Source: an optimization exercise on an open RTL-to-GDS flow (aim: small area and a short achievable clock period). Production flows keep margins and buffers that such runs may drop.
At most, simulation tests tie the RTL to the original design; equivalence was not proved.
Not every run is shown, and edits may drop behaviour that the tests do not exercise.
For runs 1 and 2, only the layout was checked, not whether the RTL still works.

==> flow/run.sh <==
#!/bin/bash
# synth_recipe.tcl (not shown) runs the flow's synth.tcl, then flattens the netlist and writes it again
# the make line also repeats each setting of config.mk as NAME=value (left out here)
make -C /OpenROAD-flow-scripts/flow DESIGN_CONFIG=/design/flow/config.mk WORK_HOME=/design/flow/orfs CLKGATE_MAP_FILE= SYNTH_SCRIPT=/design/flow/synth_recipe.tcl finish
==> flow/config.mk <==
export PLATFORM = sky130hd
export DESIGN_NAME = alu
export DESIGN_NICKNAME = alu
export VERILOG_FILES = /design/flow/design.v
export SDC_FILE = /design/flow/constraint.sdc
export NUM_CORES = 4
export LEC_CHECK = 0
export ABC_AREA = 1
export CAP_MARGIN = 20
export CORE_MARGIN = 2
export CORE_UTILIZATION = 40
export GPL_TIMING_DRIVEN = 0
export SLEW_MARGIN = 20
==> flow/constraint.sdc <==
create_clock -name core_clock -period 9.0 [get_ports {clk}]
set_input_delay 1.8000 -clock core_clock [delete_from_list [all_inputs] [get_ports {clk}]]
set_output_delay 1.8000 -clock core_clock [all_outputs]
set_load 0.01 [all_outputs]
==> flow/design.v <==
module alu # ( parameter WIDTH = 16, CMD_WIDTH = 4 ) (
	input clk, rst,
	input CE,
	input CIN,
	input mode,
	input [1:0] INP_INVALID,
	input [ CMD_WIDTH-1 :0] CMD,
	input [ WIDTH-1 :0] opa,
	input [ WIDTH-1 :0] opb,
	output reg ERR, OFLOW, g , l, e, cout,
	output reg [ 2 * WIDTH :0] RES
);
    wire [15:0] a = opa;
    wire [15:0] b = opb;
    wire v11 = INP_INVALID == 2'b11;
    wire v10 = INP_INVALID == 2'b10;
    wire v01 = INP_INVALID == 2'b01;
    wire v00 = INP_INVALID == 2'b00;
    wire ar  = mode;
    wire lo  = ~mode;
    wire op_add  = ar & v11 & (CMD == 4'd0);
    wire op_sub  = ar & v11 & (CMD == 4'd1);
    wire op_addc = ar & v11 & (CMD == 4'd2);
    wire op_subc = ar & v11 & (CMD == 4'd3);
    wire op_cmp  = ar & v11 & (CMD == 4'd8);
    wire op_amul = ar & v11 & (CMD == 4'd9);
    wire op_smul = ar & v11 & (CMD == 4'd10);
    wire op_adds = ar & v11 & (CMD == 4'd11);
    wire op_subs = ar & v11 & (CMD == 4'd12);
    wire op_inca = ar & v10 & (CMD == 4'd4);
    wire op_deca = ar & v10 & (CMD == 4'd6);
    wire op_incb = ar & v01 & (CMD == 4'd5);
    wire op_decb = ar & v01 & (CMD == 4'd7);
    wire op_nop  = ar & v00;                
    wire op_and  = lo & v11 & (CMD == 4'd0);
    wire op_nand = lo & v11 & (CMD == 4'd1);
    wire op_or   = lo & v11 & (CMD == 4'd2);
    wire op_nor  = lo & v11 & (CMD == 4'd3);
    wire op_xor  = lo & v11 & (CMD == 4'd4);
    wire op_xnor = lo & v11 & (CMD == 4'd5);
    wire op_rol  = lo & v11 & (CMD == 4'd12);
    wire op_ror  = lo & v11 & (CMD == 4'd13);
    wire op_nota = lo & v10 & (CMD == 4'd6);
    wire op_shra = lo & v10 & (CMD == 4'd8);
    wire op_shla = lo & v10 & (CMD == 4'd9);
    wire op_notb = lo & v01 & (CMD == 4'd7);
    wire op_shrb = lo & v01 & (CMD == 4'd10);
    wire op_shlb = lo & v01 & (CMD == 4'd11);
    wire op_sig  = op_adds | op_subs;
    wire op_mul  = op_amul | op_smul;
    wire op_shq  = op_rol | op_ror | op_shla | op_shra;
    wire op_addt = op_add | op_sub | op_addc | op_subc | op_inca | op_deca |
                   op_incb | op_decb | op_sig;
    wire op_ext  = op_sub | op_subc | op_deca | op_decb | op_sig;
    wire op_lut  = op_and | op_nand | op_or | op_nor | op_xor | op_xnor | op_nota | op_notb;
    wire op_ok   = op_addt | op_cmp | op_mul | op_nop | op_lut | op_shq | op_shrb | op_shlb;
    wire op_err  = ~op_ok;
    wire [15:0] dec = 16'd1 << b[3:0];
    wire [15:0] dec_r = {dec[1], dec[2], dec[3], dec[4], dec[5], dec[6], dec[7], dec[8],
                         dec[9], dec[10], dec[11], dec[12], dec[13], dec[14], dec[15], dec[0]};
    wire [15:0] onehot = ({16{op_rol}} & dec) | ({16{op_ror}} & dec_r) |
                         {op_shra, 13'd0, op_shla, 1'b0};
    wire [15:0] m  = op_smul ? {a[14:0], 1'b0} : a;
    wire [15:0] q  = ({16{op_mul}} & b) | onehot;
    wire ena  = op_add | op_sub | op_addc | op_subc | op_cmp | op_amul | op_sig | op_inca | op_deca;
    wire enb1 = op_incb | op_decb;
    wire enb2 = op_add | op_sub | op_addc | op_subc | op_cmp | op_amul | op_sig;
    wire inv  = op_sub | op_subc | op_cmp | op_subs | op_deca | op_decb;
    wire [15:0] r1 = ({16{ena}} & a) | ({16{enb1}} & b);
    wire [15:0] r2 = ({16{enb2}} & b) ^ {16{inv}};
    wire cin = op_sub | op_cmp | op_subs | op_amul | op_inca | op_incb |
               (op_addc & CIN) | (op_subc & ~CIN);
    wire op_neg = op_sub | op_subc | op_cmp | op_deca | op_decb;
    wire ext16 = op_neg | (op_sig & (r1[15] ^ r2[15]));
    wire exthi = op_neg | (op_sig & (r1[15] | r2[15]));
    wire [32:0] p;
  wire pp0_0 = q[0] & m[0];
  wire pp0_1 = q[0] & m[1];
  wire pp0_2 = q[0] & m[2];
  wire pp0_3 = q[0] & m[3];
  wire pp0_4 = q[0] & m[4];
  wire pp0_5 = q[0] & m[5];
  wire pp0_6 = q[0] & m[6];
  wire pp0_7 = q[0] & m[7];
  wire pp0_8 = q[0] & m[8];
  wire pp0_9 = q[0] & m[9];
  wire pp0_10 = q[0] & m[10];
  wire pp0_11 = q[0] & m[11];
  wire pp0_12 = q[0] & m[12];
  wire pp0_13 = q[0] & m[13];
  wire pp0_14 = q[0] & m[14];
  wire pp0_15 = q[0] & m[15];
  wire pp1_0 = q[1] & m[0];
  wire pp1_1 = q[1] & m[1];
  wire pp1_2 = q[1] & m[2];
  wire pp1_3 = q[1] & m[3];
  wire pp1_4 = q[1] & m[4];
  wire pp1_5 = q[1] & m[5];
  wire pp1_6 = q[1] & m[6];
  wire pp1_7 = q[1] & m[7];
  wire pp1_8 = q[1] & m[8];
  wire pp1_9 = q[1] & m[9];
  wire pp1_10 = q[1] & m[10];
  wire pp1_11 = q[1] & m[11];
  wire pp1_12 = q[1] & m[12];
  wire pp1_13 = q[1] & m[13];
  wire pp1_14 = q[1] & m[14];
  wire pp1_15 = q[1] & m[15];
  wire pp2_0 = q[2] & m[0];
  wire pp2_1 = q[2] & m[1];
  wire pp2_2 = q[2] & m[2];
  wire pp2_3 = q[2] & m[3];
  wire pp2_4 = q[2] & m[4];
  wire pp2_5 = q[2] & m[5];
  wire pp2_6 = q[2] & m[6];
  wire pp2_7 = q[2] & m[7];
  wire pp2_8 = q[2] & m[8];
  wire pp2_9 = q[2] & m[9];
  wire pp2_10 = q[2] & m[10];
  wire pp2_11 = q[2] & m[11];
  wire pp2_12 = q[2] & m[12];
  wire pp2_13 = q[2] & m[13];
  wire pp2_14 = q[2] & m[14];
  wire pp2_15 = q[2] & m[15];
  wire pp3_0 = q[3] & m[0];
  wire pp3_1 = q[3] & m[1];
  wire pp3_2 = q[3] & m[2];
  wire pp3_3 = q[3] & m[3];
  wire pp3_4 = q[3] & m[4];
  wire pp3_5 = q[3] & m[5];
  wire pp3_6 = q[3] & m[6];
  wire pp3_7 = q[3] & m[7];
  wire pp3_8 = q[3] & m[8];
  wire pp3_9 = q[3] & m[9];
  wire pp3_10 = q[3] & m[10];
  wire pp3_11 = q[3] & m[11];
  wire pp3_12 = q[3] & m[12];
  wire pp3_13 = q[3] & m[13];
  wire pp3_14 = q[3] & m[14];
  wire pp3_15 = q[3] & m[15];
  wire pp4_0 = q[4] & m[0];
  wire pp4_1 = q[4] & m[1];
  wire pp4_2 = q[4] & m[2];
  wire pp4_3 = q[4] & m[3];
  wire pp4_4 = q[4] & m[4];
  wire pp4_5 = q[4] & m[5];
  wire pp4_6 = q[4] & m[6];
  wire pp4_7 = q[4] & m[7];
  wire pp4_8 = q[4] & m[8];
  wire pp4_9 = q[4] & m[9];
  wire pp4_10 = q[4] & m[10];
  wire pp4_11 = q[4] & m[11];
  wire pp4_12 = q[4] & m[12];
  wire pp4_13 = q[4] & m[13];
  wire pp4_14 = q[4] & m[14];
  wire pp4_15 = q[4] & m[15];
  wire pp5_0 = q[5] & m[0];
  wire pp5_1 = q[5] & m[1];
  wire pp5_2 = q[5] & m[2];
  wire pp5_3 = q[5] & m[3];
  wire pp5_4 = q[5] & m[4];
  wire pp5_5 = q[5] & m[5];
  wire pp5_6 = q[5] & m[6];
  wire pp5_7 = q[5] & m[7];
  wire pp5_8 = q[5] & m[8];
  wire pp5_9 = q[5] & m[9];
  wire pp5_10 = q[5] & m[10];
  wire pp5_11 = q[5] & m[11];
  wire pp5_12 = q[5] & m[12];
  wire pp5_13 = q[5] & m[13];
  wire pp5_14 = q[5] & m[14];
  wire pp5_15 = q[5] & m[15];
  wire pp6_0 = q[6] & m[0];
  wire pp6_1 = q[6] & m[1];
  wire pp6_2 = q[6] & m[2];
  wire pp6_3 = q[6] & m[3];
  wire pp6_4 = q[6] & m[4];
  wire pp6_5 = q[6] & m[5];
  wire pp6_6 = q[6] & m[6];
  wire pp6_7 = q[6] & m[7];
  wire pp6_8 = q[6] & m[8];
  wire pp6_9 = q[6] & m[9];
  wire pp6_10 = q[6] & m[10];
  wire pp6_11 = q[6] & m[11];
  wire pp6_12 = q[6] & m[12];
  wire pp6_13 = q[6] & m[13];
  wire pp6_14 = q[6] & m[14];
  wire pp6_15 = q[6] & m[15];
  wire pp7_0 = q[7] & m[0];
  wire pp7_1 = q[7] & m[1];
  wire pp7_2 = q[7] & m[2];
  wire pp7_3 = q[7] & m[3];
  wire pp7_4 = q[7] & m[4];
  wire pp7_5 = q[7] & m[5];
  wire pp7_6 = q[7] & m[6];
  wire pp7_7 = q[7] & m[7];
  wire pp7_8 = q[7] & m[8];
  wire pp7_9 = q[7] & m[9];
  wire pp7_10 = q[7] & m[10];
  wire pp7_11 = q[7] & m[11];
  wire pp7_12 = q[7] & m[12];
  wire pp7_13 = q[7] & m[13];
  wire pp7_14 = q[7] & m[14];
  wire pp7_15 = q[7] & m[15];
  wire pp8_0 = q[8] & m[0];
  wire pp8_1 = q[8] & m[1];
  wire pp8_2 = q[8] & m[2];
  wire pp8_3 = q[8] & m[3];
  wire pp8_4 = q[8] & m[4];
  wire pp8_5 = q[8] & m[5];
  wire pp8_6 = q[8] & m[6];
  wire pp8_7 = q[8] & m[7];
  wire pp8_8 = q[8] & m[8];
  wire pp8_9 = q[8] & m[9];
  wire pp8_10 = q[8] & m[10];
  wire pp8_11 = q[8] & m[11];
  wire pp8_12 = q[8] & m[12];
  wire pp8_13 = q[8] & m[13];
  wire pp8_14 = q[8] & m[14];
  wire pp8_15 = q[8] & m[15];
  wire pp9_0 = q[9] & m[0];
  wire pp9_1 = q[9] & m[1];
  wire pp9_2 = q[9] & m[2];
  wire pp9_3 = q[9] & m[3];
  wire pp9_4 = q[9] & m[4];
  wire pp9_5 = q[9] & m[5];
  wire pp9_6 = q[9] & m[6];
  wire pp9_7 = q[9] & m[7];
  wire pp9_8 = q[9] & m[8];
  wire pp9_9 = q[9] & m[9];
  wire pp9_10 = q[9] & m[10];
  wire pp9_11 = q[9] & m[11];
  wire pp9_12 = q[9] & m[12];
  wire pp9_13 = q[9] & m[13];
  wire pp9_14 = q[9] & m[14];
  wire pp9_15 = q[9] & m[15];
  wire pp10_0 = q[10] & m[0];
  wire pp10_1 = q[10] & m[1];
  wire pp10_2 = q[10] & m[2];
  wire pp10_3 = q[10] & m[3];
  wire pp10_4 = q[10] & m[4];
  wire pp10_5 = q[10] & m[5];
  wire pp10_6 = q[10] & m[6];
  wire pp10_7 = q[10] & m[7];
  wire pp10_8 = q[10] & m[8];
  wire pp10_9 = q[10] & m[9];
  wire pp10_10 = q[10] & m[10];
  wire pp10_11 = q[10] & m[11];
  wire pp10_12 = q[10] & m[12];
  wire pp10_13 = q[10] & m[13];
  wire pp10_14 = q[10] & m[14];
  wire pp10_15 = q[10] & m[15];
  wire pp11_0 = q[11] & m[0];
  wire pp11_1 = q[11] & m[1];
  wire pp11_2 = q[11] & m[2];
  wire pp11_3 = q[11] & m[3];
  wire pp11_4 = q[11] & m[4];
  wire pp11_5 = q[11] & m[5];
  wire pp11_6 = q[11] & m[6];
  wire pp11_7 = q[11] & m[7];
  wire pp11_8 = q[11] & m[8];
  wire pp11_9 = q[11] & m[9];
  wire pp11_10 = q[11] & m[10];
  wire pp11_11 = q[11] & m[11];
  wire pp11_12 = q[11] & m[12];
  wire pp11_13 = q[11] & m[13];
  wire pp11_14 = q[11] & m[14];
  wire pp11_15 = q[11] & m[15];
  wire pp12_0 = q[12] & m[0];
  wire pp12_1 = q[12] & m[1];
  wire pp12_2 = q[12] & m[2];
  wire pp12_3 = q[12] & m[3];
  wire pp12_4 = q[12] & m[4];
  wire pp12_5 = q[12] & m[5];
  wire pp12_6 = q[12] & m[6];
  wire pp12_7 = q[12] & m[7];
  wire pp12_8 = q[12] & m[8];
  wire pp12_9 = q[12] & m[9];
  wire pp12_10 = q[12] & m[10];
  wire pp12_11 = q[12] & m[11];
  wire pp12_12 = q[12] & m[12];
  wire pp12_13 = q[12] & m[13];
  wire pp12_14 = q[12] & m[14];
  wire pp12_15 = q[12] & m[15];
  wire pp13_0 = q[13] & m[0];
  wire pp13_1 = q[13] & m[1];
  wire pp13_2 = q[13] & m[2];
  wire pp13_3 = q[13] & m[3];
  wire pp13_4 = q[13] & m[4];
  wire pp13_5 = q[13] & m[5];
  wire pp13_6 = q[13] & m[6];
  wire pp13_7 = q[13] & m[7];
  wire pp13_8 = q[13] & m[8];
  wire pp13_9 = q[13] & m[9];
  wire pp13_10 = q[13] & m[10];
  wire pp13_11 = q[13] & m[11];
  wire pp13_12 = q[13] & m[12];
  wire pp13_13 = q[13] & m[13];
  wire pp13_14 = q[13] & m[14];
  wire pp13_15 = q[13] & m[15];
  wire pp14_0 = q[14] & m[0];
  wire pp14_1 = q[14] & m[1];
  wire pp14_2 = q[14] & m[2];
  wire pp14_3 = q[14] & m[3];
  wire pp14_4 = q[14] & m[4];
  wire pp14_5 = q[14] & m[5];
  wire pp14_6 = q[14] & m[6];
  wire pp14_7 = q[14] & m[7];
  wire pp14_8 = q[14] & m[8];
  wire pp14_9 = q[14] & m[9];
  wire pp14_10 = q[14] & m[10];
  wire pp14_11 = q[14] & m[11];
  wire pp14_12 = q[14] & m[12];
  wire pp14_13 = q[14] & m[13];
  wire pp14_14 = q[14] & m[14];
  wire pp14_15 = q[14] & m[15];
  wire pp15_0 = q[15] & m[0];
  wire pp15_1 = q[15] & m[1];
  wire pp15_2 = q[15] & m[2];
  wire pp15_3 = q[15] & m[3];
  wire pp15_4 = q[15] & m[4];
  wire pp15_5 = q[15] & m[5];
  wire pp15_6 = q[15] & m[6];
  wire pp15_7 = q[15] & m[7];
  wire pp15_8 = q[15] & m[8];
  wire pp15_9 = q[15] & m[9];
  wire pp15_10 = q[15] & m[10];
  wire pp15_11 = q[15] & m[11];
  wire pp15_12 = q[15] & m[12];
  wire pp15_13 = q[15] & m[13];
  wire pp15_14 = q[15] & m[14];
  wire pp15_15 = q[15] & m[15];
  wire s1 = cin ^ r1[0] ^ r2[0];
  wire c2 = (cin & r1[0]) | (cin & r2[0]) | (r1[0] & r2[0]);
  wire s3 = r1[1] ^ r2[1] ^ pp0_1;
  wire c4 = (r1[1] & r2[1]) | (r1[1] & pp0_1) | (r2[1] & pp0_1);
  wire s5 = pp1_0 ^ c2;
  wire c6 = pp1_0 & c2;
  wire s7 = r1[2] ^ r2[2] ^ pp0_2;
  wire c8 = (r1[2] & r2[2]) | (r1[2] & pp0_2) | (r2[2] & pp0_2);
  wire s9 = pp1_1 ^ pp2_0 ^ c4;
  wire c10 = (pp1_1 & pp2_0) | (pp1_1 & c4) | (pp2_0 & c4);
  wire s11 = s7 ^ c6;
  wire c12 = s7 & c6;
  wire s13 = r1[3] ^ r2[3] ^ pp0_3;
  wire c14 = (r1[3] & r2[3]) | (r1[3] & pp0_3) | (r2[3] & pp0_3);
  wire s15 = pp1_2 ^ pp2_1 ^ pp3_0;
  wire c16 = (pp1_2 & pp2_1) | (pp1_2 & pp3_0) | (pp2_1 & pp3_0);
  wire s17 = c8 ^ s13 ^ s15;
  wire c18 = (c8 & s13) | (c8 & s15) | (s13 & s15);
  wire s19 = c12 ^ c10;
  wire c20 = c12 & c10;
  wire s21 = r1[4] ^ r2[4] ^ pp0_4;
  wire c22 = (r1[4] & r2[4]) | (r1[4] & pp0_4) | (r2[4] & pp0_4);
  wire s23 = pp1_3 ^ pp2_2 ^ pp3_1;
  wire c24 = (pp1_3 & pp2_2) | (pp1_3 & pp3_1) | (pp2_2 & pp3_1);
  wire s25 = pp4_0 ^ c14 ^ c16;
  wire c26 = (pp4_0 & c14) | (pp4_0 & c16) | (c14 & c16);
  wire s27 = s21 ^ s23 ^ c18;
  wire c28 = (s21 & s23) | (s21 & c18) | (s23 & c18);
  wire s29 = s25 ^ c20;
  wire c30 = s25 & c20;
  wire s31 = r1[5] ^ r2[5] ^ pp0_5;
  wire c32 = (r1[5] & r2[5]) | (r1[5] & pp0_5) | (r2[5] & pp0_5);
  wire s33 = pp1_4 ^ pp2_3 ^ pp3_2;
  wire c34 = (pp1_4 & pp2_3) | (pp1_4 & pp3_2) | (pp2_3 & pp3_2);
  wire s35 = pp4_1 ^ pp5_0 ^ c22;
  wire c36 = (pp4_1 & pp5_0) | (pp4_1 & c22) | (pp5_0 & c22);
  wire s37 = c24 ^ s31 ^ s33;
  wire c38 = (c24 & s31) | (c24 & s33) | (s31 & s33);
  wire s39 = c26 ^ s35 ^ s37;
  wire c40 = (c26 & s35) | (c26 & s37) | (s35 & s37);
  wire s41 = c30 ^ c28;
  wire c42 = c30 & c28;
  wire s43 = r1[6] ^ r2[6] ^ pp0_6;
  wire c44 = (r1[6] & r2[6]) | (r1[6] & pp0_6) | (r2[6] & pp0_6);
  wire s45 = pp1_5 ^ pp2_4 ^ pp3_3;
  wire c46 = (pp1_5 & pp2_4) | (pp1_5 & pp3_3) | (pp2_4 & pp3_3);
  wire s47 = pp4_2 ^ pp5_1 ^ pp6_0;
  wire c48 = (pp4_2 & pp5_1) | (pp4_2 & pp6_0) | (pp5_1 & pp6_0);
  wire s49 = c32 ^ c34 ^ s43;
  wire c50 = (c32 & c34) | (c32 & s43) | (c34 & s43);
  wire s51 = s45 ^ s47 ^ c36;
  wire c52 = (s45 & s47) | (s45 & c36) | (s47 & c36);
  wire s53 = c38 ^ s49 ^ s51;
  wire c54 = (c38 & s49) | (c38 & s51) | (s49 & s51);
  wire s55 = c40 ^ c42;
  wire c56 = c40 & c42;
  wire s57 = r1[7] ^ r2[7] ^ pp0_7;
  wire c58 = (r1[7] & r2[7]) | (r1[7] & pp0_7) | (r2[7] & pp0_7);
  wire s59 = pp1_6 ^ pp2_5 ^ pp3_4;
  wire c60 = (pp1_6 & pp2_5) | (pp1_6 & pp3_4) | (pp2_5 & pp3_4);
  wire s61 = pp4_3 ^ pp5_2 ^ pp6_1;
  wire c62 = (pp4_3 & pp5_2) | (pp4_3 & pp6_1) | (pp5_2 & pp6_1);
  wire s63 = pp7_0 ^ c44 ^ c46;
  wire c64 = (pp7_0 & c44) | (pp7_0 & c46) | (c44 & c46);
  wire s65 = c48 ^ s57 ^ s59;
  wire c66 = (c48 & s57) | (c48 & s59) | (s57 & s59);
  wire s67 = s61 ^ c50 ^ s63;
  wire c68 = (s61 & c50) | (s61 & s63) | (c50 & s63);
  wire s69 = s65 ^ c52 ^ s67;
  wire c70 = (s65 & c52) | (s65 & s67) | (c52 & s67);
  wire s71 = c54 ^ c56;
  wire c72 = c54 & c56;
  wire s73 = r1[8] ^ r2[8] ^ pp0_8;
  wire c74 = (r1[8] & r2[8]) | (r1[8] & pp0_8) | (r2[8] & pp0_8);
  wire s75 = pp1_7 ^ pp2_6 ^ pp3_5;
  wire c76 = (pp1_7 & pp2_6) | (pp1_7 & pp3_5) | (pp2_6 & pp3_5);
  wire s77 = pp4_4 ^ pp5_3 ^ pp6_2;
  wire c78 = (pp4_4 & pp5_3) | (pp4_4 & pp6_2) | (pp5_3 & pp6_2);
  wire s79 = pp7_1 ^ pp8_0 ^ c58;
  wire c80 = (pp7_1 & pp8_0) | (pp7_1 & c58) | (pp8_0 & c58);
  wire s81 = c60 ^ c62 ^ s73;
  wire c82 = (c60 & c62) | (c60 & s73) | (c62 & s73);
  wire s83 = s75 ^ s77 ^ c64;
  wire c84 = (s75 & s77) | (s75 & c64) | (s77 & c64);
  wire s85 = c66 ^ s79 ^ s81;
  wire c86 = (c66 & s79) | (c66 & s81) | (s79 & s81);
  wire s87 = s83 ^ c68 ^ s85;
  wire c88 = (s83 & c68) | (s83 & s85) | (c68 & s85);
  wire s89 = c70 ^ s87;
  wire c90 = c70 & s87;
  wire s91 = r1[9] ^ r2[9] ^ pp0_9;
  wire c92 = (r1[9] & r2[9]) | (r1[9] & pp0_9) | (r2[9] & pp0_9);
  wire s93 = pp1_8 ^ pp2_7 ^ pp3_6;
  wire c94 = (pp1_8 & pp2_7) | (pp1_8 & pp3_6) | (pp2_7 & pp3_6);
  wire s95 = pp4_5 ^ pp5_4 ^ pp6_3;
  wire c96 = (pp4_5 & pp5_4) | (pp4_5 & pp6_3) | (pp5_4 & pp6_3);
  wire s97 = pp7_2 ^ pp8_1 ^ pp9_0;
  wire c98 = (pp7_2 & pp8_1) | (pp7_2 & pp9_0) | (pp8_1 & pp9_0);
  wire s99 = c74 ^ c76 ^ c78;
  wire c100 = (c74 & c76) | (c74 & c78) | (c76 & c78);
  wire s101 = s91 ^ s93 ^ s95;
  wire c102 = (s91 & s93) | (s91 & s95) | (s93 & s95);
  wire s103 = s97 ^ c80 ^ c82;
  wire c104 = (s97 & c80) | (s97 & c82) | (c80 & c82);
  wire s105 = s99 ^ s101 ^ c84;
  wire c106 = (s99 & s101) | (s99 & c84) | (s101 & c84);
  wire s107 = c86 ^ s103 ^ s105;
  wire c108 = (c86 & s103) | (c86 & s105) | (s103 & s105);
  wire s109 = c88 ^ c90;
  wire c110 = c88 & c90;
  wire s111 = r1[10] ^ r2[10] ^ pp0_10;
  wire c112 = (r1[10] & r2[10]) | (r1[10] & pp0_10) | (r2[10] & pp0_10);
  wire s113 = pp10_0 ^ pp1_9 ^ pp2_8;
  wire c114 = (pp10_0 & pp1_9) | (pp10_0 & pp2_8) | (pp1_9 & pp2_8);
  wire s115 = pp3_7 ^ pp4_6 ^ pp5_5;
  wire c116 = (pp3_7 & pp4_6) | (pp3_7 & pp5_5) | (pp4_6 & pp5_5);
  wire s117 = pp6_4 ^ pp7_3 ^ pp8_2;
  wire c118 = (pp6_4 & pp7_3) | (pp6_4 & pp8_2) | (pp7_3 & pp8_2);
  wire s119 = pp9_1 ^ c92 ^ c94;
  wire c120 = (pp9_1 & c92) | (pp9_1 & c94) | (c92 & c94);
  wire s121 = c96 ^ c98 ^ s111;
  wire c122 = (c96 & c98) | (c96 & s111) | (c98 & s111);
  wire s123 = s113 ^ s115 ^ s117;
  wire c124 = (s113 & s115) | (s113 & s117) | (s115 & s117);
  wire s125 = c100 ^ c102 ^ s119;
  wire c126 = (c100 & c102) | (c100 & s119) | (c102 & s119);
  wire s127 = s121 ^ s123 ^ c104;
  wire c128 = (s121 & s123) | (s121 & c104) | (s123 & c104);
  wire s129 = s125 ^ c106 ^ s127;
  wire c130 = (s125 & c106) | (s125 & s127) | (c106 & s127);
  wire s131 = c108 ^ s129;
  wire c132 = c108 & s129;
  wire s133 = r1[11] ^ r2[11] ^ pp0_11;
  wire c134 = (r1[11] & r2[11]) | (r1[11] & pp0_11) | (r2[11] & pp0_11);
  wire s135 = pp10_1 ^ pp11_0 ^ pp1_10;
  wire c136 = (pp10_1 & pp11_0) | (pp10_1 & pp1_10) | (pp11_0 & pp1_10);
  wire s137 = pp2_9 ^ pp3_8 ^ pp4_7;
  wire c138 = (pp2_9 & pp3_8) | (pp2_9 & pp4_7) | (pp3_8 & pp4_7);
  wire s139 = pp5_6 ^ pp6_5 ^ pp7_4;
  wire c140 = (pp5_6 & pp6_5) | (pp5_6 & pp7_4) | (pp6_5 & pp7_4);
  wire s141 = pp8_3 ^ pp9_2 ^ c112;
  wire c142 = (pp8_3 & pp9_2) | (pp8_3 & c112) | (pp9_2 & c112);
  wire s143 = c114 ^ c116 ^ c118;
  wire c144 = (c114 & c116) | (c114 & c118) | (c116 & c118);
  wire s145 = s133 ^ s135 ^ s137;
  wire c146 = (s133 & s135) | (s133 & s137) | (s135 & s137);
  wire s147 = s139 ^ c120 ^ c122;
  wire c148 = (s139 & c120) | (s139 & c122) | (c120 & c122);
  wire s149 = c124 ^ s141 ^ s143;
  wire c150 = (c124 & s141) | (c124 & s143) | (s141 & s143);
  wire s151 = s145 ^ c126 ^ s147;
  wire c152 = (s145 & c126) | (s145 & s147) | (c126 & s147);
  wire s153 = s149 ^ c128 ^ s151;
  wire c154 = (s149 & c128) | (s149 & s151) | (c128 & s151);
  wire s155 = c130 ^ s153;
  wire c156 = c130 & s153;
  wire s157 = r1[12] ^ r2[12] ^ pp0_12;
  wire c158 = (r1[12] & r2[12]) | (r1[12] & pp0_12) | (r2[12] & pp0_12);
  wire s159 = pp10_2 ^ pp11_1 ^ pp12_0;
  wire c160 = (pp10_2 & pp11_1) | (pp10_2 & pp12_0) | (pp11_1 & pp12_0);
  wire s161 = pp1_11 ^ pp2_10 ^ pp3_9;
  wire c162 = (pp1_11 & pp2_10) | (pp1_11 & pp3_9) | (pp2_10 & pp3_9);
  wire s163 = pp4_8 ^ pp5_7 ^ pp6_6;
  wire c164 = (pp4_8 & pp5_7) | (pp4_8 & pp6_6) | (pp5_7 & pp6_6);
  wire s165 = pp7_5 ^ pp8_4 ^ pp9_3;
  wire c166 = (pp7_5 & pp8_4) | (pp7_5 & pp9_3) | (pp8_4 & pp9_3);
  wire s167 = c134 ^ c136 ^ c138;
  wire c168 = (c134 & c136) | (c134 & c138) | (c136 & c138);
  wire s169 = c140 ^ s157 ^ s159;
  wire c170 = (c140 & s157) | (c140 & s159) | (s157 & s159);
  wire s171 = s161 ^ s163 ^ s165;
  wire c172 = (s161 & s163) | (s161 & s165) | (s163 & s165);
  wire s173 = c142 ^ c144 ^ c146;
  wire c174 = (c142 & c144) | (c142 & c146) | (c144 & c146);
  wire s175 = s167 ^ s169 ^ s171;
  wire c176 = (s167 & s169) | (s167 & s171) | (s169 & s171);
  wire s177 = c148 ^ c150 ^ s173;
  wire c178 = (c148 & c150) | (c148 & s173) | (c150 & s173);
  wire s179 = s175 ^ c152 ^ s177;
  wire c180 = (s175 & c152) | (s175 & s177) | (c152 & s177);
  wire s181 = c154 ^ s179;
  wire c182 = c154 & s179;
  wire s183 = r1[13] ^ r2[13] ^ pp0_13;
  wire c184 = (r1[13] & r2[13]) | (r1[13] & pp0_13) | (r2[13] & pp0_13);
  wire s185 = pp10_3 ^ pp11_2 ^ pp12_1;
  wire c186 = (pp10_3 & pp11_2) | (pp10_3 & pp12_1) | (pp11_2 & pp12_1);
  wire s187 = pp13_0 ^ pp1_12 ^ pp2_11;
  wire c188 = (pp13_0 & pp1_12) | (pp13_0 & pp2_11) | (pp1_12 & pp2_11);
  wire s189 = pp3_10 ^ pp4_9 ^ pp5_8;
  wire c190 = (pp3_10 & pp4_9) | (pp3_10 & pp5_8) | (pp4_9 & pp5_8);
  wire s191 = pp6_7 ^ pp7_6 ^ pp8_5;
  wire c192 = (pp6_7 & pp7_6) | (pp6_7 & pp8_5) | (pp7_6 & pp8_5);
  wire s193 = pp9_4 ^ c158 ^ c160;
  wire c194 = (pp9_4 & c158) | (pp9_4 & c160) | (c158 & c160);
  wire s195 = c162 ^ c164 ^ c166;
  wire c196 = (c162 & c164) | (c162 & c166) | (c164 & c166);
  wire s197 = s183 ^ s185 ^ s187;
  wire c198 = (s183 & s185) | (s183 & s187) | (s185 & s187);
  wire s199 = s189 ^ s191 ^ c168;
  wire c200 = (s189 & s191) | (s189 & c168) | (s191 & c168);
  wire s201 = c170 ^ c172 ^ s193;
  wire c202 = (c170 & c172) | (c170 & s193) | (c172 & s193);
  wire s203 = s195 ^ s197 ^ s199;
  wire c204 = (s195 & s197) | (s195 & s199) | (s197 & s199);
  wire s205 = c174 ^ c176 ^ s201;
  wire c206 = (c174 & c176) | (c174 & s201) | (c176 & s201);
  wire s207 = s203 ^ c178 ^ s205;
  wire c208 = (s203 & c178) | (s203 & s205) | (c178 & s205);
  wire s209 = c180 ^ s207;
  wire c210 = c180 & s207;
  wire s211 = r1[14] ^ r2[14] ^ pp0_14;
  wire c212 = (r1[14] & r2[14]) | (r1[14] & pp0_14) | (r2[14] & pp0_14);
  wire s213 = pp10_4 ^ pp11_3 ^ pp12_2;
  wire c214 = (pp10_4 & pp11_3) | (pp10_4 & pp12_2) | (pp11_3 & pp12_2);
  wire s215 = pp13_1 ^ pp14_0 ^ pp1_13;
  wire c216 = (pp13_1 & pp14_0) | (pp13_1 & pp1_13) | (pp14_0 & pp1_13);
  wire s217 = pp2_12 ^ pp3_11 ^ pp4_10;
  wire c218 = (pp2_12 & pp3_11) | (pp2_12 & pp4_10) | (pp3_11 & pp4_10);
  wire s219 = pp5_9 ^ pp6_8 ^ pp7_7;
  wire c220 = (pp5_9 & pp6_8) | (pp5_9 & pp7_7) | (pp6_8 & pp7_7);
  wire s221 = pp8_6 ^ pp9_5 ^ c184;
  wire c222 = (pp8_6 & pp9_5) | (pp8_6 & c184) | (pp9_5 & c184);
  wire s223 = c186 ^ c188 ^ c190;
  wire c224 = (c186 & c188) | (c186 & c190) | (c188 & c190);
  wire s225 = c192 ^ s211 ^ s213;
  wire c226 = (c192 & s211) | (c192 & s213) | (s211 & s213);
  wire s227 = s215 ^ s217 ^ s219;
  wire c228 = (s215 & s217) | (s215 & s219) | (s217 & s219);
  wire s229 = c194 ^ c196 ^ c198;
  wire c230 = (c194 & c196) | (c194 & c198) | (c196 & c198);
  wire s231 = s221 ^ s223 ^ s225;
  wire c232 = (s221 & s223) | (s221 & s225) | (s223 & s225);
  wire s233 = s227 ^ c200 ^ c202;
  wire c234 = (s227 & c200) | (s227 & c202) | (c200 & c202);
  wire s235 = s229 ^ s231 ^ c204;
  wire c236 = (s229 & s231) | (s229 & c204) | (s231 & c204);
  wire s237 = c206 ^ s233 ^ s235;
  wire c238 = (c206 & s233) | (c206 & s235) | (s233 & s235);
  wire s239 = c208 ^ c210;
  wire c240 = c208 & c210;
  wire s241 = r1[15] ^ r2[15] ^ pp0_15;
  wire c242 = (r1[15] & r2[15]) | (r1[15] & pp0_15) | (r2[15] & pp0_15);
  wire s243 = pp10_5 ^ pp11_4 ^ pp12_3;
  wire c244 = (pp10_5 & pp11_4) | (pp10_5 & pp12_3) | (pp11_4 & pp12_3);
  wire s245 = pp13_2 ^ pp14_1 ^ pp15_0;
  wire c246 = (pp13_2 & pp14_1) | (pp13_2 & pp15_0) | (pp14_1 & pp15_0);
  wire s247 = pp1_14 ^ pp2_13 ^ pp3_12;
  wire c248 = (pp1_14 & pp2_13) | (pp1_14 & pp3_12) | (pp2_13 & pp3_12);
  wire s249 = pp4_11 ^ pp5_10 ^ pp6_9;
  wire c250 = (pp4_11 & pp5_10) | (pp4_11 & pp6_9) | (pp5_10 & pp6_9);
  wire s251 = pp7_8 ^ pp8_7 ^ pp9_6;
  wire c252 = (pp7_8 & pp8_7) | (pp7_8 & pp9_6) | (pp8_7 & pp9_6);
  wire s253 = c212 ^ c214 ^ c216;
  wire c254 = (c212 & c214) | (c212 & c216) | (c214 & c216);
  wire s255 = c218 ^ c220 ^ s241;
  wire c256 = (c218 & c220) | (c218 & s241) | (c220 & s241);
  wire s257 = s243 ^ s245 ^ s247;
  wire c258 = (s243 & s245) | (s243 & s247) | (s245 & s247);
  wire s259 = s249 ^ s251 ^ c222;
  wire c260 = (s249 & s251) | (s249 & c222) | (s251 & c222);
  wire s261 = c224 ^ c226 ^ c228;
  wire c262 = (c224 & c226) | (c224 & c228) | (c226 & c228);
  wire s263 = s253 ^ s255 ^ s257;
  wire c264 = (s253 & s255) | (s253 & s257) | (s255 & s257);
  wire s265 = s259 ^ c230 ^ c232;
  wire c266 = (s259 & c230) | (s259 & c232) | (c230 & c232);
  wire s267 = s261 ^ s263 ^ c234;
  wire c268 = (s261 & s263) | (s261 & c234) | (s263 & c234);
  wire s269 = s265 ^ c236 ^ s267;
  wire c270 = (s265 & c236) | (s265 & s267) | (c236 & s267);
  wire s271 = c238 ^ s269;
  wire c272 = c238 & s269;
  wire s273 = ext16 ^ pp10_6 ^ pp11_5;
  wire c274 = (ext16 & pp10_6) | (ext16 & pp11_5) | (pp10_6 & pp11_5);
  wire s275 = pp12_4 ^ pp13_3 ^ pp14_2;
  wire c276 = (pp12_4 & pp13_3) | (pp12_4 & pp14_2) | (pp13_3 & pp14_2);
  wire s277 = pp15_1 ^ pp1_15 ^ pp2_14;
  wire c278 = (pp15_1 & pp1_15) | (pp15_1 & pp2_14) | (pp1_15 & pp2_14);
  wire s279 = pp3_13 ^ pp4_12 ^ pp5_11;
  wire c280 = (pp3_13 & pp4_12) | (pp3_13 & pp5_11) | (pp4_12 & pp5_11);
  wire s281 = pp6_10 ^ pp7_9 ^ pp8_8;
  wire c282 = (pp6_10 & pp7_9) | (pp6_10 & pp8_8) | (pp7_9 & pp8_8);
  wire s283 = pp9_7 ^ c242 ^ c244;
  wire c284 = (pp9_7 & c242) | (pp9_7 & c244) | (c242 & c244);
  wire s285 = c246 ^ c248 ^ c250;
  wire c286 = (c246 & c248) | (c246 & c250) | (c248 & c250);
  wire s287 = c252 ^ s273 ^ s275;
  wire c288 = (c252 & s273) | (c252 & s275) | (s273 & s275);
  wire s289 = s277 ^ s279 ^ s281;
  wire c290 = (s277 & s279) | (s277 & s281) | (s279 & s281);
  wire s291 = c254 ^ c256 ^ c258;
  wire c292 = (c254 & c256) | (c254 & c258) | (c256 & c258);
  wire s293 = s283 ^ s285 ^ s287;
  wire c294 = (s283 & s285) | (s283 & s287) | (s285 & s287);
  wire s295 = s289 ^ c260 ^ c262;
  wire c296 = (s289 & c260) | (s289 & c262) | (c260 & c262);
  wire s297 = c264 ^ s291 ^ s293;
  wire c298 = (c264 & s291) | (c264 & s293) | (s291 & s293);
  wire s299 = c266 ^ s295 ^ s297;
  wire c300 = (c266 & s295) | (c266 & s297) | (s295 & s297);
  wire s301 = c268 ^ s299 ^ c270;
  wire c302 = (c268 & s299) | (c268 & c270) | (s299 & c270);
  wire s303 = exthi ^ pp10_7 ^ pp11_6;
  wire c304 = (exthi & pp10_7) | (exthi & pp11_6) | (pp10_7 & pp11_6);
  wire s305 = pp12_5 ^ pp13_4 ^ pp14_3;
  wire c306 = (pp12_5 & pp13_4) | (pp12_5 & pp14_3) | (pp13_4 & pp14_3);
  wire s307 = pp15_2 ^ pp2_15 ^ pp3_14;
  wire c308 = (pp15_2 & pp2_15) | (pp15_2 & pp3_14) | (pp2_15 & pp3_14);
  wire s309 = pp4_13 ^ pp5_12 ^ pp6_11;
  wire c310 = (pp4_13 & pp5_12) | (pp4_13 & pp6_11) | (pp5_12 & pp6_11);
  wire s311 = pp7_10 ^ pp8_9 ^ pp9_8;
  wire c312 = (pp7_10 & pp8_9) | (pp7_10 & pp9_8) | (pp8_9 & pp9_8);
  wire s313 = c274 ^ c276 ^ c278;
  wire c314 = (c274 & c276) | (c274 & c278) | (c276 & c278);
  wire s315 = c280 ^ c282 ^ s303;
  wire c316 = (c280 & c282) | (c280 & s303) | (c282 & s303);
  wire s317 = s305 ^ s307 ^ s309;
  wire c318 = (s305 & s307) | (s305 & s309) | (s307 & s309);
  wire s319 = s311 ^ c284 ^ c286;
  wire c320 = (s311 & c284) | (s311 & c286) | (c284 & c286);
  wire s321 = c288 ^ c290 ^ s313;
  wire c322 = (c288 & c290) | (c288 & s313) | (c290 & s313);
  wire s323 = s315 ^ s317 ^ s319;
  wire c324 = (s315 & s317) | (s315 & s319) | (s317 & s319);
  wire s325 = c292 ^ c294 ^ s321;
  wire c326 = (c292 & c294) | (c292 & s321) | (c294 & s321);
  wire s327 = c296 ^ s323 ^ s325;
  wire c328 = (c296 & s323) | (c296 & s325) | (s323 & s325);
  wire s329 = c298 ^ s327 ^ c300;
  wire c330 = (c298 & s327) | (c298 & c300) | (s327 & c300);
  wire s331 = exthi ^ pp10_8 ^ pp11_7;
  wire c332 = (exthi & pp10_8) | (exthi & pp11_7) | (pp10_8 & pp11_7);
  wire s333 = pp12_6 ^ pp13_5 ^ pp14_4;
  wire c334 = (pp12_6 & pp13_5) | (pp12_6 & pp14_4) | (pp13_5 & pp14_4);
  wire s335 = pp15_3 ^ pp3_15 ^ pp4_14;
  wire c336 = (pp15_3 & pp3_15) | (pp15_3 & pp4_14) | (pp3_15 & pp4_14);
  wire s337 = pp5_13 ^ pp6_12 ^ pp7_11;
  wire c338 = (pp5_13 & pp6_12) | (pp5_13 & pp7_11) | (pp6_12 & pp7_11);
  wire s339 = pp8_10 ^ pp9_9 ^ c304;
  wire c340 = (pp8_10 & pp9_9) | (pp8_10 & c304) | (pp9_9 & c304);
  wire s341 = c306 ^ c308 ^ c310;
  wire c342 = (c306 & c308) | (c306 & c310) | (c308 & c310);
  wire s343 = c312 ^ s331 ^ s333;
  wire c344 = (c312 & s331) | (c312 & s333) | (s331 & s333);
  wire s345 = s335 ^ s337 ^ c314;
  wire c346 = (s335 & s337) | (s335 & c314) | (s337 & c314);
  wire s347 = c316 ^ c318 ^ s339;
  wire c348 = (c316 & c318) | (c316 & s339) | (c318 & s339);
  wire s349 = s341 ^ s343 ^ c320;
  wire c350 = (s341 & s343) | (s341 & c320) | (s343 & c320);
  wire s351 = s345 ^ c322 ^ s347;
  wire c352 = (s345 & c322) | (s345 & s347) | (c322 & s347);
  wire s353 = c324 ^ s349 ^ c326;
  wire c354 = (c324 & s349) | (c324 & c326) | (s349 & c326);
  wire s355 = s351 ^ c328 ^ s353;
  wire c356 = (s351 & c328) | (s351 & s353) | (c328 & s353);
  wire s357 = exthi ^ pp10_9 ^ pp11_8;
  wire c358 = (exthi & pp10_9) | (exthi & pp11_8) | (pp10_9 & pp11_8);
  wire s359 = pp12_7 ^ pp13_6 ^ pp14_5;
  wire c360 = (pp12_7 & pp13_6) | (pp12_7 & pp14_5) | (pp13_6 & pp14_5);
  wire s361 = pp15_4 ^ pp4_15 ^ pp5_14;
  wire c362 = (pp15_4 & pp4_15) | (pp15_4 & pp5_14) | (pp4_15 & pp5_14);
  wire s363 = pp6_13 ^ pp7_12 ^ pp8_11;
  wire c364 = (pp6_13 & pp7_12) | (pp6_13 & pp8_11) | (pp7_12 & pp8_11);
  wire s365 = pp9_10 ^ c332 ^ c334;
  wire c366 = (pp9_10 & c332) | (pp9_10 & c334) | (c332 & c334);
  wire s367 = c336 ^ c338 ^ s357;
  wire c368 = (c336 & c338) | (c336 & s357) | (c338 & s357);
  wire s369 = s359 ^ s361 ^ s363;
  wire c370 = (s359 & s361) | (s359 & s363) | (s361 & s363);
  wire s371 = c340 ^ c342 ^ c344;
  wire c372 = (c340 & c342) | (c340 & c344) | (c342 & c344);
  wire s373 = s365 ^ s367 ^ s369;
  wire c374 = (s365 & s367) | (s365 & s369) | (s367 & s369);
  wire s375 = c346 ^ c348 ^ s371;
  wire c376 = (c346 & c348) | (c346 & s371) | (c348 & s371);
  wire s377 = s373 ^ c350 ^ c352;
  wire c378 = (s373 & c350) | (s373 & c352) | (c350 & c352);
  wire s379 = s375 ^ c354 ^ s377;
  wire c380 = (s375 & c354) | (s375 & s377) | (c354 & s377);
  wire s381 = exthi ^ pp10_10 ^ pp11_9;
  wire c382 = (exthi & pp10_10) | (exthi & pp11_9) | (pp10_10 & pp11_9);
  wire s383 = pp12_8 ^ pp13_7 ^ pp14_6;
  wire c384 = (pp12_8 & pp13_7) | (pp12_8 & pp14_6) | (pp13_7 & pp14_6);
  wire s385 = pp15_5 ^ pp5_15 ^ pp6_14;
  wire c386 = (pp15_5 & pp5_15) | (pp15_5 & pp6_14) | (pp5_15 & pp6_14);
  wire s387 = pp7_13 ^ pp8_12 ^ pp9_11;
  wire c388 = (pp7_13 & pp8_12) | (pp7_13 & pp9_11) | (pp8_12 & pp9_11);
  wire s389 = c358 ^ c360 ^ c362;
  wire c390 = (c358 & c360) | (c358 & c362) | (c360 & c362);
  wire s391 = c364 ^ s381 ^ s383;
  wire c392 = (c364 & s381) | (c364 & s383) | (s381 & s383);
  wire s393 = s385 ^ s387 ^ c366;
  wire c394 = (s385 & s387) | (s385 & c366) | (s387 & c366);
  wire s395 = c368 ^ c370 ^ s389;
  wire c396 = (c368 & c370) | (c368 & s389) | (c370 & s389);
  wire s397 = s391 ^ s393 ^ c372;
  wire c398 = (s391 & s393) | (s391 & c372) | (s393 & c372);
  wire s399 = c374 ^ s395 ^ c376;
  wire c400 = (c374 & s395) | (c374 & c376) | (s395 & c376);
  wire s401 = s397 ^ c378 ^ s399;
  wire c402 = (s397 & c378) | (s397 & s399) | (c378 & s399);
  wire s403 = exthi ^ pp10_11 ^ pp11_10;
  wire c404 = (exthi & pp10_11) | (exthi & pp11_10) | (pp10_11 & pp11_10);
  wire s405 = pp12_9 ^ pp13_8 ^ pp14_7;
  wire c406 = (pp12_9 & pp13_8) | (pp12_9 & pp14_7) | (pp13_8 & pp14_7);
  wire s407 = pp15_6 ^ pp6_15 ^ pp7_14;
  wire c408 = (pp15_6 & pp6_15) | (pp15_6 & pp7_14) | (pp6_15 & pp7_14);
  wire s409 = pp8_13 ^ pp9_12 ^ c382;
  wire c410 = (pp8_13 & pp9_12) | (pp8_13 & c382) | (pp9_12 & c382);
  wire s411 = c384 ^ c386 ^ c388;
  wire c412 = (c384 & c386) | (c384 & c388) | (c386 & c388);
  wire s413 = s403 ^ s405 ^ s407;
  wire c414 = (s403 & s405) | (s403 & s407) | (s405 & s407);
  wire s415 = c390 ^ c392 ^ s409;
  wire c416 = (c390 & c392) | (c390 & s409) | (c392 & s409);
  wire s417 = s411 ^ s413 ^ c394;
  wire c418 = (s411 & s413) | (s411 & c394) | (s413 & c394);
  wire s419 = c396 ^ s415 ^ s417;
  wire c420 = (c396 & s415) | (c396 & s417) | (s415 & s417);
  wire s421 = c398 ^ s419 ^ c400;
  wire c422 = (c398 & s419) | (c398 & c400) | (s419 & c400);
  wire s423 = exthi ^ pp10_12 ^ pp11_11;
  wire c424 = (exthi & pp10_12) | (exthi & pp11_11) | (pp10_12 & pp11_11);
  wire s425 = pp12_10 ^ pp13_9 ^ pp14_8;
  wire c426 = (pp12_10 & pp13_9) | (pp12_10 & pp14_8) | (pp13_9 & pp14_8);
  wire s427 = pp15_7 ^ pp7_15 ^ pp8_14;
  wire c428 = (pp15_7 & pp7_15) | (pp15_7 & pp8_14) | (pp7_15 & pp8_14);
  wire s429 = pp9_13 ^ c404 ^ c406;
  wire c430 = (pp9_13 & c404) | (pp9_13 & c406) | (c404 & c406);
  wire s431 = c408 ^ s423 ^ s425;
  wire c432 = (c408 & s423) | (c408 & s425) | (s423 & s425);
  wire s433 = s427 ^ c410 ^ c412;
  wire c434 = (s427 & c410) | (s427 & c412) | (c410 & c412);
  wire s435 = c414 ^ s429 ^ s431;
  wire c436 = (c414 & s429) | (c414 & s431) | (s429 & s431);
  wire s437 = s433 ^ c416 ^ s435;
  wire c438 = (s433 & c416) | (s433 & s435) | (c416 & s435);
  wire s439 = c418 ^ s437 ^ c420;
  wire c440 = (c418 & s437) | (c418 & c420) | (s437 & c420);
  wire s441 = exthi ^ pp10_13 ^ pp11_12;
  wire c442 = (exthi & pp10_13) | (exthi & pp11_12) | (pp10_13 & pp11_12);
  wire s443 = pp12_11 ^ pp13_10 ^ pp14_9;
  wire c444 = (pp12_11 & pp13_10) | (pp12_11 & pp14_9) | (pp13_10 & pp14_9);
  wire s445 = pp15_8 ^ pp8_15 ^ pp9_14;
  wire c446 = (pp15_8 & pp8_15) | (pp15_8 & pp9_14) | (pp8_15 & pp9_14);
  wire s447 = c424 ^ c426 ^ c428;
  wire c448 = (c424 & c426) | (c424 & c428) | (c426 & c428);
  wire s449 = s441 ^ s443 ^ s445;
  wire c450 = (s441 & s443) | (s441 & s445) | (s443 & s445);
  wire s451 = c430 ^ c432 ^ s447;
  wire c452 = (c430 & c432) | (c430 & s447) | (c432 & s447);
  wire s453 = s449 ^ c434 ^ c436;
  wire c454 = (s449 & c434) | (s449 & c436) | (c434 & c436);
  wire s455 = s451 ^ s453 ^ c438;
  wire c456 = (s451 & s453) | (s451 & c438) | (s453 & c438);
  wire s457 = exthi ^ pp10_14 ^ pp11_13;
  wire c458 = (exthi & pp10_14) | (exthi & pp11_13) | (pp10_14 & pp11_13);
  wire s459 = pp12_12 ^ pp13_11 ^ pp14_10;
  wire c460 = (pp12_12 & pp13_11) | (pp12_12 & pp14_10) | (pp13_11 & pp14_10);
  wire s461 = pp15_9 ^ pp9_15 ^ c442;
  wire c462 = (pp15_9 & pp9_15) | (pp15_9 & c442) | (pp9_15 & c442);
  wire s463 = c444 ^ c446 ^ s457;
  wire c464 = (c444 & c446) | (c444 & s457) | (c446 & s457);
  wire s465 = s459 ^ c448 ^ c450;
  wire c466 = (s459 & c448) | (s459 & c450) | (c448 & c450);
  wire s467 = s461 ^ s463 ^ c452;
  wire c468 = (s461 & s463) | (s461 & c452) | (s463 & c452);
  wire s469 = s465 ^ c454 ^ s467;
  wire c470 = (s465 & c454) | (s465 & s467) | (c454 & s467);
  wire s471 = exthi ^ pp10_15 ^ pp11_14;
  wire c472 = (exthi & pp10_15) | (exthi & pp11_14) | (pp10_15 & pp11_14);
  wire s473 = pp12_13 ^ pp13_12 ^ pp14_11;
  wire c474 = (pp12_13 & pp13_12) | (pp12_13 & pp14_11) | (pp13_12 & pp14_11);
  wire s475 = pp15_10 ^ c458 ^ c460;
  wire c476 = (pp15_10 & c458) | (pp15_10 & c460) | (c458 & c460);
  wire s477 = s471 ^ s473 ^ c462;
  wire c478 = (s471 & s473) | (s471 & c462) | (s473 & c462);
  wire s479 = c464 ^ s475 ^ s477;
  wire c480 = (c464 & s475) | (c464 & s477) | (s475 & s477);
  wire s481 = c466 ^ c468 ^ s479;
  wire c482 = (c466 & c468) | (c466 & s479) | (c468 & s479);
  wire s483 = exthi ^ pp11_15 ^ pp12_14;
  wire c484 = (exthi & pp11_15) | (exthi & pp12_14) | (pp11_15 & pp12_14);
  wire s485 = pp13_13 ^ pp14_12 ^ pp15_11;
  wire c486 = (pp13_13 & pp14_12) | (pp13_13 & pp15_11) | (pp14_12 & pp15_11);
  wire s487 = c472 ^ c474 ^ s483;
  wire c488 = (c472 & c474) | (c472 & s483) | (c474 & s483);
  wire s489 = s485 ^ c476 ^ s487;
  wire c490 = (s485 & c476) | (s485 & s487) | (c476 & s487);
  wire s491 = c478 ^ s489 ^ c480;
  wire c492 = (c478 & s489) | (c478 & c480) | (s489 & c480);
  wire s493 = exthi ^ pp12_15 ^ pp13_14;
  wire c494 = (exthi & pp12_15) | (exthi & pp13_14) | (pp12_15 & pp13_14);
  wire s495 = pp14_13 ^ pp15_12 ^ c484;
  wire c496 = (pp14_13 & pp15_12) | (pp14_13 & c484) | (pp15_12 & c484);
  wire s497 = c486 ^ s493 ^ c488;
  wire c498 = (c486 & s493) | (c486 & c488) | (s493 & c488);
  wire s499 = s495 ^ c490 ^ s497;
  wire c500 = (s495 & c490) | (s495 & s497) | (c490 & s497);
  wire s501 = exthi ^ pp13_15 ^ pp14_14;
  wire c502 = (exthi & pp13_15) | (exthi & pp14_14) | (pp13_15 & pp14_14);
  wire s503 = pp15_13 ^ c494 ^ s501;
  wire c504 = (pp15_13 & c494) | (pp15_13 & s501) | (c494 & s501);
  wire s505 = c496 ^ s503 ^ c498;
  wire c506 = (c496 & s503) | (c496 & c498) | (s503 & c498);
  wire s507 = exthi ^ pp14_15 ^ pp15_14;
  wire c508 = (exthi & pp14_15) | (exthi & pp15_14) | (pp14_15 & pp15_14);
  wire s509 = c502 ^ s507 ^ c504;
  wire c510 = (c502 & s507) | (c502 & c504) | (s507 & c504);
  wire s511 = exthi ^ pp15_15 ^ c508;
  wire c512 = (exthi & pp15_15) | (exthi & c508) | (pp15_15 & c508);
  wire [32:0] fa_x = {exthi, exthi, s511, s509, c500, s499, c482, c470, s469, s455, s439, c402, c380, c356, s355, s329, c272, c240, s237, c182, c156, c132, c110, s107, c72, s69, s53, s39, s27, s17, s11, s3, pp0_0};
  wire [32:0] fa_y = {1'b0, c512, c510, c506, s505, c492, s491, s481, c456, c440, c422, s421, s401, s379, c330, c302, s301, s271, s239, s209, s181, s155, s131, s109, s89, s71, s55, s41, s29, s19, s9, s5, s1};
  wire [32:0] gg0 = fa_x & fa_y;
  wire [32:0] pp0 = fa_x ^ fa_y;
  wire g513 = gg0[1] | (pp0[1] & gg0[0]);
  wire p514 = pp0[1] & pp0[0];
  wire g515 = gg0[3] | (pp0[3] & gg0[2]);
  wire p516 = pp0[3] & pp0[2];
  wire g517 = gg0[5] | (pp0[5] & gg0[4]);
  wire p518 = pp0[5] & pp0[4];
  wire g519 = gg0[7] | (pp0[7] & gg0[6]);
  wire p520 = pp0[7] & pp0[6];
  wire g521 = gg0[9] | (pp0[9] & gg0[8]);
  wire p522 = pp0[9] & pp0[8];
  wire g523 = gg0[11] | (pp0[11] & gg0[10]);
  wire p524 = pp0[11] & pp0[10];
  wire g525 = gg0[13] | (pp0[13] & gg0[12]);
  wire p526 = pp0[13] & pp0[12];
  wire g527 = gg0[15] | (pp0[15] & gg0[14]);
  wire p528 = pp0[15] & pp0[14];
  wire g529 = gg0[17] | (pp0[17] & gg0[16]);
  wire p530 = pp0[17] & pp0[16];
  wire g531 = gg0[19] | (pp0[19] & gg0[18]);
  wire p532 = pp0[19] & pp0[18];
  wire g533 = gg0[21] | (pp0[21] & gg0[20]);
  wire p534 = pp0[21] & pp0[20];
  wire g535 = gg0[23] | (pp0[23] & gg0[22]);
  wire p536 = pp0[23] & pp0[22];
  wire g537 = gg0[25] | (pp0[25] & gg0[24]);
  wire p538 = pp0[25] & pp0[24];
  wire g539 = gg0[27] | (pp0[27] & gg0[26]);
  wire p540 = pp0[27] & pp0[26];
  wire g541 = gg0[29] | (pp0[29] & gg0[28]);
  wire p542 = pp0[29] & pp0[28];
  wire g543 = gg0[31] | (pp0[31] & gg0[30]);
  wire p544 = pp0[31] & pp0[30];
  wire g545 = gg0[2] | (pp0[2] & g513);
  wire p546 = pp0[2] & p514;
  wire g547 = g515 | (p516 & g513);
  wire p548 = p516 & p514;
  wire g549 = gg0[6] | (pp0[6] & g517);
  wire p550 = pp0[6] & p518;
  wire g551 = g519 | (p520 & g517);
  wire p552 = p520 & p518;
  wire g553 = gg0[10] | (pp0[10] & g521);
  wire p554 = pp0[10] & p522;
  wire g555 = g523 | (p524 & g521);
  wire p556 = p524 & p522;
  wire g557 = gg0[14] | (pp0[14] & g525);
  wire p558 = pp0[14] & p526;
  wire g559 = g527 | (p528 & g525);
  wire p560 = p528 & p526;
  wire g561 = gg0[18] | (pp0[18] & g529);
  wire p562 = pp0[18] & p530;
  wire g563 = g531 | (p532 & g529);
  wire p564 = p532 & p530;
  wire g565 = gg0[22] | (pp0[22] & g533);
  wire p566 = pp0[22] & p534;
  wire g567 = g535 | (p536 & g533);
  wire p568 = p536 & p534;
  wire g569 = gg0[26] | (pp0[26] & g537);
  wire p570 = pp0[26] & p538;
  wire g571 = g539 | (p540 & g537);
  wire p572 = p540 & p538;
  wire g573 = gg0[30] | (pp0[30] & g541);
  wire p574 = pp0[30] & p542;
  wire g575 = g543 | (p544 & g541);
  wire p576 = p544 & p542;
  wire g577 = gg0[4] | (pp0[4] & g547);
  wire p578 = pp0[4] & p548;
  wire g579 = g517 | (p518 & g547);
  wire p580 = p518 & p548;
  wire g581 = g549 | (p550 & g547);
  wire p582 = p550 & p548;
  wire g583 = g551 | (p552 & g547);
  wire p584 = p552 & p548;
  wire g585 = gg0[12] | (pp0[12] & g555);
  wire p586 = pp0[12] & p556;
  wire g587 = g525 | (p526 & g555);
  wire p588 = p526 & p556;
  wire g589 = g557 | (p558 & g555);
  wire p590 = p558 & p556;
  wire g591 = g559 | (p560 & g555);
  wire p592 = p560 & p556;
  wire g593 = gg0[20] | (pp0[20] & g563);
  wire p594 = pp0[20] & p564;
  wire g595 = g533 | (p534 & g563);
  wire p596 = p534 & p564;
  wire g597 = g565 | (p566 & g563);
  wire p598 = p566 & p564;
  wire g599 = g567 | (p568 & g563);
  wire p600 = p568 & p564;
  wire g601 = gg0[28] | (pp0[28] & g571);
  wire p602 = pp0[28] & p572;
  wire g603 = g541 | (p542 & g571);
  wire p604 = p542 & p572;
  wire g605 = g573 | (p574 & g571);
  wire p606 = p574 & p572;
  wire g607 = g575 | (p576 & g571);
  wire p608 = p576 & p572;
  wire g609 = gg0[8] | (pp0[8] & g583);
  wire p610 = pp0[8] & p584;
  wire g611 = g521 | (p522 & g583);
  wire p612 = p522 & p584;
  wire g613 = g553 | (p554 & g583);
  wire p614 = p554 & p584;
  wire g615 = g555 | (p556 & g583);
  wire p616 = p556 & p584;
  wire g617 = g585 | (p586 & g583);
  wire p618 = p586 & p584;
  wire g619 = g587 | (p588 & g583);
  wire p620 = p588 & p584;
  wire g621 = g589 | (p590 & g583);
  wire p622 = p590 & p584;
  wire g623 = g591 | (p592 & g583);
  wire p624 = p592 & p584;
  wire g625 = gg0[24] | (pp0[24] & g599);
  wire p626 = pp0[24] & p600;
  wire g627 = g537 | (p538 & g599);
  wire p628 = p538 & p600;
  wire g629 = g569 | (p570 & g599);
  wire p630 = p570 & p600;
  wire g631 = g571 | (p572 & g599);
  wire p632 = p572 & p600;
  wire g633 = g601 | (p602 & g599);
  wire p634 = p602 & p600;
  wire g635 = g603 | (p604 & g599);
  wire p636 = p604 & p600;
  wire g637 = g605 | (p606 & g599);
  wire p638 = p606 & p600;
  wire g639 = g607 | (p608 & g599);
  wire p640 = p608 & p600;
  wire g641 = gg0[16] | (pp0[16] & g623);
  wire p642 = pp0[16] & p624;
  wire g643 = g529 | (p530 & g623);
  wire p644 = p530 & p624;
  wire g645 = g561 | (p562 & g623);
  wire p646 = p562 & p624;
  wire g647 = g563 | (p564 & g623);
  wire p648 = p564 & p624;
  wire g649 = g593 | (p594 & g623);
  wire p650 = p594 & p624;
  wire g651 = g595 | (p596 & g623);
  wire p652 = p596 & p624;
  wire g653 = g597 | (p598 & g623);
  wire p654 = p598 & p624;
  wire g655 = g599 | (p600 & g623);
  wire p656 = p600 & p624;
  wire g657 = g625 | (p626 & g623);
  wire p658 = p626 & p624;
  wire g659 = g627 | (p628 & g623);
  wire p660 = p628 & p624;
  wire g661 = g629 | (p630 & g623);
  wire p662 = p630 & p624;
  wire g663 = g631 | (p632 & g623);
  wire p664 = p632 & p624;
  wire g665 = g633 | (p634 & g623);
  wire p666 = p634 & p624;
  wire g667 = g635 | (p636 & g623);
  wire p668 = p636 & p624;
  wire g669 = g637 | (p638 & g623);
  wire p670 = p638 & p624;
  wire g671 = g639 | (p640 & g623);
  wire p672 = p640 & p624;
  wire g673 = gg0[32] | (pp0[32] & g671);
  wire p674 = pp0[32] & p672;
  assign p[0] = pp0[0];
  assign p[1] = pp0[1] ^ gg0[0];
  assign p[2] = pp0[2] ^ g513;
  assign p[3] = pp0[3] ^ g545;
  assign p[4] = pp0[4] ^ g547;
  assign p[5] = pp0[5] ^ g577;
  assign p[6] = pp0[6] ^ g579;
  assign p[7] = pp0[7] ^ g581;
  assign p[8] = pp0[8] ^ g583;
  assign p[9] = pp0[9] ^ g609;
  assign p[10] = pp0[10] ^ g611;
  assign p[11] = pp0[11] ^ g613;
  assign p[12] = pp0[12] ^ g615;
  assign p[13] = pp0[13] ^ g617;
  assign p[14] = pp0[14] ^ g619;
  assign p[15] = pp0[15] ^ g621;
  assign p[16] = pp0[16] ^ g623;
  assign p[17] = pp0[17] ^ g641;
  assign p[18] = pp0[18] ^ g643;
  assign p[19] = pp0[19] ^ g645;
  assign p[20] = pp0[20] ^ g647;
  assign p[21] = pp0[21] ^ g649;
  assign p[22] = pp0[22] ^ g651;
  assign p[23] = pp0[23] ^ g653;
  assign p[24] = pp0[24] ^ g655;
  assign p[25] = pp0[25] ^ g657;
  assign p[26] = pp0[26] ^ g659;
  assign p[27] = pp0[27] ^ g661;
  assign p[28] = pp0[28] ^ g663;
  assign p[29] = pp0[29] ^ g665;
  assign p[30] = pp0[30] ^ g667;
  assign p[31] = pp0[31] ^ g669;
  assign p[32] = pp0[32] ^ g671;
    wire z = ~|p[15:0];
    wire t00 = op_nand | op_nor | op_xnor | op_nota | op_notb;
    wire t01 = op_nand | op_or  | op_xor  | op_nota;
    wire t10 = op_nand | op_or  | op_xor  | op_notb;
    wire t11 = op_and  | op_or  | op_xnor;
    wire [15:0] lut = ({16{t00}} & ~a & ~b) | ({16{t01}} & ~a & b) |
                      ({16{t10}} & a & ~b) | ({16{t11}} & a & b);
    wire sel_p  = op_addt | op_mul;
    wire sel_lo = sel_p | op_rol | op_ror | op_shla;
    wire sel_hi = op_rol | op_ror | op_shra;
    wire [15:0] res_lo = ({16{sel_lo}} & p[15:0]) | ({16{sel_hi}} & p[31:16]) | lut |
                         ({16{op_shlb}} & {b[14:0], 1'b0}) | ({16{op_shrb}} & {1'b0, b[15:1]});
    wire [32:0] res_n = {{17{sel_p}} & p[32:16], res_lo};
    wire op_fl   = op_cmp | op_sig;
    wire cout_n  = op_addt & p[16];
    wire oflow_n = ((op_addc | op_subc | op_inca | op_incb) & p[16]) | (op_sig & (p[16] ^ p[15]));
    wire g_n     = op_fl & ~p[16] & ~z;
    wire l_n     = op_fl & p[16];
    wire e_n     = op_fl & ~p[16] & z;
    wire err_n   = op_err | ((op_rol | op_ror) & (|b[15:4]));
    always @(posedge clk or posedge rst) begin
        if (rst) begin
            RES <= 33'd0;
            {g, l, e, ERR, cout, OFLOW} <= 6'b0;
        end else if (CE) begin
            RES <= res_n;
            if (!op_nop)
                {g, l, e, ERR, cout, OFLOW} <= {g_n, l_n, e_n, err_n, cout_n, oflow_n};
        end
    end
endmodule
Fig. 1: run 1, floorplan with the power grid
Drawn at 2 px/um. Pins as bars on the die edge.
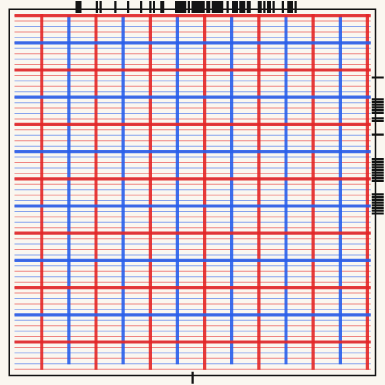
- blue: VDD
- red: VSS
- met5 straps: 13
- rows: 65
- met1 rails: 66

Fig. 2: run 1, placement by cell class
Drawn at 4 px/um. Fill, decap, tap and diode cells in gray.
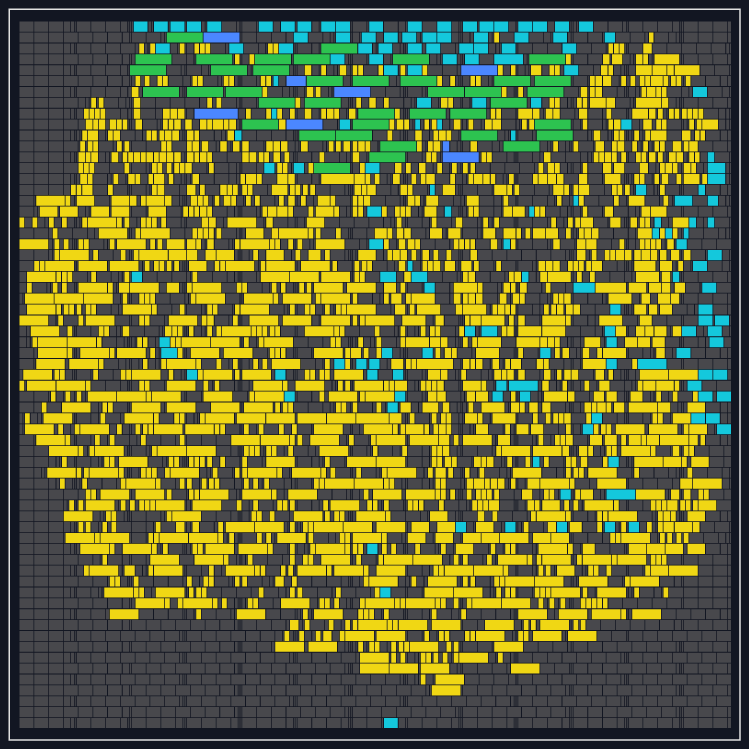
- green: flip-flops (cells 39; share of their area 6.7%)
- cyan: other buffers and delay cells (cells 152; share of their area 9.3%)
- blue: clock drivers and dummy loads (cells 8; share of their area 1.2%)
- yellow: all other logic (cells 1,674; share of their area 83%)
Rows: 65
Finished Cell Area: 14,960 um2
core area: 31,470 um2
final core occ: 47.55%

Fig. 3: run 1, clock network drawn from the DEF
Drawn at 2 px/um.
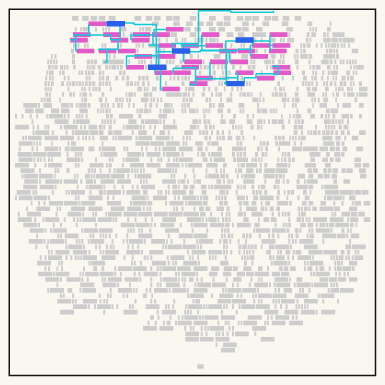
- blue: cells driving clock nets (count 5)
- magenta: flip-flops (count 39)
- cyan: clock wires (length 526 um)
- routed clock nets: 6

[run 1: sequential cells by signal, summed over array words and instances (netlist names)]
register,flops
l,1
OFLOW,1
cout,1
RES,33
e,1
g,1
ERR,1
[run 1: final cells by class]
| type | count | area, um2 |
|---|---|---|
| clock inverter | 2 | 35.03 |
| timing repair buffer | 120 | 1141 |
| buffer | 32 | 200.2 |
| tap | 402 | 503.0 |
| clock buffer | 6 | 138.9 |
| fill | 3172 | 16510 |
| inverter | 410 | 1602 |
| sequential | 39 | 975.9 |
| multi-input combinational | 1264 | 10370 |
[run 1: cell usage in the layout (no fill, tap or decap), types with 6 or more instances in the layout]
cell type,count
a221oi_1,13
clkdlybuf4s50_1,73
clkbuf_1,10
buf_2,6
o21ai_0,38
nor3_1,7
nand2_1,362
dfrtp_1,39
inv_1,371
nand4_1,17
o22a_1,10
nor2_4,9
a22oi_1,10
nand3_1,79
inv_2,18
clkinv_2,7
nor2_2,10
xor2_1,18
nand3b_1,9
clkinvlp_4,6
nand2_2,8
nor2_1,239
clkbuf_2,7
o21ai_4,22
ha_1,45
fa_1,243
o211ai_1,7
a21oi_1,66
buf_4,42
[run 1: synth_stat cells (all sizes together) (13+ instances only)]
master and count:
inv 398, a221oi 13, xor2 18, nand3 82, nand4 17, nor2 258, clkbuf 20, nand2 374
o21ai 65, fa 245, buf 15, ha 46, a21oi 68, dfrtp 39
[run 1: final timing paths]
path | from | cells past startpoint | endpoint | slack [ns]
min in group asynchronous | rst | 2 | ERR | 1.74
hold reg to reg | RES[28] | 2 | RES[28] | 0.48
max in group asynchronous | rst | 3 | RES[22] | 6.83
setup reg to reg | RES[0] | 2 | RES[0] | 8.20
hold / removal | RES[28] | 2 | RES[28] | 0.48
setup / recovery | INP_INVALID[1] | 30 | e | 0.16
[run 1: routing by layer]
metal / global-route usage, % / vias up / share of wire (%)
met5: 0 / - / 0
met4: 12.45 / 0 / 5.4
met3: 4.889 / 164 / 8.7
met2: 49.94 / 574 / 47
met1: 37.27 / 6240 / 38
li1: - / 5540 / -
[run 1: through the flow]
step	TNS, ns	area [um2]	setup slack, ns
global placement	-32.15	14020	-1.669
CTS	-0.007976	14830	-0.007976
global route	-0.04641	14960	-0.03072
floorplan	0	12720	0.7235
detailed placement	-34.19	14040	-1.661
finish	0	14960	0.1563
[run 1: cells by family (layout without fill, tap and decap cells)]
family                     after synthesis  in the layout  synth area share (%)
AOI/OAI and AO/OA                      200            200                 10.26
buffers and inverters                  445            570                 13.39
xor gates and xnor gates                19             19                 1.308
adders and majority gates              291            291                 43.08
DFF                                     39             39                 7.673
and+or+nand+nor                        754            754                 24.29
[run 1: critical path, delay by kind of cell]
| kind | cells | cell delay (ns) |
|---|---|---|
| buf+inv | 10 | 1.32 |
| compound gates | 1 | 0.39 |
| simple gates | 11 | 1.72 |
| fa+ha+maj | 8 | 3.81 |
[run 1: timing repair]
item | 4_1_cts | 5_1_grt
gates cloned | 0 | 0
pin swaps | 20 | 5
buffers inserted | 34 | 5
resized for setup | 90 | 58
endpoints found under the setup margin | 38 | 32
==> results_dict.tcl, run 1 <==
set metrics [dict create \
    status "timing/DRC/antenna clean" \
    slew_headroom_pct 50.07 \
    fin_crit_sh_pct 98.26 \
    wire_per_inst_um 20.97 \
    finalHoldViolations 0 \
    synthArstFlopShare_pct 100.0 \
    place_hpwl_um 37610 \
    synth_edf_count 0 \
    layout.cells.non_filler 2275 \
    synth.cell_area_um2 12720 \
    track_usage_pct 29.42 \
    synth_area_leaders "fa_1, inv_1, nand2_1" \
    grt_max_degree 32 \
    critical_path.endpoint_type "flop" \
    final_layout_size_suffix_gt1_share_pct 9.717 \
    drc 0 \
    grt_pass1_vias 12930 \
    crit_top_cell "fa_1" \
    routed_wl_um 47700 \
    drt_iter0_markers 1151 \
    max_stage_delay_ns 0.66 \
    yosysSeqAreaShare_pct 7.673 \
    ant_nets 0 \
    grt_pass1_wl_um 73760 \
    setup_viol 0 \
    ys.warnings.count 1 \
    min_path_type "reg -> reg" \
    cpMaxStageDelayCell "fa_2" \
    num-nets-final 2206 \
    antenna_found_initial 0 \
    clk_latency_ns 0.28 \
    area_growth_pct 17.65 \
    crit_fanout 10 \
    yosysTopAreaCell "fa_1" \
    vias 12520 \
    start_util_pct 40.41 \
    cts_root_buffer "clkbuf_16" \
    clk_path_buf_depth 2 \
    synthCells 1748 \
    critical_path_class "in -> reg" \
    holdBufCountCts 0 \
    io_pins 82 \
    maxSlewViolCount 0 \
    synth_top_area_share_pct 38.56 \
    io_buffers 80 \
    max_freq_mhz 113.1 \
    diodes 0 \
    synthFlopType "dfrtp_1" \
    hold_slack_ns 0.4785 \
    clk_pin_slew_worst_paths_ns 0.06 \
    dp_cells 2231 \
    numCtsBuffers 5 \
    ys_ff_latch 39 \
    syn_nets 2082 \
    via_per_inst 5.502 \
    die_area_um2 33240 \
    drtPass1Iterations 6 \
    die_h_um 182.3 \
    arrival_ns 9.06 \
    gp_congestion 0.9778 \
    cap_violations 0 \
    die_w_um 182.3 \
    cts_tree "done" \
    required_ns 9.22 \
    cts.sinks 39 \
    overflow 0 \
    synth_area_per_cell_um2 7.277 \
    synthDistinctLibCells 47 \
    skew_ns 0 \
    fin_crit_ns 8.844 \
    worst_pin_slew_ns 0.7489 \
    cts_max_level 2 \
    startpoint_type "input port" \
]
==> run 2: a larger rewrite; changed files in full <==
removed: flow/run.sh
==> flow/design.v <==
module alu # ( parameter WIDTH = 16, CMD_WIDTH = 4 ) (
	input clk, rst,
	input CE,
	input CIN,
	input mode,
	input [1:0] INP_INVALID,
	input [ CMD_WIDTH-1 :0] CMD,
	input [ WIDTH-1 :0] opa,
	input [ WIDTH-1 :0] opb,
	output reg ERR, OFLOW, g , l, e, cout,
	output reg [ 2 * WIDTH :0] RES
);
    wire [15:0] a = opa;
    wire [15:0] b = opb;
    wire v11 = INP_INVALID == 2'b11;
    wire v10 = INP_INVALID == 2'b10;
    wire v01 = INP_INVALID == 2'b01;
    wire v00 = INP_INVALID == 2'b00;
    wire ar  = mode;
    wire lo  = ~mode;
    wire op_add  = ar & v11 & (CMD == 4'd0);
    wire op_sub  = ar & v11 & (CMD == 4'd1);
    wire op_addc = ar & v11 & (CMD == 4'd2);
    wire op_subc = ar & v11 & (CMD == 4'd3);
    wire op_cmp  = ar & v11 & (CMD == 4'd8);
    wire op_amul = ar & v11 & (CMD == 4'd9);
    wire op_smul = ar & v11 & (CMD == 4'd10);
    wire op_adds = ar & v11 & (CMD == 4'd11);
    wire op_subs = ar & v11 & (CMD == 4'd12);
    wire op_inca = ar & v10 & (CMD == 4'd4);
    wire op_deca = ar & v10 & (CMD == 4'd6);
    wire op_incb = ar & v01 & (CMD == 4'd5);
    wire op_decb = ar & v01 & (CMD == 4'd7);
    wire op_nop  = ar & v00;                
    wire op_and  = lo & v11 & (CMD == 4'd0);
    wire op_nand = lo & v11 & (CMD == 4'd1);
    wire op_or   = lo & v11 & (CMD == 4'd2);
    wire op_nor  = lo & v11 & (CMD == 4'd3);
    wire op_xor  = lo & v11 & (CMD == 4'd4);
    wire op_xnor = lo & v11 & (CMD == 4'd5);
    wire op_rol  = lo & v11 & (CMD == 4'd12);
    wire op_ror  = lo & v11 & (CMD == 4'd13);
    wire op_nota = lo & v10 & (CMD == 4'd6);
    wire op_shra = lo & v10 & (CMD == 4'd8);
    wire op_shla = lo & v10 & (CMD == 4'd9);
    wire op_notb = lo & v01 & (CMD == 4'd7);
    wire op_shrb = lo & v01 & (CMD == 4'd10);
    wire op_shlb = lo & v01 & (CMD == 4'd11);
    wire op_sig  = op_adds | op_subs;
    wire op_mul  = op_amul | op_smul;
    wire op_shq  = op_rol | op_ror | op_shla | op_shra;
    wire op_addt = op_add | op_sub | op_addc | op_subc | op_inca | op_deca |
                   op_incb | op_decb | op_sig;
    wire op_ext  = op_sub | op_subc | op_deca | op_decb | op_sig;
    wire op_lut  = op_and | op_nand | op_or | op_nor | op_xor | op_xnor | op_nota | op_notb;
    wire op_ok   = op_addt | op_cmp | op_mul | op_nop | op_lut | op_shq | op_shrb | op_shlb;
    wire op_err  = ~op_ok;
    wire [15:0] dec = 16'd1 << b[3:0];
    wire [15:0] dec_r = {dec[1], dec[2], dec[3], dec[4], dec[5], dec[6], dec[7], dec[8],
                         dec[9], dec[10], dec[11], dec[12], dec[13], dec[14], dec[15], dec[0]};
    wire [15:0] onehot = ({16{op_rol}} & dec) | ({16{op_ror}} & dec_r) |
                         {op_shra, 13'd0, op_shla, 1'b0};
    wire [15:0] m  = op_smul ? {a[14:0], 1'b0} : a;
    wire [15:0] q  = ({16{op_mul}} & b) | onehot;
    wire ena  = op_add | op_sub | op_addc | op_subc | op_cmp | op_amul | op_sig | op_inca | op_deca;
    wire enb1 = op_incb | op_decb;
    wire enb2 = op_add | op_sub | op_addc | op_subc | op_cmp | op_amul | op_sig;
    wire inv  = op_sub | op_subc | op_cmp | op_subs | op_deca | op_decb;
    wire [15:0] r1 = ({16{ena}} & a) | ({16{enb1}} & b);
    wire [15:0] r2 = ({16{enb2}} & b) ^ {16{inv}};
    wire cin = op_sub | op_cmp | op_subs | op_amul | op_inca | op_incb |
               (op_addc & CIN) | (op_subc & ~CIN);
    wire [32:0] p;
  wire pp0_0 = q[0] & m[0];
  wire pp0_1 = q[0] & m[1];
  wire pp0_2 = q[0] & m[2];
  wire pp0_3 = q[0] & m[3];
  wire pp0_4 = q[0] & m[4];
  wire pp0_5 = q[0] & m[5];
  wire pp0_6 = q[0] & m[6];
  wire pp0_7 = q[0] & m[7];
  wire pp0_8 = q[0] & m[8];
  wire pp0_9 = q[0] & m[9];
  wire pp0_10 = q[0] & m[10];
  wire pp0_11 = q[0] & m[11];
  wire pp0_12 = q[0] & m[12];
  wire pp0_13 = q[0] & m[13];
  wire pp0_14 = q[0] & m[14];
  wire pp0_15 = q[0] & m[15];
  wire pp1_0 = q[1] & m[0];
  wire pp1_1 = q[1] & m[1];
  wire pp1_2 = q[1] & m[2];
  wire pp1_3 = q[1] & m[3];
  wire pp1_4 = q[1] & m[4];
  wire pp1_5 = q[1] & m[5];
  wire pp1_6 = q[1] & m[6];
  wire pp1_7 = q[1] & m[7];
  wire pp1_8 = q[1] & m[8];
  wire pp1_9 = q[1] & m[9];
  wire pp1_10 = q[1] & m[10];
  wire pp1_11 = q[1] & m[11];
  wire pp1_12 = q[1] & m[12];
  wire pp1_13 = q[1] & m[13];
  wire pp1_14 = q[1] & m[14];
  wire pp1_15 = q[1] & m[15];
  wire pp2_0 = q[2] & m[0];
  wire pp2_1 = q[2] & m[1];
  wire pp2_2 = q[2] & m[2];
  wire pp2_3 = q[2] & m[3];
  wire pp2_4 = q[2] & m[4];
  wire pp2_5 = q[2] & m[5];
  wire pp2_6 = q[2] & m[6];
  wire pp2_7 = q[2] & m[7];
  wire pp2_8 = q[2] & m[8];
  wire pp2_9 = q[2] & m[9];
  wire pp2_10 = q[2] & m[10];
  wire pp2_11 = q[2] & m[11];
  wire pp2_12 = q[2] & m[12];
  wire pp2_13 = q[2] & m[13];
  wire pp2_14 = q[2] & m[14];
  wire pp2_15 = q[2] & m[15];
  wire pp3_0 = q[3] & m[0];
  wire pp3_1 = q[3] & m[1];
  wire pp3_2 = q[3] & m[2];
  wire pp3_3 = q[3] & m[3];
  wire pp3_4 = q[3] & m[4];
  wire pp3_5 = q[3] & m[5];
  wire pp3_6 = q[3] & m[6];
  wire pp3_7 = q[3] & m[7];
  wire pp3_8 = q[3] & m[8];
  wire pp3_9 = q[3] & m[9];
  wire pp3_10 = q[3] & m[10];
  wire pp3_11 = q[3] & m[11];
  wire pp3_12 = q[3] & m[12];
  wire pp3_13 = q[3] & m[13];
  wire pp3_14 = q[3] & m[14];
  wire pp3_15 = q[3] & m[15];
  wire pp4_0 = q[4] & m[0];
  wire pp4_1 = q[4] & m[1];
  wire pp4_2 = q[4] & m[2];
  wire pp4_3 = q[4] & m[3];
  wire pp4_4 = q[4] & m[4];
  wire pp4_5 = q[4] & m[5];
  wire pp4_6 = q[4] & m[6];
  wire pp4_7 = q[4] & m[7];
  wire pp4_8 = q[4] & m[8];
  wire pp4_9 = q[4] & m[9];
  wire pp4_10 = q[4] & m[10];
  wire pp4_11 = q[4] & m[11];
  wire pp4_12 = q[4] & m[12];
  wire pp4_13 = q[4] & m[13];
  wire pp4_14 = q[4] & m[14];
  wire pp4_15 = q[4] & m[15];
  wire pp5_0 = q[5] & m[0];
  wire pp5_1 = q[5] & m[1];
  wire pp5_2 = q[5] & m[2];
  wire pp5_3 = q[5] & m[3];
  wire pp5_4 = q[5] & m[4];
  wire pp5_5 = q[5] & m[5];
  wire pp5_6 = q[5] & m[6];
  wire pp5_7 = q[5] & m[7];
  wire pp5_8 = q[5] & m[8];
  wire pp5_9 = q[5] & m[9];
  wire pp5_10 = q[5] & m[10];
  wire pp5_11 = q[5] & m[11];
  wire pp5_12 = q[5] & m[12];
  wire pp5_13 = q[5] & m[13];
  wire pp5_14 = q[5] & m[14];
  wire pp5_15 = q[5] & m[15];
  wire pp6_0 = q[6] & m[0];
  wire pp6_1 = q[6] & m[1];
  wire pp6_2 = q[6] & m[2];
  wire pp6_3 = q[6] & m[3];
  wire pp6_4 = q[6] & m[4];
  wire pp6_5 = q[6] & m[5];
  wire pp6_6 = q[6] & m[6];
  wire pp6_7 = q[6] & m[7];
  wire pp6_8 = q[6] & m[8];
  wire pp6_9 = q[6] & m[9];
  wire pp6_10 = q[6] & m[10];
  wire pp6_11 = q[6] & m[11];
  wire pp6_12 = q[6] & m[12];
  wire pp6_13 = q[6] & m[13];
  wire pp6_14 = q[6] & m[14];
  wire pp6_15 = q[6] & m[15];
  wire pp7_0 = q[7] & m[0];
  wire pp7_1 = q[7] & m[1];
  wire pp7_2 = q[7] & m[2];
  wire pp7_3 = q[7] & m[3];
  wire pp7_4 = q[7] & m[4];
  wire pp7_5 = q[7] & m[5];
  wire pp7_6 = q[7] & m[6];
  wire pp7_7 = q[7] & m[7];
  wire pp7_8 = q[7] & m[8];
  wire pp7_9 = q[7] & m[9];
  wire pp7_10 = q[7] & m[10];
  wire pp7_11 = q[7] & m[11];
  wire pp7_12 = q[7] & m[12];
  wire pp7_13 = q[7] & m[13];
  wire pp7_14 = q[7] & m[14];
  wire pp7_15 = q[7] & m[15];
  wire pp8_0 = q[8] & m[0];
  wire pp8_1 = q[8] & m[1];
  wire pp8_2 = q[8] & m[2];
  wire pp8_3 = q[8] & m[3];
  wire pp8_4 = q[8] & m[4];
  wire pp8_5 = q[8] & m[5];
  wire pp8_6 = q[8] & m[6];
  wire pp8_7 = q[8] & m[7];
  wire pp8_8 = q[8] & m[8];
  wire pp8_9 = q[8] & m[9];
  wire pp8_10 = q[8] & m[10];
  wire pp8_11 = q[8] & m[11];
  wire pp8_12 = q[8] & m[12];
  wire pp8_13 = q[8] & m[13];
  wire pp8_14 = q[8] & m[14];
  wire pp8_15 = q[8] & m[15];
  wire pp9_0 = q[9] & m[0];
  wire pp9_1 = q[9] & m[1];
  wire pp9_2 = q[9] & m[2];
  wire pp9_3 = q[9] & m[3];
  wire pp9_4 = q[9] & m[4];
  wire pp9_5 = q[9] & m[5];
  wire pp9_6 = q[9] & m[6];
  wire pp9_7 = q[9] & m[7];
  wire pp9_8 = q[9] & m[8];
  wire pp9_9 = q[9] & m[9];
  wire pp9_10 = q[9] & m[10];
  wire pp9_11 = q[9] & m[11];
  wire pp9_12 = q[9] & m[12];
  wire pp9_13 = q[9] & m[13];
  wire pp9_14 = q[9] & m[14];
  wire pp9_15 = q[9] & m[15];
  wire pp10_0 = q[10] & m[0];
  wire pp10_1 = q[10] & m[1];
  wire pp10_2 = q[10] & m[2];
  wire pp10_3 = q[10] & m[3];
  wire pp10_4 = q[10] & m[4];
  wire pp10_5 = q[10] & m[5];
  wire pp10_6 = q[10] & m[6];
  wire pp10_7 = q[10] & m[7];
  wire pp10_8 = q[10] & m[8];
  wire pp10_9 = q[10] & m[9];
  wire pp10_10 = q[10] & m[10];
  wire pp10_11 = q[10] & m[11];
  wire pp10_12 = q[10] & m[12];
  wire pp10_13 = q[10] & m[13];
  wire pp10_14 = q[10] & m[14];
  wire pp10_15 = q[10] & m[15];
  wire pp11_0 = q[11] & m[0];
  wire pp11_1 = q[11] & m[1];
  wire pp11_2 = q[11] & m[2];
  wire pp11_3 = q[11] & m[3];
  wire pp11_4 = q[11] & m[4];
  wire pp11_5 = q[11] & m[5];
  wire pp11_6 = q[11] & m[6];
  wire pp11_7 = q[11] & m[7];
  wire pp11_8 = q[11] & m[8];
  wire pp11_9 = q[11] & m[9];
  wire pp11_10 = q[11] & m[10];
  wire pp11_11 = q[11] & m[11];
  wire pp11_12 = q[11] & m[12];
  wire pp11_13 = q[11] & m[13];
  wire pp11_14 = q[11] & m[14];
  wire pp11_15 = q[11] & m[15];
  wire pp12_0 = q[12] & m[0];
  wire pp12_1 = q[12] & m[1];
  wire pp12_2 = q[12] & m[2];
  wire pp12_3 = q[12] & m[3];
  wire pp12_4 = q[12] & m[4];
  wire pp12_5 = q[12] & m[5];
  wire pp12_6 = q[12] & m[6];
  wire pp12_7 = q[12] & m[7];
  wire pp12_8 = q[12] & m[8];
  wire pp12_9 = q[12] & m[9];
  wire pp12_10 = q[12] & m[10];
  wire pp12_11 = q[12] & m[11];
  wire pp12_12 = q[12] & m[12];
  wire pp12_13 = q[12] & m[13];
  wire pp12_14 = q[12] & m[14];
  wire pp12_15 = q[12] & m[15];
  wire pp13_0 = q[13] & m[0];
  wire pp13_1 = q[13] & m[1];
  wire pp13_2 = q[13] & m[2];
  wire pp13_3 = q[13] & m[3];
  wire pp13_4 = q[13] & m[4];
  wire pp13_5 = q[13] & m[5];
  wire pp13_6 = q[13] & m[6];
  wire pp13_7 = q[13] & m[7];
  wire pp13_8 = q[13] & m[8];
  wire pp13_9 = q[13] & m[9];
  wire pp13_10 = q[13] & m[10];
  wire pp13_11 = q[13] & m[11];
  wire pp13_12 = q[13] & m[12];
  wire pp13_13 = q[13] & m[13];
  wire pp13_14 = q[13] & m[14];
  wire pp13_15 = q[13] & m[15];
  wire pp14_0 = q[14] & m[0];
  wire pp14_1 = q[14] & m[1];
  wire pp14_2 = q[14] & m[2];
  wire pp14_3 = q[14] & m[3];
  wire pp14_4 = q[14] & m[4];
  wire pp14_5 = q[14] & m[5];
  wire pp14_6 = q[14] & m[6];
  wire pp14_7 = q[14] & m[7];
  wire pp14_8 = q[14] & m[8];
  wire pp14_9 = q[14] & m[9];
  wire pp14_10 = q[14] & m[10];
  wire pp14_11 = q[14] & m[11];
  wire pp14_12 = q[14] & m[12];
  wire pp14_13 = q[14] & m[13];
  wire pp14_14 = q[14] & m[14];
  wire pp14_15 = q[14] & m[15];
  wire pp15_0 = q[15] & m[0];
  wire pp15_1 = q[15] & m[1];
  wire pp15_2 = q[15] & m[2];
  wire pp15_3 = q[15] & m[3];
  wire pp15_4 = q[15] & m[4];
  wire pp15_5 = q[15] & m[5];
  wire pp15_6 = q[15] & m[6];
  wire pp15_7 = q[15] & m[7];
  wire pp15_8 = q[15] & m[8];
  wire pp15_9 = q[15] & m[9];
  wire pp15_10 = q[15] & m[10];
  wire pp15_11 = q[15] & m[11];
  wire pp15_12 = q[15] & m[12];
  wire pp15_13 = q[15] & m[13];
  wire pp15_14 = q[15] & m[14];
  wire pp15_15 = q[15] & m[15];
  wire s1 = cin ^ r1[0] ^ r2[0];
  wire c2 = (cin & r1[0]) | (cin & r2[0]) | (r1[0] & r2[0]);
  wire s3 = r1[1] ^ r2[1] ^ pp0_1;
  wire c4 = (r1[1] & r2[1]) | (r1[1] & pp0_1) | (r2[1] & pp0_1);
  wire s5 = pp1_0 ^ c2;
  wire c6 = pp1_0 & c2;
  wire s7 = r1[2] ^ r2[2] ^ pp0_2;
  wire c8 = (r1[2] & r2[2]) | (r1[2] & pp0_2) | (r2[2] & pp0_2);
  wire s9 = pp1_1 ^ pp2_0 ^ c4;
  wire c10 = (pp1_1 & pp2_0) | (pp1_1 & c4) | (pp2_0 & c4);
  wire s11 = s7 ^ c6;
  wire c12 = s7 & c6;
  wire s13 = r1[3] ^ r2[3] ^ pp0_3;
  wire c14 = (r1[3] & r2[3]) | (r1[3] & pp0_3) | (r2[3] & pp0_3);
  wire s15 = pp1_2 ^ pp2_1 ^ pp3_0;
  wire c16 = (pp1_2 & pp2_1) | (pp1_2 & pp3_0) | (pp2_1 & pp3_0);
  wire s17 = c8 ^ s13 ^ s15;
  wire c18 = (c8 & s13) | (c8 & s15) | (s13 & s15);
  wire s19 = c12 ^ c10;
  wire c20 = c12 & c10;
  wire s21 = r1[4] ^ r2[4] ^ pp0_4;
  wire c22 = (r1[4] & r2[4]) | (r1[4] & pp0_4) | (r2[4] & pp0_4);
  wire s23 = pp1_3 ^ pp2_2 ^ pp3_1;
  wire c24 = (pp1_3 & pp2_2) | (pp1_3 & pp3_1) | (pp2_2 & pp3_1);
  wire s25 = pp4_0 ^ c14 ^ c16;
  wire c26 = (pp4_0 & c14) | (pp4_0 & c16) | (c14 & c16);
  wire s27 = s21 ^ s23 ^ c18;
  wire c28 = (s21 & s23) | (s21 & c18) | (s23 & c18);
  wire s29 = s25 ^ c20;
  wire c30 = s25 & c20;
  wire s31 = r1[5] ^ r2[5] ^ pp0_5;
  wire c32 = (r1[5] & r2[5]) | (r1[5] & pp0_5) | (r2[5] & pp0_5);
  wire s33 = pp1_4 ^ pp2_3 ^ pp3_2;
  wire c34 = (pp1_4 & pp2_3) | (pp1_4 & pp3_2) | (pp2_3 & pp3_2);
  wire s35 = pp4_1 ^ pp5_0 ^ c22;
  wire c36 = (pp4_1 & pp5_0) | (pp4_1 & c22) | (pp5_0 & c22);
  wire s37 = c24 ^ s31 ^ s33;
  wire c38 = (c24 & s31) | (c24 & s33) | (s31 & s33);
  wire s39 = c26 ^ s35 ^ s37;
  wire c40 = (c26 & s35) | (c26 & s37) | (s35 & s37);
  wire s41 = c30 ^ c28;
  wire c42 = c30 & c28;
  wire s43 = r1[6] ^ r2[6] ^ pp0_6;
  wire c44 = (r1[6] & r2[6]) | (r1[6] & pp0_6) | (r2[6] & pp0_6);
  wire s45 = pp1_5 ^ pp2_4 ^ pp3_3;
  wire c46 = (pp1_5 & pp2_4) | (pp1_5 & pp3_3) | (pp2_4 & pp3_3);
  wire s47 = pp4_2 ^ pp5_1 ^ pp6_0;
  wire c48 = (pp4_2 & pp5_1) | (pp4_2 & pp6_0) | (pp5_1 & pp6_0);
  wire s49 = c32 ^ c34 ^ s43;
  wire c50 = (c32 & c34) | (c32 & s43) | (c34 & s43);
  wire s51 = s45 ^ s47 ^ c36;
  wire c52 = (s45 & s47) | (s45 & c36) | (s47 & c36);
  wire s53 = c38 ^ s49 ^ s51;
  wire c54 = (c38 & s49) | (c38 & s51) | (s49 & s51);
  wire s55 = c40 ^ c42;
  wire c56 = c40 & c42;
  wire s57 = r1[7] ^ r2[7] ^ pp0_7;
  wire c58 = (r1[7] & r2[7]) | (r1[7] & pp0_7) | (r2[7] & pp0_7);
  wire s59 = pp1_6 ^ pp2_5 ^ pp3_4;
  wire c60 = (pp1_6 & pp2_5) | (pp1_6 & pp3_4) | (pp2_5 & pp3_4);
  wire s61 = pp4_3 ^ pp5_2 ^ pp6_1;
  wire c62 = (pp4_3 & pp5_2) | (pp4_3 & pp6_1) | (pp5_2 & pp6_1);
  wire s63 = pp7_0 ^ c44 ^ c46;
  wire c64 = (pp7_0 & c44) | (pp7_0 & c46) | (c44 & c46);
  wire s65 = c48 ^ s57 ^ s59;
  wire c66 = (c48 & s57) | (c48 & s59) | (s57 & s59);
  wire s67 = s61 ^ c50 ^ s63;
  wire c68 = (s61 & c50) | (s61 & s63) | (c50 & s63);
  wire s69 = s65 ^ c52 ^ s67;
  wire c70 = (s65 & c52) | (s65 & s67) | (c52 & s67);
  wire s71 = c54 ^ c56;
  wire c72 = c54 & c56;
  wire s73 = r1[8] ^ r2[8] ^ pp0_8;
  wire c74 = (r1[8] & r2[8]) | (r1[8] & pp0_8) | (r2[8] & pp0_8);
  wire s75 = pp1_7 ^ pp2_6 ^ pp3_5;
  wire c76 = (pp1_7 & pp2_6) | (pp1_7 & pp3_5) | (pp2_6 & pp3_5);
  wire s77 = pp4_4 ^ pp5_3 ^ pp6_2;
  wire c78 = (pp4_4 & pp5_3) | (pp4_4 & pp6_2) | (pp5_3 & pp6_2);
  wire s79 = pp7_1 ^ pp8_0 ^ c58;
  wire c80 = (pp7_1 & pp8_0) | (pp7_1 & c58) | (pp8_0 & c58);
  wire s81 = c60 ^ c62 ^ s73;
  wire c82 = (c60 & c62) | (c60 & s73) | (c62 & s73);
  wire s83 = s75 ^ s77 ^ c64;
  wire c84 = (s75 & s77) | (s75 & c64) | (s77 & c64);
  wire s85 = c66 ^ s79 ^ s81;
  wire c86 = (c66 & s79) | (c66 & s81) | (s79 & s81);
  wire s87 = s83 ^ c68 ^ s85;
  wire c88 = (s83 & c68) | (s83 & s85) | (c68 & s85);
  wire s89 = c70 ^ s87;
  wire c90 = c70 & s87;
  wire s91 = r1[9] ^ r2[9] ^ pp0_9;
  wire c92 = (r1[9] & r2[9]) | (r1[9] & pp0_9) | (r2[9] & pp0_9);
  wire s93 = pp1_8 ^ pp2_7 ^ pp3_6;
  wire c94 = (pp1_8 & pp2_7) | (pp1_8 & pp3_6) | (pp2_7 & pp3_6);
  wire s95 = pp4_5 ^ pp5_4 ^ pp6_3;
  wire c96 = (pp4_5 & pp5_4) | (pp4_5 & pp6_3) | (pp5_4 & pp6_3);
  wire s97 = pp7_2 ^ pp8_1 ^ pp9_0;
  wire c98 = (pp7_2 & pp8_1) | (pp7_2 & pp9_0) | (pp8_1 & pp9_0);
  wire s99 = c74 ^ c76 ^ c78;
  wire c100 = (c74 & c76) | (c74 & c78) | (c76 & c78);
  wire s101 = s91 ^ s93 ^ s95;
  wire c102 = (s91 & s93) | (s91 & s95) | (s93 & s95);
  wire s103 = s97 ^ c80 ^ c82;
  wire c104 = (s97 & c80) | (s97 & c82) | (c80 & c82);
  wire s105 = s99 ^ s101 ^ c84;
  wire c106 = (s99 & s101) | (s99 & c84) | (s101 & c84);
  wire s107 = c86 ^ s103 ^ s105;
  wire c108 = (c86 & s103) | (c86 & s105) | (s103 & s105);
  wire s109 = c88 ^ c90;
  wire c110 = c88 & c90;
  wire s111 = r1[10] ^ r2[10] ^ pp0_10;
  wire c112 = (r1[10] & r2[10]) | (r1[10] & pp0_10) | (r2[10] & pp0_10);
  wire s113 = pp10_0 ^ pp1_9 ^ pp2_8;
  wire c114 = (pp10_0 & pp1_9) | (pp10_0 & pp2_8) | (pp1_9 & pp2_8);
  wire s115 = pp3_7 ^ pp4_6 ^ pp5_5;
  wire c116 = (pp3_7 & pp4_6) | (pp3_7 & pp5_5) | (pp4_6 & pp5_5);
  wire s117 = pp6_4 ^ pp7_3 ^ pp8_2;
  wire c118 = (pp6_4 & pp7_3) | (pp6_4 & pp8_2) | (pp7_3 & pp8_2);
  wire s119 = pp9_1 ^ c92 ^ c94;
  wire c120 = (pp9_1 & c92) | (pp9_1 & c94) | (c92 & c94);
  wire s121 = c96 ^ c98 ^ s111;
  wire c122 = (c96 & c98) | (c96 & s111) | (c98 & s111);
  wire s123 = s113 ^ s115 ^ s117;
  wire c124 = (s113 & s115) | (s113 & s117) | (s115 & s117);
  wire s125 = c100 ^ c102 ^ s119;
  wire c126 = (c100 & c102) | (c100 & s119) | (c102 & s119);
  wire s127 = s121 ^ s123 ^ c104;
  wire c128 = (s121 & s123) | (s121 & c104) | (s123 & c104);
  wire s129 = s125 ^ c106 ^ s127;
  wire c130 = (s125 & c106) | (s125 & s127) | (c106 & s127);
  wire s131 = c108 ^ s129;
  wire c132 = c108 & s129;
  wire s133 = r1[11] ^ r2[11] ^ pp0_11;
  wire c134 = (r1[11] & r2[11]) | (r1[11] & pp0_11) | (r2[11] & pp0_11);
  wire s135 = pp10_1 ^ pp11_0 ^ pp1_10;
  wire c136 = (pp10_1 & pp11_0) | (pp10_1 & pp1_10) | (pp11_0 & pp1_10);
  wire s137 = pp2_9 ^ pp3_8 ^ pp4_7;
  wire c138 = (pp2_9 & pp3_8) | (pp2_9 & pp4_7) | (pp3_8 & pp4_7);
  wire s139 = pp5_6 ^ pp6_5 ^ pp7_4;
  wire c140 = (pp5_6 & pp6_5) | (pp5_6 & pp7_4) | (pp6_5 & pp7_4);
  wire s141 = pp8_3 ^ pp9_2 ^ c112;
  wire c142 = (pp8_3 & pp9_2) | (pp8_3 & c112) | (pp9_2 & c112);
  wire s143 = c114 ^ c116 ^ c118;
  wire c144 = (c114 & c116) | (c114 & c118) | (c116 & c118);
  wire s145 = s133 ^ s135 ^ s137;
  wire c146 = (s133 & s135) | (s133 & s137) | (s135 & s137);
  wire s147 = s139 ^ c120 ^ c122;
  wire c148 = (s139 & c120) | (s139 & c122) | (c120 & c122);
  wire s149 = c124 ^ s141 ^ s143;
  wire c150 = (c124 & s141) | (c124 & s143) | (s141 & s143);
  wire s151 = s145 ^ c126 ^ s147;
  wire c152 = (s145 & c126) | (s145 & s147) | (c126 & s147);
  wire s153 = s149 ^ c128 ^ s151;
  wire c154 = (s149 & c128) | (s149 & s151) | (c128 & s151);
  wire s155 = c130 ^ s153;
  wire c156 = c130 & s153;
  wire s157 = r1[12] ^ r2[12] ^ pp0_12;
  wire c158 = (r1[12] & r2[12]) | (r1[12] & pp0_12) | (r2[12] & pp0_12);
  wire s159 = pp10_2 ^ pp11_1 ^ pp12_0;
  wire c160 = (pp10_2 & pp11_1) | (pp10_2 & pp12_0) | (pp11_1 & pp12_0);
  wire s161 = pp1_11 ^ pp2_10 ^ pp3_9;
  wire c162 = (pp1_11 & pp2_10) | (pp1_11 & pp3_9) | (pp2_10 & pp3_9);
  wire s163 = pp4_8 ^ pp5_7 ^ pp6_6;
  wire c164 = (pp4_8 & pp5_7) | (pp4_8 & pp6_6) | (pp5_7 & pp6_6);
  wire s165 = pp7_5 ^ pp8_4 ^ pp9_3;
  wire c166 = (pp7_5 & pp8_4) | (pp7_5 & pp9_3) | (pp8_4 & pp9_3);
  wire s167 = c134 ^ c136 ^ c138;
  wire c168 = (c134 & c136) | (c134 & c138) | (c136 & c138);
  wire s169 = c140 ^ s157 ^ s159;
  wire c170 = (c140 & s157) | (c140 & s159) | (s157 & s159);
  wire s171 = s161 ^ s163 ^ s165;
  wire c172 = (s161 & s163) | (s161 & s165) | (s163 & s165);
  wire s173 = c142 ^ c144 ^ c146;
  wire c174 = (c142 & c144) | (c142 & c146) | (c144 & c146);
  wire s175 = s167 ^ s169 ^ s171;
  wire c176 = (s167 & s169) | (s167 & s171) | (s169 & s171);
  wire s177 = c148 ^ c150 ^ s173;
  wire c178 = (c148 & c150) | (c148 & s173) | (c150 & s173);
  wire s179 = s175 ^ c152 ^ s177;
  wire c180 = (s175 & c152) | (s175 & s177) | (c152 & s177);
  wire s181 = c154 ^ s179;
  wire c182 = c154 & s179;
  wire s183 = r1[13] ^ r2[13] ^ pp0_13;
  wire c184 = (r1[13] & r2[13]) | (r1[13] & pp0_13) | (r2[13] & pp0_13);
  wire s185 = pp10_3 ^ pp11_2 ^ pp12_1;
  wire c186 = (pp10_3 & pp11_2) | (pp10_3 & pp12_1) | (pp11_2 & pp12_1);
  wire s187 = pp13_0 ^ pp1_12 ^ pp2_11;
  wire c188 = (pp13_0 & pp1_12) | (pp13_0 & pp2_11) | (pp1_12 & pp2_11);
  wire s189 = pp3_10 ^ pp4_9 ^ pp5_8;
  wire c190 = (pp3_10 & pp4_9) | (pp3_10 & pp5_8) | (pp4_9 & pp5_8);
  wire s191 = pp6_7 ^ pp7_6 ^ pp8_5;
  wire c192 = (pp6_7 & pp7_6) | (pp6_7 & pp8_5) | (pp7_6 & pp8_5);
  wire s193 = pp9_4 ^ c158 ^ c160;
  wire c194 = (pp9_4 & c158) | (pp9_4 & c160) | (c158 & c160);
  wire s195 = c162 ^ c164 ^ c166;
  wire c196 = (c162 & c164) | (c162 & c166) | (c164 & c166);
  wire s197 = s183 ^ s185 ^ s187;
  wire c198 = (s183 & s185) | (s183 & s187) | (s185 & s187);
  wire s199 = s189 ^ s191 ^ c168;
  wire c200 = (s189 & s191) | (s189 & c168) | (s191 & c168);
  wire s201 = c170 ^ c172 ^ s193;
  wire c202 = (c170 & c172) | (c170 & s193) | (c172 & s193);
  wire s203 = s195 ^ s197 ^ s199;
  wire c204 = (s195 & s197) | (s195 & s199) | (s197 & s199);
  wire s205 = c174 ^ c176 ^ s201;
  wire c206 = (c174 & c176) | (c174 & s201) | (c176 & s201);
  wire s207 = s203 ^ c178 ^ s205;
  wire c208 = (s203 & c178) | (s203 & s205) | (c178 & s205);
  wire s209 = c180 ^ s207;
  wire c210 = c180 & s207;
  wire s211 = r1[14] ^ r2[14] ^ pp0_14;
  wire c212 = (r1[14] & r2[14]) | (r1[14] & pp0_14) | (r2[14] & pp0_14);
  wire s213 = pp10_4 ^ pp11_3 ^ pp12_2;
  wire c214 = (pp10_4 & pp11_3) | (pp10_4 & pp12_2) | (pp11_3 & pp12_2);
  wire s215 = pp13_1 ^ pp14_0 ^ pp1_13;
  wire c216 = (pp13_1 & pp14_0) | (pp13_1 & pp1_13) | (pp14_0 & pp1_13);
  wire s217 = pp2_12 ^ pp3_11 ^ pp4_10;
  wire c218 = (pp2_12 & pp3_11) | (pp2_12 & pp4_10) | (pp3_11 & pp4_10);
  wire s219 = pp5_9 ^ pp6_8 ^ pp7_7;
  wire c220 = (pp5_9 & pp6_8) | (pp5_9 & pp7_7) | (pp6_8 & pp7_7);
  wire s221 = pp8_6 ^ pp9_5 ^ c184;
  wire c222 = (pp8_6 & pp9_5) | (pp8_6 & c184) | (pp9_5 & c184);
  wire s223 = c186 ^ c188 ^ c190;
  wire c224 = (c186 & c188) | (c186 & c190) | (c188 & c190);
  wire s225 = c192 ^ s211 ^ s213;
  wire c226 = (c192 & s211) | (c192 & s213) | (s211 & s213);
  wire s227 = s215 ^ s217 ^ s219;
  wire c228 = (s215 & s217) | (s215 & s219) | (s217 & s219);
  wire s229 = c194 ^ c196 ^ c198;
  wire c230 = (c194 & c196) | (c194 & c198) | (c196 & c198);
  wire s231 = s221 ^ s223 ^ s225;
  wire c232 = (s221 & s223) | (s221 & s225) | (s223 & s225);
  wire s233 = s227 ^ c200 ^ c202;
  wire c234 = (s227 & c200) | (s227 & c202) | (c200 & c202);
  wire s235 = s229 ^ s231 ^ c204;
  wire c236 = (s229 & s231) | (s229 & c204) | (s231 & c204);
  wire s237 = c206 ^ s233 ^ s235;
  wire c238 = (c206 & s233) | (c206 & s235) | (s233 & s235);
  wire s239 = c208 ^ c210;
  wire c240 = c208 & c210;
  wire s241 = r1[15] ^ r2[15] ^ pp0_15;
  wire c242 = (r1[15] & r2[15]) | (r1[15] & pp0_15) | (r2[15] & pp0_15);
  wire s243 = pp10_5 ^ pp11_4 ^ pp12_3;
  wire c244 = (pp10_5 & pp11_4) | (pp10_5 & pp12_3) | (pp11_4 & pp12_3);
  wire s245 = pp13_2 ^ pp14_1 ^ pp15_0;
  wire c246 = (pp13_2 & pp14_1) | (pp13_2 & pp15_0) | (pp14_1 & pp15_0);
  wire s247 = pp1_14 ^ pp2_13 ^ pp3_12;
  wire c248 = (pp1_14 & pp2_13) | (pp1_14 & pp3_12) | (pp2_13 & pp3_12);
  wire s249 = pp4_11 ^ pp5_10 ^ pp6_9;
  wire c250 = (pp4_11 & pp5_10) | (pp4_11 & pp6_9) | (pp5_10 & pp6_9);
  wire s251 = pp7_8 ^ pp8_7 ^ pp9_6;
  wire c252 = (pp7_8 & pp8_7) | (pp7_8 & pp9_6) | (pp8_7 & pp9_6);
  wire s253 = c212 ^ c214 ^ c216;
  wire c254 = (c212 & c214) | (c212 & c216) | (c214 & c216);
  wire s255 = c218 ^ c220 ^ s241;
  wire c256 = (c218 & c220) | (c218 & s241) | (c220 & s241);
  wire s257 = s243 ^ s245 ^ s247;
  wire c258 = (s243 & s245) | (s243 & s247) | (s245 & s247);
  wire s259 = s249 ^ s251 ^ c222;
  wire c260 = (s249 & s251) | (s249 & c222) | (s251 & c222);
  wire s261 = c224 ^ c226 ^ c228;
  wire c262 = (c224 & c226) | (c224 & c228) | (c226 & c228);
  wire s263 = s253 ^ s255 ^ s257;
  wire c264 = (s253 & s255) | (s253 & s257) | (s255 & s257);
  wire s265 = s259 ^ c230 ^ c232;
  wire c266 = (s259 & c230) | (s259 & c232) | (c230 & c232);
  wire s267 = s261 ^ s263 ^ c234;
  wire c268 = (s261 & s263) | (s261 & c234) | (s263 & c234);
  wire s269 = s265 ^ c236 ^ s267;
  wire c270 = (s265 & c236) | (s265 & s267) | (c236 & s267);
  wire s271 = c238 ^ s269;
  wire c272 = c238 & s269;
  wire s273 = pp10_6 ^ pp11_5 ^ pp12_4;
  wire c274 = (pp10_6 & pp11_5) | (pp10_6 & pp12_4) | (pp11_5 & pp12_4);
  wire s275 = pp13_3 ^ pp14_2 ^ pp15_1;
  wire c276 = (pp13_3 & pp14_2) | (pp13_3 & pp15_1) | (pp14_2 & pp15_1);
  wire s277 = pp1_15 ^ pp2_14 ^ pp3_13;
  wire c278 = (pp1_15 & pp2_14) | (pp1_15 & pp3_13) | (pp2_14 & pp3_13);
  wire s279 = pp4_12 ^ pp5_11 ^ pp6_10;
  wire c280 = (pp4_12 & pp5_11) | (pp4_12 & pp6_10) | (pp5_11 & pp6_10);
  wire s281 = pp7_9 ^ pp8_8 ^ pp9_7;
  wire c282 = (pp7_9 & pp8_8) | (pp7_9 & pp9_7) | (pp8_8 & pp9_7);
  wire s283 = c242 ^ c244 ^ c246;
  wire c284 = (c242 & c244) | (c242 & c246) | (c244 & c246);
  wire s285 = c248 ^ c250 ^ c252;
  wire c286 = (c248 & c250) | (c248 & c252) | (c250 & c252);
  wire s287 = s273 ^ s275 ^ s277;
  wire c288 = (s273 & s275) | (s273 & s277) | (s275 & s277);
  wire s289 = s279 ^ s281 ^ c254;
  wire c290 = (s279 & s281) | (s279 & c254) | (s281 & c254);
  wire s291 = c256 ^ c258 ^ s283;
  wire c292 = (c256 & c258) | (c256 & s283) | (c258 & s283);
  wire s293 = s285 ^ s287 ^ c260;
  wire c294 = (s285 & s287) | (s285 & c260) | (s287 & c260);
  wire s295 = s289 ^ c262 ^ c264;
  wire c296 = (s289 & c262) | (s289 & c264) | (c262 & c264);
  wire s297 = s291 ^ s293 ^ c266;
  wire c298 = (s291 & s293) | (s291 & c266) | (s293 & c266);
  wire s299 = s295 ^ c268 ^ s297;
  wire c300 = (s295 & c268) | (s295 & s297) | (c268 & s297);
  wire s301 = c270 ^ s299;
  wire c302 = c270 & s299;
  wire s303 = pp10_7 ^ pp11_6 ^ pp12_5;
  wire c304 = (pp10_7 & pp11_6) | (pp10_7 & pp12_5) | (pp11_6 & pp12_5);
  wire s305 = pp13_4 ^ pp14_3 ^ pp15_2;
  wire c306 = (pp13_4 & pp14_3) | (pp13_4 & pp15_2) | (pp14_3 & pp15_2);
  wire s307 = pp2_15 ^ pp3_14 ^ pp4_13;
  wire c308 = (pp2_15 & pp3_14) | (pp2_15 & pp4_13) | (pp3_14 & pp4_13);
  wire s309 = pp5_12 ^ pp6_11 ^ pp7_10;
  wire c310 = (pp5_12 & pp6_11) | (pp5_12 & pp7_10) | (pp6_11 & pp7_10);
  wire s311 = pp8_9 ^ pp9_8 ^ c274;
  wire c312 = (pp8_9 & pp9_8) | (pp8_9 & c274) | (pp9_8 & c274);
  wire s313 = c276 ^ c278 ^ c280;
  wire c314 = (c276 & c278) | (c276 & c280) | (c278 & c280);
  wire s315 = c282 ^ s303 ^ s305;
  wire c316 = (c282 & s303) | (c282 & s305) | (s303 & s305);
  wire s317 = s307 ^ s309 ^ c284;
  wire c318 = (s307 & s309) | (s307 & c284) | (s309 & c284);
  wire s319 = c286 ^ c288 ^ s311;
  wire c320 = (c286 & c288) | (c286 & s311) | (c288 & s311);
  wire s321 = s313 ^ s315 ^ c290;
  wire c322 = (s313 & s315) | (s313 & c290) | (s315 & c290);
  wire s323 = s317 ^ c292 ^ s319;
  wire c324 = (s317 & c292) | (s317 & s319) | (c292 & s319);
  wire s325 = c294 ^ s321 ^ c296;
  wire c326 = (c294 & s321) | (c294 & c296) | (s321 & c296);
  wire s327 = s323 ^ c298 ^ s325;
  wire c328 = (s323 & c298) | (s323 & s325) | (c298 & s325);
  wire s329 = c300 ^ s327;
  wire c330 = c300 & s327;
  wire s331 = pp10_8 ^ pp11_7 ^ pp12_6;
  wire c332 = (pp10_8 & pp11_7) | (pp10_8 & pp12_6) | (pp11_7 & pp12_6);
  wire s333 = pp13_5 ^ pp14_4 ^ pp15_3;
  wire c334 = (pp13_5 & pp14_4) | (pp13_5 & pp15_3) | (pp14_4 & pp15_3);
  wire s335 = pp3_15 ^ pp4_14 ^ pp5_13;
  wire c336 = (pp3_15 & pp4_14) | (pp3_15 & pp5_13) | (pp4_14 & pp5_13);
  wire s337 = pp6_12 ^ pp7_11 ^ pp8_10;
  wire c338 = (pp6_12 & pp7_11) | (pp6_12 & pp8_10) | (pp7_11 & pp8_10);
  wire s339 = pp9_9 ^ c304 ^ c306;
  wire c340 = (pp9_9 & c304) | (pp9_9 & c306) | (c304 & c306);
  wire s341 = c308 ^ c310 ^ s331;
  wire c342 = (c308 & c310) | (c308 & s331) | (c310 & s331);
  wire s343 = s333 ^ s335 ^ s337;
  wire c344 = (s333 & s335) | (s333 & s337) | (s335 & s337);
  wire s345 = c312 ^ c314 ^ c316;
  wire c346 = (c312 & c314) | (c312 & c316) | (c314 & c316);
  wire s347 = s339 ^ s341 ^ s343;
  wire c348 = (s339 & s341) | (s339 & s343) | (s341 & s343);
  wire s349 = c318 ^ c320 ^ s345;
  wire c350 = (c318 & c320) | (c318 & s345) | (c320 & s345);
  wire s351 = s347 ^ c322 ^ c324;
  wire c352 = (s347 & c322) | (s347 & c324) | (c322 & c324);
  wire s353 = s349 ^ c326 ^ s351;
  wire c354 = (s349 & c326) | (s349 & s351) | (c326 & s351);
  wire s355 = c328 ^ s353;
  wire c356 = c328 & s353;
  wire s357 = pp10_9 ^ pp11_8 ^ pp12_7;
  wire c358 = (pp10_9 & pp11_8) | (pp10_9 & pp12_7) | (pp11_8 & pp12_7);
  wire s359 = pp13_6 ^ pp14_5 ^ pp15_4;
  wire c360 = (pp13_6 & pp14_5) | (pp13_6 & pp15_4) | (pp14_5 & pp15_4);
  wire s361 = pp4_15 ^ pp5_14 ^ pp6_13;
  wire c362 = (pp4_15 & pp5_14) | (pp4_15 & pp6_13) | (pp5_14 & pp6_13);
  wire s363 = pp7_12 ^ pp8_11 ^ pp9_10;
  wire c364 = (pp7_12 & pp8_11) | (pp7_12 & pp9_10) | (pp8_11 & pp9_10);
  wire s365 = c332 ^ c334 ^ c336;
  wire c366 = (c332 & c334) | (c332 & c336) | (c334 & c336);
  wire s367 = c338 ^ s357 ^ s359;
  wire c368 = (c338 & s357) | (c338 & s359) | (s357 & s359);
  wire s369 = s361 ^ s363 ^ c340;
  wire c370 = (s361 & s363) | (s361 & c340) | (s363 & c340);
  wire s371 = c342 ^ c344 ^ s365;
  wire c372 = (c342 & c344) | (c342 & s365) | (c344 & s365);
  wire s373 = s367 ^ s369 ^ c346;
  wire c374 = (s367 & s369) | (s367 & c346) | (s369 & c346);
  wire s375 = c348 ^ s371 ^ c350;
  wire c376 = (c348 & s371) | (c348 & c350) | (s371 & c350);
  wire s377 = s373 ^ c352 ^ s375;
  wire c378 = (s373 & c352) | (s373 & s375) | (c352 & s375);
  wire s379 = c354 ^ s377;
  wire c380 = c354 & s377;
  wire s381 = pp10_10 ^ pp11_9 ^ pp12_8;
  wire c382 = (pp10_10 & pp11_9) | (pp10_10 & pp12_8) | (pp11_9 & pp12_8);
  wire s383 = pp13_7 ^ pp14_6 ^ pp15_5;
  wire c384 = (pp13_7 & pp14_6) | (pp13_7 & pp15_5) | (pp14_6 & pp15_5);
  wire s385 = pp5_15 ^ pp6_14 ^ pp7_13;
  wire c386 = (pp5_15 & pp6_14) | (pp5_15 & pp7_13) | (pp6_14 & pp7_13);
  wire s387 = pp8_12 ^ pp9_11 ^ c358;
  wire c388 = (pp8_12 & pp9_11) | (pp8_12 & c358) | (pp9_11 & c358);
  wire s389 = c360 ^ c362 ^ c364;
  wire c390 = (c360 & c362) | (c360 & c364) | (c362 & c364);
  wire s391 = s381 ^ s383 ^ s385;
  wire c392 = (s381 & s383) | (s381 & s385) | (s383 & s385);
  wire s393 = c366 ^ c368 ^ s387;
  wire c394 = (c366 & c368) | (c366 & s387) | (c368 & s387);
  wire s395 = s389 ^ s391 ^ c370;
  wire c396 = (s389 & s391) | (s389 & c370) | (s391 & c370);
  wire s397 = c372 ^ s393 ^ s395;
  wire c398 = (c372 & s393) | (c372 & s395) | (s393 & s395);
  wire s399 = c374 ^ s397 ^ c376;
  wire c400 = (c374 & s397) | (c374 & c376) | (s397 & c376);
  wire s401 = c378 ^ s399;
  wire c402 = c378 & s399;
  wire s403 = pp10_11 ^ pp11_10 ^ pp12_9;
  wire c404 = (pp10_11 & pp11_10) | (pp10_11 & pp12_9) | (pp11_10 & pp12_9);
  wire s405 = pp13_8 ^ pp14_7 ^ pp15_6;
  wire c406 = (pp13_8 & pp14_7) | (pp13_8 & pp15_6) | (pp14_7 & pp15_6);
  wire s407 = pp6_15 ^ pp7_14 ^ pp8_13;
  wire c408 = (pp6_15 & pp7_14) | (pp6_15 & pp8_13) | (pp7_14 & pp8_13);
  wire s409 = pp9_12 ^ c382 ^ c384;
  wire c410 = (pp9_12 & c382) | (pp9_12 & c384) | (c382 & c384);
  wire s411 = c386 ^ s403 ^ s405;
  wire c412 = (c386 & s403) | (c386 & s405) | (s403 & s405);
  wire s413 = s407 ^ c388 ^ c390;
  wire c414 = (s407 & c388) | (s407 & c390) | (c388 & c390);
  wire s415 = c392 ^ s409 ^ s411;
  wire c416 = (c392 & s409) | (c392 & s411) | (s409 & s411);
  wire s417 = s413 ^ c394 ^ s415;
  wire c418 = (s413 & c394) | (s413 & s415) | (c394 & s415);
  wire s419 = c396 ^ s417 ^ c398;
  wire c420 = (c396 & s417) | (c396 & c398) | (s417 & c398);
  wire s421 = s419 ^ c400;
  wire c422 = s419 & c400;
  wire s423 = pp10_12 ^ pp11_11 ^ pp12_10;
  wire c424 = (pp10_12 & pp11_11) | (pp10_12 & pp12_10) | (pp11_11 & pp12_10);
  wire s425 = pp13_9 ^ pp14_8 ^ pp15_7;
  wire c426 = (pp13_9 & pp14_8) | (pp13_9 & pp15_7) | (pp14_8 & pp15_7);
  wire s427 = pp7_15 ^ pp8_14 ^ pp9_13;
  wire c428 = (pp7_15 & pp8_14) | (pp7_15 & pp9_13) | (pp8_14 & pp9_13);
  wire s429 = c404 ^ c406 ^ c408;
  wire c430 = (c404 & c406) | (c404 & c408) | (c406 & c408);
  wire s431 = s423 ^ s425 ^ s427;
  wire c432 = (s423 & s425) | (s423 & s427) | (s425 & s427);
  wire s433 = c410 ^ c412 ^ s429;
  wire c434 = (c410 & c412) | (c410 & s429) | (c412 & s429);
  wire s435 = s431 ^ c414 ^ c416;
  wire c436 = (s431 & c414) | (s431 & c416) | (c414 & c416);
  wire s437 = s433 ^ s435 ^ c418;
  wire c438 = (s433 & s435) | (s433 & c418) | (s435 & c418);
  wire s439 = s437 ^ c420;
  wire c440 = s437 & c420;
  wire s441 = pp10_13 ^ pp11_12 ^ pp12_11;
  wire c442 = (pp10_13 & pp11_12) | (pp10_13 & pp12_11) | (pp11_12 & pp12_11);
  wire s443 = pp13_10 ^ pp14_9 ^ pp15_8;
  wire c444 = (pp13_10 & pp14_9) | (pp13_10 & pp15_8) | (pp14_9 & pp15_8);
  wire s445 = pp8_15 ^ pp9_14 ^ c424;
  wire c446 = (pp8_15 & pp9_14) | (pp8_15 & c424) | (pp9_14 & c424);
  wire s447 = c426 ^ c428 ^ s441;
  wire c448 = (c426 & c428) | (c426 & s441) | (c428 & s441);
  wire s449 = s443 ^ c430 ^ c432;
  wire c450 = (s443 & c430) | (s443 & c432) | (c430 & c432);
  wire s451 = s445 ^ s447 ^ c434;
  wire c452 = (s445 & s447) | (s445 & c434) | (s447 & c434);
  wire s453 = s449 ^ c436 ^ s451;
  wire c454 = (s449 & c436) | (s449 & s451) | (c436 & s451);
  wire s455 = s453 ^ c438;
  wire c456 = s453 & c438;
  wire s457 = pp10_14 ^ pp11_13 ^ pp12_12;
  wire c458 = (pp10_14 & pp11_13) | (pp10_14 & pp12_12) | (pp11_13 & pp12_12);
  wire s459 = pp13_11 ^ pp14_10 ^ pp15_9;
  wire c460 = (pp13_11 & pp14_10) | (pp13_11 & pp15_9) | (pp14_10 & pp15_9);
  wire s461 = pp9_15 ^ c442 ^ c444;
  wire c462 = (pp9_15 & c442) | (pp9_15 & c444) | (c442 & c444);
  wire s463 = s457 ^ s459 ^ c446;
  wire c464 = (s457 & s459) | (s457 & c446) | (s459 & c446);
  wire s465 = c448 ^ s461 ^ s463;
  wire c466 = (c448 & s461) | (c448 & s463) | (s461 & s463);
  wire s467 = c450 ^ c452 ^ s465;
  wire c468 = (c450 & c452) | (c450 & s465) | (c452 & s465);
  wire s469 = c454 ^ s467;
  wire c470 = c454 & s467;
  wire s471 = pp10_15 ^ pp11_14 ^ pp12_13;
  wire c472 = (pp10_15 & pp11_14) | (pp10_15 & pp12_13) | (pp11_14 & pp12_13);
  wire s473 = pp13_12 ^ pp14_11 ^ pp15_10;
  wire c474 = (pp13_12 & pp14_11) | (pp13_12 & pp15_10) | (pp14_11 & pp15_10);
  wire s475 = c458 ^ c460 ^ s471;
  wire c476 = (c458 & c460) | (c458 & s471) | (c460 & s471);
  wire s477 = s473 ^ c462 ^ s475;
  wire c478 = (s473 & c462) | (s473 & s475) | (c462 & s475);
  wire s479 = c464 ^ s477 ^ c466;
  wire c480 = (c464 & s477) | (c464 & c466) | (s477 & c466);
  wire s481 = c468 ^ s479;
  wire c482 = c468 & s479;
  wire s483 = pp11_15 ^ pp12_14 ^ pp13_13;
  wire c484 = (pp11_15 & pp12_14) | (pp11_15 & pp13_13) | (pp12_14 & pp13_13);
  wire s485 = pp14_12 ^ pp15_11 ^ c472;
  wire c486 = (pp14_12 & pp15_11) | (pp14_12 & c472) | (pp15_11 & c472);
  wire s487 = c474 ^ s483 ^ c476;
  wire c488 = (c474 & s483) | (c474 & c476) | (s483 & c476);
  wire s489 = s485 ^ c478 ^ s487;
  wire c490 = (s485 & c478) | (s485 & s487) | (c478 & s487);
  wire s491 = s489 ^ c480;
  wire c492 = s489 & c480;
  wire s493 = pp12_15 ^ pp13_14 ^ pp14_13;
  wire c494 = (pp12_15 & pp13_14) | (pp12_15 & pp14_13) | (pp13_14 & pp14_13);
  wire s495 = pp15_12 ^ c484 ^ s493;
  wire c496 = (pp15_12 & c484) | (pp15_12 & s493) | (c484 & s493);
  wire s497 = c486 ^ s495 ^ c488;
  wire c498 = (c486 & s495) | (c486 & c488) | (s495 & c488);
  wire s499 = c490 ^ s497;
  wire c500 = c490 & s497;
  wire s501 = pp13_15 ^ pp14_14 ^ pp15_13;
  wire c502 = (pp13_15 & pp14_14) | (pp13_15 & pp15_13) | (pp14_14 & pp15_13);
  wire s503 = c494 ^ s501 ^ c496;
  wire c504 = (c494 & s501) | (c494 & c496) | (s501 & c496);
  wire s505 = s503 ^ c498;
  wire c506 = s503 & c498;
  wire s507 = pp14_15 ^ pp15_14 ^ c502;
  wire c508 = (pp14_15 & pp15_14) | (pp14_15 & c502) | (pp15_14 & c502);
  wire s509 = s507 ^ c504;
  wire c510 = s507 & c504;
  wire s511 = pp15_15 ^ c508;
  wire c512 = pp15_15 & c508;
  wire [32:0] fa_x = {1'b0, c512, s511, s509, c500, s499, c482, c470, c456, s455, c422, c402, c380, c356, c330, c302, c272, c240, s237, c182, c156, c132, c110, s107, c72, s69, s53, s39, s27, s17, s11, s3, pp0_0};
  wire [32:0] fa_y = {1'b0, 1'b0, c510, c506, s505, c492, s491, s481, s469, c440, s439, s421, s401, s379, s355, s329, s301, s271, s239, s209, s181, s155, s131, s109, s89, s71, s55, s41, s29, s19, s9, s5, s1};
  wire [32:0] gg0 = fa_x & fa_y;
  wire [32:0] pp0 = fa_x ^ fa_y;
  wire g513 = gg0[1] | (pp0[1] & gg0[0]);
  wire p514 = pp0[1] & pp0[0];
  wire g515 = gg0[3] | (pp0[3] & gg0[2]);
  wire p516 = pp0[3] & pp0[2];
  wire g517 = gg0[5] | (pp0[5] & gg0[4]);
  wire p518 = pp0[5] & pp0[4];
  wire g519 = gg0[7] | (pp0[7] & gg0[6]);
  wire p520 = pp0[7] & pp0[6];
  wire g521 = gg0[9] | (pp0[9] & gg0[8]);
  wire p522 = pp0[9] & pp0[8];
  wire g523 = gg0[11] | (pp0[11] & gg0[10]);
  wire p524 = pp0[11] & pp0[10];
  wire g525 = gg0[13] | (pp0[13] & gg0[12]);
  wire p526 = pp0[13] & pp0[12];
  wire g527 = gg0[15] | (pp0[15] & gg0[14]);
  wire p528 = pp0[15] & pp0[14];
  wire g529 = gg0[17] | (pp0[17] & gg0[16]);
  wire p530 = pp0[17] & pp0[16];
  wire g531 = gg0[19] | (pp0[19] & gg0[18]);
  wire p532 = pp0[19] & pp0[18];
  wire g533 = gg0[21] | (pp0[21] & gg0[20]);
  wire p534 = pp0[21] & pp0[20];
  wire g535 = gg0[23] | (pp0[23] & gg0[22]);
  wire p536 = pp0[23] & pp0[22];
  wire g537 = gg0[25] | (pp0[25] & gg0[24]);
  wire p538 = pp0[25] & pp0[24];
  wire g539 = gg0[27] | (pp0[27] & gg0[26]);
  wire p540 = pp0[27] & pp0[26];
  wire g541 = gg0[29] | (pp0[29] & gg0[28]);
  wire p542 = pp0[29] & pp0[28];
  wire g543 = gg0[31] | (pp0[31] & gg0[30]);
  wire p544 = pp0[31] & pp0[30];
  wire g545 = gg0[2] | (pp0[2] & g513);
  wire p546 = pp0[2] & p514;
  wire g547 = g515 | (p516 & g513);
  wire p548 = p516 & p514;
  wire g549 = gg0[6] | (pp0[6] & g517);
  wire p550 = pp0[6] & p518;
  wire g551 = g519 | (p520 & g517);
  wire p552 = p520 & p518;
  wire g553 = gg0[10] | (pp0[10] & g521);
  wire p554 = pp0[10] & p522;
  wire g555 = g523 | (p524 & g521);
  wire p556 = p524 & p522;
  wire g557 = gg0[14] | (pp0[14] & g525);
  wire p558 = pp0[14] & p526;
  wire g559 = g527 | (p528 & g525);
  wire p560 = p528 & p526;
  wire g561 = gg0[18] | (pp0[18] & g529);
  wire p562 = pp0[18] & p530;
  wire g563 = g531 | (p532 & g529);
  wire p564 = p532 & p530;
  wire g565 = gg0[22] | (pp0[22] & g533);
  wire p566 = pp0[22] & p534;
  wire g567 = g535 | (p536 & g533);
  wire p568 = p536 & p534;
  wire g569 = gg0[26] | (pp0[26] & g537);
  wire p570 = pp0[26] & p538;
  wire g571 = g539 | (p540 & g537);
  wire p572 = p540 & p538;
  wire g573 = gg0[30] | (pp0[30] & g541);
  wire p574 = pp0[30] & p542;
  wire g575 = g543 | (p544 & g541);
  wire p576 = p544 & p542;
  wire g577 = gg0[4] | (pp0[4] & g547);
  wire p578 = pp0[4] & p548;
  wire g579 = g517 | (p518 & g547);
  wire p580 = p518 & p548;
  wire g581 = g549 | (p550 & g547);
  wire p582 = p550 & p548;
  wire g583 = g551 | (p552 & g547);
  wire p584 = p552 & p548;
  wire g585 = gg0[12] | (pp0[12] & g555);
  wire p586 = pp0[12] & p556;
  wire g587 = g525 | (p526 & g555);
  wire p588 = p526 & p556;
  wire g589 = g557 | (p558 & g555);
  wire p590 = p558 & p556;
  wire g591 = g559 | (p560 & g555);
  wire p592 = p560 & p556;
  wire g593 = gg0[20] | (pp0[20] & g563);
  wire p594 = pp0[20] & p564;
  wire g595 = g533 | (p534 & g563);
  wire p596 = p534 & p564;
  wire g597 = g565 | (p566 & g563);
  wire p598 = p566 & p564;
  wire g599 = g567 | (p568 & g563);
  wire p600 = p568 & p564;
  wire g601 = gg0[28] | (pp0[28] & g571);
  wire p602 = pp0[28] & p572;
  wire g603 = g541 | (p542 & g571);
  wire p604 = p542 & p572;
  wire g605 = g573 | (p574 & g571);
  wire p606 = p574 & p572;
  wire g607 = g575 | (p576 & g571);
  wire p608 = p576 & p572;
  wire g609 = gg0[8] | (pp0[8] & g583);
  wire p610 = pp0[8] & p584;
  wire g611 = g521 | (p522 & g583);
  wire p612 = p522 & p584;
  wire g613 = g553 | (p554 & g583);
  wire p614 = p554 & p584;
  wire g615 = g555 | (p556 & g583);
  wire p616 = p556 & p584;
  wire g617 = g585 | (p586 & g583);
  wire p618 = p586 & p584;
  wire g619 = g587 | (p588 & g583);
  wire p620 = p588 & p584;
  wire g621 = g589 | (p590 & g583);
  wire p622 = p590 & p584;
  wire g623 = g591 | (p592 & g583);
  wire p624 = p592 & p584;
  wire g625 = gg0[24] | (pp0[24] & g599);
  wire p626 = pp0[24] & p600;
  wire g627 = g537 | (p538 & g599);
  wire p628 = p538 & p600;
  wire g629 = g569 | (p570 & g599);
  wire p630 = p570 & p600;
  wire g631 = g571 | (p572 & g599);
  wire p632 = p572 & p600;
  wire g633 = g601 | (p602 & g599);
  wire p634 = p602 & p600;
  wire g635 = g603 | (p604 & g599);
  wire p636 = p604 & p600;
  wire g637 = g605 | (p606 & g599);
  wire p638 = p606 & p600;
  wire g639 = g607 | (p608 & g599);
  wire p640 = p608 & p600;
  wire g641 = gg0[16] | (pp0[16] & g623);
  wire p642 = pp0[16] & p624;
  wire g643 = g529 | (p530 & g623);
  wire p644 = p530 & p624;
  wire g645 = g561 | (p562 & g623);
  wire p646 = p562 & p624;
  wire g647 = g563 | (p564 & g623);
  wire p648 = p564 & p624;
  wire g649 = g593 | (p594 & g623);
  wire p650 = p594 & p624;
  wire g651 = g595 | (p596 & g623);
  wire p652 = p596 & p624;
  wire g653 = g597 | (p598 & g623);
  wire p654 = p598 & p624;
  wire g655 = g599 | (p600 & g623);
  wire p656 = p600 & p624;
  wire g657 = g625 | (p626 & g623);
  wire p658 = p626 & p624;
  wire g659 = g627 | (p628 & g623);
  wire p660 = p628 & p624;
  wire g661 = g629 | (p630 & g623);
  wire p662 = p630 & p624;
  wire g663 = g631 | (p632 & g623);
  wire p664 = p632 & p624;
  wire g665 = g633 | (p634 & g623);
  wire p666 = p634 & p624;
  wire g667 = g635 | (p636 & g623);
  wire p668 = p636 & p624;
  wire g669 = g637 | (p638 & g623);
  wire p670 = p638 & p624;
  wire g671 = g639 | (p640 & g623);
  wire p672 = p640 & p624;
  wire g673 = gg0[32] | (pp0[32] & g671);
  wire p674 = pp0[32] & p672;
  assign p[0] = pp0[0];
  assign p[1] = pp0[1] ^ gg0[0];
  assign p[2] = pp0[2] ^ g513;
  assign p[3] = pp0[3] ^ g545;
  assign p[4] = pp0[4] ^ g547;
  assign p[5] = pp0[5] ^ g577;
  assign p[6] = pp0[6] ^ g579;
  assign p[7] = pp0[7] ^ g581;
  assign p[8] = pp0[8] ^ g583;
  assign p[9] = pp0[9] ^ g609;
  assign p[10] = pp0[10] ^ g611;
  assign p[11] = pp0[11] ^ g613;
  assign p[12] = pp0[12] ^ g615;
  assign p[13] = pp0[13] ^ g617;
  assign p[14] = pp0[14] ^ g619;
  assign p[15] = pp0[15] ^ g621;
  assign p[16] = pp0[16] ^ g623;
  assign p[17] = pp0[17] ^ g641;
  assign p[18] = pp0[18] ^ g643;
  assign p[19] = pp0[19] ^ g645;
  assign p[20] = pp0[20] ^ g647;
  assign p[21] = pp0[21] ^ g649;
  assign p[22] = pp0[22] ^ g651;
  assign p[23] = pp0[23] ^ g653;
  assign p[24] = pp0[24] ^ g655;
  assign p[25] = pp0[25] ^ g657;
  assign p[26] = pp0[26] ^ g659;
  assign p[27] = pp0[27] ^ g661;
  assign p[28] = pp0[28] ^ g663;
  assign p[29] = pp0[29] ^ g665;
  assign p[30] = pp0[30] ^ g667;
  assign p[31] = pp0[31] ^ g669;
  assign p[32] = pp0[32] ^ g671;
    wire z = ~|p[15:0];
    wire kinv = op_sub | op_subc | op_cmp | op_deca | op_decb | (op_sig & (r1[15] ^ r2[15]));
    wire hb   = p[16] ^ kinv;
    wire t00 = op_nand | op_nor | op_xnor | op_nota | op_notb;
    wire t01 = op_nand | op_or  | op_xor  | op_nota;
    wire t10 = op_nand | op_or  | op_xor  | op_notb;
    wire t11 = op_and  | op_or  | op_xnor;
    wire [15:0] lut = ({16{t00}} & ~a & ~b) | ({16{t01}} & ~a & b) |
                      ({16{t10}} & a & ~b) | ({16{t11}} & a & b);
    wire sel_p  = op_addt | op_mul;
    wire sel_lo = sel_p | op_rol | op_ror | op_shla;
    wire sel_hi = op_rol | op_ror | op_shra;
    wire [15:0] res_lo = ({16{sel_lo}} & p[15:0]) | ({16{sel_hi}} & p[31:16]) | lut |
                         ({16{op_shlb}} & {b[14:0], 1'b0}) | ({16{op_shrb}} & {1'b0, b[15:1]});
    wire res_16 = (op_mul & p[16]) | (op_addt & hb);
    wire [15:0] res_hi = ({16{op_mul}} & p[32:17]) | {16{op_ext & hb}};
    wire [32:0] res_n = {res_hi, res_16, res_lo};
    wire op_fl   = op_cmp | op_sig;
    wire cout_n  = op_addt & hb;
    wire oflow_n = ((op_addc | op_subc | op_inca | op_incb) & hb) | (op_sig & (hb ^ p[15]));
    wire g_n     = op_fl & ~hb & ~z;
    wire l_n     = op_fl & hb;
    wire e_n     = op_fl & ~hb & z;
    wire err_n   = op_err | ((op_rol | op_ror) & (|b[15:4]));
    always @(posedge clk or posedge rst) begin
        if (rst) begin
            RES <= 33'd0;
            {g, l, e, ERR, cout, OFLOW} <= 6'b0;
        end else if (CE) begin
            RES <= res_n;
            if (!op_nop)
                {g, l, e, ERR, cout, OFLOW} <= {g_n, l_n, e_n, err_n, cout_n, oflow_n};
        end
    end
endmodule
==> flow/flow/run.sh <==
#!/bin/bash
# The standard layout (standard.sh, all of its steps), with two changes:
#  - synthesis: Yosys's synth command also gets -noabc, so its quick generic
#    ABC pass does not rewrite the full adders before extract_fa maps them (that
#    pass leaves an inverter between most pairs of adder cells).  The rest of
#    the synthesis script is synth_recipe.tcl unchanged (-nofsm -noshare,
#    flatten, renames), and ORFS's own ABC mapping still runs afterwards.
#  - placement: buffer_ports uses sky130_fd_sc_hd__buf_1 for the port buffers
#    instead of the delay cell it picks by default; every input and output port
#    still gets its own buffer.
# The make output is kept in standard.log.
set -euo pipefail
{
  echo 'proc synth {args} { yosys synth -nofsm -noshare -noabc {*}$args }'
  tail -n +2 synth_recipe.tcl
} > synth_noabc.tcl
bash standard.sh SYNTH_SCRIPT="$PWD/synth_noabc.tcl" \
  BUFFER_PORTS_ARGS="-buffer_cell sky130_fd_sc_hd__buf_1" finish > standard.log 2>&1
==> flow/standard.sh <==
#!/bin/bash
# synth_recipe.tcl (not shown) runs the flow's synth.tcl, then flattens the netlist and writes it again
# the make line also repeats each setting of config.mk as NAME=value (left out here)
make -C /OpenROAD-flow-scripts/flow DESIGN_CONFIG=/design/flow/config.mk WORK_HOME=/design/flow/orfs CLKGATE_MAP_FILE= SYNTH_SCRIPT=/design/flow/synth_recipe.tcl "${@:-finish}"
==> flow/config.mk <==
export PLATFORM = sky130hd
export DESIGN_NAME = alu
export DESIGN_NICKNAME = alu
export VERILOG_FILES = /design/flow/design.v
export SDC_FILE = /design/flow/constraint.sdc
export NUM_CORES = 4
export LEC_CHECK = 0
export ABC_AREA = 1
export CAP_MARGIN = 20
export CORE_MARGIN = 2
export CORE_UTILIZATION = 40
export SETUP_SLACK_MARGIN = 0.8
export SLEW_MARGIN = 20
Fig. 4: run 2, placement by cell class
Drawn at 4 px/um. Fill, decap, tap and diode cells in gray.
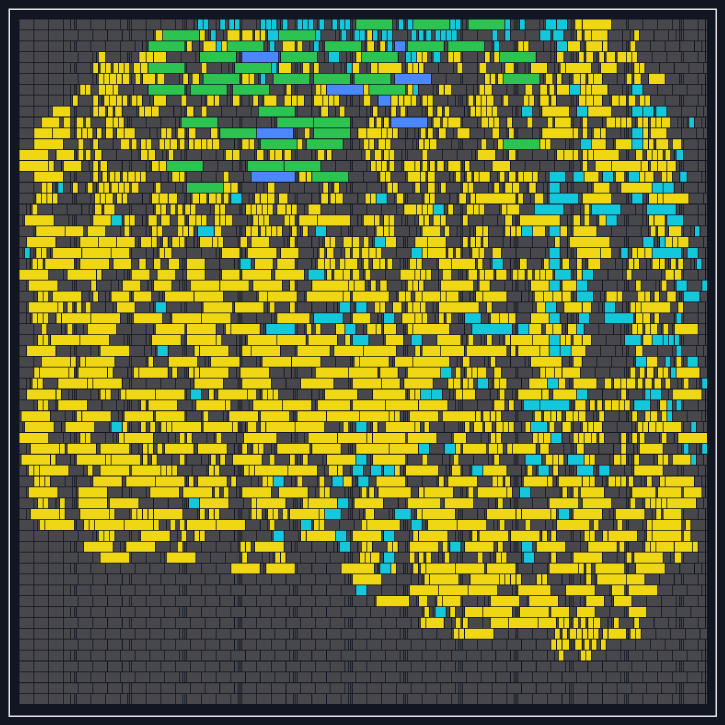
final core occ: 48.80%
Rows: 63
core area: 29,480 um2
Finished Cell Area: 14,390 um2

Fig. 5: run 2, placed standard cells
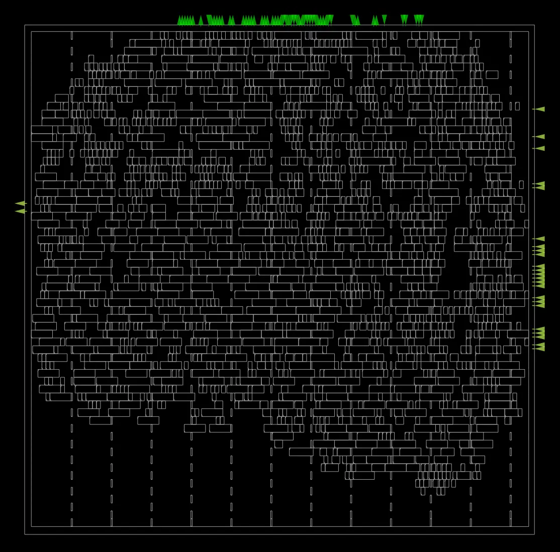
final non-filler cell total: 2,084
seq_cells: 39

Fig. 6: run 2, floorplan with the power grid
Drawn at 3 px/um. Pins as bars on the die edge.
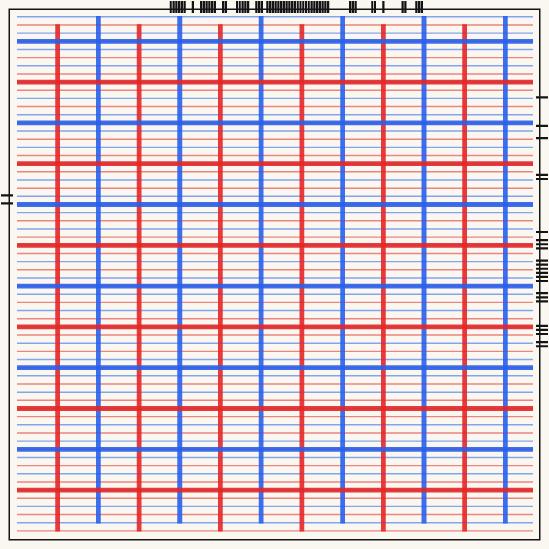
- blue: VDD
- red: VSS
- met1 rails: 64
- rows: 63
- signal pins: 82
- met5 straps: 12
Die H: 176.3 um
Die W: 176.3 um

==> results_dict.tcl, run 2 <==
set metrics [dict create \
    status "timing/DRC/antenna clean" \
    fin_crit_sh_pct 88.84 \
    drtPass1Iterations 6 \
    gp_congestion 0.9719 \
    final_common_cell "nor2_1" \
    yosysTopAreaCell "fa_1" \
    clk_latency_ns 0.28 \
    whs_path_depth 2 \
    layout_common_cells "nor2_1, nand2_1, fa_1" \
    hold_slack_ns 0.4996 \
    worst_pin_slew_ns 1.109 \
    drc 0 \
    worst_hold_startpoint "e" \
    crit_top_cell "fa_1" \
    critical_path.endpoint_type "flop" \
    synth.cell_area_um2 11880 \
    fin_crit_ns 7.995 \
    ys.warnings.count 1 \
    synthFlopType "dfrtp_1" \
    cts_root_buffer "clkbuf_16" \
    holdBufCountCts 0 \
    cts.sinks 39 \
    dp_cells 2008 \
    vias 11720 \
    max_freq_mhz 125.1 \
    yosysSeqAreaShare_pct 8.214 \
    numCtsBuffers 5 \
    setup_viol 0 \
    nFillCells 2927 \
    yosysMostFrequentCell "nor2_1" \
    ys_ff_latch 39 \
    arrival_ns 8.21 \
    min_path_type "reg -> reg" \
    setup_ws_ns 1.005 \
    routed_wl_um 43380 \
    cts_tree "done" \
    num-nets-final 2028 \
    final_layout_size_suffix_gt1_share_pct 18.71 \
    antenna_found_initial 1 \
    regToRegSetupSlack_ns 8.29 \
    die_area_um2 31100 \
    syn_nets 1875 \
    synth_top_area_share_pct 38.92 \
    synth_edf_count 0 \
    area_growth_pct 21.08 \
    cpMaxStageDelayCell "fa_1" \
    clk_pin_slew_worst_paths_ns 0.06 \
    max_stage_delay_ns 0.59 \
    crit_fanout 7 \
    synthDistinctLibCells 51 \
    synthArstFlopShare_pct 100.0 \
    diodes 0 \
    overflow 0 \
    startpoint_type "input port" \
    synth_area_per_cell_um2 7.715 \
]
run 2: changes by cell type in the layout (fill, tap and decap cells not counted), sizes merged, moves of 34 or more:
cell	before	now
nor2	258	393
a21oi	68	102
clkdlybuf4s50	73	0
inv	394	126
buf	57	202
nand2	374	287
run 2: timing repair:
item                       in CTS  in global routing
cloned                          1                  2
gates resized for setup        57                146
setup endpoints to repair      32                 31
pin swaps                       7                 42
setup buffers                  16                 49
run 2: through the flow:
step | utilization, % | cell area (um2)
global route | 48.80 | 14390
detailed placement | 43.59 | 12850
floorplan | - | 11940
CTS | 45.43 | 13390
global placement | 43.57 | 12840
finish | 48.80 | 14390
run 2: how the worst max path moves through the flow:
stage                start  endpoint  slack, ns  cells past startpoint
floorplan           CMD[3]   RES[18]       0.87                     32
global placement    CMD[1]   RES[27]       0.17                     27
detailed placement  CMD[1]   RES[17]       0.15                     27
CTS                 CMD[3]   RES[18]       0.80                     30
global route        CMD[3]   RES[18]       0.77                     30
finish              CMD[0]   RES[18]       1.00                     29
run 2: area by class of cell:
cell class	instances	area, um2	share of cell area, %
Multi-Input combinational cell	1310	10760	74.79
Timing Repair Buffer	208	1475	10.25
Sequential cell	39	975.9	6.784
Inverter	128	509.2	3.540
Tap cell	390	488.0	3.392
Clock buffer	5	125.1	0.8697
Clock inverter	3	46.29	0.3218
Timing Repair inverter	1	7.507	0.05218
run 2: worst reg2reg max path: cells and delay by family, from the launching register on:
family / cells / cell delay (ns)
flops: 1 / 0.42
simple gates: 1 / 0.10
compound gates: 1 / 0.06
run 2: cell families after synthesis:
| logic type | count (synthesis) | share of synthesized area (%) |
|---|---|---|
| simple gates | 802 | 27.41 |
| fa+ha+maj | 292 | 45.35 |
| compound gates | 196 | 9.888 |
| buf+inv | 192 | 7.108 |
| flops | 39 | 8.214 |
| xor+xnor | 19 | 2.033 |
run 2: per-layer routing:
| layer | vias to the layer above | routed length [um] | global-route usage (%) | share of wire [%] |
|---|---|---|---|---|
| li1 | 5204 | - | - | - |
| met1 | 5892 | 17120 | 36.20 | 39 |
| met2 | 517 | 21440 | 48.59 | 49 |
| met3 | 105 | 3134 | 3.467 | 7.2 |
| met4 | 2 | 1671 | 8.333 | 3.9 |
| met5 | - | 15 | 0 | 0.035 |
==> run 3: a larger rewrite; changed files in full <==
removed: flow/flow/run.sh
removed: flow/standard.sh
==> flow/design.v <==
module alu # ( parameter WIDTH = 16, CMD_WIDTH = 4 ) (
	input clk, rst,
	input CE,
	input CIN,
	input mode,
	input [1:0] INP_INVALID,
	input [ CMD_WIDTH-1 :0] CMD,
	input [ WIDTH-1 :0] opa,
	input [ WIDTH-1 :0] opb,
	output reg ERR, OFLOW, g , l, e, cout,
	output reg [ 2 * WIDTH :0] RES
);
    wire [15:0] a = opa;
    wire [15:0] b = opb;
    wire v11 = INP_INVALID == 2'b11;
    wire v10 = INP_INVALID == 2'b10;
    wire v01 = INP_INVALID == 2'b01;
    wire v00 = INP_INVALID == 2'b00;
    wire ar  = mode;
    wire lo  = ~mode;
    wire op_add  = ar & v11 & (CMD == 4'd0);
    wire op_sub  = ar & v11 & (CMD == 4'd1);
    wire op_addc = ar & v11 & (CMD == 4'd2);
    wire op_subc = ar & v11 & (CMD == 4'd3);
    wire op_cmp  = ar & v11 & (CMD == 4'd8);
    wire op_amul = ar & v11 & (CMD == 4'd9);
    wire op_smul = ar & v11 & (CMD == 4'd10);
    wire op_adds = ar & v11 & (CMD == 4'd11);
    wire op_subs = ar & v11 & (CMD == 4'd12);
    wire op_inca = ar & v10 & (CMD == 4'd4);
    wire op_deca = ar & v10 & (CMD == 4'd6);
    wire op_incb = ar & v01 & (CMD == 4'd5);
    wire op_decb = ar & v01 & (CMD == 4'd7);
    wire op_nop  = ar & v00;                
    wire op_and  = lo & v11 & (CMD == 4'd0);
    wire op_nand = lo & v11 & (CMD == 4'd1);
    wire op_or   = lo & v11 & (CMD == 4'd2);
    wire op_nor  = lo & v11 & (CMD == 4'd3);
    wire op_xor  = lo & v11 & (CMD == 4'd4);
    wire op_xnor = lo & v11 & (CMD == 4'd5);
    wire op_rol  = lo & v11 & (CMD == 4'd12);
    wire op_ror  = lo & v11 & (CMD == 4'd13);
    wire op_nota = lo & v10 & (CMD == 4'd6);
    wire op_shra = lo & v10 & (CMD == 4'd8);
    wire op_shla = lo & v10 & (CMD == 4'd9);
    wire op_notb = lo & v01 & (CMD == 4'd7);
    wire op_shrb = lo & v01 & (CMD == 4'd10);
    wire op_shlb = lo & v01 & (CMD == 4'd11);
    wire op_sig  = op_adds | op_subs;
    wire op_mul  = op_amul | op_smul;
    wire op_shq  = op_rol | op_ror | op_shla | op_shra;
    wire op_addt = op_add | op_sub | op_addc | op_subc | op_inca | op_deca |
                   op_incb | op_decb | op_sig;
    wire op_ext  = op_sub | op_subc | op_deca | op_decb | op_sig;
    wire op_lut  = op_and | op_nand | op_or | op_nor | op_xor | op_xnor | op_nota | op_notb;
    wire op_ok   = op_addt | op_cmp | op_mul | op_nop | op_lut | op_shq | op_shrb | op_shlb;
    wire op_err  = ~op_ok;
    wire [3:0] sh   = b[3:0];
    wire [3:0] kk   = ({4{op_rol}} & sh) | ({4{op_ror}} & (4'd0 - sh)) |
                      ({4{op_shla}} & 4'd1) | ({4{op_shra}} & 4'd15);
    wire [15:0] onehot = {15'd0, op_shq} << kk;
    wire [15:0] m  = {a[15] & ~op_smul, a[14:0]};
    wire [15:0] q  = ({16{op_mul}} & b) | onehot;
    wire ena  = op_add | op_sub | op_addc | op_subc | op_cmp | op_amul | op_sig | op_inca | op_deca;
    wire enb1 = op_incb | op_decb;
    wire enb2 = op_add | op_sub | op_addc | op_subc | op_cmp | op_amul | op_sig;
    wire inv  = op_sub | op_subc | op_cmp | op_subs | op_deca | op_decb;
    wire [15:0] r1 = ({16{ena}} & a) | ({16{enb1}} & b);
    wire [15:0] r2 = ({16{enb2}} & b) ^ {16{inv}};
    wire cin = op_sub | op_cmp | op_subs | op_amul | op_inca | op_incb |
               (op_addc & CIN) | (op_subc & ~CIN);
    wire [32:0] p;
  wire pp0_0 = q[0] & m[0];
  wire pp0_1 = q[0] & m[1];
  wire pp0_2 = q[0] & m[2];
  wire pp0_3 = q[0] & m[3];
  wire pp0_4 = q[0] & m[4];
  wire pp0_5 = q[0] & m[5];
  wire pp0_6 = q[0] & m[6];
  wire pp0_7 = q[0] & m[7];
  wire pp0_8 = q[0] & m[8];
  wire pp0_9 = q[0] & m[9];
  wire pp0_10 = q[0] & m[10];
  wire pp0_11 = q[0] & m[11];
  wire pp0_12 = q[0] & m[12];
  wire pp0_13 = q[0] & m[13];
  wire pp0_14 = q[0] & m[14];
  wire pp0_15 = q[0] & m[15];
  wire pp1_0 = q[1] & m[0];
  wire pp1_1 = q[1] & m[1];
  wire pp1_2 = q[1] & m[2];
  wire pp1_3 = q[1] & m[3];
  wire pp1_4 = q[1] & m[4];
  wire pp1_5 = q[1] & m[5];
  wire pp1_6 = q[1] & m[6];
  wire pp1_7 = q[1] & m[7];
  wire pp1_8 = q[1] & m[8];
  wire pp1_9 = q[1] & m[9];
  wire pp1_10 = q[1] & m[10];
  wire pp1_11 = q[1] & m[11];
  wire pp1_12 = q[1] & m[12];
  wire pp1_13 = q[1] & m[13];
  wire pp1_14 = q[1] & m[14];
  wire pp1_15 = q[1] & m[15];
  wire pp2_0 = q[2] & m[0];
  wire pp2_1 = q[2] & m[1];
  wire pp2_2 = q[2] & m[2];
  wire pp2_3 = q[2] & m[3];
  wire pp2_4 = q[2] & m[4];
  wire pp2_5 = q[2] & m[5];
  wire pp2_6 = q[2] & m[6];
  wire pp2_7 = q[2] & m[7];
  wire pp2_8 = q[2] & m[8];
  wire pp2_9 = q[2] & m[9];
  wire pp2_10 = q[2] & m[10];
  wire pp2_11 = q[2] & m[11];
  wire pp2_12 = q[2] & m[12];
  wire pp2_13 = q[2] & m[13];
  wire pp2_14 = q[2] & m[14];
  wire pp2_15 = q[2] & m[15];
  wire pp3_0 = q[3] & m[0];
  wire pp3_1 = q[3] & m[1];
  wire pp3_2 = q[3] & m[2];
  wire pp3_3 = q[3] & m[3];
  wire pp3_4 = q[3] & m[4];
  wire pp3_5 = q[3] & m[5];
  wire pp3_6 = q[3] & m[6];
  wire pp3_7 = q[3] & m[7];
  wire pp3_8 = q[3] & m[8];
  wire pp3_9 = q[3] & m[9];
  wire pp3_10 = q[3] & m[10];
  wire pp3_11 = q[3] & m[11];
  wire pp3_12 = q[3] & m[12];
  wire pp3_13 = q[3] & m[13];
  wire pp3_14 = q[3] & m[14];
  wire pp3_15 = q[3] & m[15];
  wire pp4_0 = q[4] & m[0];
  wire pp4_1 = q[4] & m[1];
  wire pp4_2 = q[4] & m[2];
  wire pp4_3 = q[4] & m[3];
  wire pp4_4 = q[4] & m[4];
  wire pp4_5 = q[4] & m[5];
  wire pp4_6 = q[4] & m[6];
  wire pp4_7 = q[4] & m[7];
  wire pp4_8 = q[4] & m[8];
  wire pp4_9 = q[4] & m[9];
  wire pp4_10 = q[4] & m[10];
  wire pp4_11 = q[4] & m[11];
  wire pp4_12 = q[4] & m[12];
  wire pp4_13 = q[4] & m[13];
  wire pp4_14 = q[4] & m[14];
  wire pp4_15 = q[4] & m[15];
  wire pp5_0 = q[5] & m[0];
  wire pp5_1 = q[5] & m[1];
  wire pp5_2 = q[5] & m[2];
  wire pp5_3 = q[5] & m[3];
  wire pp5_4 = q[5] & m[4];
  wire pp5_5 = q[5] & m[5];
  wire pp5_6 = q[5] & m[6];
  wire pp5_7 = q[5] & m[7];
  wire pp5_8 = q[5] & m[8];
  wire pp5_9 = q[5] & m[9];
  wire pp5_10 = q[5] & m[10];
  wire pp5_11 = q[5] & m[11];
  wire pp5_12 = q[5] & m[12];
  wire pp5_13 = q[5] & m[13];
  wire pp5_14 = q[5] & m[14];
  wire pp5_15 = q[5] & m[15];
  wire pp6_0 = q[6] & m[0];
  wire pp6_1 = q[6] & m[1];
  wire pp6_2 = q[6] & m[2];
  wire pp6_3 = q[6] & m[3];
  wire pp6_4 = q[6] & m[4];
  wire pp6_5 = q[6] & m[5];
  wire pp6_6 = q[6] & m[6];
  wire pp6_7 = q[6] & m[7];
  wire pp6_8 = q[6] & m[8];
  wire pp6_9 = q[6] & m[9];
  wire pp6_10 = q[6] & m[10];
  wire pp6_11 = q[6] & m[11];
  wire pp6_12 = q[6] & m[12];
  wire pp6_13 = q[6] & m[13];
  wire pp6_14 = q[6] & m[14];
  wire pp6_15 = q[6] & m[15];
  wire pp7_0 = q[7] & m[0];
  wire pp7_1 = q[7] & m[1];
  wire pp7_2 = q[7] & m[2];
  wire pp7_3 = q[7] & m[3];
  wire pp7_4 = q[7] & m[4];
  wire pp7_5 = q[7] & m[5];
  wire pp7_6 = q[7] & m[6];
  wire pp7_7 = q[7] & m[7];
  wire pp7_8 = q[7] & m[8];
  wire pp7_9 = q[7] & m[9];
  wire pp7_10 = q[7] & m[10];
  wire pp7_11 = q[7] & m[11];
  wire pp7_12 = q[7] & m[12];
  wire pp7_13 = q[7] & m[13];
  wire pp7_14 = q[7] & m[14];
  wire pp7_15 = q[7] & m[15];
  wire pp8_0 = q[8] & m[0];
  wire pp8_1 = q[8] & m[1];
  wire pp8_2 = q[8] & m[2];
  wire pp8_3 = q[8] & m[3];
  wire pp8_4 = q[8] & m[4];
  wire pp8_5 = q[8] & m[5];
  wire pp8_6 = q[8] & m[6];
  wire pp8_7 = q[8] & m[7];
  wire pp8_8 = q[8] & m[8];
  wire pp8_9 = q[8] & m[9];
  wire pp8_10 = q[8] & m[10];
  wire pp8_11 = q[8] & m[11];
  wire pp8_12 = q[8] & m[12];
  wire pp8_13 = q[8] & m[13];
  wire pp8_14 = q[8] & m[14];
  wire pp8_15 = q[8] & m[15];
  wire pp9_0 = q[9] & m[0];
  wire pp9_1 = q[9] & m[1];
  wire pp9_2 = q[9] & m[2];
  wire pp9_3 = q[9] & m[3];
  wire pp9_4 = q[9] & m[4];
  wire pp9_5 = q[9] & m[5];
  wire pp9_6 = q[9] & m[6];
  wire pp9_7 = q[9] & m[7];
  wire pp9_8 = q[9] & m[8];
  wire pp9_9 = q[9] & m[9];
  wire pp9_10 = q[9] & m[10];
  wire pp9_11 = q[9] & m[11];
  wire pp9_12 = q[9] & m[12];
  wire pp9_13 = q[9] & m[13];
  wire pp9_14 = q[9] & m[14];
  wire pp9_15 = q[9] & m[15];
  wire pp10_0 = q[10] & m[0];
  wire pp10_1 = q[10] & m[1];
  wire pp10_2 = q[10] & m[2];
  wire pp10_3 = q[10] & m[3];
  wire pp10_4 = q[10] & m[4];
  wire pp10_5 = q[10] & m[5];
  wire pp10_6 = q[10] & m[6];
  wire pp10_7 = q[10] & m[7];
  wire pp10_8 = q[10] & m[8];
  wire pp10_9 = q[10] & m[9];
  wire pp10_10 = q[10] & m[10];
  wire pp10_11 = q[10] & m[11];
  wire pp10_12 = q[10] & m[12];
  wire pp10_13 = q[10] & m[13];
  wire pp10_14 = q[10] & m[14];
  wire pp10_15 = q[10] & m[15];
  wire pp11_0 = q[11] & m[0];
  wire pp11_1 = q[11] & m[1];
  wire pp11_2 = q[11] & m[2];
  wire pp11_3 = q[11] & m[3];
  wire pp11_4 = q[11] & m[4];
  wire pp11_5 = q[11] & m[5];
  wire pp11_6 = q[11] & m[6];
  wire pp11_7 = q[11] & m[7];
  wire pp11_8 = q[11] & m[8];
  wire pp11_9 = q[11] & m[9];
  wire pp11_10 = q[11] & m[10];
  wire pp11_11 = q[11] & m[11];
  wire pp11_12 = q[11] & m[12];
  wire pp11_13 = q[11] & m[13];
  wire pp11_14 = q[11] & m[14];
  wire pp11_15 = q[11] & m[15];
  wire pp12_0 = q[12] & m[0];
  wire pp12_1 = q[12] & m[1];
  wire pp12_2 = q[12] & m[2];
  wire pp12_3 = q[12] & m[3];
  wire pp12_4 = q[12] & m[4];
  wire pp12_5 = q[12] & m[5];
  wire pp12_6 = q[12] & m[6];
  wire pp12_7 = q[12] & m[7];
  wire pp12_8 = q[12] & m[8];
  wire pp12_9 = q[12] & m[9];
  wire pp12_10 = q[12] & m[10];
  wire pp12_11 = q[12] & m[11];
  wire pp12_12 = q[12] & m[12];
  wire pp12_13 = q[12] & m[13];
  wire pp12_14 = q[12] & m[14];
  wire pp12_15 = q[12] & m[15];
  wire pp13_0 = q[13] & m[0];
  wire pp13_1 = q[13] & m[1];
  wire pp13_2 = q[13] & m[2];
  wire pp13_3 = q[13] & m[3];
  wire pp13_4 = q[13] & m[4];
  wire pp13_5 = q[13] & m[5];
  wire pp13_6 = q[13] & m[6];
  wire pp13_7 = q[13] & m[7];
  wire pp13_8 = q[13] & m[8];
  wire pp13_9 = q[13] & m[9];
  wire pp13_10 = q[13] & m[10];
  wire pp13_11 = q[13] & m[11];
  wire pp13_12 = q[13] & m[12];
  wire pp13_13 = q[13] & m[13];
  wire pp13_14 = q[13] & m[14];
  wire pp13_15 = q[13] & m[15];
  wire pp14_0 = q[14] & m[0];
  wire pp14_1 = q[14] & m[1];
  wire pp14_2 = q[14] & m[2];
  wire pp14_3 = q[14] & m[3];
  wire pp14_4 = q[14] & m[4];
  wire pp14_5 = q[14] & m[5];
  wire pp14_6 = q[14] & m[6];
  wire pp14_7 = q[14] & m[7];
  wire pp14_8 = q[14] & m[8];
  wire pp14_9 = q[14] & m[9];
  wire pp14_10 = q[14] & m[10];
  wire pp14_11 = q[14] & m[11];
  wire pp14_12 = q[14] & m[12];
  wire pp14_13 = q[14] & m[13];
  wire pp14_14 = q[14] & m[14];
  wire pp14_15 = q[14] & m[15];
  wire pp15_0 = q[15] & m[0];
  wire pp15_1 = q[15] & m[1];
  wire pp15_2 = q[15] & m[2];
  wire pp15_3 = q[15] & m[3];
  wire pp15_4 = q[15] & m[4];
  wire pp15_5 = q[15] & m[5];
  wire pp15_6 = q[15] & m[6];
  wire pp15_7 = q[15] & m[7];
  wire pp15_8 = q[15] & m[8];
  wire pp15_9 = q[15] & m[9];
  wire pp15_10 = q[15] & m[10];
  wire pp15_11 = q[15] & m[11];
  wire pp15_12 = q[15] & m[12];
  wire pp15_13 = q[15] & m[13];
  wire pp15_14 = q[15] & m[14];
  wire pp15_15 = q[15] & m[15];
  wire s1 = r1[11] ^ r2[11];
  wire c2 = r1[11] & r2[11];
  wire s3 = r1[12] ^ r2[12] ^ pp0_12;
  wire c4 = (r1[12] & r2[12]) | (r1[12] & pp0_12) | (r2[12] & pp0_12);
  wire s5 = pp10_2 ^ pp11_1;
  wire c6 = pp10_2 & pp11_1;
  wire s7 = r1[13] ^ r2[13] ^ pp0_13;
  wire c8 = (r1[13] & r2[13]) | (r1[13] & pp0_13) | (r2[13] & pp0_13);
  wire s9 = pp10_3 ^ pp11_2 ^ pp12_1;
  wire c10 = (pp10_3 & pp11_2) | (pp10_3 & pp12_1) | (pp11_2 & pp12_1);
  wire s11 = pp13_0 ^ pp1_12;
  wire c12 = pp13_0 & pp1_12;
  wire s13 = r1[14] ^ r2[14] ^ pp0_14;
  wire c14 = (r1[14] & r2[14]) | (r1[14] & pp0_14) | (r2[14] & pp0_14);
  wire s15 = pp10_4 ^ pp11_3 ^ pp12_2;
  wire c16 = (pp10_4 & pp11_3) | (pp10_4 & pp12_2) | (pp11_3 & pp12_2);
  wire s17 = pp13_1 ^ pp14_0 ^ pp1_13;
  wire c18 = (pp13_1 & pp14_0) | (pp13_1 & pp1_13) | (pp14_0 & pp1_13);
  wire s19 = pp2_12 ^ pp3_11;
  wire c20 = pp2_12 & pp3_11;
  wire s21 = r1[15] ^ r2[15] ^ pp0_15;
  wire c22 = (r1[15] & r2[15]) | (r1[15] & pp0_15) | (r2[15] & pp0_15);
  wire s23 = pp10_5 ^ pp11_4 ^ pp12_3;
  wire c24 = (pp10_5 & pp11_4) | (pp10_5 & pp12_3) | (pp11_4 & pp12_3);
  wire s25 = pp13_2 ^ pp14_1 ^ pp15_0;
  wire c26 = (pp13_2 & pp14_1) | (pp13_2 & pp15_0) | (pp14_1 & pp15_0);
  wire s27 = pp1_14 ^ pp2_13 ^ pp3_12;
  wire c28 = (pp1_14 & pp2_13) | (pp1_14 & pp3_12) | (pp2_13 & pp3_12);
  wire s29 = pp4_11 ^ pp5_10;
  wire c30 = pp4_11 & pp5_10;
  wire s31 = pp10_6 ^ pp11_5 ^ pp12_4;
  wire c32 = (pp10_6 & pp11_5) | (pp10_6 & pp12_4) | (pp11_5 & pp12_4);
  wire s33 = pp13_3 ^ pp14_2 ^ pp15_1;
  wire c34 = (pp13_3 & pp14_2) | (pp13_3 & pp15_1) | (pp14_2 & pp15_1);
  wire s35 = pp1_15 ^ pp2_14 ^ pp3_13;
  wire c36 = (pp1_15 & pp2_14) | (pp1_15 & pp3_13) | (pp2_14 & pp3_13);
  wire s37 = pp4_12 ^ pp5_11;
  wire c38 = pp4_12 & pp5_11;
  wire s39 = pp10_7 ^ pp11_6 ^ pp12_5;
  wire c40 = (pp10_7 & pp11_6) | (pp10_7 & pp12_5) | (pp11_6 & pp12_5);
  wire s41 = pp13_4 ^ pp14_3 ^ pp15_2;
  wire c42 = (pp13_4 & pp14_3) | (pp13_4 & pp15_2) | (pp14_3 & pp15_2);
  wire s43 = pp2_15 ^ pp3_14;
  wire c44 = pp2_15 & pp3_14;
  wire s45 = pp10_8 ^ pp11_7 ^ pp12_6;
  wire c46 = (pp10_8 & pp11_7) | (pp10_8 & pp12_6) | (pp11_7 & pp12_6);
  wire s47 = pp13_5 ^ pp14_4;
  wire c48 = pp13_5 & pp14_4;
  wire s49 = pp10_9 ^ pp11_8;
  wire c50 = pp10_9 & pp11_8;
  wire s51 = r1[7] ^ r2[7];
  wire c52 = r1[7] & r2[7];
  wire s53 = r1[8] ^ r2[8] ^ pp0_8;
  wire c54 = (r1[8] & r2[8]) | (r1[8] & pp0_8) | (r2[8] & pp0_8);
  wire s55 = pp1_7 ^ pp2_6;
  wire c56 = pp1_7 & pp2_6;
  wire s57 = r1[9] ^ r2[9] ^ pp0_9;
  wire c58 = (r1[9] & r2[9]) | (r1[9] & pp0_9) | (r2[9] & pp0_9);
  wire s59 = pp1_8 ^ pp2_7 ^ pp3_6;
  wire c60 = (pp1_8 & pp2_7) | (pp1_8 & pp3_6) | (pp2_7 & pp3_6);
  wire s61 = pp4_5 ^ pp5_4;
  wire c62 = pp4_5 & pp5_4;
  wire s63 = r1[10] ^ r2[10] ^ pp0_10;
  wire c64 = (r1[10] & r2[10]) | (r1[10] & pp0_10) | (r2[10] & pp0_10);
  wire s65 = pp10_0 ^ pp1_9 ^ pp2_8;
  wire c66 = (pp10_0 & pp1_9) | (pp10_0 & pp2_8) | (pp1_9 & pp2_8);
  wire s67 = pp3_7 ^ pp4_6 ^ pp5_5;
  wire c68 = (pp3_7 & pp4_6) | (pp3_7 & pp5_5) | (pp4_6 & pp5_5);
  wire s69 = pp6_4 ^ pp7_3;
  wire c70 = pp6_4 & pp7_3;
  wire s71 = pp0_11 ^ pp10_1 ^ pp11_0;
  wire c72 = (pp0_11 & pp10_1) | (pp0_11 & pp11_0) | (pp10_1 & pp11_0);
  wire s73 = pp1_10 ^ pp2_9 ^ pp3_8;
  wire c74 = (pp1_10 & pp2_9) | (pp1_10 & pp3_8) | (pp2_9 & pp3_8);
  wire s75 = pp4_7 ^ pp5_6 ^ pp6_5;
  wire c76 = (pp4_7 & pp5_6) | (pp4_7 & pp6_5) | (pp5_6 & pp6_5);
  wire s77 = pp7_4 ^ pp8_3 ^ pp9_2;
  wire c78 = (pp7_4 & pp8_3) | (pp7_4 & pp9_2) | (pp8_3 & pp9_2);
  wire s79 = c2 ^ pp12_0 ^ pp1_11;
  wire c80 = (c2 & pp12_0) | (c2 & pp1_11) | (pp12_0 & pp1_11);
  wire s81 = pp2_10 ^ pp3_9 ^ pp4_8;
  wire c82 = (pp2_10 & pp3_9) | (pp2_10 & pp4_8) | (pp3_9 & pp4_8);
  wire s83 = pp5_7 ^ pp6_6 ^ pp7_5;
  wire c84 = (pp5_7 & pp6_6) | (pp5_7 & pp7_5) | (pp6_6 & pp7_5);
  wire s85 = pp8_4 ^ pp9_3 ^ s5;
  wire c86 = (pp8_4 & pp9_3) | (pp8_4 & s5) | (pp9_3 & s5);
  wire s87 = pp2_11 ^ pp3_10 ^ pp4_9;
  wire c88 = (pp2_11 & pp3_10) | (pp2_11 & pp4_9) | (pp3_10 & pp4_9);
  wire s89 = pp5_8 ^ pp6_7 ^ pp7_6;
  wire c90 = (pp5_8 & pp6_7) | (pp5_8 & pp7_6) | (pp6_7 & pp7_6);
  wire s91 = pp8_5 ^ pp9_4 ^ c6;
  wire c92 = (pp8_5 & pp9_4) | (pp8_5 & c6) | (pp9_4 & c6);
  wire s93 = s11 ^ c4 ^ s7;
  wire c94 = (s11 & c4) | (s11 & s7) | (c4 & s7);
  wire s95 = pp4_10 ^ pp5_9 ^ pp6_8;
  wire c96 = (pp4_10 & pp5_9) | (pp4_10 & pp6_8) | (pp5_9 & pp6_8);
  wire s97 = pp7_7 ^ pp8_6 ^ pp9_5;
  wire c98 = (pp7_7 & pp8_6) | (pp7_7 & pp9_5) | (pp8_6 & pp9_5);
  wire s99 = c12 ^ s19 ^ c10;
  wire c100 = (c12 & s19) | (c12 & c10) | (s19 & c10);
  wire s101 = c8 ^ s13 ^ s15;
  wire c102 = (c8 & s13) | (c8 & s15) | (s13 & s15);
  wire s103 = pp6_9 ^ pp7_8 ^ pp8_7;
  wire c104 = (pp6_9 & pp7_8) | (pp6_9 & pp8_7) | (pp7_8 & pp8_7);
  wire s105 = pp9_6 ^ c20 ^ s29;
  wire c106 = (pp9_6 & c20) | (pp9_6 & s29) | (c20 & s29);
  wire s107 = c14 ^ c16 ^ c18;
  wire c108 = (c14 & c16) | (c14 & c18) | (c16 & c18);
  wire s109 = s21 ^ s23 ^ s25;
  wire c110 = (s21 & s23) | (s21 & s25) | (s23 & s25);
  wire s111 = pp6_10 ^ pp7_9 ^ pp8_8;
  wire c112 = (pp6_10 & pp7_9) | (pp6_10 & pp8_8) | (pp7_9 & pp8_8);
  wire s113 = pp9_7 ^ c30 ^ s37;
  wire c114 = (pp9_7 & c30) | (pp9_7 & s37) | (c30 & s37);
  wire s115 = c22 ^ c24 ^ c26;
  wire c116 = (c22 & c24) | (c22 & c26) | (c24 & c26);
  wire s117 = c28 ^ s31 ^ s33;
  wire c118 = (c28 & s31) | (c28 & s33) | (s31 & s33);
  wire s119 = pp4_13 ^ pp5_12 ^ pp6_11;
  wire c120 = (pp4_13 & pp5_12) | (pp4_13 & pp6_11) | (pp5_12 & pp6_11);
  wire s121 = pp7_10 ^ pp8_9 ^ pp9_8;
  wire c122 = (pp7_10 & pp8_9) | (pp7_10 & pp9_8) | (pp8_9 & pp9_8);
  wire s123 = c38 ^ s43 ^ c32;
  wire c124 = (c38 & s43) | (c38 & c32) | (s43 & c32);
  wire s125 = c34 ^ c36 ^ s39;
  wire c126 = (c34 & c36) | (c34 & s39) | (c36 & s39);
  wire s127 = pp15_3 ^ pp3_15 ^ pp4_14;
  wire c128 = (pp15_3 & pp3_15) | (pp15_3 & pp4_14) | (pp3_15 & pp4_14);
  wire s129 = pp5_13 ^ pp6_12 ^ pp7_11;
  wire c130 = (pp5_13 & pp6_12) | (pp5_13 & pp7_11) | (pp6_12 & pp7_11);
  wire s131 = pp8_10 ^ pp9_9 ^ c44;
  wire c132 = (pp8_10 & pp9_9) | (pp8_10 & c44) | (pp9_9 & c44);
  wire s133 = s47 ^ c40 ^ c42;
  wire c134 = (s47 & c40) | (s47 & c42) | (c40 & c42);
  wire s135 = pp12_7 ^ pp13_6 ^ pp14_5;
  wire c136 = (pp12_7 & pp13_6) | (pp12_7 & pp14_5) | (pp13_6 & pp14_5);
  wire s137 = pp15_4 ^ pp4_15 ^ pp5_14;
  wire c138 = (pp15_4 & pp4_15) | (pp15_4 & pp5_14) | (pp4_15 & pp5_14);
  wire s139 = pp6_13 ^ pp7_12 ^ pp8_11;
  wire c140 = (pp6_13 & pp7_12) | (pp6_13 & pp8_11) | (pp7_12 & pp8_11);
  wire s141 = pp9_10 ^ c48 ^ s49;
  wire c142 = (pp9_10 & c48) | (pp9_10 & s49) | (c48 & s49);
  wire s143 = pp10_10 ^ pp11_9 ^ pp12_8;
  wire c144 = (pp10_10 & pp11_9) | (pp10_10 & pp12_8) | (pp11_9 & pp12_8);
  wire s145 = pp13_7 ^ pp14_6 ^ pp15_5;
  wire c146 = (pp13_7 & pp14_6) | (pp13_7 & pp15_5) | (pp14_6 & pp15_5);
  wire s147 = pp5_15 ^ pp6_14 ^ pp7_13;
  wire c148 = (pp5_15 & pp6_14) | (pp5_15 & pp7_13) | (pp6_14 & pp7_13);
  wire s149 = pp8_12 ^ pp9_11;
  wire c150 = pp8_12 & pp9_11;
  wire s151 = pp10_11 ^ pp11_10 ^ pp12_9;
  wire c152 = (pp10_11 & pp11_10) | (pp10_11 & pp12_9) | (pp11_10 & pp12_9);
  wire s153 = pp13_8 ^ pp14_7 ^ pp15_6;
  wire c154 = (pp13_8 & pp14_7) | (pp13_8 & pp15_6) | (pp14_7 & pp15_6);
  wire s155 = pp6_15 ^ pp7_14;
  wire c156 = pp6_15 & pp7_14;
  wire s157 = pp10_12 ^ pp11_11 ^ pp12_10;
  wire c158 = (pp10_12 & pp11_11) | (pp10_12 & pp12_10) | (pp11_11 & pp12_10);
  wire s159 = pp13_9 ^ pp14_8;
  wire c160 = pp13_9 & pp14_8;
  wire s161 = pp10_13 ^ pp11_12;
  wire c162 = pp10_13 & pp11_12;
  wire s163 = r1[4] ^ r2[4];
  wire c164 = r1[4] & r2[4];
  wire s165 = r1[5] ^ r2[5] ^ pp0_5;
  wire c166 = (r1[5] & r2[5]) | (r1[5] & pp0_5) | (r2[5] & pp0_5);
  wire s167 = pp1_4 ^ pp2_3;
  wire c168 = pp1_4 & pp2_3;
  wire s169 = r1[6] ^ r2[6] ^ pp0_6;
  wire c170 = (r1[6] & r2[6]) | (r1[6] & pp0_6) | (r2[6] & pp0_6);
  wire s171 = pp1_5 ^ pp2_4 ^ pp3_3;
  wire c172 = (pp1_5 & pp2_4) | (pp1_5 & pp3_3) | (pp2_4 & pp3_3);
  wire s173 = pp4_2 ^ pp5_1;
  wire c174 = pp4_2 & pp5_1;
  wire s175 = pp0_7 ^ pp1_6 ^ pp2_5;
  wire c176 = (pp0_7 & pp1_6) | (pp0_7 & pp2_5) | (pp1_6 & pp2_5);
  wire s177 = pp3_4 ^ pp4_3 ^ pp5_2;
  wire c178 = (pp3_4 & pp4_3) | (pp3_4 & pp5_2) | (pp4_3 & pp5_2);
  wire s179 = pp6_1 ^ pp7_0 ^ s51;
  wire c180 = (pp6_1 & pp7_0) | (pp6_1 & s51) | (pp7_0 & s51);
  wire s181 = c52 ^ pp3_5 ^ pp4_4;
  wire c182 = (c52 & pp3_5) | (c52 & pp4_4) | (pp3_5 & pp4_4);
  wire s183 = pp5_3 ^ pp6_2 ^ pp7_1;
  wire c184 = (pp5_3 & pp6_2) | (pp5_3 & pp7_1) | (pp6_2 & pp7_1);
  wire s185 = pp8_0 ^ s55 ^ s53;
  wire c186 = (pp8_0 & s55) | (pp8_0 & s53) | (s55 & s53);
  wire s187 = pp6_3 ^ pp7_2 ^ pp8_1;
  wire c188 = (pp6_3 & pp7_2) | (pp6_3 & pp8_1) | (pp7_2 & pp8_1);
  wire s189 = pp9_0 ^ c56 ^ s61;
  wire c190 = (pp9_0 & c56) | (pp9_0 & s61) | (c56 & s61);
  wire s191 = c54 ^ s57 ^ s59;
  wire c192 = (c54 & s57) | (c54 & s59) | (s57 & s59);
  wire s193 = pp8_2 ^ pp9_1 ^ c62;
  wire c194 = (pp8_2 & pp9_1) | (pp8_2 & c62) | (pp9_1 & c62);
  wire s195 = s69 ^ c58 ^ c60;
  wire c196 = (s69 & c58) | (s69 & c60) | (c58 & c60);
  wire s197 = s63 ^ s65 ^ s67;
  wire c198 = (s63 & s65) | (s63 & s67) | (s65 & s67);
  wire s199 = s1 ^ c70 ^ c64;
  wire c200 = (s1 & c70) | (s1 & c64) | (c70 & c64);
  wire s201 = c66 ^ c68 ^ s71;
  wire c202 = (c66 & c68) | (c66 & s71) | (c68 & s71);
  wire s203 = s73 ^ s75 ^ s77;
  wire c204 = (s73 & s75) | (s73 & s77) | (s75 & s77);
  wire s205 = c72 ^ c74 ^ c76;
  wire c206 = (c72 & c74) | (c72 & c76) | (c74 & c76);
  wire s207 = c78 ^ s3 ^ s79;
  wire c208 = (c78 & s3) | (c78 & s79) | (s3 & s79);
  wire s209 = s81 ^ s83 ^ s85;
  wire c210 = (s81 & s83) | (s81 & s85) | (s83 & s85);
  wire s211 = c80 ^ c82 ^ c84;
  wire c212 = (c80 & c82) | (c80 & c84) | (c82 & c84);
  wire s213 = s87 ^ s89 ^ s9;
  wire c214 = (s87 & s89) | (s87 & s9) | (s89 & s9);
  wire s215 = s91 ^ c86 ^ s93;
  wire c216 = (s91 & c86) | (s91 & s93) | (c86 & s93);
  wire s217 = c88 ^ c90 ^ s17;
  wire c218 = (c88 & c90) | (c88 & s17) | (c90 & s17);
  wire s219 = s95 ^ s97 ^ c92;
  wire c220 = (s95 & s97) | (s95 & c92) | (s97 & c92);
  wire s221 = c94 ^ s99 ^ s101;
  wire c222 = (c94 & s99) | (c94 & s101) | (s99 & s101);
  wire s223 = c96 ^ c98 ^ s103;
  wire c224 = (c96 & c98) | (c96 & s103) | (c98 & s103);
  wire s225 = s27 ^ c100 ^ s105;
  wire c226 = (s27 & c100) | (s27 & s105) | (c100 & s105);
  wire s227 = c102 ^ s107 ^ s109;
  wire c228 = (c102 & s107) | (c102 & s109) | (s107 & s109);
  wire s229 = c104 ^ s111 ^ s35;
  wire c230 = (c104 & s111) | (c104 & s35) | (s111 & s35);
  wire s231 = c106 ^ c108 ^ s113;
  wire c232 = (c106 & c108) | (c106 & s113) | (c108 & s113);
  wire s233 = c110 ^ s115 ^ s117;
  wire c234 = (c110 & s115) | (c110 & s117) | (s115 & s117);
  wire s235 = c112 ^ s119 ^ s121;
  wire c236 = (c112 & s119) | (c112 & s121) | (s119 & s121);
  wire s237 = s41 ^ c114 ^ c116;
  wire c238 = (s41 & c114) | (s41 & c116) | (c114 & c116);
  wire s239 = c118 ^ s123 ^ s125;
  wire c240 = (c118 & s123) | (c118 & s125) | (s123 & s125);
  wire s241 = c120 ^ c122 ^ s127;
  wire c242 = (c120 & c122) | (c120 & s127) | (c122 & s127);
  wire s243 = s129 ^ s45 ^ s131;
  wire c244 = (s129 & s45) | (s129 & s131) | (s45 & s131);
  wire s245 = c124 ^ c126 ^ s133;
  wire c246 = (c124 & c126) | (c124 & s133) | (c126 & s133);
  wire s247 = c128 ^ c130 ^ c46;
  wire c248 = (c128 & c130) | (c128 & c46) | (c130 & c46);
  wire s249 = s135 ^ s137 ^ s139;
  wire c250 = (s135 & s137) | (s135 & s139) | (s137 & s139);
  wire s251 = c132 ^ c134 ^ s141;
  wire c252 = (c132 & c134) | (c132 & s141) | (c134 & s141);
  wire s253 = c50 ^ s149 ^ c136;
  wire c254 = (c50 & s149) | (c50 & c136) | (s149 & c136);
  wire s255 = c138 ^ c140 ^ s143;
  wire c256 = (c138 & c140) | (c138 & s143) | (c140 & s143);
  wire s257 = s145 ^ s147 ^ c142;
  wire c258 = (s145 & s147) | (s145 & c142) | (s147 & c142);
  wire s259 = pp8_13 ^ pp9_12 ^ c150;
  wire c260 = (pp8_13 & pp9_12) | (pp8_13 & c150) | (pp9_12 & c150);
  wire s261 = s155 ^ c144 ^ c146;
  wire c262 = (s155 & c144) | (s155 & c146) | (c144 & c146);
  wire s263 = c148 ^ s151 ^ s153;
  wire c264 = (c148 & s151) | (c148 & s153) | (s151 & s153);
  wire s265 = pp15_7 ^ pp7_15 ^ pp8_14;
  wire c266 = (pp15_7 & pp7_15) | (pp15_7 & pp8_14) | (pp7_15 & pp8_14);
  wire s267 = pp9_13 ^ c156 ^ s159;
  wire c268 = (pp9_13 & c156) | (pp9_13 & s159) | (c156 & s159);
  wire s269 = c152 ^ c154 ^ s157;
  wire c270 = (c152 & c154) | (c152 & s157) | (c154 & s157);
  wire s271 = pp12_11 ^ pp13_10 ^ pp14_9;
  wire c272 = (pp12_11 & pp13_10) | (pp12_11 & pp14_9) | (pp13_10 & pp14_9);
  wire s273 = pp15_8 ^ pp8_15 ^ pp9_14;
  wire c274 = (pp15_8 & pp8_15) | (pp15_8 & pp9_14) | (pp8_15 & pp9_14);
  wire s275 = c160 ^ s161 ^ c158;
  wire c276 = (c160 & s161) | (c160 & c158) | (s161 & c158);
  wire s277 = pp10_14 ^ pp11_13 ^ pp12_12;
  wire c278 = (pp10_14 & pp11_13) | (pp10_14 & pp12_12) | (pp11_13 & pp12_12);
  wire s279 = pp13_11 ^ pp14_10 ^ pp15_9;
  wire c280 = (pp13_11 & pp14_10) | (pp13_11 & pp15_9) | (pp14_10 & pp15_9);
  wire s281 = pp9_15 ^ c162;
  wire c282 = pp9_15 & c162;
  wire s283 = pp10_15 ^ pp11_14 ^ pp12_13;
  wire c284 = (pp10_15 & pp11_14) | (pp10_15 & pp12_13) | (pp11_14 & pp12_13);
  wire s285 = pp13_12 ^ pp14_11;
  wire c286 = pp13_12 & pp14_11;
  wire s287 = pp11_15 ^ pp12_14;
  wire c288 = pp11_15 & pp12_14;
  wire s289 = r1[2] ^ r2[2];
  wire c290 = r1[2] & r2[2];
  wire s291 = r1[3] ^ r2[3] ^ pp0_3;
  wire c292 = (r1[3] & r2[3]) | (r1[3] & pp0_3) | (r2[3] & pp0_3);
  wire s293 = pp1_2 ^ pp2_1;
  wire c294 = pp1_2 & pp2_1;
  wire s295 = pp0_4 ^ pp1_3 ^ pp2_2;
  wire c296 = (pp0_4 & pp1_3) | (pp0_4 & pp2_2) | (pp1_3 & pp2_2);
  wire s297 = pp3_1 ^ pp4_0 ^ s163;
  wire c298 = (pp3_1 & pp4_0) | (pp3_1 & s163) | (pp4_0 & s163);
  wire s299 = c164 ^ pp3_2 ^ pp4_1;
  wire c300 = (c164 & pp3_2) | (c164 & pp4_1) | (pp3_2 & pp4_1);
  wire s301 = pp5_0 ^ s167 ^ s165;
  wire c302 = (pp5_0 & s167) | (pp5_0 & s165) | (s167 & s165);
  wire s303 = pp6_0 ^ c168 ^ s173;
  wire c304 = (pp6_0 & c168) | (pp6_0 & s173) | (c168 & s173);
  wire s305 = c166 ^ s169 ^ s171;
  wire c306 = (c166 & s169) | (c166 & s171) | (s169 & s171);
  wire s307 = c174 ^ c170 ^ c172;
  wire c308 = (c174 & c170) | (c174 & c172) | (c170 & c172);
  wire s309 = s175 ^ s177 ^ s179;
  wire c310 = (s175 & s177) | (s175 & s179) | (s177 & s179);
  wire s311 = c176 ^ c178 ^ c180;
  wire c312 = (c176 & c178) | (c176 & c180) | (c178 & c180);
  wire s313 = s181 ^ s183 ^ s185;
  wire c314 = (s181 & s183) | (s181 & s185) | (s183 & s185);
  wire s315 = c182 ^ c184 ^ s187;
  wire c316 = (c182 & c184) | (c182 & s187) | (c184 & s187);
  wire s317 = s189 ^ c186 ^ s191;
  wire c318 = (s189 & c186) | (s189 & s191) | (c186 & s191);
  wire s319 = c188 ^ s193 ^ c190;
  wire c320 = (c188 & s193) | (c188 & c190) | (s193 & c190);
  wire s321 = c192 ^ s195 ^ s197;
  wire c322 = (c192 & s195) | (c192 & s197) | (s195 & s197);
  wire s323 = c194 ^ c196 ^ c198;
  wire c324 = (c194 & c196) | (c194 & c198) | (c196 & c198);
  wire s325 = s199 ^ s201 ^ s203;
  wire c326 = (s199 & s201) | (s199 & s203) | (s201 & s203);
  wire s327 = c200 ^ c202 ^ c204;
  wire c328 = (c200 & c202) | (c200 & c204) | (c202 & c204);
  wire s329 = s205 ^ s207 ^ s209;
  wire c330 = (s205 & s207) | (s205 & s209) | (s207 & s209);
  wire s331 = c206 ^ c208 ^ s211;
  wire c332 = (c206 & c208) | (c206 & s211) | (c208 & s211);
  wire s333 = s213 ^ c210 ^ s215;
  wire c334 = (s213 & c210) | (s213 & s215) | (c210 & s215);
  wire s335 = c212 ^ c214 ^ s217;
  wire c336 = (c212 & c214) | (c212 & s217) | (c214 & s217);
  wire s337 = s219 ^ c216 ^ s221;
  wire c338 = (s219 & c216) | (s219 & s221) | (c216 & s221);
  wire s339 = c218 ^ c220 ^ s223;
  wire c340 = (c218 & c220) | (c218 & s223) | (c220 & s223);
  wire s341 = s225 ^ c222 ^ s227;
  wire c342 = (s225 & c222) | (s225 & s227) | (c222 & s227);
  wire s343 = c224 ^ s229 ^ c226;
  wire c344 = (c224 & s229) | (c224 & c226) | (s229 & c226);
  wire s345 = s231 ^ c228 ^ s233;
  wire c346 = (s231 & c228) | (s231 & s233) | (c228 & s233);
  wire s347 = c230 ^ s235 ^ c232;
  wire c348 = (c230 & s235) | (c230 & c232) | (s235 & c232);
  wire s349 = s237 ^ c234 ^ s239;
  wire c350 = (s237 & c234) | (s237 & s239) | (c234 & s239);
  wire s351 = c236 ^ s241 ^ c238;
  wire c352 = (c236 & s241) | (c236 & c238) | (s241 & c238);
  wire s353 = s243 ^ c240 ^ s245;
  wire c354 = (s243 & c240) | (s243 & s245) | (c240 & s245);
  wire s355 = c242 ^ s247 ^ s249;
  wire c356 = (c242 & s247) | (c242 & s249) | (s247 & s249);
  wire s357 = c244 ^ c246 ^ s251;
  wire c358 = (c244 & c246) | (c244 & s251) | (c246 & s251);
  wire s359 = c248 ^ c250 ^ s253;
  wire c360 = (c248 & c250) | (c248 & s253) | (c250 & s253);
  wire s361 = s255 ^ c252 ^ s257;
  wire c362 = (s255 & c252) | (s255 & s257) | (c252 & s257);
  wire s363 = s259 ^ c254 ^ c256;
  wire c364 = (s259 & c254) | (s259 & c256) | (c254 & c256);
  wire s365 = s261 ^ s263 ^ c258;
  wire c366 = (s261 & s263) | (s261 & c258) | (s263 & c258);
  wire s367 = s265 ^ c260 ^ c262;
  wire c368 = (s265 & c260) | (s265 & c262) | (c260 & c262);
  wire s369 = s267 ^ c264 ^ s269;
  wire c370 = (s267 & c264) | (s267 & s269) | (c264 & s269);
  wire s371 = c266 ^ s271 ^ s273;
  wire c372 = (c266 & s271) | (c266 & s273) | (s271 & s273);
  wire s373 = c268 ^ c270 ^ s275;
  wire c374 = (c268 & c270) | (c268 & s275) | (c270 & s275);
  wire s375 = c272 ^ c274 ^ s277;
  wire c376 = (c272 & c274) | (c272 & s277) | (c274 & s277);
  wire s377 = s279 ^ s281 ^ c276;
  wire c378 = (s279 & s281) | (s279 & c276) | (s281 & c276);
  wire s379 = pp15_10 ^ s285 ^ c278;
  wire c380 = (pp15_10 & s285) | (pp15_10 & c278) | (s285 & c278);
  wire s381 = c280 ^ c282 ^ s283;
  wire c382 = (c280 & c282) | (c280 & s283) | (c282 & s283);
  wire s383 = pp13_13 ^ pp14_12 ^ pp15_11;
  wire c384 = (pp13_13 & pp14_12) | (pp13_13 & pp15_11) | (pp14_12 & pp15_11);
  wire s385 = c286 ^ s287 ^ c284;
  wire c386 = (c286 & s287) | (c286 & c284) | (s287 & c284);
  wire s387 = pp12_15 ^ pp13_14 ^ pp14_13;
  wire c388 = (pp12_15 & pp13_14) | (pp12_15 & pp14_13) | (pp13_14 & pp14_13);
  wire s389 = pp15_12 ^ c288;
  wire c390 = pp15_12 & c288;
  wire s391 = pp13_15 ^ pp14_14;
  wire c392 = pp13_15 & pp14_14;
  wire s393 = cin ^ r1[0];
  wire c394 = cin & r1[0];
  wire s395 = r1[1] ^ r2[1] ^ pp0_1;
  wire c396 = (r1[1] & r2[1]) | (r1[1] & pp0_1) | (r2[1] & pp0_1);
  wire s397 = pp0_2 ^ pp1_1 ^ pp2_0;
  wire c398 = (pp0_2 & pp1_1) | (pp0_2 & pp2_0) | (pp1_1 & pp2_0);
  wire s399 = c290 ^ pp3_0 ^ s293;
  wire c400 = (c290 & pp3_0) | (c290 & s293) | (pp3_0 & s293);
  wire s401 = c294 ^ c292 ^ s295;
  wire c402 = (c294 & c292) | (c294 & s295) | (c292 & s295);
  wire s403 = c296 ^ c298 ^ s299;
  wire c404 = (c296 & c298) | (c296 & s299) | (c298 & s299);
  wire s405 = c300 ^ s303 ^ c302;
  wire c406 = (c300 & s303) | (c300 & c302) | (s303 & c302);
  wire s407 = c304 ^ c306 ^ s307;
  wire c408 = (c304 & c306) | (c304 & s307) | (c306 & s307);
  wire s409 = c308 ^ c310 ^ s311;
  wire c410 = (c308 & c310) | (c308 & s311) | (c310 & s311);
  wire s411 = c312 ^ s315 ^ c314;
  wire c412 = (c312 & s315) | (c312 & c314) | (s315 & c314);
  wire s413 = c316 ^ s319 ^ c318;
  wire c414 = (c316 & s319) | (c316 & c318) | (s319 & c318);
  wire s415 = c320 ^ c322 ^ s323;
  wire c416 = (c320 & c322) | (c320 & s323) | (c322 & s323);
  wire s417 = c324 ^ c326 ^ s327;
  wire c418 = (c324 & c326) | (c324 & s327) | (c326 & s327);
  wire s419 = c328 ^ s331 ^ c330;
  wire c420 = (c328 & s331) | (c328 & c330) | (s331 & c330);
  wire s421 = c332 ^ s335 ^ c334;
  wire c422 = (c332 & s335) | (c332 & c334) | (s335 & c334);
  wire s423 = c336 ^ s339 ^ c338;
  wire c424 = (c336 & s339) | (c336 & c338) | (s339 & c338);
  wire s425 = c340 ^ s343 ^ c342;
  wire c426 = (c340 & s343) | (c340 & c342) | (s343 & c342);
  wire s427 = c344 ^ s347 ^ c346;
  wire c428 = (c344 & s347) | (c344 & c346) | (s347 & c346);
  wire s429 = c348 ^ s351 ^ c350;
  wire c430 = (c348 & s351) | (c348 & c350) | (s351 & c350);
  wire s431 = s355 ^ c352 ^ c354;
  wire c432 = (s355 & c352) | (s355 & c354) | (c352 & c354);
  wire s433 = c356 ^ s359 ^ c358;
  wire c434 = (c356 & s359) | (c356 & c358) | (s359 & c358);
  wire s435 = c360 ^ s363 ^ c362;
  wire c436 = (c360 & s363) | (c360 & c362) | (s363 & c362);
  wire s437 = c364 ^ s367 ^ c366;
  wire c438 = (c364 & s367) | (c364 & c366) | (s367 & c366);
  wire s439 = s371 ^ c368 ^ c370;
  wire c440 = (s371 & c368) | (s371 & c370) | (c368 & c370);
  wire s441 = c372 ^ s375 ^ c374;
  wire c442 = (c372 & s375) | (c372 & c374) | (s375 & c374);
  wire s443 = c376 ^ s379 ^ s381;
  wire c444 = (c376 & s379) | (c376 & s381) | (s379 & s381);
  wire s445 = s383 ^ c380 ^ c382;
  wire c446 = (s383 & c380) | (s383 & c382) | (c380 & c382);
  wire s447 = c384 ^ s387 ^ s389;
  wire c448 = (c384 & s387) | (c384 & s389) | (s387 & s389);
  wire s449 = pp15_13 ^ s391 ^ c388;
  wire c450 = (pp15_13 & s391) | (pp15_13 & c388) | (s391 & c388);
  wire s451 = pp14_15 ^ pp15_14;
  wire c452 = pp14_15 & pp15_14;
  wire s453 = r2[0] ^ pp0_0;
  wire c454 = r2[0] & pp0_0;
  wire s455 = c394 ^ pp1_0 ^ s395;
  wire c456 = (c394 & pp1_0) | (c394 & s395) | (pp1_0 & s395);
  wire s457 = s289 ^ c396 ^ s397;
  wire c458 = (s289 & c396) | (s289 & s397) | (c396 & s397);
  wire s459 = c398 ^ s291 ^ s399;
  wire c460 = (c398 & s291) | (c398 & s399) | (s291 & s399);
  wire s461 = s297 ^ c400 ^ s401;
  wire c462 = (s297 & c400) | (s297 & s401) | (c400 & s401);
  wire s463 = c402 ^ s301 ^ s403;
  wire c464 = (c402 & s301) | (c402 & s403) | (s301 & s403);
  wire s465 = c404 ^ s305 ^ s405;
  wire c466 = (c404 & s305) | (c404 & s405) | (s305 & s405);
  wire s467 = s309 ^ c406 ^ s407;
  wire c468 = (s309 & c406) | (s309 & s407) | (c406 & s407);
  wire s469 = c408 ^ s409 ^ s313;
  wire c470 = (c408 & s409) | (c408 & s313) | (s409 & s313);
  wire s471 = c410 ^ s317 ^ s411;
  wire c472 = (c410 & s317) | (c410 & s411) | (s317 & s411);
  wire s473 = s321 ^ c412 ^ s413;
  wire c474 = (s321 & c412) | (s321 & s413) | (c412 & s413);
  wire s475 = s325 ^ c414 ^ s415;
  wire c476 = (s325 & c414) | (s325 & s415) | (c414 & s415);
  wire s477 = c416 ^ s329 ^ s417;
  wire c478 = (c416 & s329) | (c416 & s417) | (s329 & s417);
  wire s479 = c418 ^ s333 ^ s419;
  wire c480 = (c418 & s333) | (c418 & s419) | (s333 & s419);
  wire s481 = s337 ^ c420 ^ s421;
  wire c482 = (s337 & c420) | (s337 & s421) | (c420 & s421);
  wire s483 = s341 ^ c422 ^ s423;
  wire c484 = (s341 & c422) | (s341 & s423) | (c422 & s423);
  wire s485 = s345 ^ c424 ^ s425;
  wire c486 = (s345 & c424) | (s345 & s425) | (c424 & s425);
  wire s487 = s349 ^ c426 ^ s427;
  wire c488 = (s349 & c426) | (s349 & s427) | (c426 & s427);
  wire s489 = s353 ^ c428 ^ s429;
  wire c490 = (s353 & c428) | (s353 & s429) | (c428 & s429);
  wire s491 = s357 ^ c430 ^ s431;
  wire c492 = (s357 & c430) | (s357 & s431) | (c430 & s431);
  wire s493 = s361 ^ c432 ^ s433;
  wire c494 = (s361 & c432) | (s361 & s433) | (c432 & s433);
  wire s495 = s365 ^ c434 ^ s435;
  wire c496 = (s365 & c434) | (s365 & s435) | (c434 & s435);
  wire s497 = s369 ^ c436 ^ s437;
  wire c498 = (s369 & c436) | (s369 & s437) | (c436 & s437);
  wire s499 = s373 ^ c438 ^ s439;
  wire c500 = (s373 & c438) | (s373 & s439) | (c438 & s439);
  wire s501 = s377 ^ c440 ^ s441;
  wire c502 = (s377 & c440) | (s377 & s441) | (c440 & s441);
  wire s503 = c378 ^ s443 ^ c442;
  wire c504 = (c378 & s443) | (c378 & c442) | (s443 & c442);
  wire s505 = s385 ^ c444 ^ s445;
  wire c506 = (s385 & c444) | (s385 & s445) | (c444 & s445);
  wire s507 = c386 ^ s447 ^ c446;
  wire c508 = (c386 & s447) | (c386 & c446) | (s447 & c446);
  wire s509 = c390 ^ c448 ^ s449;
  wire c510 = (c390 & c448) | (c390 & s449) | (c448 & s449);
  wire s511 = c392 ^ s451 ^ c450;
  wire c512 = (c392 & s451) | (c392 & c450) | (s451 & c450);
  wire s513 = pp15_15 ^ c452;
  wire c514 = pp15_15 & c452;
  wire [32:0] fa_x = {1'b0, c514, c512, c510, c508, c506, c504, c502, c500, c498, c496, c494, c492, c490, c488, c486, c484, c482, c480, c478, c476, c474, c472, c470, c468, c466, c464, c462, c460, c458, c456, c454, s453};
  wire [32:0] fa_y = {1'b0, 1'b0, s513, s511, s509, s507, s505, s503, s501, s499, s497, s495, s493, s491, s489, s487, s485, s483, s481, s479, s477, s475, s473, s471, s469, s467, s465, s463, s461, s459, s457, s455, s393};
  wire [32:0] gg0 = fa_x & fa_y;
  wire [32:0] pp0 = fa_x ^ fa_y;
  wire g515 = gg0[1] | (pp0[1] & gg0[0]);
  wire p516 = pp0[1] & pp0[0];
  wire g517 = gg0[3] | (pp0[3] & gg0[2]);
  wire p518 = pp0[3] & pp0[2];
  wire g519 = gg0[5] | (pp0[5] & gg0[4]);
  wire p520 = pp0[5] & pp0[4];
  wire g521 = gg0[7] | (pp0[7] & gg0[6]);
  wire p522 = pp0[7] & pp0[6];
  wire g523 = gg0[9] | (pp0[9] & gg0[8]);
  wire p524 = pp0[9] & pp0[8];
  wire g525 = gg0[11] | (pp0[11] & gg0[10]);
  wire p526 = pp0[11] & pp0[10];
  wire g527 = gg0[13] | (pp0[13] & gg0[12]);
  wire p528 = pp0[13] & pp0[12];
  wire g529 = gg0[15] | (pp0[15] & gg0[14]);
  wire p530 = pp0[15] & pp0[14];
  wire g531 = gg0[17] | (pp0[17] & gg0[16]);
  wire p532 = pp0[17] & pp0[16];
  wire g533 = gg0[19] | (pp0[19] & gg0[18]);
  wire p534 = pp0[19] & pp0[18];
  wire g535 = gg0[21] | (pp0[21] & gg0[20]);
  wire p536 = pp0[21] & pp0[20];
  wire g537 = gg0[23] | (pp0[23] & gg0[22]);
  wire p538 = pp0[23] & pp0[22];
  wire g539 = gg0[25] | (pp0[25] & gg0[24]);
  wire p540 = pp0[25] & pp0[24];
  wire g541 = gg0[27] | (pp0[27] & gg0[26]);
  wire p542 = pp0[27] & pp0[26];
  wire g543 = gg0[29] | (pp0[29] & gg0[28]);
  wire p544 = pp0[29] & pp0[28];
  wire g545 = gg0[31] | (pp0[31] & gg0[30]);
  wire p546 = pp0[31] & pp0[30];
  wire g547 = gg0[2] | (pp0[2] & g515);
  wire p548 = pp0[2] & p516;
  wire g549 = g517 | (p518 & g515);
  wire p550 = p518 & p516;
  wire g551 = gg0[6] | (pp0[6] & g519);
  wire p552 = pp0[6] & p520;
  wire g553 = g521 | (p522 & g519);
  wire p554 = p522 & p520;
  wire g555 = gg0[10] | (pp0[10] & g523);
  wire p556 = pp0[10] & p524;
  wire g557 = g525 | (p526 & g523);
  wire p558 = p526 & p524;
  wire g559 = gg0[14] | (pp0[14] & g527);
  wire p560 = pp0[14] & p528;
  wire g561 = g529 | (p530 & g527);
  wire p562 = p530 & p528;
  wire g563 = gg0[18] | (pp0[18] & g531);
  wire p564 = pp0[18] & p532;
  wire g565 = g533 | (p534 & g531);
  wire p566 = p534 & p532;
  wire g567 = gg0[22] | (pp0[22] & g535);
  wire p568 = pp0[22] & p536;
  wire g569 = g537 | (p538 & g535);
  wire p570 = p538 & p536;
  wire g571 = gg0[26] | (pp0[26] & g539);
  wire p572 = pp0[26] & p540;
  wire g573 = g541 | (p542 & g539);
  wire p574 = p542 & p540;
  wire g575 = gg0[30] | (pp0[30] & g543);
  wire p576 = pp0[30] & p544;
  wire g577 = g545 | (p546 & g543);
  wire p578 = p546 & p544;
  wire g579 = gg0[4] | (pp0[4] & g549);
  wire p580 = pp0[4] & p550;
  wire g581 = g519 | (p520 & g549);
  wire p582 = p520 & p550;
  wire g583 = g551 | (p552 & g549);
  wire p584 = p552 & p550;
  wire g585 = g553 | (p554 & g549);
  wire p586 = p554 & p550;
  wire g587 = gg0[12] | (pp0[12] & g557);
  wire p588 = pp0[12] & p558;
  wire g589 = g527 | (p528 & g557);
  wire p590 = p528 & p558;
  wire g591 = g559 | (p560 & g557);
  wire p592 = p560 & p558;
  wire g593 = g561 | (p562 & g557);
  wire p594 = p562 & p558;
  wire g595 = gg0[20] | (pp0[20] & g565);
  wire p596 = pp0[20] & p566;
  wire g597 = g535 | (p536 & g565);
  wire p598 = p536 & p566;
  wire g599 = g567 | (p568 & g565);
  wire p600 = p568 & p566;
  wire g601 = g569 | (p570 & g565);
  wire p602 = p570 & p566;
  wire g603 = gg0[28] | (pp0[28] & g573);
  wire p604 = pp0[28] & p574;
  wire g605 = g543 | (p544 & g573);
  wire p606 = p544 & p574;
  wire g607 = g575 | (p576 & g573);
  wire p608 = p576 & p574;
  wire g609 = g577 | (p578 & g573);
  wire p610 = p578 & p574;
  wire g611 = gg0[8] | (pp0[8] & g585);
  wire p612 = pp0[8] & p586;
  wire g613 = g523 | (p524 & g585);
  wire p614 = p524 & p586;
  wire g615 = g555 | (p556 & g585);
  wire p616 = p556 & p586;
  wire g617 = g557 | (p558 & g585);
  wire p618 = p558 & p586;
  wire g619 = g587 | (p588 & g585);
  wire p620 = p588 & p586;
  wire g621 = g589 | (p590 & g585);
  wire p622 = p590 & p586;
  wire g623 = g591 | (p592 & g585);
  wire p624 = p592 & p586;
  wire g625 = g593 | (p594 & g585);
  wire p626 = p594 & p586;
  wire g627 = gg0[24] | (pp0[24] & g601);
  wire p628 = pp0[24] & p602;
  wire g629 = g539 | (p540 & g601);
  wire p630 = p540 & p602;
  wire g631 = g571 | (p572 & g601);
  wire p632 = p572 & p602;
  wire g633 = g573 | (p574 & g601);
  wire p634 = p574 & p602;
  wire g635 = g603 | (p604 & g601);
  wire p636 = p604 & p602;
  wire g637 = g605 | (p606 & g601);
  wire p638 = p606 & p602;
  wire g639 = g607 | (p608 & g601);
  wire p640 = p608 & p602;
  wire g641 = g609 | (p610 & g601);
  wire p642 = p610 & p602;
  wire g643 = gg0[16] | (pp0[16] & g625);
  wire p644 = pp0[16] & p626;
  wire g645 = g531 | (p532 & g625);
  wire p646 = p532 & p626;
  wire g647 = g563 | (p564 & g625);
  wire p648 = p564 & p626;
  wire g649 = g565 | (p566 & g625);
  wire p650 = p566 & p626;
  wire g651 = g595 | (p596 & g625);
  wire p652 = p596 & p626;
  wire g653 = g597 | (p598 & g625);
  wire p654 = p598 & p626;
  wire g655 = g599 | (p600 & g625);
  wire p656 = p600 & p626;
  wire g657 = g601 | (p602 & g625);
  wire p658 = p602 & p626;
  wire g659 = g627 | (p628 & g625);
  wire p660 = p628 & p626;
  wire g661 = g629 | (p630 & g625);
  wire p662 = p630 & p626;
  wire g663 = g631 | (p632 & g625);
  wire p664 = p632 & p626;
  wire g665 = g633 | (p634 & g625);
  wire p666 = p634 & p626;
  wire g667 = g635 | (p636 & g625);
  wire p668 = p636 & p626;
  wire g669 = g637 | (p638 & g625);
  wire p670 = p638 & p626;
  wire g671 = g639 | (p640 & g625);
  wire p672 = p640 & p626;
  wire g673 = g641 | (p642 & g625);
  wire p674 = p642 & p626;
  wire g675 = gg0[32] | (pp0[32] & g673);
  wire p676 = pp0[32] & p674;
  assign p[0] = pp0[0];
  assign p[1] = pp0[1] ^ gg0[0];
  assign p[2] = pp0[2] ^ g515;
  assign p[3] = pp0[3] ^ g547;
  assign p[4] = pp0[4] ^ g549;
  assign p[5] = pp0[5] ^ g579;
  assign p[6] = pp0[6] ^ g581;
  assign p[7] = pp0[7] ^ g583;
  assign p[8] = pp0[8] ^ g585;
  assign p[9] = pp0[9] ^ g611;
  assign p[10] = pp0[10] ^ g613;
  assign p[11] = pp0[11] ^ g615;
  assign p[12] = pp0[12] ^ g617;
  assign p[13] = pp0[13] ^ g619;
  assign p[14] = pp0[14] ^ g621;
  assign p[15] = pp0[15] ^ g623;
  assign p[16] = pp0[16] ^ g625;
  assign p[17] = pp0[17] ^ g643;
  assign p[18] = pp0[18] ^ g645;
  assign p[19] = pp0[19] ^ g647;
  assign p[20] = pp0[20] ^ g649;
  assign p[21] = pp0[21] ^ g651;
  assign p[22] = pp0[22] ^ g653;
  assign p[23] = pp0[23] ^ g655;
  assign p[24] = pp0[24] ^ g657;
  assign p[25] = pp0[25] ^ g659;
  assign p[26] = pp0[26] ^ g661;
  assign p[27] = pp0[27] ^ g663;
  assign p[28] = pp0[28] ^ g665;
  assign p[29] = pp0[29] ^ g667;
  assign p[30] = pp0[30] ^ g669;
  assign p[31] = pp0[31] ^ g671;
  assign p[32] = pp0[32] ^ g673;
    wire [15:0] zt = {r1[14:0] | r2[14:0], cin};
    wire z = &(~(r1 ^ r2 ^ zt));
    wire kinv = op_sub | op_subc | op_deca | op_decb | (op_sig & (r1[15] ^ r2[15]));
    wire hb   = p[16] ^ kinv;         
    wire t00 = op_nand | op_nor | op_xnor | op_nota | op_notb;
    wire t01 = op_nand | op_or  | op_xor  | op_nota;
    wire t10 = op_nand | op_or  | op_xor  | op_notb;
    wire t11 = op_and  | op_or  | op_xnor;
    wire [15:0] lut = ({16{t00}} & ~a & ~b) | ({16{t01}} & ~a & b) |
                      ({16{t10}} & a & ~b) | ({16{t11}} & a & b);
    wire sel_p  = op_addt | op_amul | op_rol | op_ror | op_shla;
    wire sel_hi = op_rol | op_ror | op_shra;
    wire [15:0] res_lo = ({16{sel_p}} & p[15:0]) | ({16{op_smul}} & {p[14:0], 1'b0}) |
                         ({16{sel_hi}} & p[31:16]) | lut |
                         ({16{op_shlb}} & {b[14:0], 1'b0}) | ({16{op_shrb}} & {1'b0, b[15:1]});
    wire res_16 = (op_amul & p[16]) | (op_smul & p[15]) | (op_addt & hb);
    wire [15:0] res_hi = ({16{op_amul}} & p[32:17]) | ({16{op_smul}} & p[31:16]) |
                         {16{op_ext & hb}};
    wire [32:0] res_n = {res_hi, res_16, res_lo};
    wire cout_n  = op_addt & hb;
    wire oflow_n = ((op_addc | op_subc | op_inca | op_incb) & hb) | (op_sig & (hb ^ p[15]));
    wire g_n     = (op_cmp & p[16] & ~z) | (op_sig & ~hb & ~z);
    wire l_n     = (op_cmp & ~p[16]) | (op_sig & hb);
    wire e_n     = (op_cmp & z) | (op_sig & z & ~hb);
    wire err_n   = op_err | ((op_rol | op_ror) & (|b[15:4]));
    always @(posedge clk or posedge rst) begin
        if (rst) begin
            RES <= 33'd0;
            {g, l, e, ERR, cout, OFLOW} <= 6'b0;
        end else if (CE) begin
            RES <= res_n;
            if (!op_nop)
                {g, l, e, ERR, cout, OFLOW} <= {g_n, l_n, e_n, err_n, cout_n, oflow_n};
        end
    end
endmodule
==> flow/run.sh <==
#!/bin/bash
# synth_recipe.tcl (not shown) runs the flow's synth.tcl, then flattens the netlist and writes it again
# the make line also repeats each setting of config.mk as NAME=value (left out here)
make -C /OpenROAD-flow-scripts/flow DESIGN_CONFIG=/design/flow/config.mk WORK_HOME=/design/flow/orfs CLKGATE_MAP_FILE= SYNTH_SCRIPT=/design/flow/synth_recipe.tcl finish
==> flow/config.mk <==
export PLATFORM = sky130hd
export DESIGN_NAME = alu
export DESIGN_NICKNAME = alu
export VERILOG_FILES = /design/flow/design.v
export SDC_FILE = /design/flow/constraint.sdc
export NUM_CORES = 4
export LEC_CHECK = 0
export CAP_MARGIN = 20
export CORE_MARGIN = 2
export CORE_UTILIZATION = 40
export SETUP_SLACK_MARGIN = 2.0
export SLEW_MARGIN = 20
Fig. 7: run 3, metal layers overlaid
Drawn at 2 px/um. Only two layers are drawn.
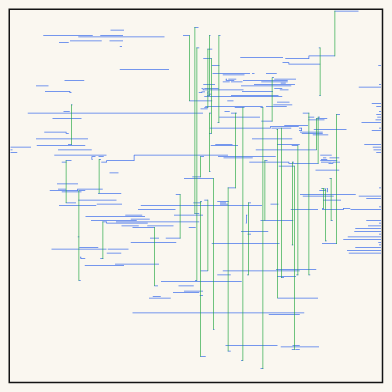
- green: met4 (wire length 1,890 um)
- blue: met3 (wire length 2,590 um)
Routed WL per cell: 19.84 um
gr usage total: 26.60%
drt total wl: 44,720 um
vias after detailed routing: 11,870

Fig. 8: run 3, congestion heat map
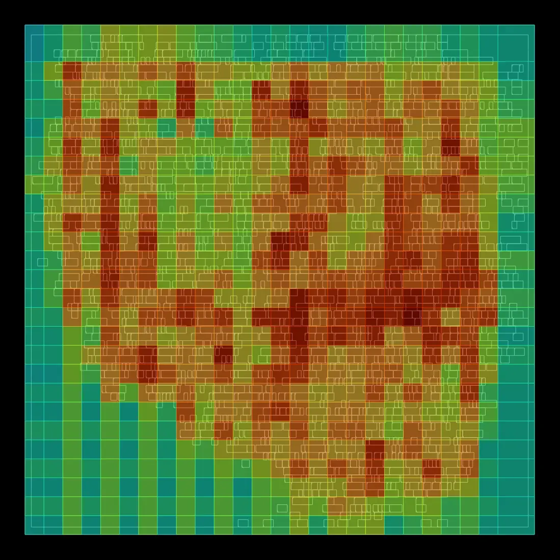
met3 Resource Use GR: 2.387%
met2 Track Usage GR: 44.59%
met1 GRT Util: 35.79%
busiest grt layer: met2
final core occ: 53.86%

Fig. 9: run 3, placement by cell class
Drawn at 4 px/um. Fill, decap, tap and diode cells in gray.
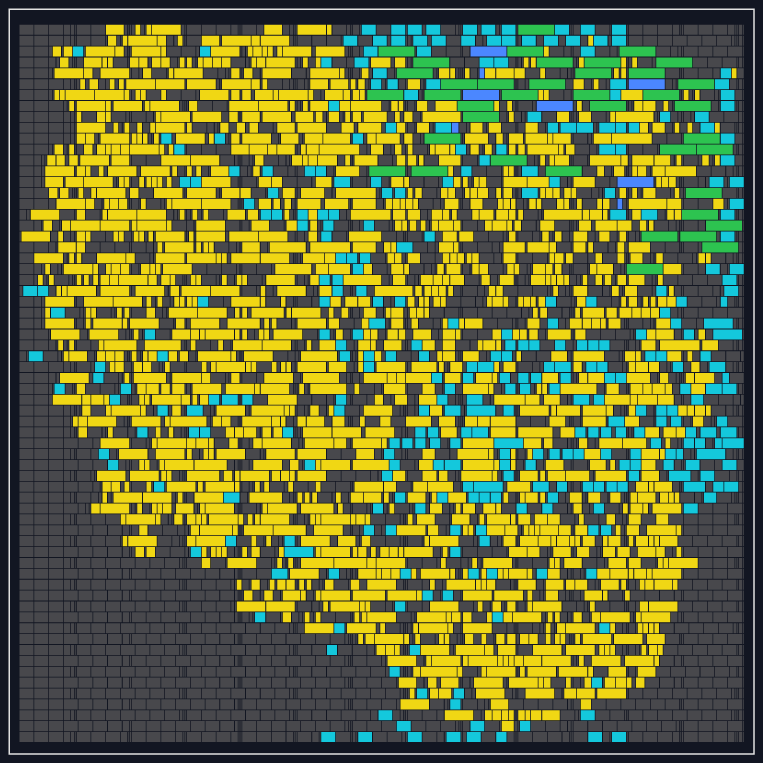
- cyan: other buffers and delay cells (cells 341; share of their area 17%)
- blue: clock drivers and dummy loads (cells 8; share of their area 0.81%)
- yellow: all other logic (cells 1,424; share of their area 76%)
- green: flip-flops (cells 39; share of their area 5.8%)
register share of the cell area: 5.569%
Rows: 66
core area: 32,540 um2

==> results_dict.tcl, run 3 <==
set metrics [dict create \
    clk_latency_ns 0.28 \
    max_stage_delay_ns 0.52 \
    synth_edf_count 0 \
    r2r_cells 1 \
    synth.cell_area_um2 13230 \
    overflow 0 \
    drc 0 \
    io_pins 82 \
    die_h_um 185.8 \
    layout_common_cells "inv_1, buf_4, fa_1" \
    syn_nets 1925 \
    synthDistinctLibCells 79 \
    antenna_found_initial 0 \
    cts_tree "done" \
    fin_crit_ns 8.507 \
    maxSlewViolCount 0 \
    grt_pass1_vias 12380 \
    r2r-end "l" \
    die_w_um 185.8 \
    die_area_um2 34530 \
    holdBufCountCts 0 \
    clk_pin_slew_worst_paths_ns 0.06 \
    cp.depth 32 \
    arrival_ns 8.67 \
    rsz0062_at_grt "true" \
    grt_max_degree 54 \
    crit_fanout 7 \
    required_ns 9.16 \
    skew_ns 0 \
    crit_top_cell "fa_1" \
    status "timing/DRC/antenna clean" \
    ys.warnings.count 1 \
    cpMaxStageDelayCell "fa_1" \
    yosysMostFrequentCell "inv_1" \
    ys_ff_latch 39 \
    cts_root_buffer "clkbuf_16" \
    grt_pass1_wl_um 69820 \
    synthArstFlopShare_pct 100.0 \
    largest_register_ffs 33 \
    max_freq_mhz 117.5 \
    numCtsBuffers 5 \
    largest_register "RES" \
    synthFlopType "dfrtp_1" \
    final_layout_size_suffix_gt1_share_pct 25.99 \
    critical_path.endpoint_type "flop" \
    regToRegSetupSlack_ns 8.24 \
    gp_congestion 0.9807 \
    regToRegStartpoint "l" \
    cp-endpoint "RES[29]" \
    critical_path_class "in -> reg" \
    synth_top_area_share_pct 34.82 \
    crit_start "INP_INVALID[0]" \
    cp_top_family "adder cells" \
    yosysSeqAreaShare_pct 7.379 \
    num-nets-final 2170 \
    yosysTopAreaCell "fa_1" \
    area_growth_pct 32.50 \
    start_util_pct 40.65 \
    min_path_type "reg -> reg" \
    synth_area_per_cell_um2 8.445 \
    final_common_cell "inv_1" \
    worst_pin_slew_ns 1.258 \
    diodes 0 \
    synth_common_cells "inv_1, fa_1, nand2_1" \
    fin_crit_sh_pct 94.52 \
    cts.sinks 39 \
    startpoint_type "input port" \
    setup_viol 0 \
    drtPass1Iterations 7 \
]
[run 3: area by class of cell]
cell class,count,area (um2)
Inverter,275,1042
Clock buffer,7,132.6
Sequential cell,39,975.9
Multi-Input combinational cell,1149,11870
Fill cell,3004,15010
Tap cell,442,553.0
Timing Repair Buffer,341,2948
Clock inverter,1,5.005
[run 3: routing by layer]
| layer | vias up | GRT usage, % | share of wire, % |
|---|---|---|---|
| li1 | 5404 | - | - |
| met1 | 5952 | 35.79 | 42 |
| met2 | 435 | 44.59 | 48 |
| met3 | 83 | 2.387 | 5.8 |
| met4 | 0 | 9.953 | 4.2 |
| met5 | - | 0 | 0 |
[run 3: what timing repair did]
action,CTS,global route
cloned,1,0
pin swaps,71,76
setup endpoints to repair,38,38
gates resized for setup,146,71
setup buffers,34,13
[run 3: stage by stage]
step	utilization [%]	setup slack (ns)	area (um2)	hold slack, ns	std cells
after floorplan	-	0.6573	13670	0.5162	1566
after global placement	49.51	-0.2963	16110	0.4605	2198
after detailed placement	49.51	-0.3491	16110	0.4704	2198
after CTS	52.49	0.5296	17080	0.4830	2241
after global routing	53.86	0.2502	17520	0.4979	2254
final	53.86	0.4929	17520	0.4808	2254
[run 3: worst min path at each step]
stage                          to  depth (start not counted)    start  slack (ns)
final                     RES[14]                          1  RES[14]        0.48
after global routing      RES[14]                          1  RES[14]        0.50
after CTS                 RES[14]                          1  RES[14]        0.48
after detailed placement  RES[14]                          1  RES[14]        0.47
after global placement     RES[4]                          1   RES[4]        0.46
after floorplan               ERR                          2      ERR        0.52
[run 3: cells by family (layout without fill, tap and decap cells)]
kind of cell / count (synthesis) / in the layout / synth area share, %
AO/OA/AOI/OAI: 257 / 258 / 13.89
XOR/XNOR: 60 / 60 / 3.974
AND/OR/NAND/NOR: 497 / 497 / 19.27
flip-flops: 39 / 39 / 7.379
buffers and inverters: 379 / 624 / 11.16
adder cells (fa/ha/maj): 316 / 316 / 42.95
multiplexers: 18 / 18 / 1.372
--- run 4 (diff from run 3) ---
--- a/flow/config.mk
+++ b/flow/config.mk
@@ -10,3 +10,3 @@
 export CORE_UTILIZATION = 40
-export SETUP_SLACK_MARGIN = 2.0
+export GPL_TIMING_DRIVEN = 0
 export SLEW_MARGIN = 20
Fig. 10: run 4, placement by cell class
Drawn at 4 px/um. Fill, decap, tap and diode cells in gray.
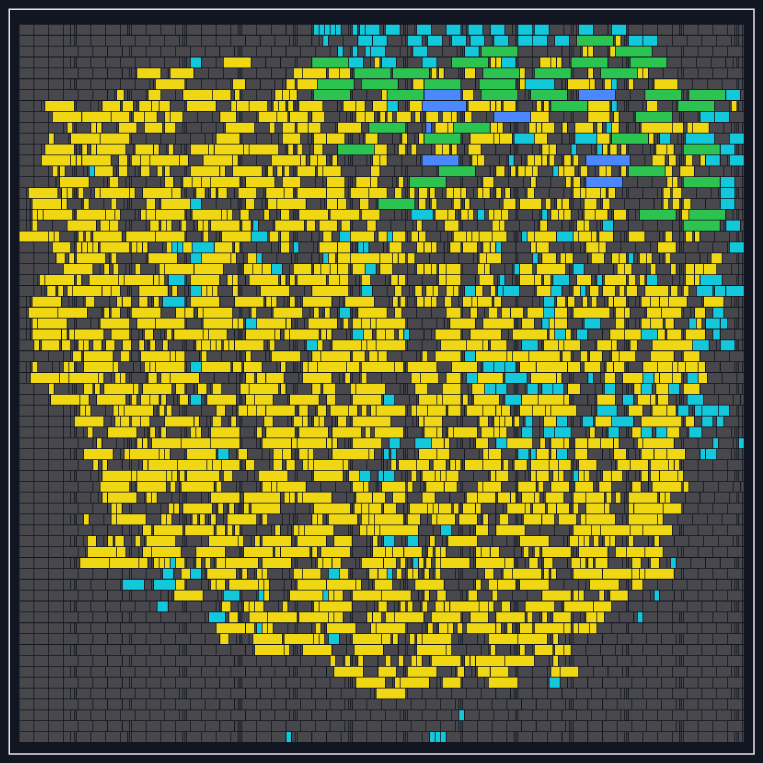
- green: flip-flops (cells 39; share of their area 6.4%)
- cyan: other buffers and delay cells (cells 216; share of their area 11%)
- blue: clock drivers and dummy loads (cells 8; share of their area 1.2%)
- yellow: all other logic (cells 1,423; share of their area 82%)
final core occ: 48.67%
register share of the cell area: 6.163%
Finished Cell Area: 15,840 um2

Fig. 11: run 4, congestion heat map
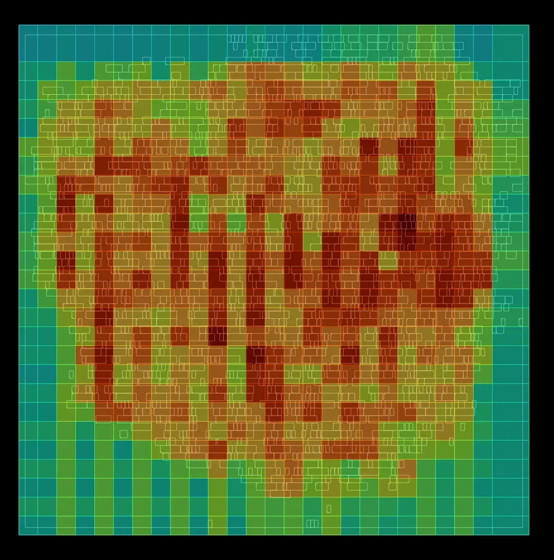
met2 Track Usage GR: 46.14%
met1 GRT Util: 37.46%
Routed WL per cell: 22.11 um

Fig. 12: run 4, metal layers overlaid
Drawn at 2 px/um. Only two layers are drawn.
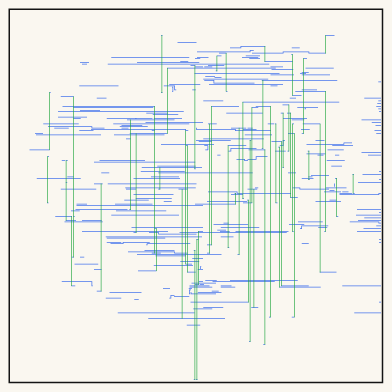
vias after detailed routing: 11,780
drt total wl: 47,100 um
gr usage total: 28.03%

==> results_dict.tcl, run 4 <==
set metrics [dict create \
    antenna_found_initial 3 \
    drc 0 \
    max_freq_mhz 113.2 \
    skew_ns 0 \
    io_pins 82 \
    maxSlewViolCount 0 \
    arrival_ns 8.99 \
    synthFlopType "dfrtp_1" \
    gp_congestion 0.9388 \
    overflow 0 \
    synth_area_leaders "fa_1, ha_1, inv_1" \
    final_layout_size_suffix_gt1_share_pct 14.89 \
    clk_path_buf_depth 2 \
    start_util_pct 40.65 \
    yosysSeqAreaShare_pct 7.379 \
    die_area_um2 34530 \
    min_path_type "reg -> reg" \
    rows 66 \
    cp_top_family "adder cells" \
    critical_path_class "in -> reg" \
    max_stage_delay_ns 0.61 \
    clk_pin_slew_worst_paths_ns 0.06 \
    synthDistinctLibCells 79 \
    synth_top_area_share_pct 34.82 \
    cpMaxStageDelayCell "fa_1" \
    area_growth_pct 19.74 \
    largest_register_ffs 33 \
    worst_pin_slew_ns 1.077 \
    syn_nets 1925 \
    startpoint_type "input port" \
    numCtsBuffers 5 \
    cts_root_buffer "clkbuf_16" \
    synthArstFlopShare_pct 100.0 \
    ys.warnings.count 1 \
    crit_fanout 7 \
    cts.sinks 39 \
    yosysTopAreaCell "fa_1" \
    synth_edf_count 0 \
    clk_latency_ns 0.28 \
    ys_ff_latch 39 \
    nFillCells 3131 \
    synth_area_per_cell_um2 8.445 \
    synth_common_cells "inv_1, fa_1, nand2_1" \
    grt_pass1_vias 11980 \
    required_ns 9.16 \
    final_common_cell "inv_1" \
    setup_viol 0 \
    fin_crit_ns 8.835 \
    io_buffers 52 \
    status "timing/DRC/antenna clean" \
    synth.cell_area_um2 13230 \
    holdBufCountCts 0 \
    largest_register "RES" \
    fp.coreArea_um2 32540 \
    yosysMostFrequentCell "inv_1" \
    grt_pass1_wl_um 71910 \
    die_w_um 185.8 \
    die_h_um 185.8 \
    fin_crit_sh_pct 98.16 \
    grt_max_degree 34 \
    cts_tree "done" \
    num-nets-final 2044 \
    crit_top_cell "fa_1" \
    finalHoldViolations 0 \
    layout_common_cells "inv_1, fa_1, nand2_1" \
    fin_setup_tns_ns 0 \
    critical_path.endpoint_type "flop" \
    drtPass1Iterations 6 \
    rsz0062_at_grt "true" \
]
==> run 4: cell counts after synthesis <==
Identical to the previous run, type by type.
==> run 4: timing repair <==
item                                    CTS  global route
cloned                                    1             1
hold endpoints to repair                  0             0
buffers inserted                         32            29
endpoints found under the setup margin   38            38
resized for setup                       157            92
pin swaps                                34            53
==> run 4: through the flow <==
step / cells / worst slack (ns) / hold slack [ns] / instance area (um2)
after global placement: 2060 / -1.981 / 0.4701 / 14310
after CTS: 2099 / 0.002516 / 0.4833 / 15340
final: 2130 / 0.1654 / 0.4786 / 15840
after detailed placement: 2061 / -2.045 / 0.4703 / 14330
after global routing: 2130 / -0.03658 / 0.5011 / 15840
after floorplan: 1566 / 0.02785 / 0.5162 / 13240
==> run 4: final timing paths <==
check	from	endpoint	slack [ns]	cells past startpoint
min in group asynchronous	rst	OFLOW	1.74	2
hold / removal	ERR	ERR	0.48	2
hold reg to reg	ERR	ERR	0.48	2
setup / recovery	opb[1]	RES[23]	0.17	33
setup reg to reg	l	l	8.25	1
max in group asynchronous	rst	RES[21]	6.84	3
==> run 4: logic make-up (layout without fill, tap and decap cells) <==
logic type / after synthesis / after routing / synth area share (%)
simple gates: 497 / 497 / 19.27
buf+inv: 379 / 499 / 11.16
fa+ha+maj: 316 / 316 / 42.95
compound gates: 257 / 257 / 13.89
xor+xnor: 60 / 60 / 3.974
flops: 39 / 39 / 7.379
mux: 18 / 18 / 1.372
other cells: 0 / 2 / 0
==> run 4: per-layer routing <==
| layer | track usage [%] | vias up | part of all wire (%) |
|---|---|---|---|
| met3 | 3.444 | 121 | 7.9 |
| li1 | - | 5165 | - |
| met2 | 46.14 | 565 | 46 |
| met5 | 0 | - | 0 |
| met4 | 11.46 | 0 | 5.1 |
| met1 | 37.46 | 5929 | 41 |
==> run 4: layout make-up <==
| cell class | count | area, um2 | area share [%] |
|---|---|---|---|
| multi-input cells | 1148 | 11430 | 72.17 |
| flip-flops and latches | 39 | 975.9 | 6.163 |
| diodes | 2 | 5.005 | 0.03161 |
| well taps | 442 | 553.0 | 3.492 |
| repair buffers | 116 | 1025 | 6.471 |
| plain buffers | 100 | 626.9 | 3.959 |
| clock inverters | 2 | 60.06 | 0.3793 |
| inverters | 275 | 1032 | 6.519 |
| clock buffers | 6 | 128.9 | 0.8138 |
--- run 5 (diff from run 4) ---
--- a/flow/config.mk
+++ b/flow/config.mk
@@ -7,2 +7,3 @@
 export LEC_CHECK = 0
+export ABC_AREA = 1
 export CAP_MARGIN = 20
Fig. 13: run 5, placed standard cells
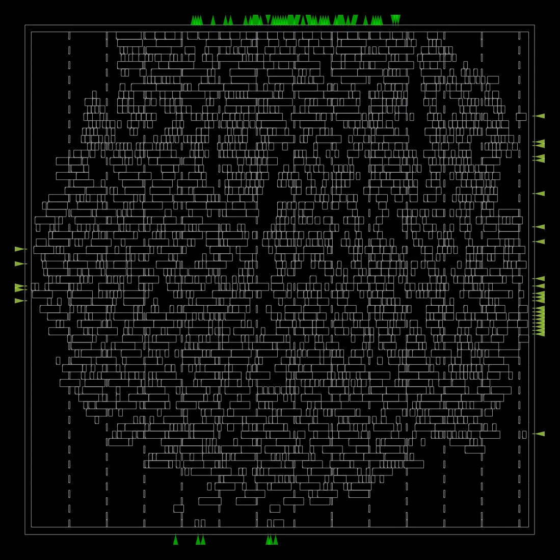
Rows: 67
final non-filler cell total: 2,459
final core occ: 47.09%

Fig. 14: run 5, congestion heat map
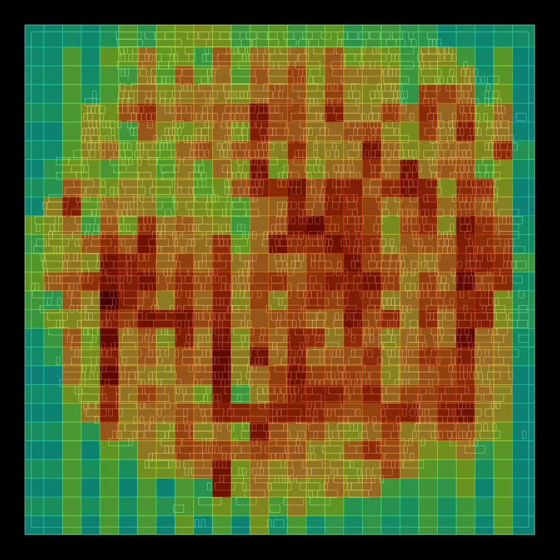
met2 Track Usage GR: 47.25%
gr usage total: 29.36%
met3 Resource Use GR: 8.235%
Routed WL per cell: 20.66 um

Fig. 15: run 5, metal layers overlaid
Drawn at 2 px/um. Only two layers are drawn.
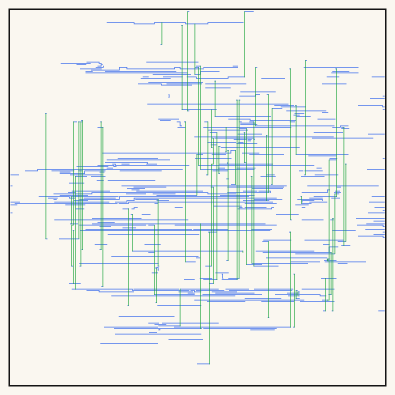
drt total wl: 50,810 um
vias after detailed routing: 13,150

==> results_dict.tcl, run 5 <==
set metrics [dict create \
    status "timing/DRC/antenna clean" \
    grt_pass1_vias 13490 \
    finalHoldViolations 0 \
    dp_slack_ns -1.857 \
    yosysMostFrequentCell "inv_1" \
    synth_common_cells "inv_1, nand2_1, nor2_1" \
    die_h_um 187.5 \
    skew_ns 0 \
    die_w_um 187.5 \
    ys_ff_latch 39 \
    worst_pin_slew_ns 0.9991 \
    cts_root_buffer "clkbuf_16" \
    antenna_found_initial 1 \
    ys.warnings.count 1 \
    fin_setup_tns_ns 0 \
    largest_register_ffs 33 \
    fp.coreArea_um2 33360 \
    cpMaxStageDelayCell "fa_2" \
    crit_fanout 6 \
    yosysTopAreaCell "fa_1" \
    synth_area_per_cell_um2 7.146 \
    critical_path_class "in -> reg" \
    synth.cell_area_um2 13470 \
    r2r_cells 3 \
    syn_nets 2244 \
    grt_max_degree 22 \
    diodes 0 \
    gp_congestion 0.9689 \
    final_layout_size_suffix_gt1_share_pct 11.24 \
    fin_crit_ns 8.853 \
    whs_path_depth 2 \
    area_growth_pct 16.63 \
    numCtsBuffers 5 \
    cts_tree "done" \
    fin_crit_sh_pct 98.37 \
    grt_busiest_layer "met2" \
    max_stage_delay_ns 0.67 \
    final_common_cell "inv_1" \
    critical_path.endpoint_type "flop" \
    use_met1_pct 36.86 \
    grt_pass1_wl_um 77710 \
    io_pins 82 \
    num-nets-final 2369 \
    synthArstFlopShare_pct 100.0 \
    synth_edf_count 0 \
    synthFlopType "dfrtp_1" \
    hold_slack_ns 0.4940 \
    startpoint_type "input port" \
    synthDistinctLibCells 46 \
    clk_path_buf_depth 2 \
    setup_viol 0 \
    drtPass1Iterations 6 \
    clk_latency_ns 0.29 \
    drc 0 \
    cts.sinks 39 \
]
==> run 5: worst max-delay path, delay by kind of cell <==
kind                     cells  cell delay [ns]
adder cells (fa/ha/maj)      8             4.01
AO/OA/AOI/OAI                2             0.27
AND/OR/NAND/NOR             16             1.56
buffers and inverters       11             1.39
==> run 5: final cells by class <==
type / instances / area [um2]
fillers: 3510 / 17650
multi-input cells: 1377 / 11050
inverters: 405 / 1548
repair buffers: 123 / 1095
flip-flops and latches: 39 / 975.9
well taps: 448 / 560.5
plain buffers: 59 / 296.5
clock buffers: 6 / 128.9
clock inverters: 2 / 60.06
==> run 5: stage by stage <==
| step | area (um2) | util (%) | cells |
|---|---|---|---|
| floorplan | 13470 | - | 1885 |
| global placement | 14730 | 44.15 | 2403 |
| detailed placement | 14760 | 44.24 | 2404 |
| CTS | 15430 | 46.26 | 2439 |
| global route | 15710 | 47.09 | 2459 |
| finish | 15710 | 47.09 | 2459 |
==> run 5: timing repair <==
item	4_1_cts	5_1_grt
gates cloned	0	1
endpoints found under the setup margin	38	30
resized for setup	87	58
setup buffers	32	19
pin swaps	23	35
==> run 5: logic make-up (layout without fill, tap and decap cells) <==
kind of cell | count (synthesis) | after routing | share of synthesized area [%]
and+or+nand+nor | 832 | 832 | 26.63
buffers and inverters | 469 | 595 | 13.42
adders and majority gates | 316 | 316 | 42.17
AOI/OAI and AO/OA | 196 | 196 | 8.387
DFF | 39 | 39 | 7.245
xor gates and xnor gates | 33 | 33 | 2.146
==> run 5: path summary, 6_finish.rpt <==
kind	start	end	slack, ns
max in group asynchronous	rst	RES[20]	6.69
setup / recovery	mode	RES[20]	0.15
hold reg to reg	e	e	0.49
setup reg to reg	RES[30]	RES[30]	8.13
min in group asynchronous	rst	RES[14]	1.84
hold / removal	e	e	0.49
==> run 5: layer usage <==
metal / part of all wire, % / vias to the layer above / routed length, um
met2: 45 / 667 / 22950
met5: 0.020 / - / 10
li1: - / 5963 / -
met3: 10 / 137 / 5148
met4: 5.3 / 2 / 2712
met1: 39 / 6378 / 19990
--- run 6 (diff from run 5) ---
--- a/flow/config.mk
+++ b/flow/config.mk
@@ -7,3 +7,2 @@
 export LEC_CHECK = 0
-export ABC_AREA = 1
 export CAP_MARGIN = 20
@@ -11,3 +10,2 @@
 export CORE_UTILIZATION = 40
-export GPL_TIMING_DRIVEN = 0
 export SLEW_MARGIN = 20
Fig. 16: run 6, clock network drawn from the DEF
Drawn at 2 px/um.
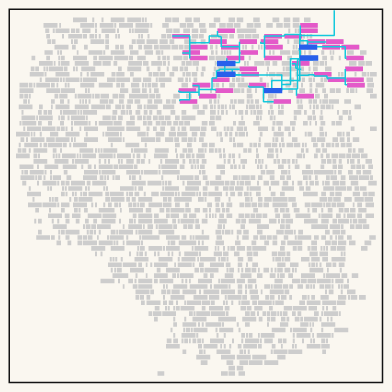
- magenta: flip-flops (count 39)
- blue: cells driving clock nets (count 5)
- cyan: clock wires (length 480 um)
- routed clock nets: 6

Fig. 17: run 6, floorplan with the power grid
Drawn at 2 px/um. Pins as bars on the die edge.
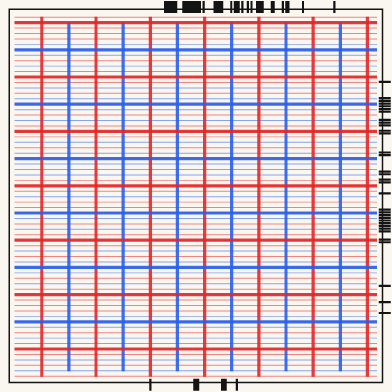
- red: VSS
- blue: VDD
- met5 straps: 13
- signal pins: 82
Die W: 185.8 um
Die H: 185.8 um

Fig. 18: run 6, placed standard cells
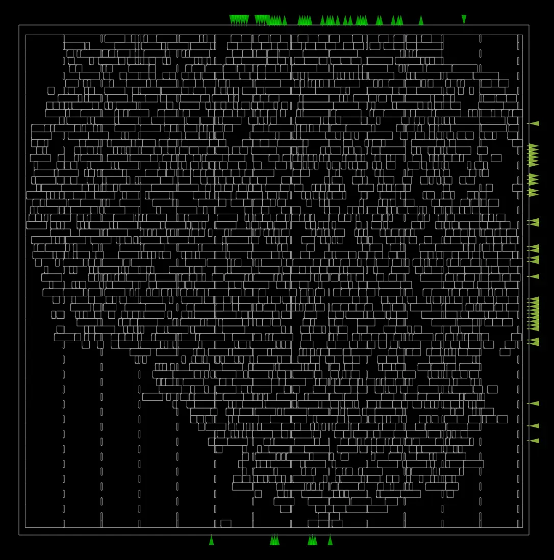
Rows: 66
num tapcells: 442
final non-filler cell total: 2,228
filler cell count: 3,135
register share of the cell area: 5.839%

==> results_dict.tcl, run 6 <==
set metrics [dict create \
    drc 0 \
    clk_pin_slew_worst_paths_ns 0.05 \
    synthCells 1566 \
    final_layout_size_suffix_gt1_share_pct 20.04 \
    synth.cell_area_um2 13230 \
    dp_slack_ns -0.4699 \
    start_util_pct 40.65 \
    synth_edf_count 0 \
    setup_viol 0 \
    synthFlopType "dfrtp_1" \
    io_pins 82 \
    cts_root_buffer "clkbuf_16" \
    skew_ns 0 \
    vias 11710 \
    track_usage_pct 26.63 \
    grt_max_degree 53 \
    ys_ff_latch 39 \
    worst_pin_slew_ns 1.239 \
    setup_ws_ns 0.1914 \
    synthDistinctLibCells 79 \
    status "timing/DRC/antenna clean" \
    synth_common_cells "inv_1, fa_1, nand2_1" \
    largest_register "RES" \
    cpMaxStageDelayCell "fa_1" \
    dp_cells 2208 \
    routed_wl_um 44650 \
    place_hpwl_um 36170 \
    drtPass1Iterations 5 \
    fp.coreArea_um2 32540 \
    startpoint_type "input port" \
    fin_crit_sh_pct 97.87 \
    fin_crit_ns 8.809 \
    required_ns 9.16 \
    gp_congestion 0.9609 \
    overflow 0 \
    area_growth_pct 26.38 \
    finalHoldViolations 0 \
    clk_latency_ns 0.28 \
    synth_area_leaders "fa_1, ha_1, inv_1" \
    largest_register_ffs 33 \
    ys.warnings.count 1 \
    synth_top_area_share_pct 34.82 \
    critical_path.endpoint_type "flop" \
    crit_fanout 8 \
    drt_iter0_markers 739 \
    syn_nets 1925 \
    max_freq_mhz 113.5 \
    final_common_cell "inv_1" \
    fin_setup_tns_ns 0 \
    grt_pass1_vias 12270 \
    cts_max_level 2 \
    holdBufCountCts 0 \
    io_buffers 81 \
    max_stage_delay_ns 0.53 \
    yosysMostFrequentCell "inv_1" \
    yosysSeqAreaShare_pct 7.379 \
    arrival_ns 8.97 \
    antenna_found_initial 0 \
    wire_per_inst_um 20.04 \
    numCtsBuffers 5 \
    cts_tree "done" \
    grt_pass1_wl_um 69570 \
    via_per_inst 5.254 \
    clk_path_buf_depth 2 \
    num-nets-final 2144 \
    maxSlewViolCount 0 \
    synthArstFlopShare_pct 100.0 \
    synth_area_per_cell_um2 8.445 \
    yosysTopAreaCell "fa_1" \
    cts.sinks 39 \
    min_path_type "reg -> reg" \
    layout_common_cells "inv_1, fa_1, buf_4" \
    slew_headroom_pct 17.09 \
    diodes 0 \
    die_area_um2 34530 \
    cap_violations 0 \
    critical_path_class "in -> reg" \
    ant_nets 0 \
    crit_top_cell "fa_1" \
]
run 6: layout make-up:
class                   count  area, um2
clock buffers               6      138.9
clock inverters             2      35.03
fillers                  3135      15820
inverters                 275       1032
multi-input cells        1148      11280
flip-flops and latches     39      975.9
well taps                 442      553.0
repair buffers            316       2701
run 6: path summary, 6_finish.rpt:
kind                       startpoint      end  slack [ns]  depth (start not counted)
hold reg to reg                RES[9]   RES[9]        0.48                          1
max in group asynchronous         rst  RES[12]        6.70                          3
setup reg to reg               RES[1]   RES[1]        8.24                          1
hold / removal                 RES[9]   RES[9]        0.48                          1
setup / recovery               opb[2]  RES[21]        0.19                         28
min in group asynchronous         rst   RES[4]        1.94                          3
run 6: kinds of logic (layout without fill, tap and decap cells):
group / count (synthesis) / after routing / synth area share (%)
xor gates and xnor gates: 60 / 60 / 3.974
adders and majority gates: 316 / 316 / 42.95
DFF: 39 / 39 / 7.379
and+or+nand+nor: 497 / 497 / 19.27
AOI/OAI and AO/OA: 257 / 257 / 13.89
muxes: 18 / 18 / 1.372
buffers and inverters: 379 / 599 / 11.16
run 6: stage by stage:
step                      hold WS, ns  cell area [um2]  util [%]
after floorplan                0.5162            13240         -
after global placement         0.4649            15870     48.77
after detailed placement       0.4679            15870     48.77
after CTS                      0.4805            16250     49.96
after global routing           0.5032            16710     51.37
final                          0.4796            16710     51.37
run 6: per-layer routing:
layer | routed length, um | GRT usage, %
met1 | 18580 | 34.87
met3 | 2230 | 2.504
met5 | 0 | 0
met4 | 2228 | 12.16
met2 | 21610 | 44.70
run 6: worst max-delay path: cells and delay by family:
family                     cells  cell delay, ns
buffers and inverters          7            1.04
AOI/OAI and AO/OA              6            1.49
and+or+nand+nor                6            0.89
xor gates and xnor gates       1            0.12
adders and majority gates      8            3.61
run 6: repair_timing:
item | CTS | global route
cloned | 1 | 0
pin swaps | 15 | 59
setup endpoints to repair | 31 | 38
gates resized for setup | 30 | 89
hold endpoints to repair | 0 | 0
buffers inserted | 7 | 5
--- run 7 (diff from run 6) ---
--- a/flow/config.mk
+++ b/flow/config.mk
@@ -7,5 +7,6 @@
 export LEC_CHECK = 0
-export CAP_MARGIN = 20
+export CAP_MARGIN = 0
 export CORE_MARGIN = 2
 export CORE_UTILIZATION = 40
-export SLEW_MARGIN = 20
+export GPL_TIMING_DRIVEN = 0
+export SLEW_MARGIN = 0
Fig. 19: run 7, metal layers overlaid
Drawn at 2 px/um. Only two layers are drawn.
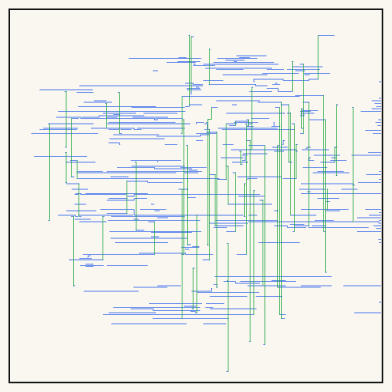
- blue: met3 (wire length 4,140 um)
- green: met4 (wire length 2,290 um)

Fig. 20: run 7, placement by cell class
Drawn at 4 px/um. Fill, decap, tap and diode cells in gray.
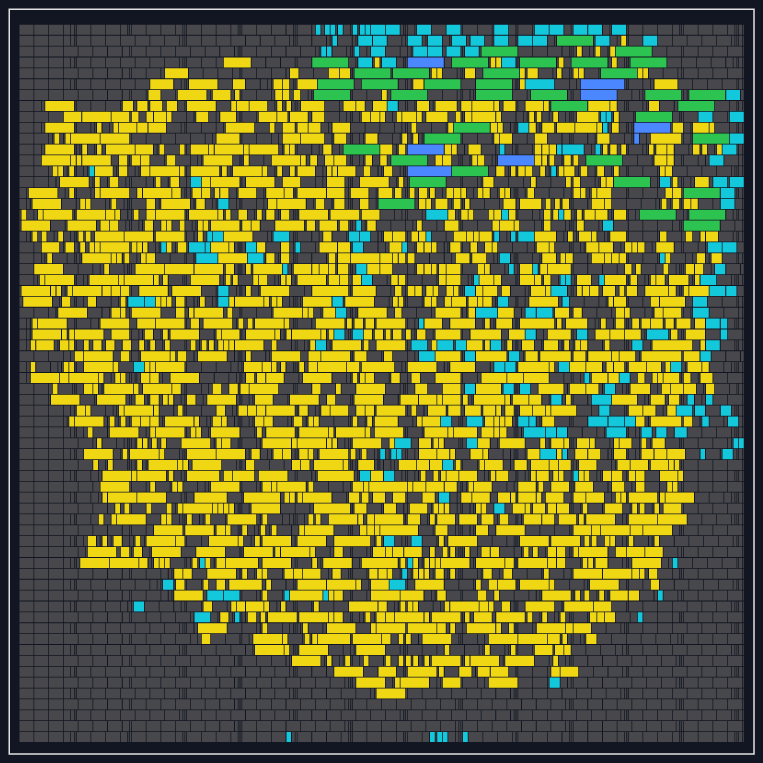
- green: flip-flops (cells 39; share of their area 6.3%)
- cyan: other buffers and delay cells (cells 215; share of their area 11%)
- yellow: all other logic (cells 1,423; share of their area 82%)
- blue: clock drivers and dummy loads (cells 8; share of their area 1.2%)
register share of the cell area: 6.125%
final core occ: 48.97%

Fig. 21: run 7, clock network drawn from the DEF
Drawn at 2 px/um.
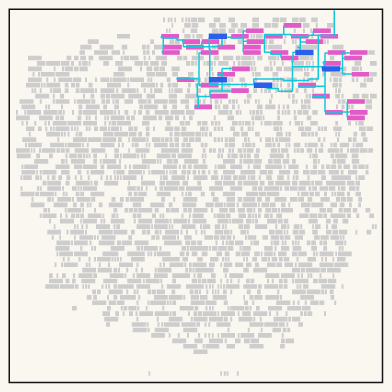
clk_skew: 0 ns
Skew-Pair Late Insertion Delay: 0.28 ns

==> results_dict.tcl, run 7 <==
set metrics [dict create \
    status "timing/DRC/antenna clean" \
    drc 0 \
    synthFlopType "dfrtp_1" \
    required_ns 9.14 \
    finalHoldViolations 0 \
    synth.cell_area_um2 13230 \
    die_h_um 185.8 \
    io_pins 82 \
    placed_cell_area_um2 14310 \
    ant_nets 0 \
    cts.sinks 39 \
    slew_headroom_pct 25.98 \
    largest_register_ffs 33 \
    wire_per_inst_um 22.31 \
    crit_top_cell "fa_1" \
    fin_crit_sh_pct 98.82 \
    critical_path.endpoint_type "flop" \
    area_growth_pct 20.47 \
    synthArstFlopShare_pct 100.0 \
    fp.coreArea_um2 32540 \
    track_usage_pct 28.33 \
    synth_area_per_cell_um2 8.445 \
    synth_edf_count 0 \
    maxSlewViolCount 0 \
    die_w_um 185.8 \
    max_stage_delay_ns 0.61 \
    nFillCells 3205 \
    yosysTopAreaCell "fa_1" \
    final_cell_area_um2 15930 \
    crit_fanout 6 \
    grt_pass1_wl_um 72550 \
    layout_common_cells "inv_1, fa_1, nand2_1" \
    synth_top_area_share_pct 34.82 \
    synthCells 1566 \
    synthDistinctLibCells 79 \
    final_common_cell "inv_1" \
    syn_nets 1925 \
    cts_max_level 2 \
    ys_ff_latch 39 \
    drtPass1Iterations 5 \
    start_util_pct 40.65 \
    min_path_type "reg -> reg" \
    grt_max_degree 40 \
    critical_path_class "in -> reg" \
    yosysSeqAreaShare_pct 7.379 \
    die_area_um2 34530 \
    arrival_ns 9.03 \
    antenna_found_initial 4 \
    yosysMostFrequentCell "inv_1" \
    dp_slack_ns -2.017 \
    setup_ws_ns 0.1060 \
    startpoint_type "input port" \
    vias 11840 \
    drt_iter0_markers 1114 \
]
==> run 7: changes by cell type in the layout (fill, tap and decap cells not counted), moves of 7 or more <==
| cell | change |
|---|---|
| a22o_1 | -7 |
| a22o_4 | +9 |
| buf_4 | -153 |
| buf_6 | +13 |
| clkbuf_1 | +59 |
| clkdlybuf4s50_1 | -28 |
| dlymetal6s2s_1 | -8 |
==> run 7: kinds of logic after synthesis <==
kind of cell    after synthesis  synth area share, %
xor+xnor                     60                3.974
compound gates              257                13.89
mux                          18                1.372
flops                        39                7.379
fa+ha+maj                   316                42.95
buf+inv                     379                11.16
simple gates                497                19.27
==> run 7: path summary, 6_finish.rpt <==
kind / end / startpoint / cells past startpoint / slack, ns
max: RES[16] / opb[0] / 29 / 0.11
min: ERR / ERR / 2 / 0.48
max reg2reg: l / l / 1 / 8.25
min reg2reg: ERR / ERR / 2 / 0.48
max in group asynchronous: RES[27] / rst / 2 / 6.47
min in group asynchronous: e / rst / 2 / 2.01
==> run 7: timing repair <==
action                                  CTS  global route
pin swaps                                32            57
gates resized for setup                 152           117
endpoints found under the setup margin   38            38
gates cloned                              1             0
hold buffers                              0             0
endpoints found under the hold margin     0             0
buffers inserted                         33            30
==> run 7: metal layers <==
metal  part of all wire (%)  GRT usage [%]  up-vias  routed length (um)
met5                      0              0        -                   0
met4                    4.8          12.28        0                2288
met3                    8.7          4.148      119                4143
met2                     47          45.78      589               22130
met1                     40          37.89     5972               18980
li1                       -              -     5156                   -
==> run 7: worst max-delay path, delay by kind of cell <==
kind            cells  cell delay (ns)
fa+ha+maj           8             3.52
simple gates        7             1.27
compound gates      5             1.24
buf+inv             8             0.92
xor+xnor            1             0.26
==> run 7: final cells by class <==
cell class	count	area (um2)	area share, %
diodes	4	10.01	0.06282
plain buffers	100	643.1	4.036
clock buffers	6	128.9	0.8089
clock inverters	2	60.06	0.3769
inverters	275	1032	6.479
multi-input cells	1148	11540	72.41
flip-flops and latches	39	975.9	6.125
well taps	442	553.0	3.471
repair buffers	115	992.2	6.227
==> run 7: per-stage QoR <==
stage | util, % | hold WS [ns] | std cells
after detailed placement | 43.99 | 0.4703 | 2060
after floorplan | - | 0.5162 | 1566
final | 48.97 | 0.4784 | 2131
after global placement | 43.99 | 0.4701 | 2060
after global routing | 48.95 | 0.5007 | 2129
after CTS | 46.99 | 0.4865 | 2099
--- run 8 (diff from run 7) ---
==> flow/flow/run.sh (new file) <==
#!/bin/bash
# The standard layout, with the port buffers made of sky130_fd_sc_hd__buf_4
# instead of the delay cell buffer_ports picks by default.
bash standard.sh BUFFER_PORTS_ARGS="-buffer_cell sky130_fd_sc_hd__buf_4" finish > standard.log 2>&1
==> flow/standard.sh (new file) <==
#!/bin/bash
# synth_recipe.tcl (not shown) runs the flow's synth.tcl, then flattens the netlist and writes it again
# the make line also repeats each setting of config.mk as NAME=value (left out here)
make -C /OpenROAD-flow-scripts/flow DESIGN_CONFIG=/design/flow/config.mk WORK_HOME=/design/flow/orfs CLKGATE_MAP_FILE= SYNTH_SCRIPT=/design/flow/synth_recipe.tcl "${@:-finish}"
--- a/flow/config.mk
+++ b/flow/config.mk
@@ -7,3 +7,3 @@
 export LEC_CHECK = 0
-export CAP_MARGIN = 0
+export CAP_MARGIN = 20
 export CORE_MARGIN = 2
@@ -11,2 +11,2 @@
 export GPL_TIMING_DRIVEN = 0
-export SLEW_MARGIN = 0
+export SLEW_MARGIN = 20
removed: flow/run.sh
Fig. 22: run 8, congestion heat map
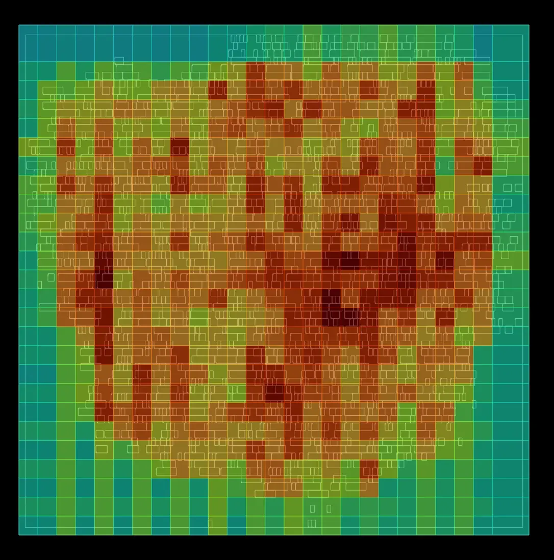
gr usage total: 28.17%
final core occ: 48.52%
met1 GRT Util: 37.85%
met2 Track Usage GR: 46.38%

Fig. 23: run 8, placement by cell class
Drawn at 4 px/um. Fill, decap, tap and diode cells in gray.
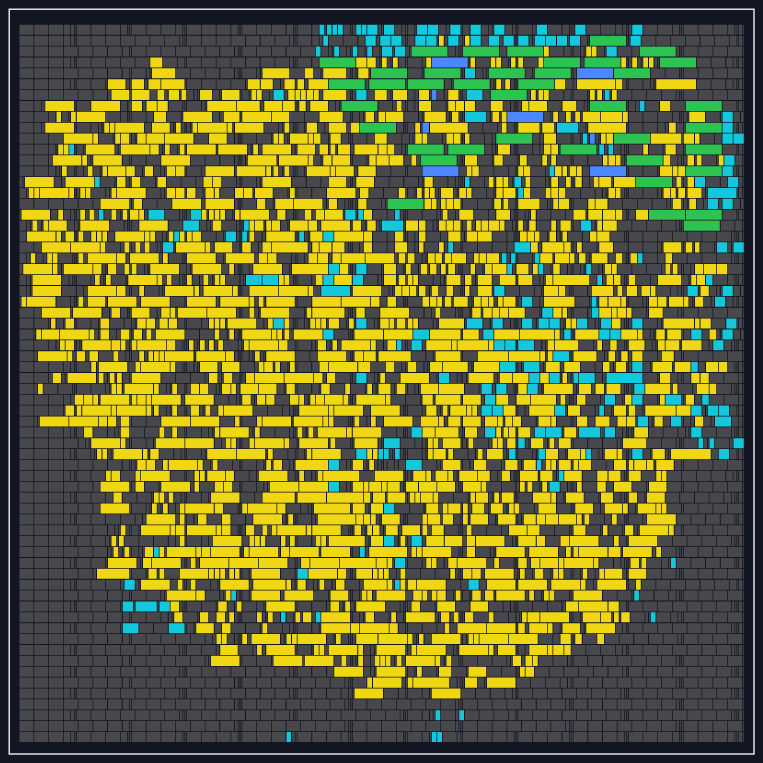
- cyan: other buffers and delay cells (cells 220; share of their area 10%)
- green: flip-flops (cells 39; share of their area 6.4%)
- yellow: all other logic (cells 1,423; share of their area 83%)
- blue: clock drivers and dummy loads (cells 8; share of their area 0.90%)

Fig. 24: run 8, placed standard cells
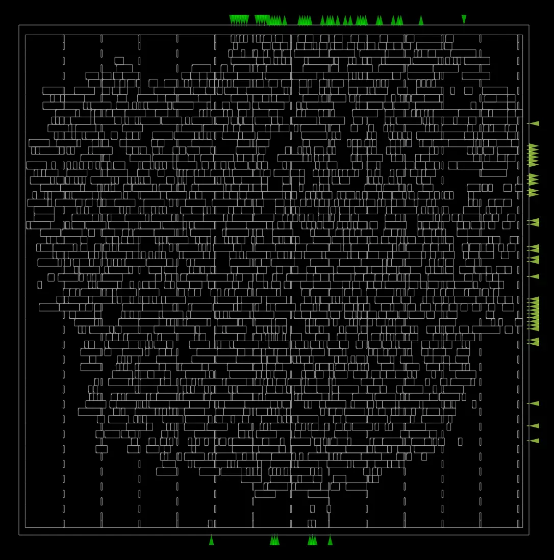
filler cell count: 3,232
register share of the cell area: 6.182%
final non-filler cell total: 2,135

==> results_dict.tcl, run 8 <==
set metrics [dict create \
    synth_top_area_share_pct 34.82 \
    final_layout_size_suffix_gt1_share_pct 17.63 \
    maxSlewViolCount 0 \
    synthFlopType "dfrtp_1" \
    synthDistinctLibCells 79 \
    synth_edf_count 0 \
    num-nets-final 2048 \
    critical_path_class "in -> reg" \
    gp_congestion 0.9468 \
    place_hpwl_um 36260 \
    crit_top_cell "fa_1" \
    skew_ns 0 \
    cts_root_buffer "clkbuf_16" \
    synth_area_per_cell_um2 8.445 \
    ys.warnings.count 1 \
    yosysMostFrequentCell "inv_1" \
    finalHoldViolations 0 \
    drc 0 \
    ant_nets 0 \
    drtPass1Iterations 12 \
    cap_violations 0 \
    synth.cell_area_um2 13230 \
    layout_common_cells "inv_1, fa_1, nand2_1" \
    fp.coreArea_um2 32540 \
    min_path_type "reg -> reg" \
    hold_slack_ns 0.4731 \
    overflow 0 \
    clk_latency_ns 0.28 \
    synth_area_leaders "fa_1, ha_1, inv_1" \
    cpMaxStageDelayCell "fa_1" \
    numCtsBuffers 5 \
    crit_fanout 7 \
    final_common_cell "inv_1" \
    startpoint_type "input port" \
    drt_iter0_markers 1008 \
    synthCells 1566 \
    antenna_found_initial 5 \
    grt_pass1_wl_um 72350 \
    required_ns 9.18 \
    max_stage_delay_ns 0.55 \
    die_h_um 185.8 \
    rows 66 \
    ys_ff_latch 39 \
    vias 11810 \
    synth_common_cells "inv_1, fa_1, nand2_1" \
    largest_register_ffs 33 \
    grt_pass1_vias 12000 \
    yosysSeqAreaShare_pct 7.379 \
    fin_crit_sh_pct 98.90 \
    holdBufCountCts 0 \
    arrival_ns 9.08 \
    routed_wl_um 47820 \
    grt_max_degree 34 \
    critical_path.endpoint_type "flop" \
    start_util_pct 40.65 \
    cts.sinks 39 \
    slew_headroom_pct 26.27 \
    setup_viol 0 \
    clk_pin_slew_worst_paths_ns 0.06 \
    io_buffers 52 \
    cts_tree "done" \
    wire_per_inst_um 22.40 \
    die_area_um2 34530 \
    via_per_inst 5.529 \
    max_freq_mhz 112.3 \
    cts_max_level 2 \
    yosysTopAreaCell "fa_1" \
    clk_path_buf_depth 2 \
    synthArstFlopShare_pct 100.0 \
    die_w_um 185.8 \
    worst_pin_slew_ns 1.106 \
    largest_register "RES" \
    status "timing/DRC/antenna clean" \
    dp_cells 2061 \
    io_pins 82 \
    fin_crit_ns 8.901 \
    area_growth_pct 19.38 \
    syn_nets 1925 \
]
## run 8: cell counts after synthesis
Identical to the previous run, type by type.
## run 8: cell type report
cell class | instances | area, um2 | area share, %
multi-input combinational | 1148 | 11530 | 73.05
clock buffer | 7 | 132.6 | 0.8401
sequential | 39 | 975.9 | 6.182
inverter | 275 | 1032 | 6.538
buffer | 103 | 606.8 | 3.844
tap | 442 | 553.0 | 3.503
antenna | 3 | 7.507 | 0.04755
clock inverter | 1 | 5.005 | 0.03170
timing repair buffer | 117 | 940.9 | 5.960
## run 8: through the flow
| stage | worst slack (ns) | instance area (um2) | setup TNS, ns |
|---|---|---|---|
| after floorplan | 0.02785 | 13240 | 0 |
| after global placement | -1.447 | 14180 | -43.86 |
| after detailed placement | -1.547 | 14200 | -46.86 |
| after CTS | -0.002999 | 14990 | -0.002999 |
| after global routing | -0.08520 | 15790 | -0.4635 |
| final | 0.09871 | 15790 | 0 |
## run 8: worst max-delay path: cells and delay by family
kind | cells | cell delay [ns]
fa+ha+maj | 8 | 3.37
compound gates | 6 | 1.43
simple gates | 7 | 1.40
buf+inv | 8 | 1.06
## run 8: final timing paths
| check | start | endpoint | slack, ns | cells past startpoint |
|---|---|---|---|---|
| max in group asynchronous | rst | RES[24] | 7.18 | 3 |
| max | opb[0] | RES[27] | 0.1 | 29 |
| min in group asynchronous | rst | OFLOW | 1.41 | 2 |
| min | cout | cout | 0.47 | 2 |
| max reg2reg | l | l | 8.25 | 1 |
| min reg2reg | cout | cout | 0.47 | 2 |
## run 8: timing repair
action                     4_1_cts  5_1_grt
gates cloned                     1        0
setup buffers                   17       46
hold endpoints to repair         0        0
gates resized for setup        108      102
pin swaps                       23       67
setup endpoints to repair       38       38
## run 8: cells by family (layout without fill, tap and decap cells)
kind of cell | Yosys count | in the layout | share of synthesized area [%]
other cells | 0 | 3 | 0
mux | 18 | 18 | 1.372
flops | 39 | 39 | 7.379
simple gates | 497 | 497 | 19.27
buf+inv | 379 | 503 | 11.16
fa+ha+maj | 316 | 316 | 42.95
xor+xnor | 60 | 60 | 3.974
compound gates | 257 | 257 | 13.89
## run 8: metal layers
layer	global-route usage (%)	wire, um
met4	11.59	2413
met3	3.111	3593
met5	0	0
met1	37.85	19630
met2	46.38	22180
## Run 9: large edit since run 8, in outline
flow/design.v: 1077 -> 1077 lines; modules unchanged: 0
  alu: edited, 1077 -> 1077 lines
==> flow/flow/run.sh (replaced) <==
#!/bin/bash
# The standard layout (standard.sh, all of its steps), with two changes:
#  - synthesis: Yosys's synth command also gets -noabc, so its quick generic
#    ABC pass does not rewrite the full adders before extract_fa maps them (that
#    pass leaves an inverter between most pairs of adder cells).  The rest of
#    the synthesis script is synth_recipe.tcl unchanged (-nofsm -noshare,
#    flatten, renames), and ORFS's own ABC mapping still runs afterwards.
#  - placement: buffer_ports uses sky130_fd_sc_hd__buf_1 for the port buffers
#    instead of the delay cell it picks by default; every input and output port
#    still gets its own buffer.
# The make output is kept in standard.log.
set -euo pipefail
{
  echo 'proc synth {args} { yosys synth -nofsm -noshare -noabc {*}$args }'
  tail -n +2 synth_recipe.tcl
} > synth_noabc.tcl
bash standard.sh SYNTH_SCRIPT="$PWD/synth_noabc.tcl" \
  BUFFER_PORTS_ARGS="-buffer_cell sky130_fd_sc_hd__buf_1" finish > standard.log 2>&1
Fig. 25: run 9, floorplan with the power grid
Drawn at 3 px/um. Pins as bars on the die edge.
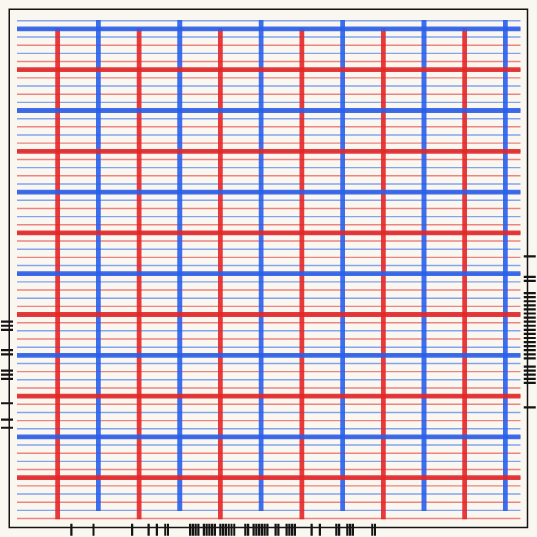
core area: 27,860 um2
Die W: 172.2 um
Die H: 172.2 um

Fig. 26: run 9, clock network drawn from the DEF
Drawn at 3 px/um.
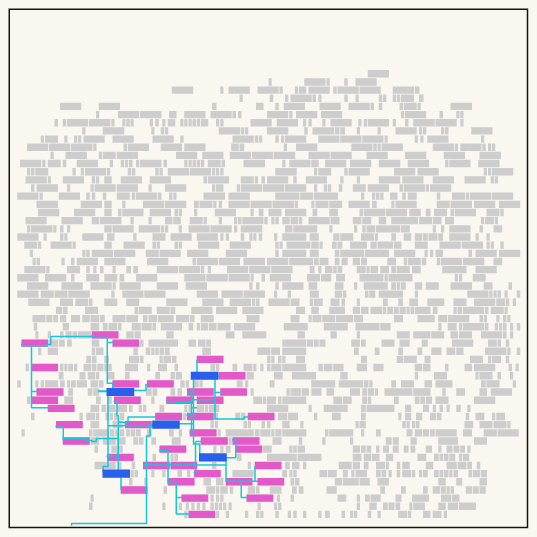

Fig. 27: run 9, placed standard cells
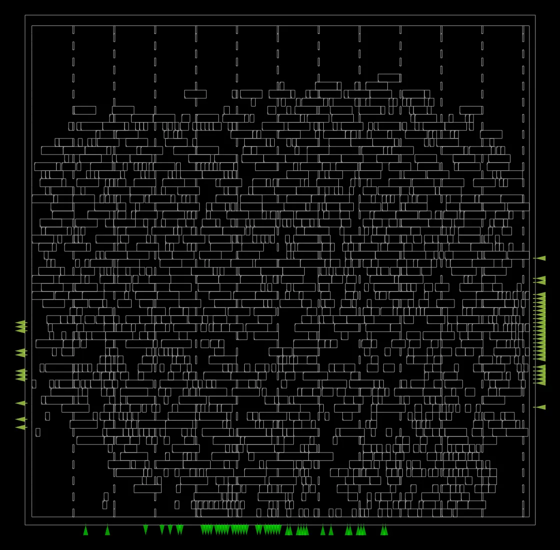
Rows: 61
filler cell count: 2,679
final core occ: 46.75%
register share of the cell area: 7.494%

==> results_dict.tcl, run 9 <==
set metrics [dict create \
    status "timing/DRC/antenna clean" \
    min_to "l" \
    drtPass1Iterations 5 \
    cts_tree "done" \
    slew_headroom_pct 28.83 \
    cts_root_buffer "clkbuf_16" \
    max_freq_mhz 113.4 \
    clk_latency_ns 0.28 \
    r2r_cells 3 \
    startpoint_type "input port" \
    antenna_found_initial 0 \
    synth-compound-area-share_pct 14.60 \
    maxSlewViolCount 0 \
    diodes 0 \
    largest_register "RES" \
    finalHoldViolations 0 \
    worst_pin_slew_ns 1.059 \
    grt_pass1_wl_um 63640 \
    crit_fanout 10 \
    placed_cell_area_um2 12120 \
    setup_ws_ns 0.1854 \
    critical_path.endpoint_type "flop" \
    synthSimpleGateAreaFrac_pct 18.18 \
    routed_wl_um 41570 \
    io_pins 82 \
    track_usage_pct 28.97 \
    synthDistinctLibCells 75 \
    cts.sinks 39 \
    critical_path_class "in -> reg" \
    setup_viol 0 \
    synthFlopType "dfrtp_1" \
    min_path_type "reg -> reg" \
    yosysTopAreaCell "fa_1" \
    ant_nets 0 \
    grt_max_degree 33 \
    synth.cell_area_um2 11320 \
    io_buffers 78 \
    synthAdderAreaFrac_pct 47.71 \
    fin_crit_sh_pct 97.94 \
    clk_pin_slew_worst_paths_ns 0.06 \
    place_hpwl_um 33470 \
    synth_mux_area_share_pct 4.742 \
    ys.warnings.count 1 \
    cts_max_level 2 \
    drt_iter0_markers 1052 \
    fin_setup_tns_ns 0 \
    largest_register_ffs 33 \
    holdBufCountCts 0 \
    num-nets-final 1651 \
    yosysMostFrequentCell "nor2_1" \
    r2r-end "RES[15]" \
    regToRegSetupSlack_ns 7.91 \
    yosysSeqAreaShare_pct 8.622 \
    final_layout_size_suffix_gt1_share_pct 13.30 \
    fin_crit_ns 8.815 \
    synth_top_family_by_area "adder cells" \
    vias 10190 \
    cap_violations 0 \
    hold_slack_ns 0.4857 \
    synth_top_area_share_pct 40.85 \
    overflow 0 \
    synth_edf_count 0 \
    synth_area_per_cell_um2 9.394 \
    synth_xor_xnor_area_share_pct 2.774 \
    arrival_ns 8.97 \
    crit_start "CMD[0]" \
    clk_path_buf_depth 2 \
    drc 0 \
    gp_congestion 0.9933 \
    synth_area_leaders "fa_1, nor2_1, dfrtp_1" \
    final_cell_area_um2 13020 \
    numCtsBuffers 5 \
    whs_path_depth 1 \
    grt_pass1_vias 10780 \
    dp_slack_ns -1.911 \
    synthArstFlopShare_pct 100.0 \
    die_area_um2 29660 \
    synthCells 1205 \
    required_ns 9.15 \
    ys_ff_latch 39 \
    regToRegStartpoint "RES[15]" \
    wire_per_inst_um 24.54 \
    final_common_cell "nor2_1" \
    synth_common_cells "nor2_1, fa_1, nand2_1" \
    skew_ns 0 \
    area_growth_pct 15.04 \
    worst_hold_startpoint "l" \
    layout_common_cells "nor2_1, fa_1, buf_1" \
    start_util_pct 40.63 \
    via_per_inst 6.012 \
    syn_nets 1541 \
]
[run 9: cell count changes in the layout (fill, tap and decap cells not counted), moves of 14 or more]
cell	delta
xor2_1	-29
buf_6	-18
clkbuf_2	+14
mux4_2	+14
buf_4	-87
and2_1	-156
buf_1	+75
inv_1	-252
mux2i_4	+15
nand2_1	-104
nor2_1	+250
ha_1	-15
clkbuf_1	-35
[run 9: worst max-delay path by stage]
stage | endpoint | slack [ns] | cells past startpoint
after floorplan | RES[22] | 0.19 | 25
after global placement | RES[22] | -1.84 | 26
after detailed placement | RES[22] | -1.91 | 26
after CTS | RES[22] | 0.006 | 24
after global routing | RES[27] | -0.01 | 24
final | RES[22] | 0.19 | 25
[run 9: cells by family (layout without fill, tap and decap cells)]
group / Yosys count / count (layout)
DFF: 39 / 39
buffers and inverters: 93 / 204
adders and majority gates: 293 / 293
AOI/OAI and AO/OA: 228 / 228
xor gates and xnor gates: 35 / 35
muxes: 36 / 36
and+or+nand+nor: 481 / 481
[run 9: area by class of cell]
type                    instances  area (um2)
fillers                      2679       14840
multi-input cells            1073       10430
flip-flops and latches         39       975.9
repair buffers                105       530.5
well taps                     378       473.0
plain buffers                  76       411.6
clock buffers                   5       125.1
inverters                      15       56.30
clock inverters                 3       23.77
[run 9: metrics by stage]
stage | instances
after floorplan | 1205
final | 1694
after global placement | 1661
after CTS | 1676
after detailed placement | 1663
after global routing | 1694
[run 9: critical path: stages]
cell and delay, ns:
buf_1 0.18, buf_4 0.23, and3b_1 0.20, o211a_1 0.26, a311o_2 0.42, o21bai_4 0.25
buf_4 0.23, a22o_1 0.27, fa_1 0.53, fa_1 0.51, fa_1 0.40, fa_1 0.54
fa_1 0.45, ha_4 0.34, nand2_1 0.10, a211oi_2 0.23, a21oi_1 0.14, o21a_1 0.23
o21ai_2 0.19, fa_2 0.55, xnor2_4 0.26, o221ai_4 0.19, buf_6 0.22, nor3_2 0.17
a211oi_2 0.05
[run 9: metal layers]
layer / track usage, % / part of all wire (%) / up-vias
li1: - / - / 4372
met1: 38.86 / 41 / 5201
met2: 45.84 / 47 / 513
met3: 6.798 / 8.9 / 99
met4: 10.81 / 3.7 / 0
met5: 0 / 0 / -
[run 9: timing repair]
| action | in CTS | in global routing |
|---|---|---|
| pin swaps | 3 | 10 |
| gates resized for setup | 82 | 72 |
| endpoints found under the setup margin | 38 | 36 |
| setup buffers | 6 | 18 |
| cloned | 0 | 1 |

==> gallery <==
Congestion heat map.
shot_01.png
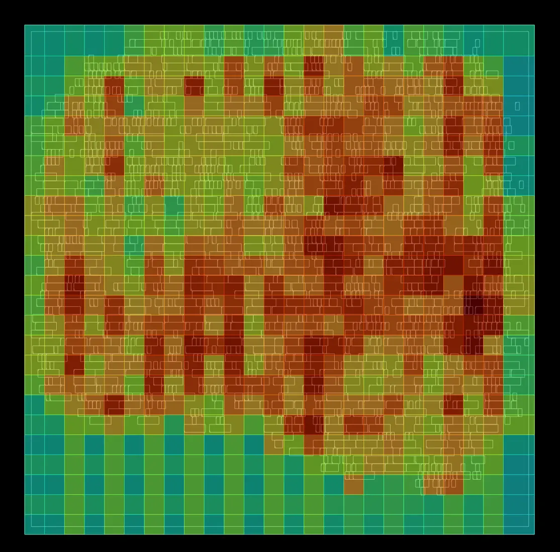
shot_02.png
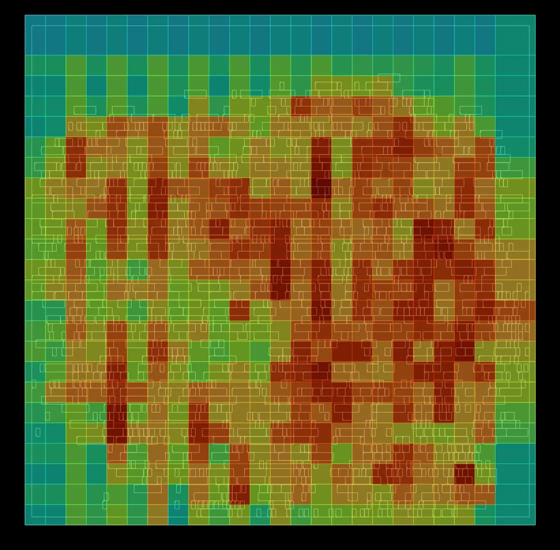
shot_03.png
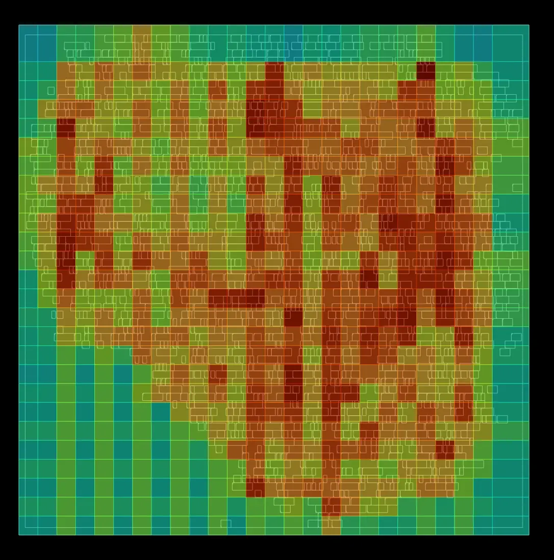
| picture | from |
|---|---|
| shot_03.png | run 6 |
| shot_01.png | run 2 |
| shot_02.png | run 9 |
The one with the most wire per cell is shot_02.png.

[what the ideal ports hide]
The results above use ideal ports. As a check the final layouts listed here were re-extracted and re-timed, cells and wires unchanged.
Step 1: set_driving_cell puts a clkbuf_16 on clk and a buf_2 on each other input, an assumption about the parent block.
Step 2 also shifts input and output timing later by t, the mid clock arrival at the registers, as if the neighbouring blocks saw the same clock.
Three values: ideal, step 1, step 2; two values: the first two.
| run | shift t [ns] | slack for setup (ns) | pins driven straight from the clock port |
|---|---|---|---|
| run 1 | 0.315 | 0.156 / 0.157 / -0.158 | 1 |
| run 2 | 0.310 | 1.005 / 1.011 / 0.701 | 1 |
| run 3 | 0.310 | 0.493 / 0.484 / 0.174 | 1 |
| run 4 | 0.316 | 0.165 / 0.160 / -0.156 | 1 |
| run 5 | 0.319 | 0.147 / 0.162 / -0.157 | 1 |
| run 6 | 0.312 | 0.191 / 0.198 / -0.114 | 1 |
| run 7 | 0.318 | 0.106 / 0.115 / -0.203 | 1 |
| run 8 | 0.315 | 0.099 / 0.089 / -0.225 | 1 |
| run 9 | 0.314 | 0.185 / 0.192 / -0.122 | 1 |
Met with ideal ports but missed after step 2: setup timing in 7 of these runs. The setup slack of run 8, which loses most, moves by -0.010 ns with the drivers and by -0.324 ns with both steps.
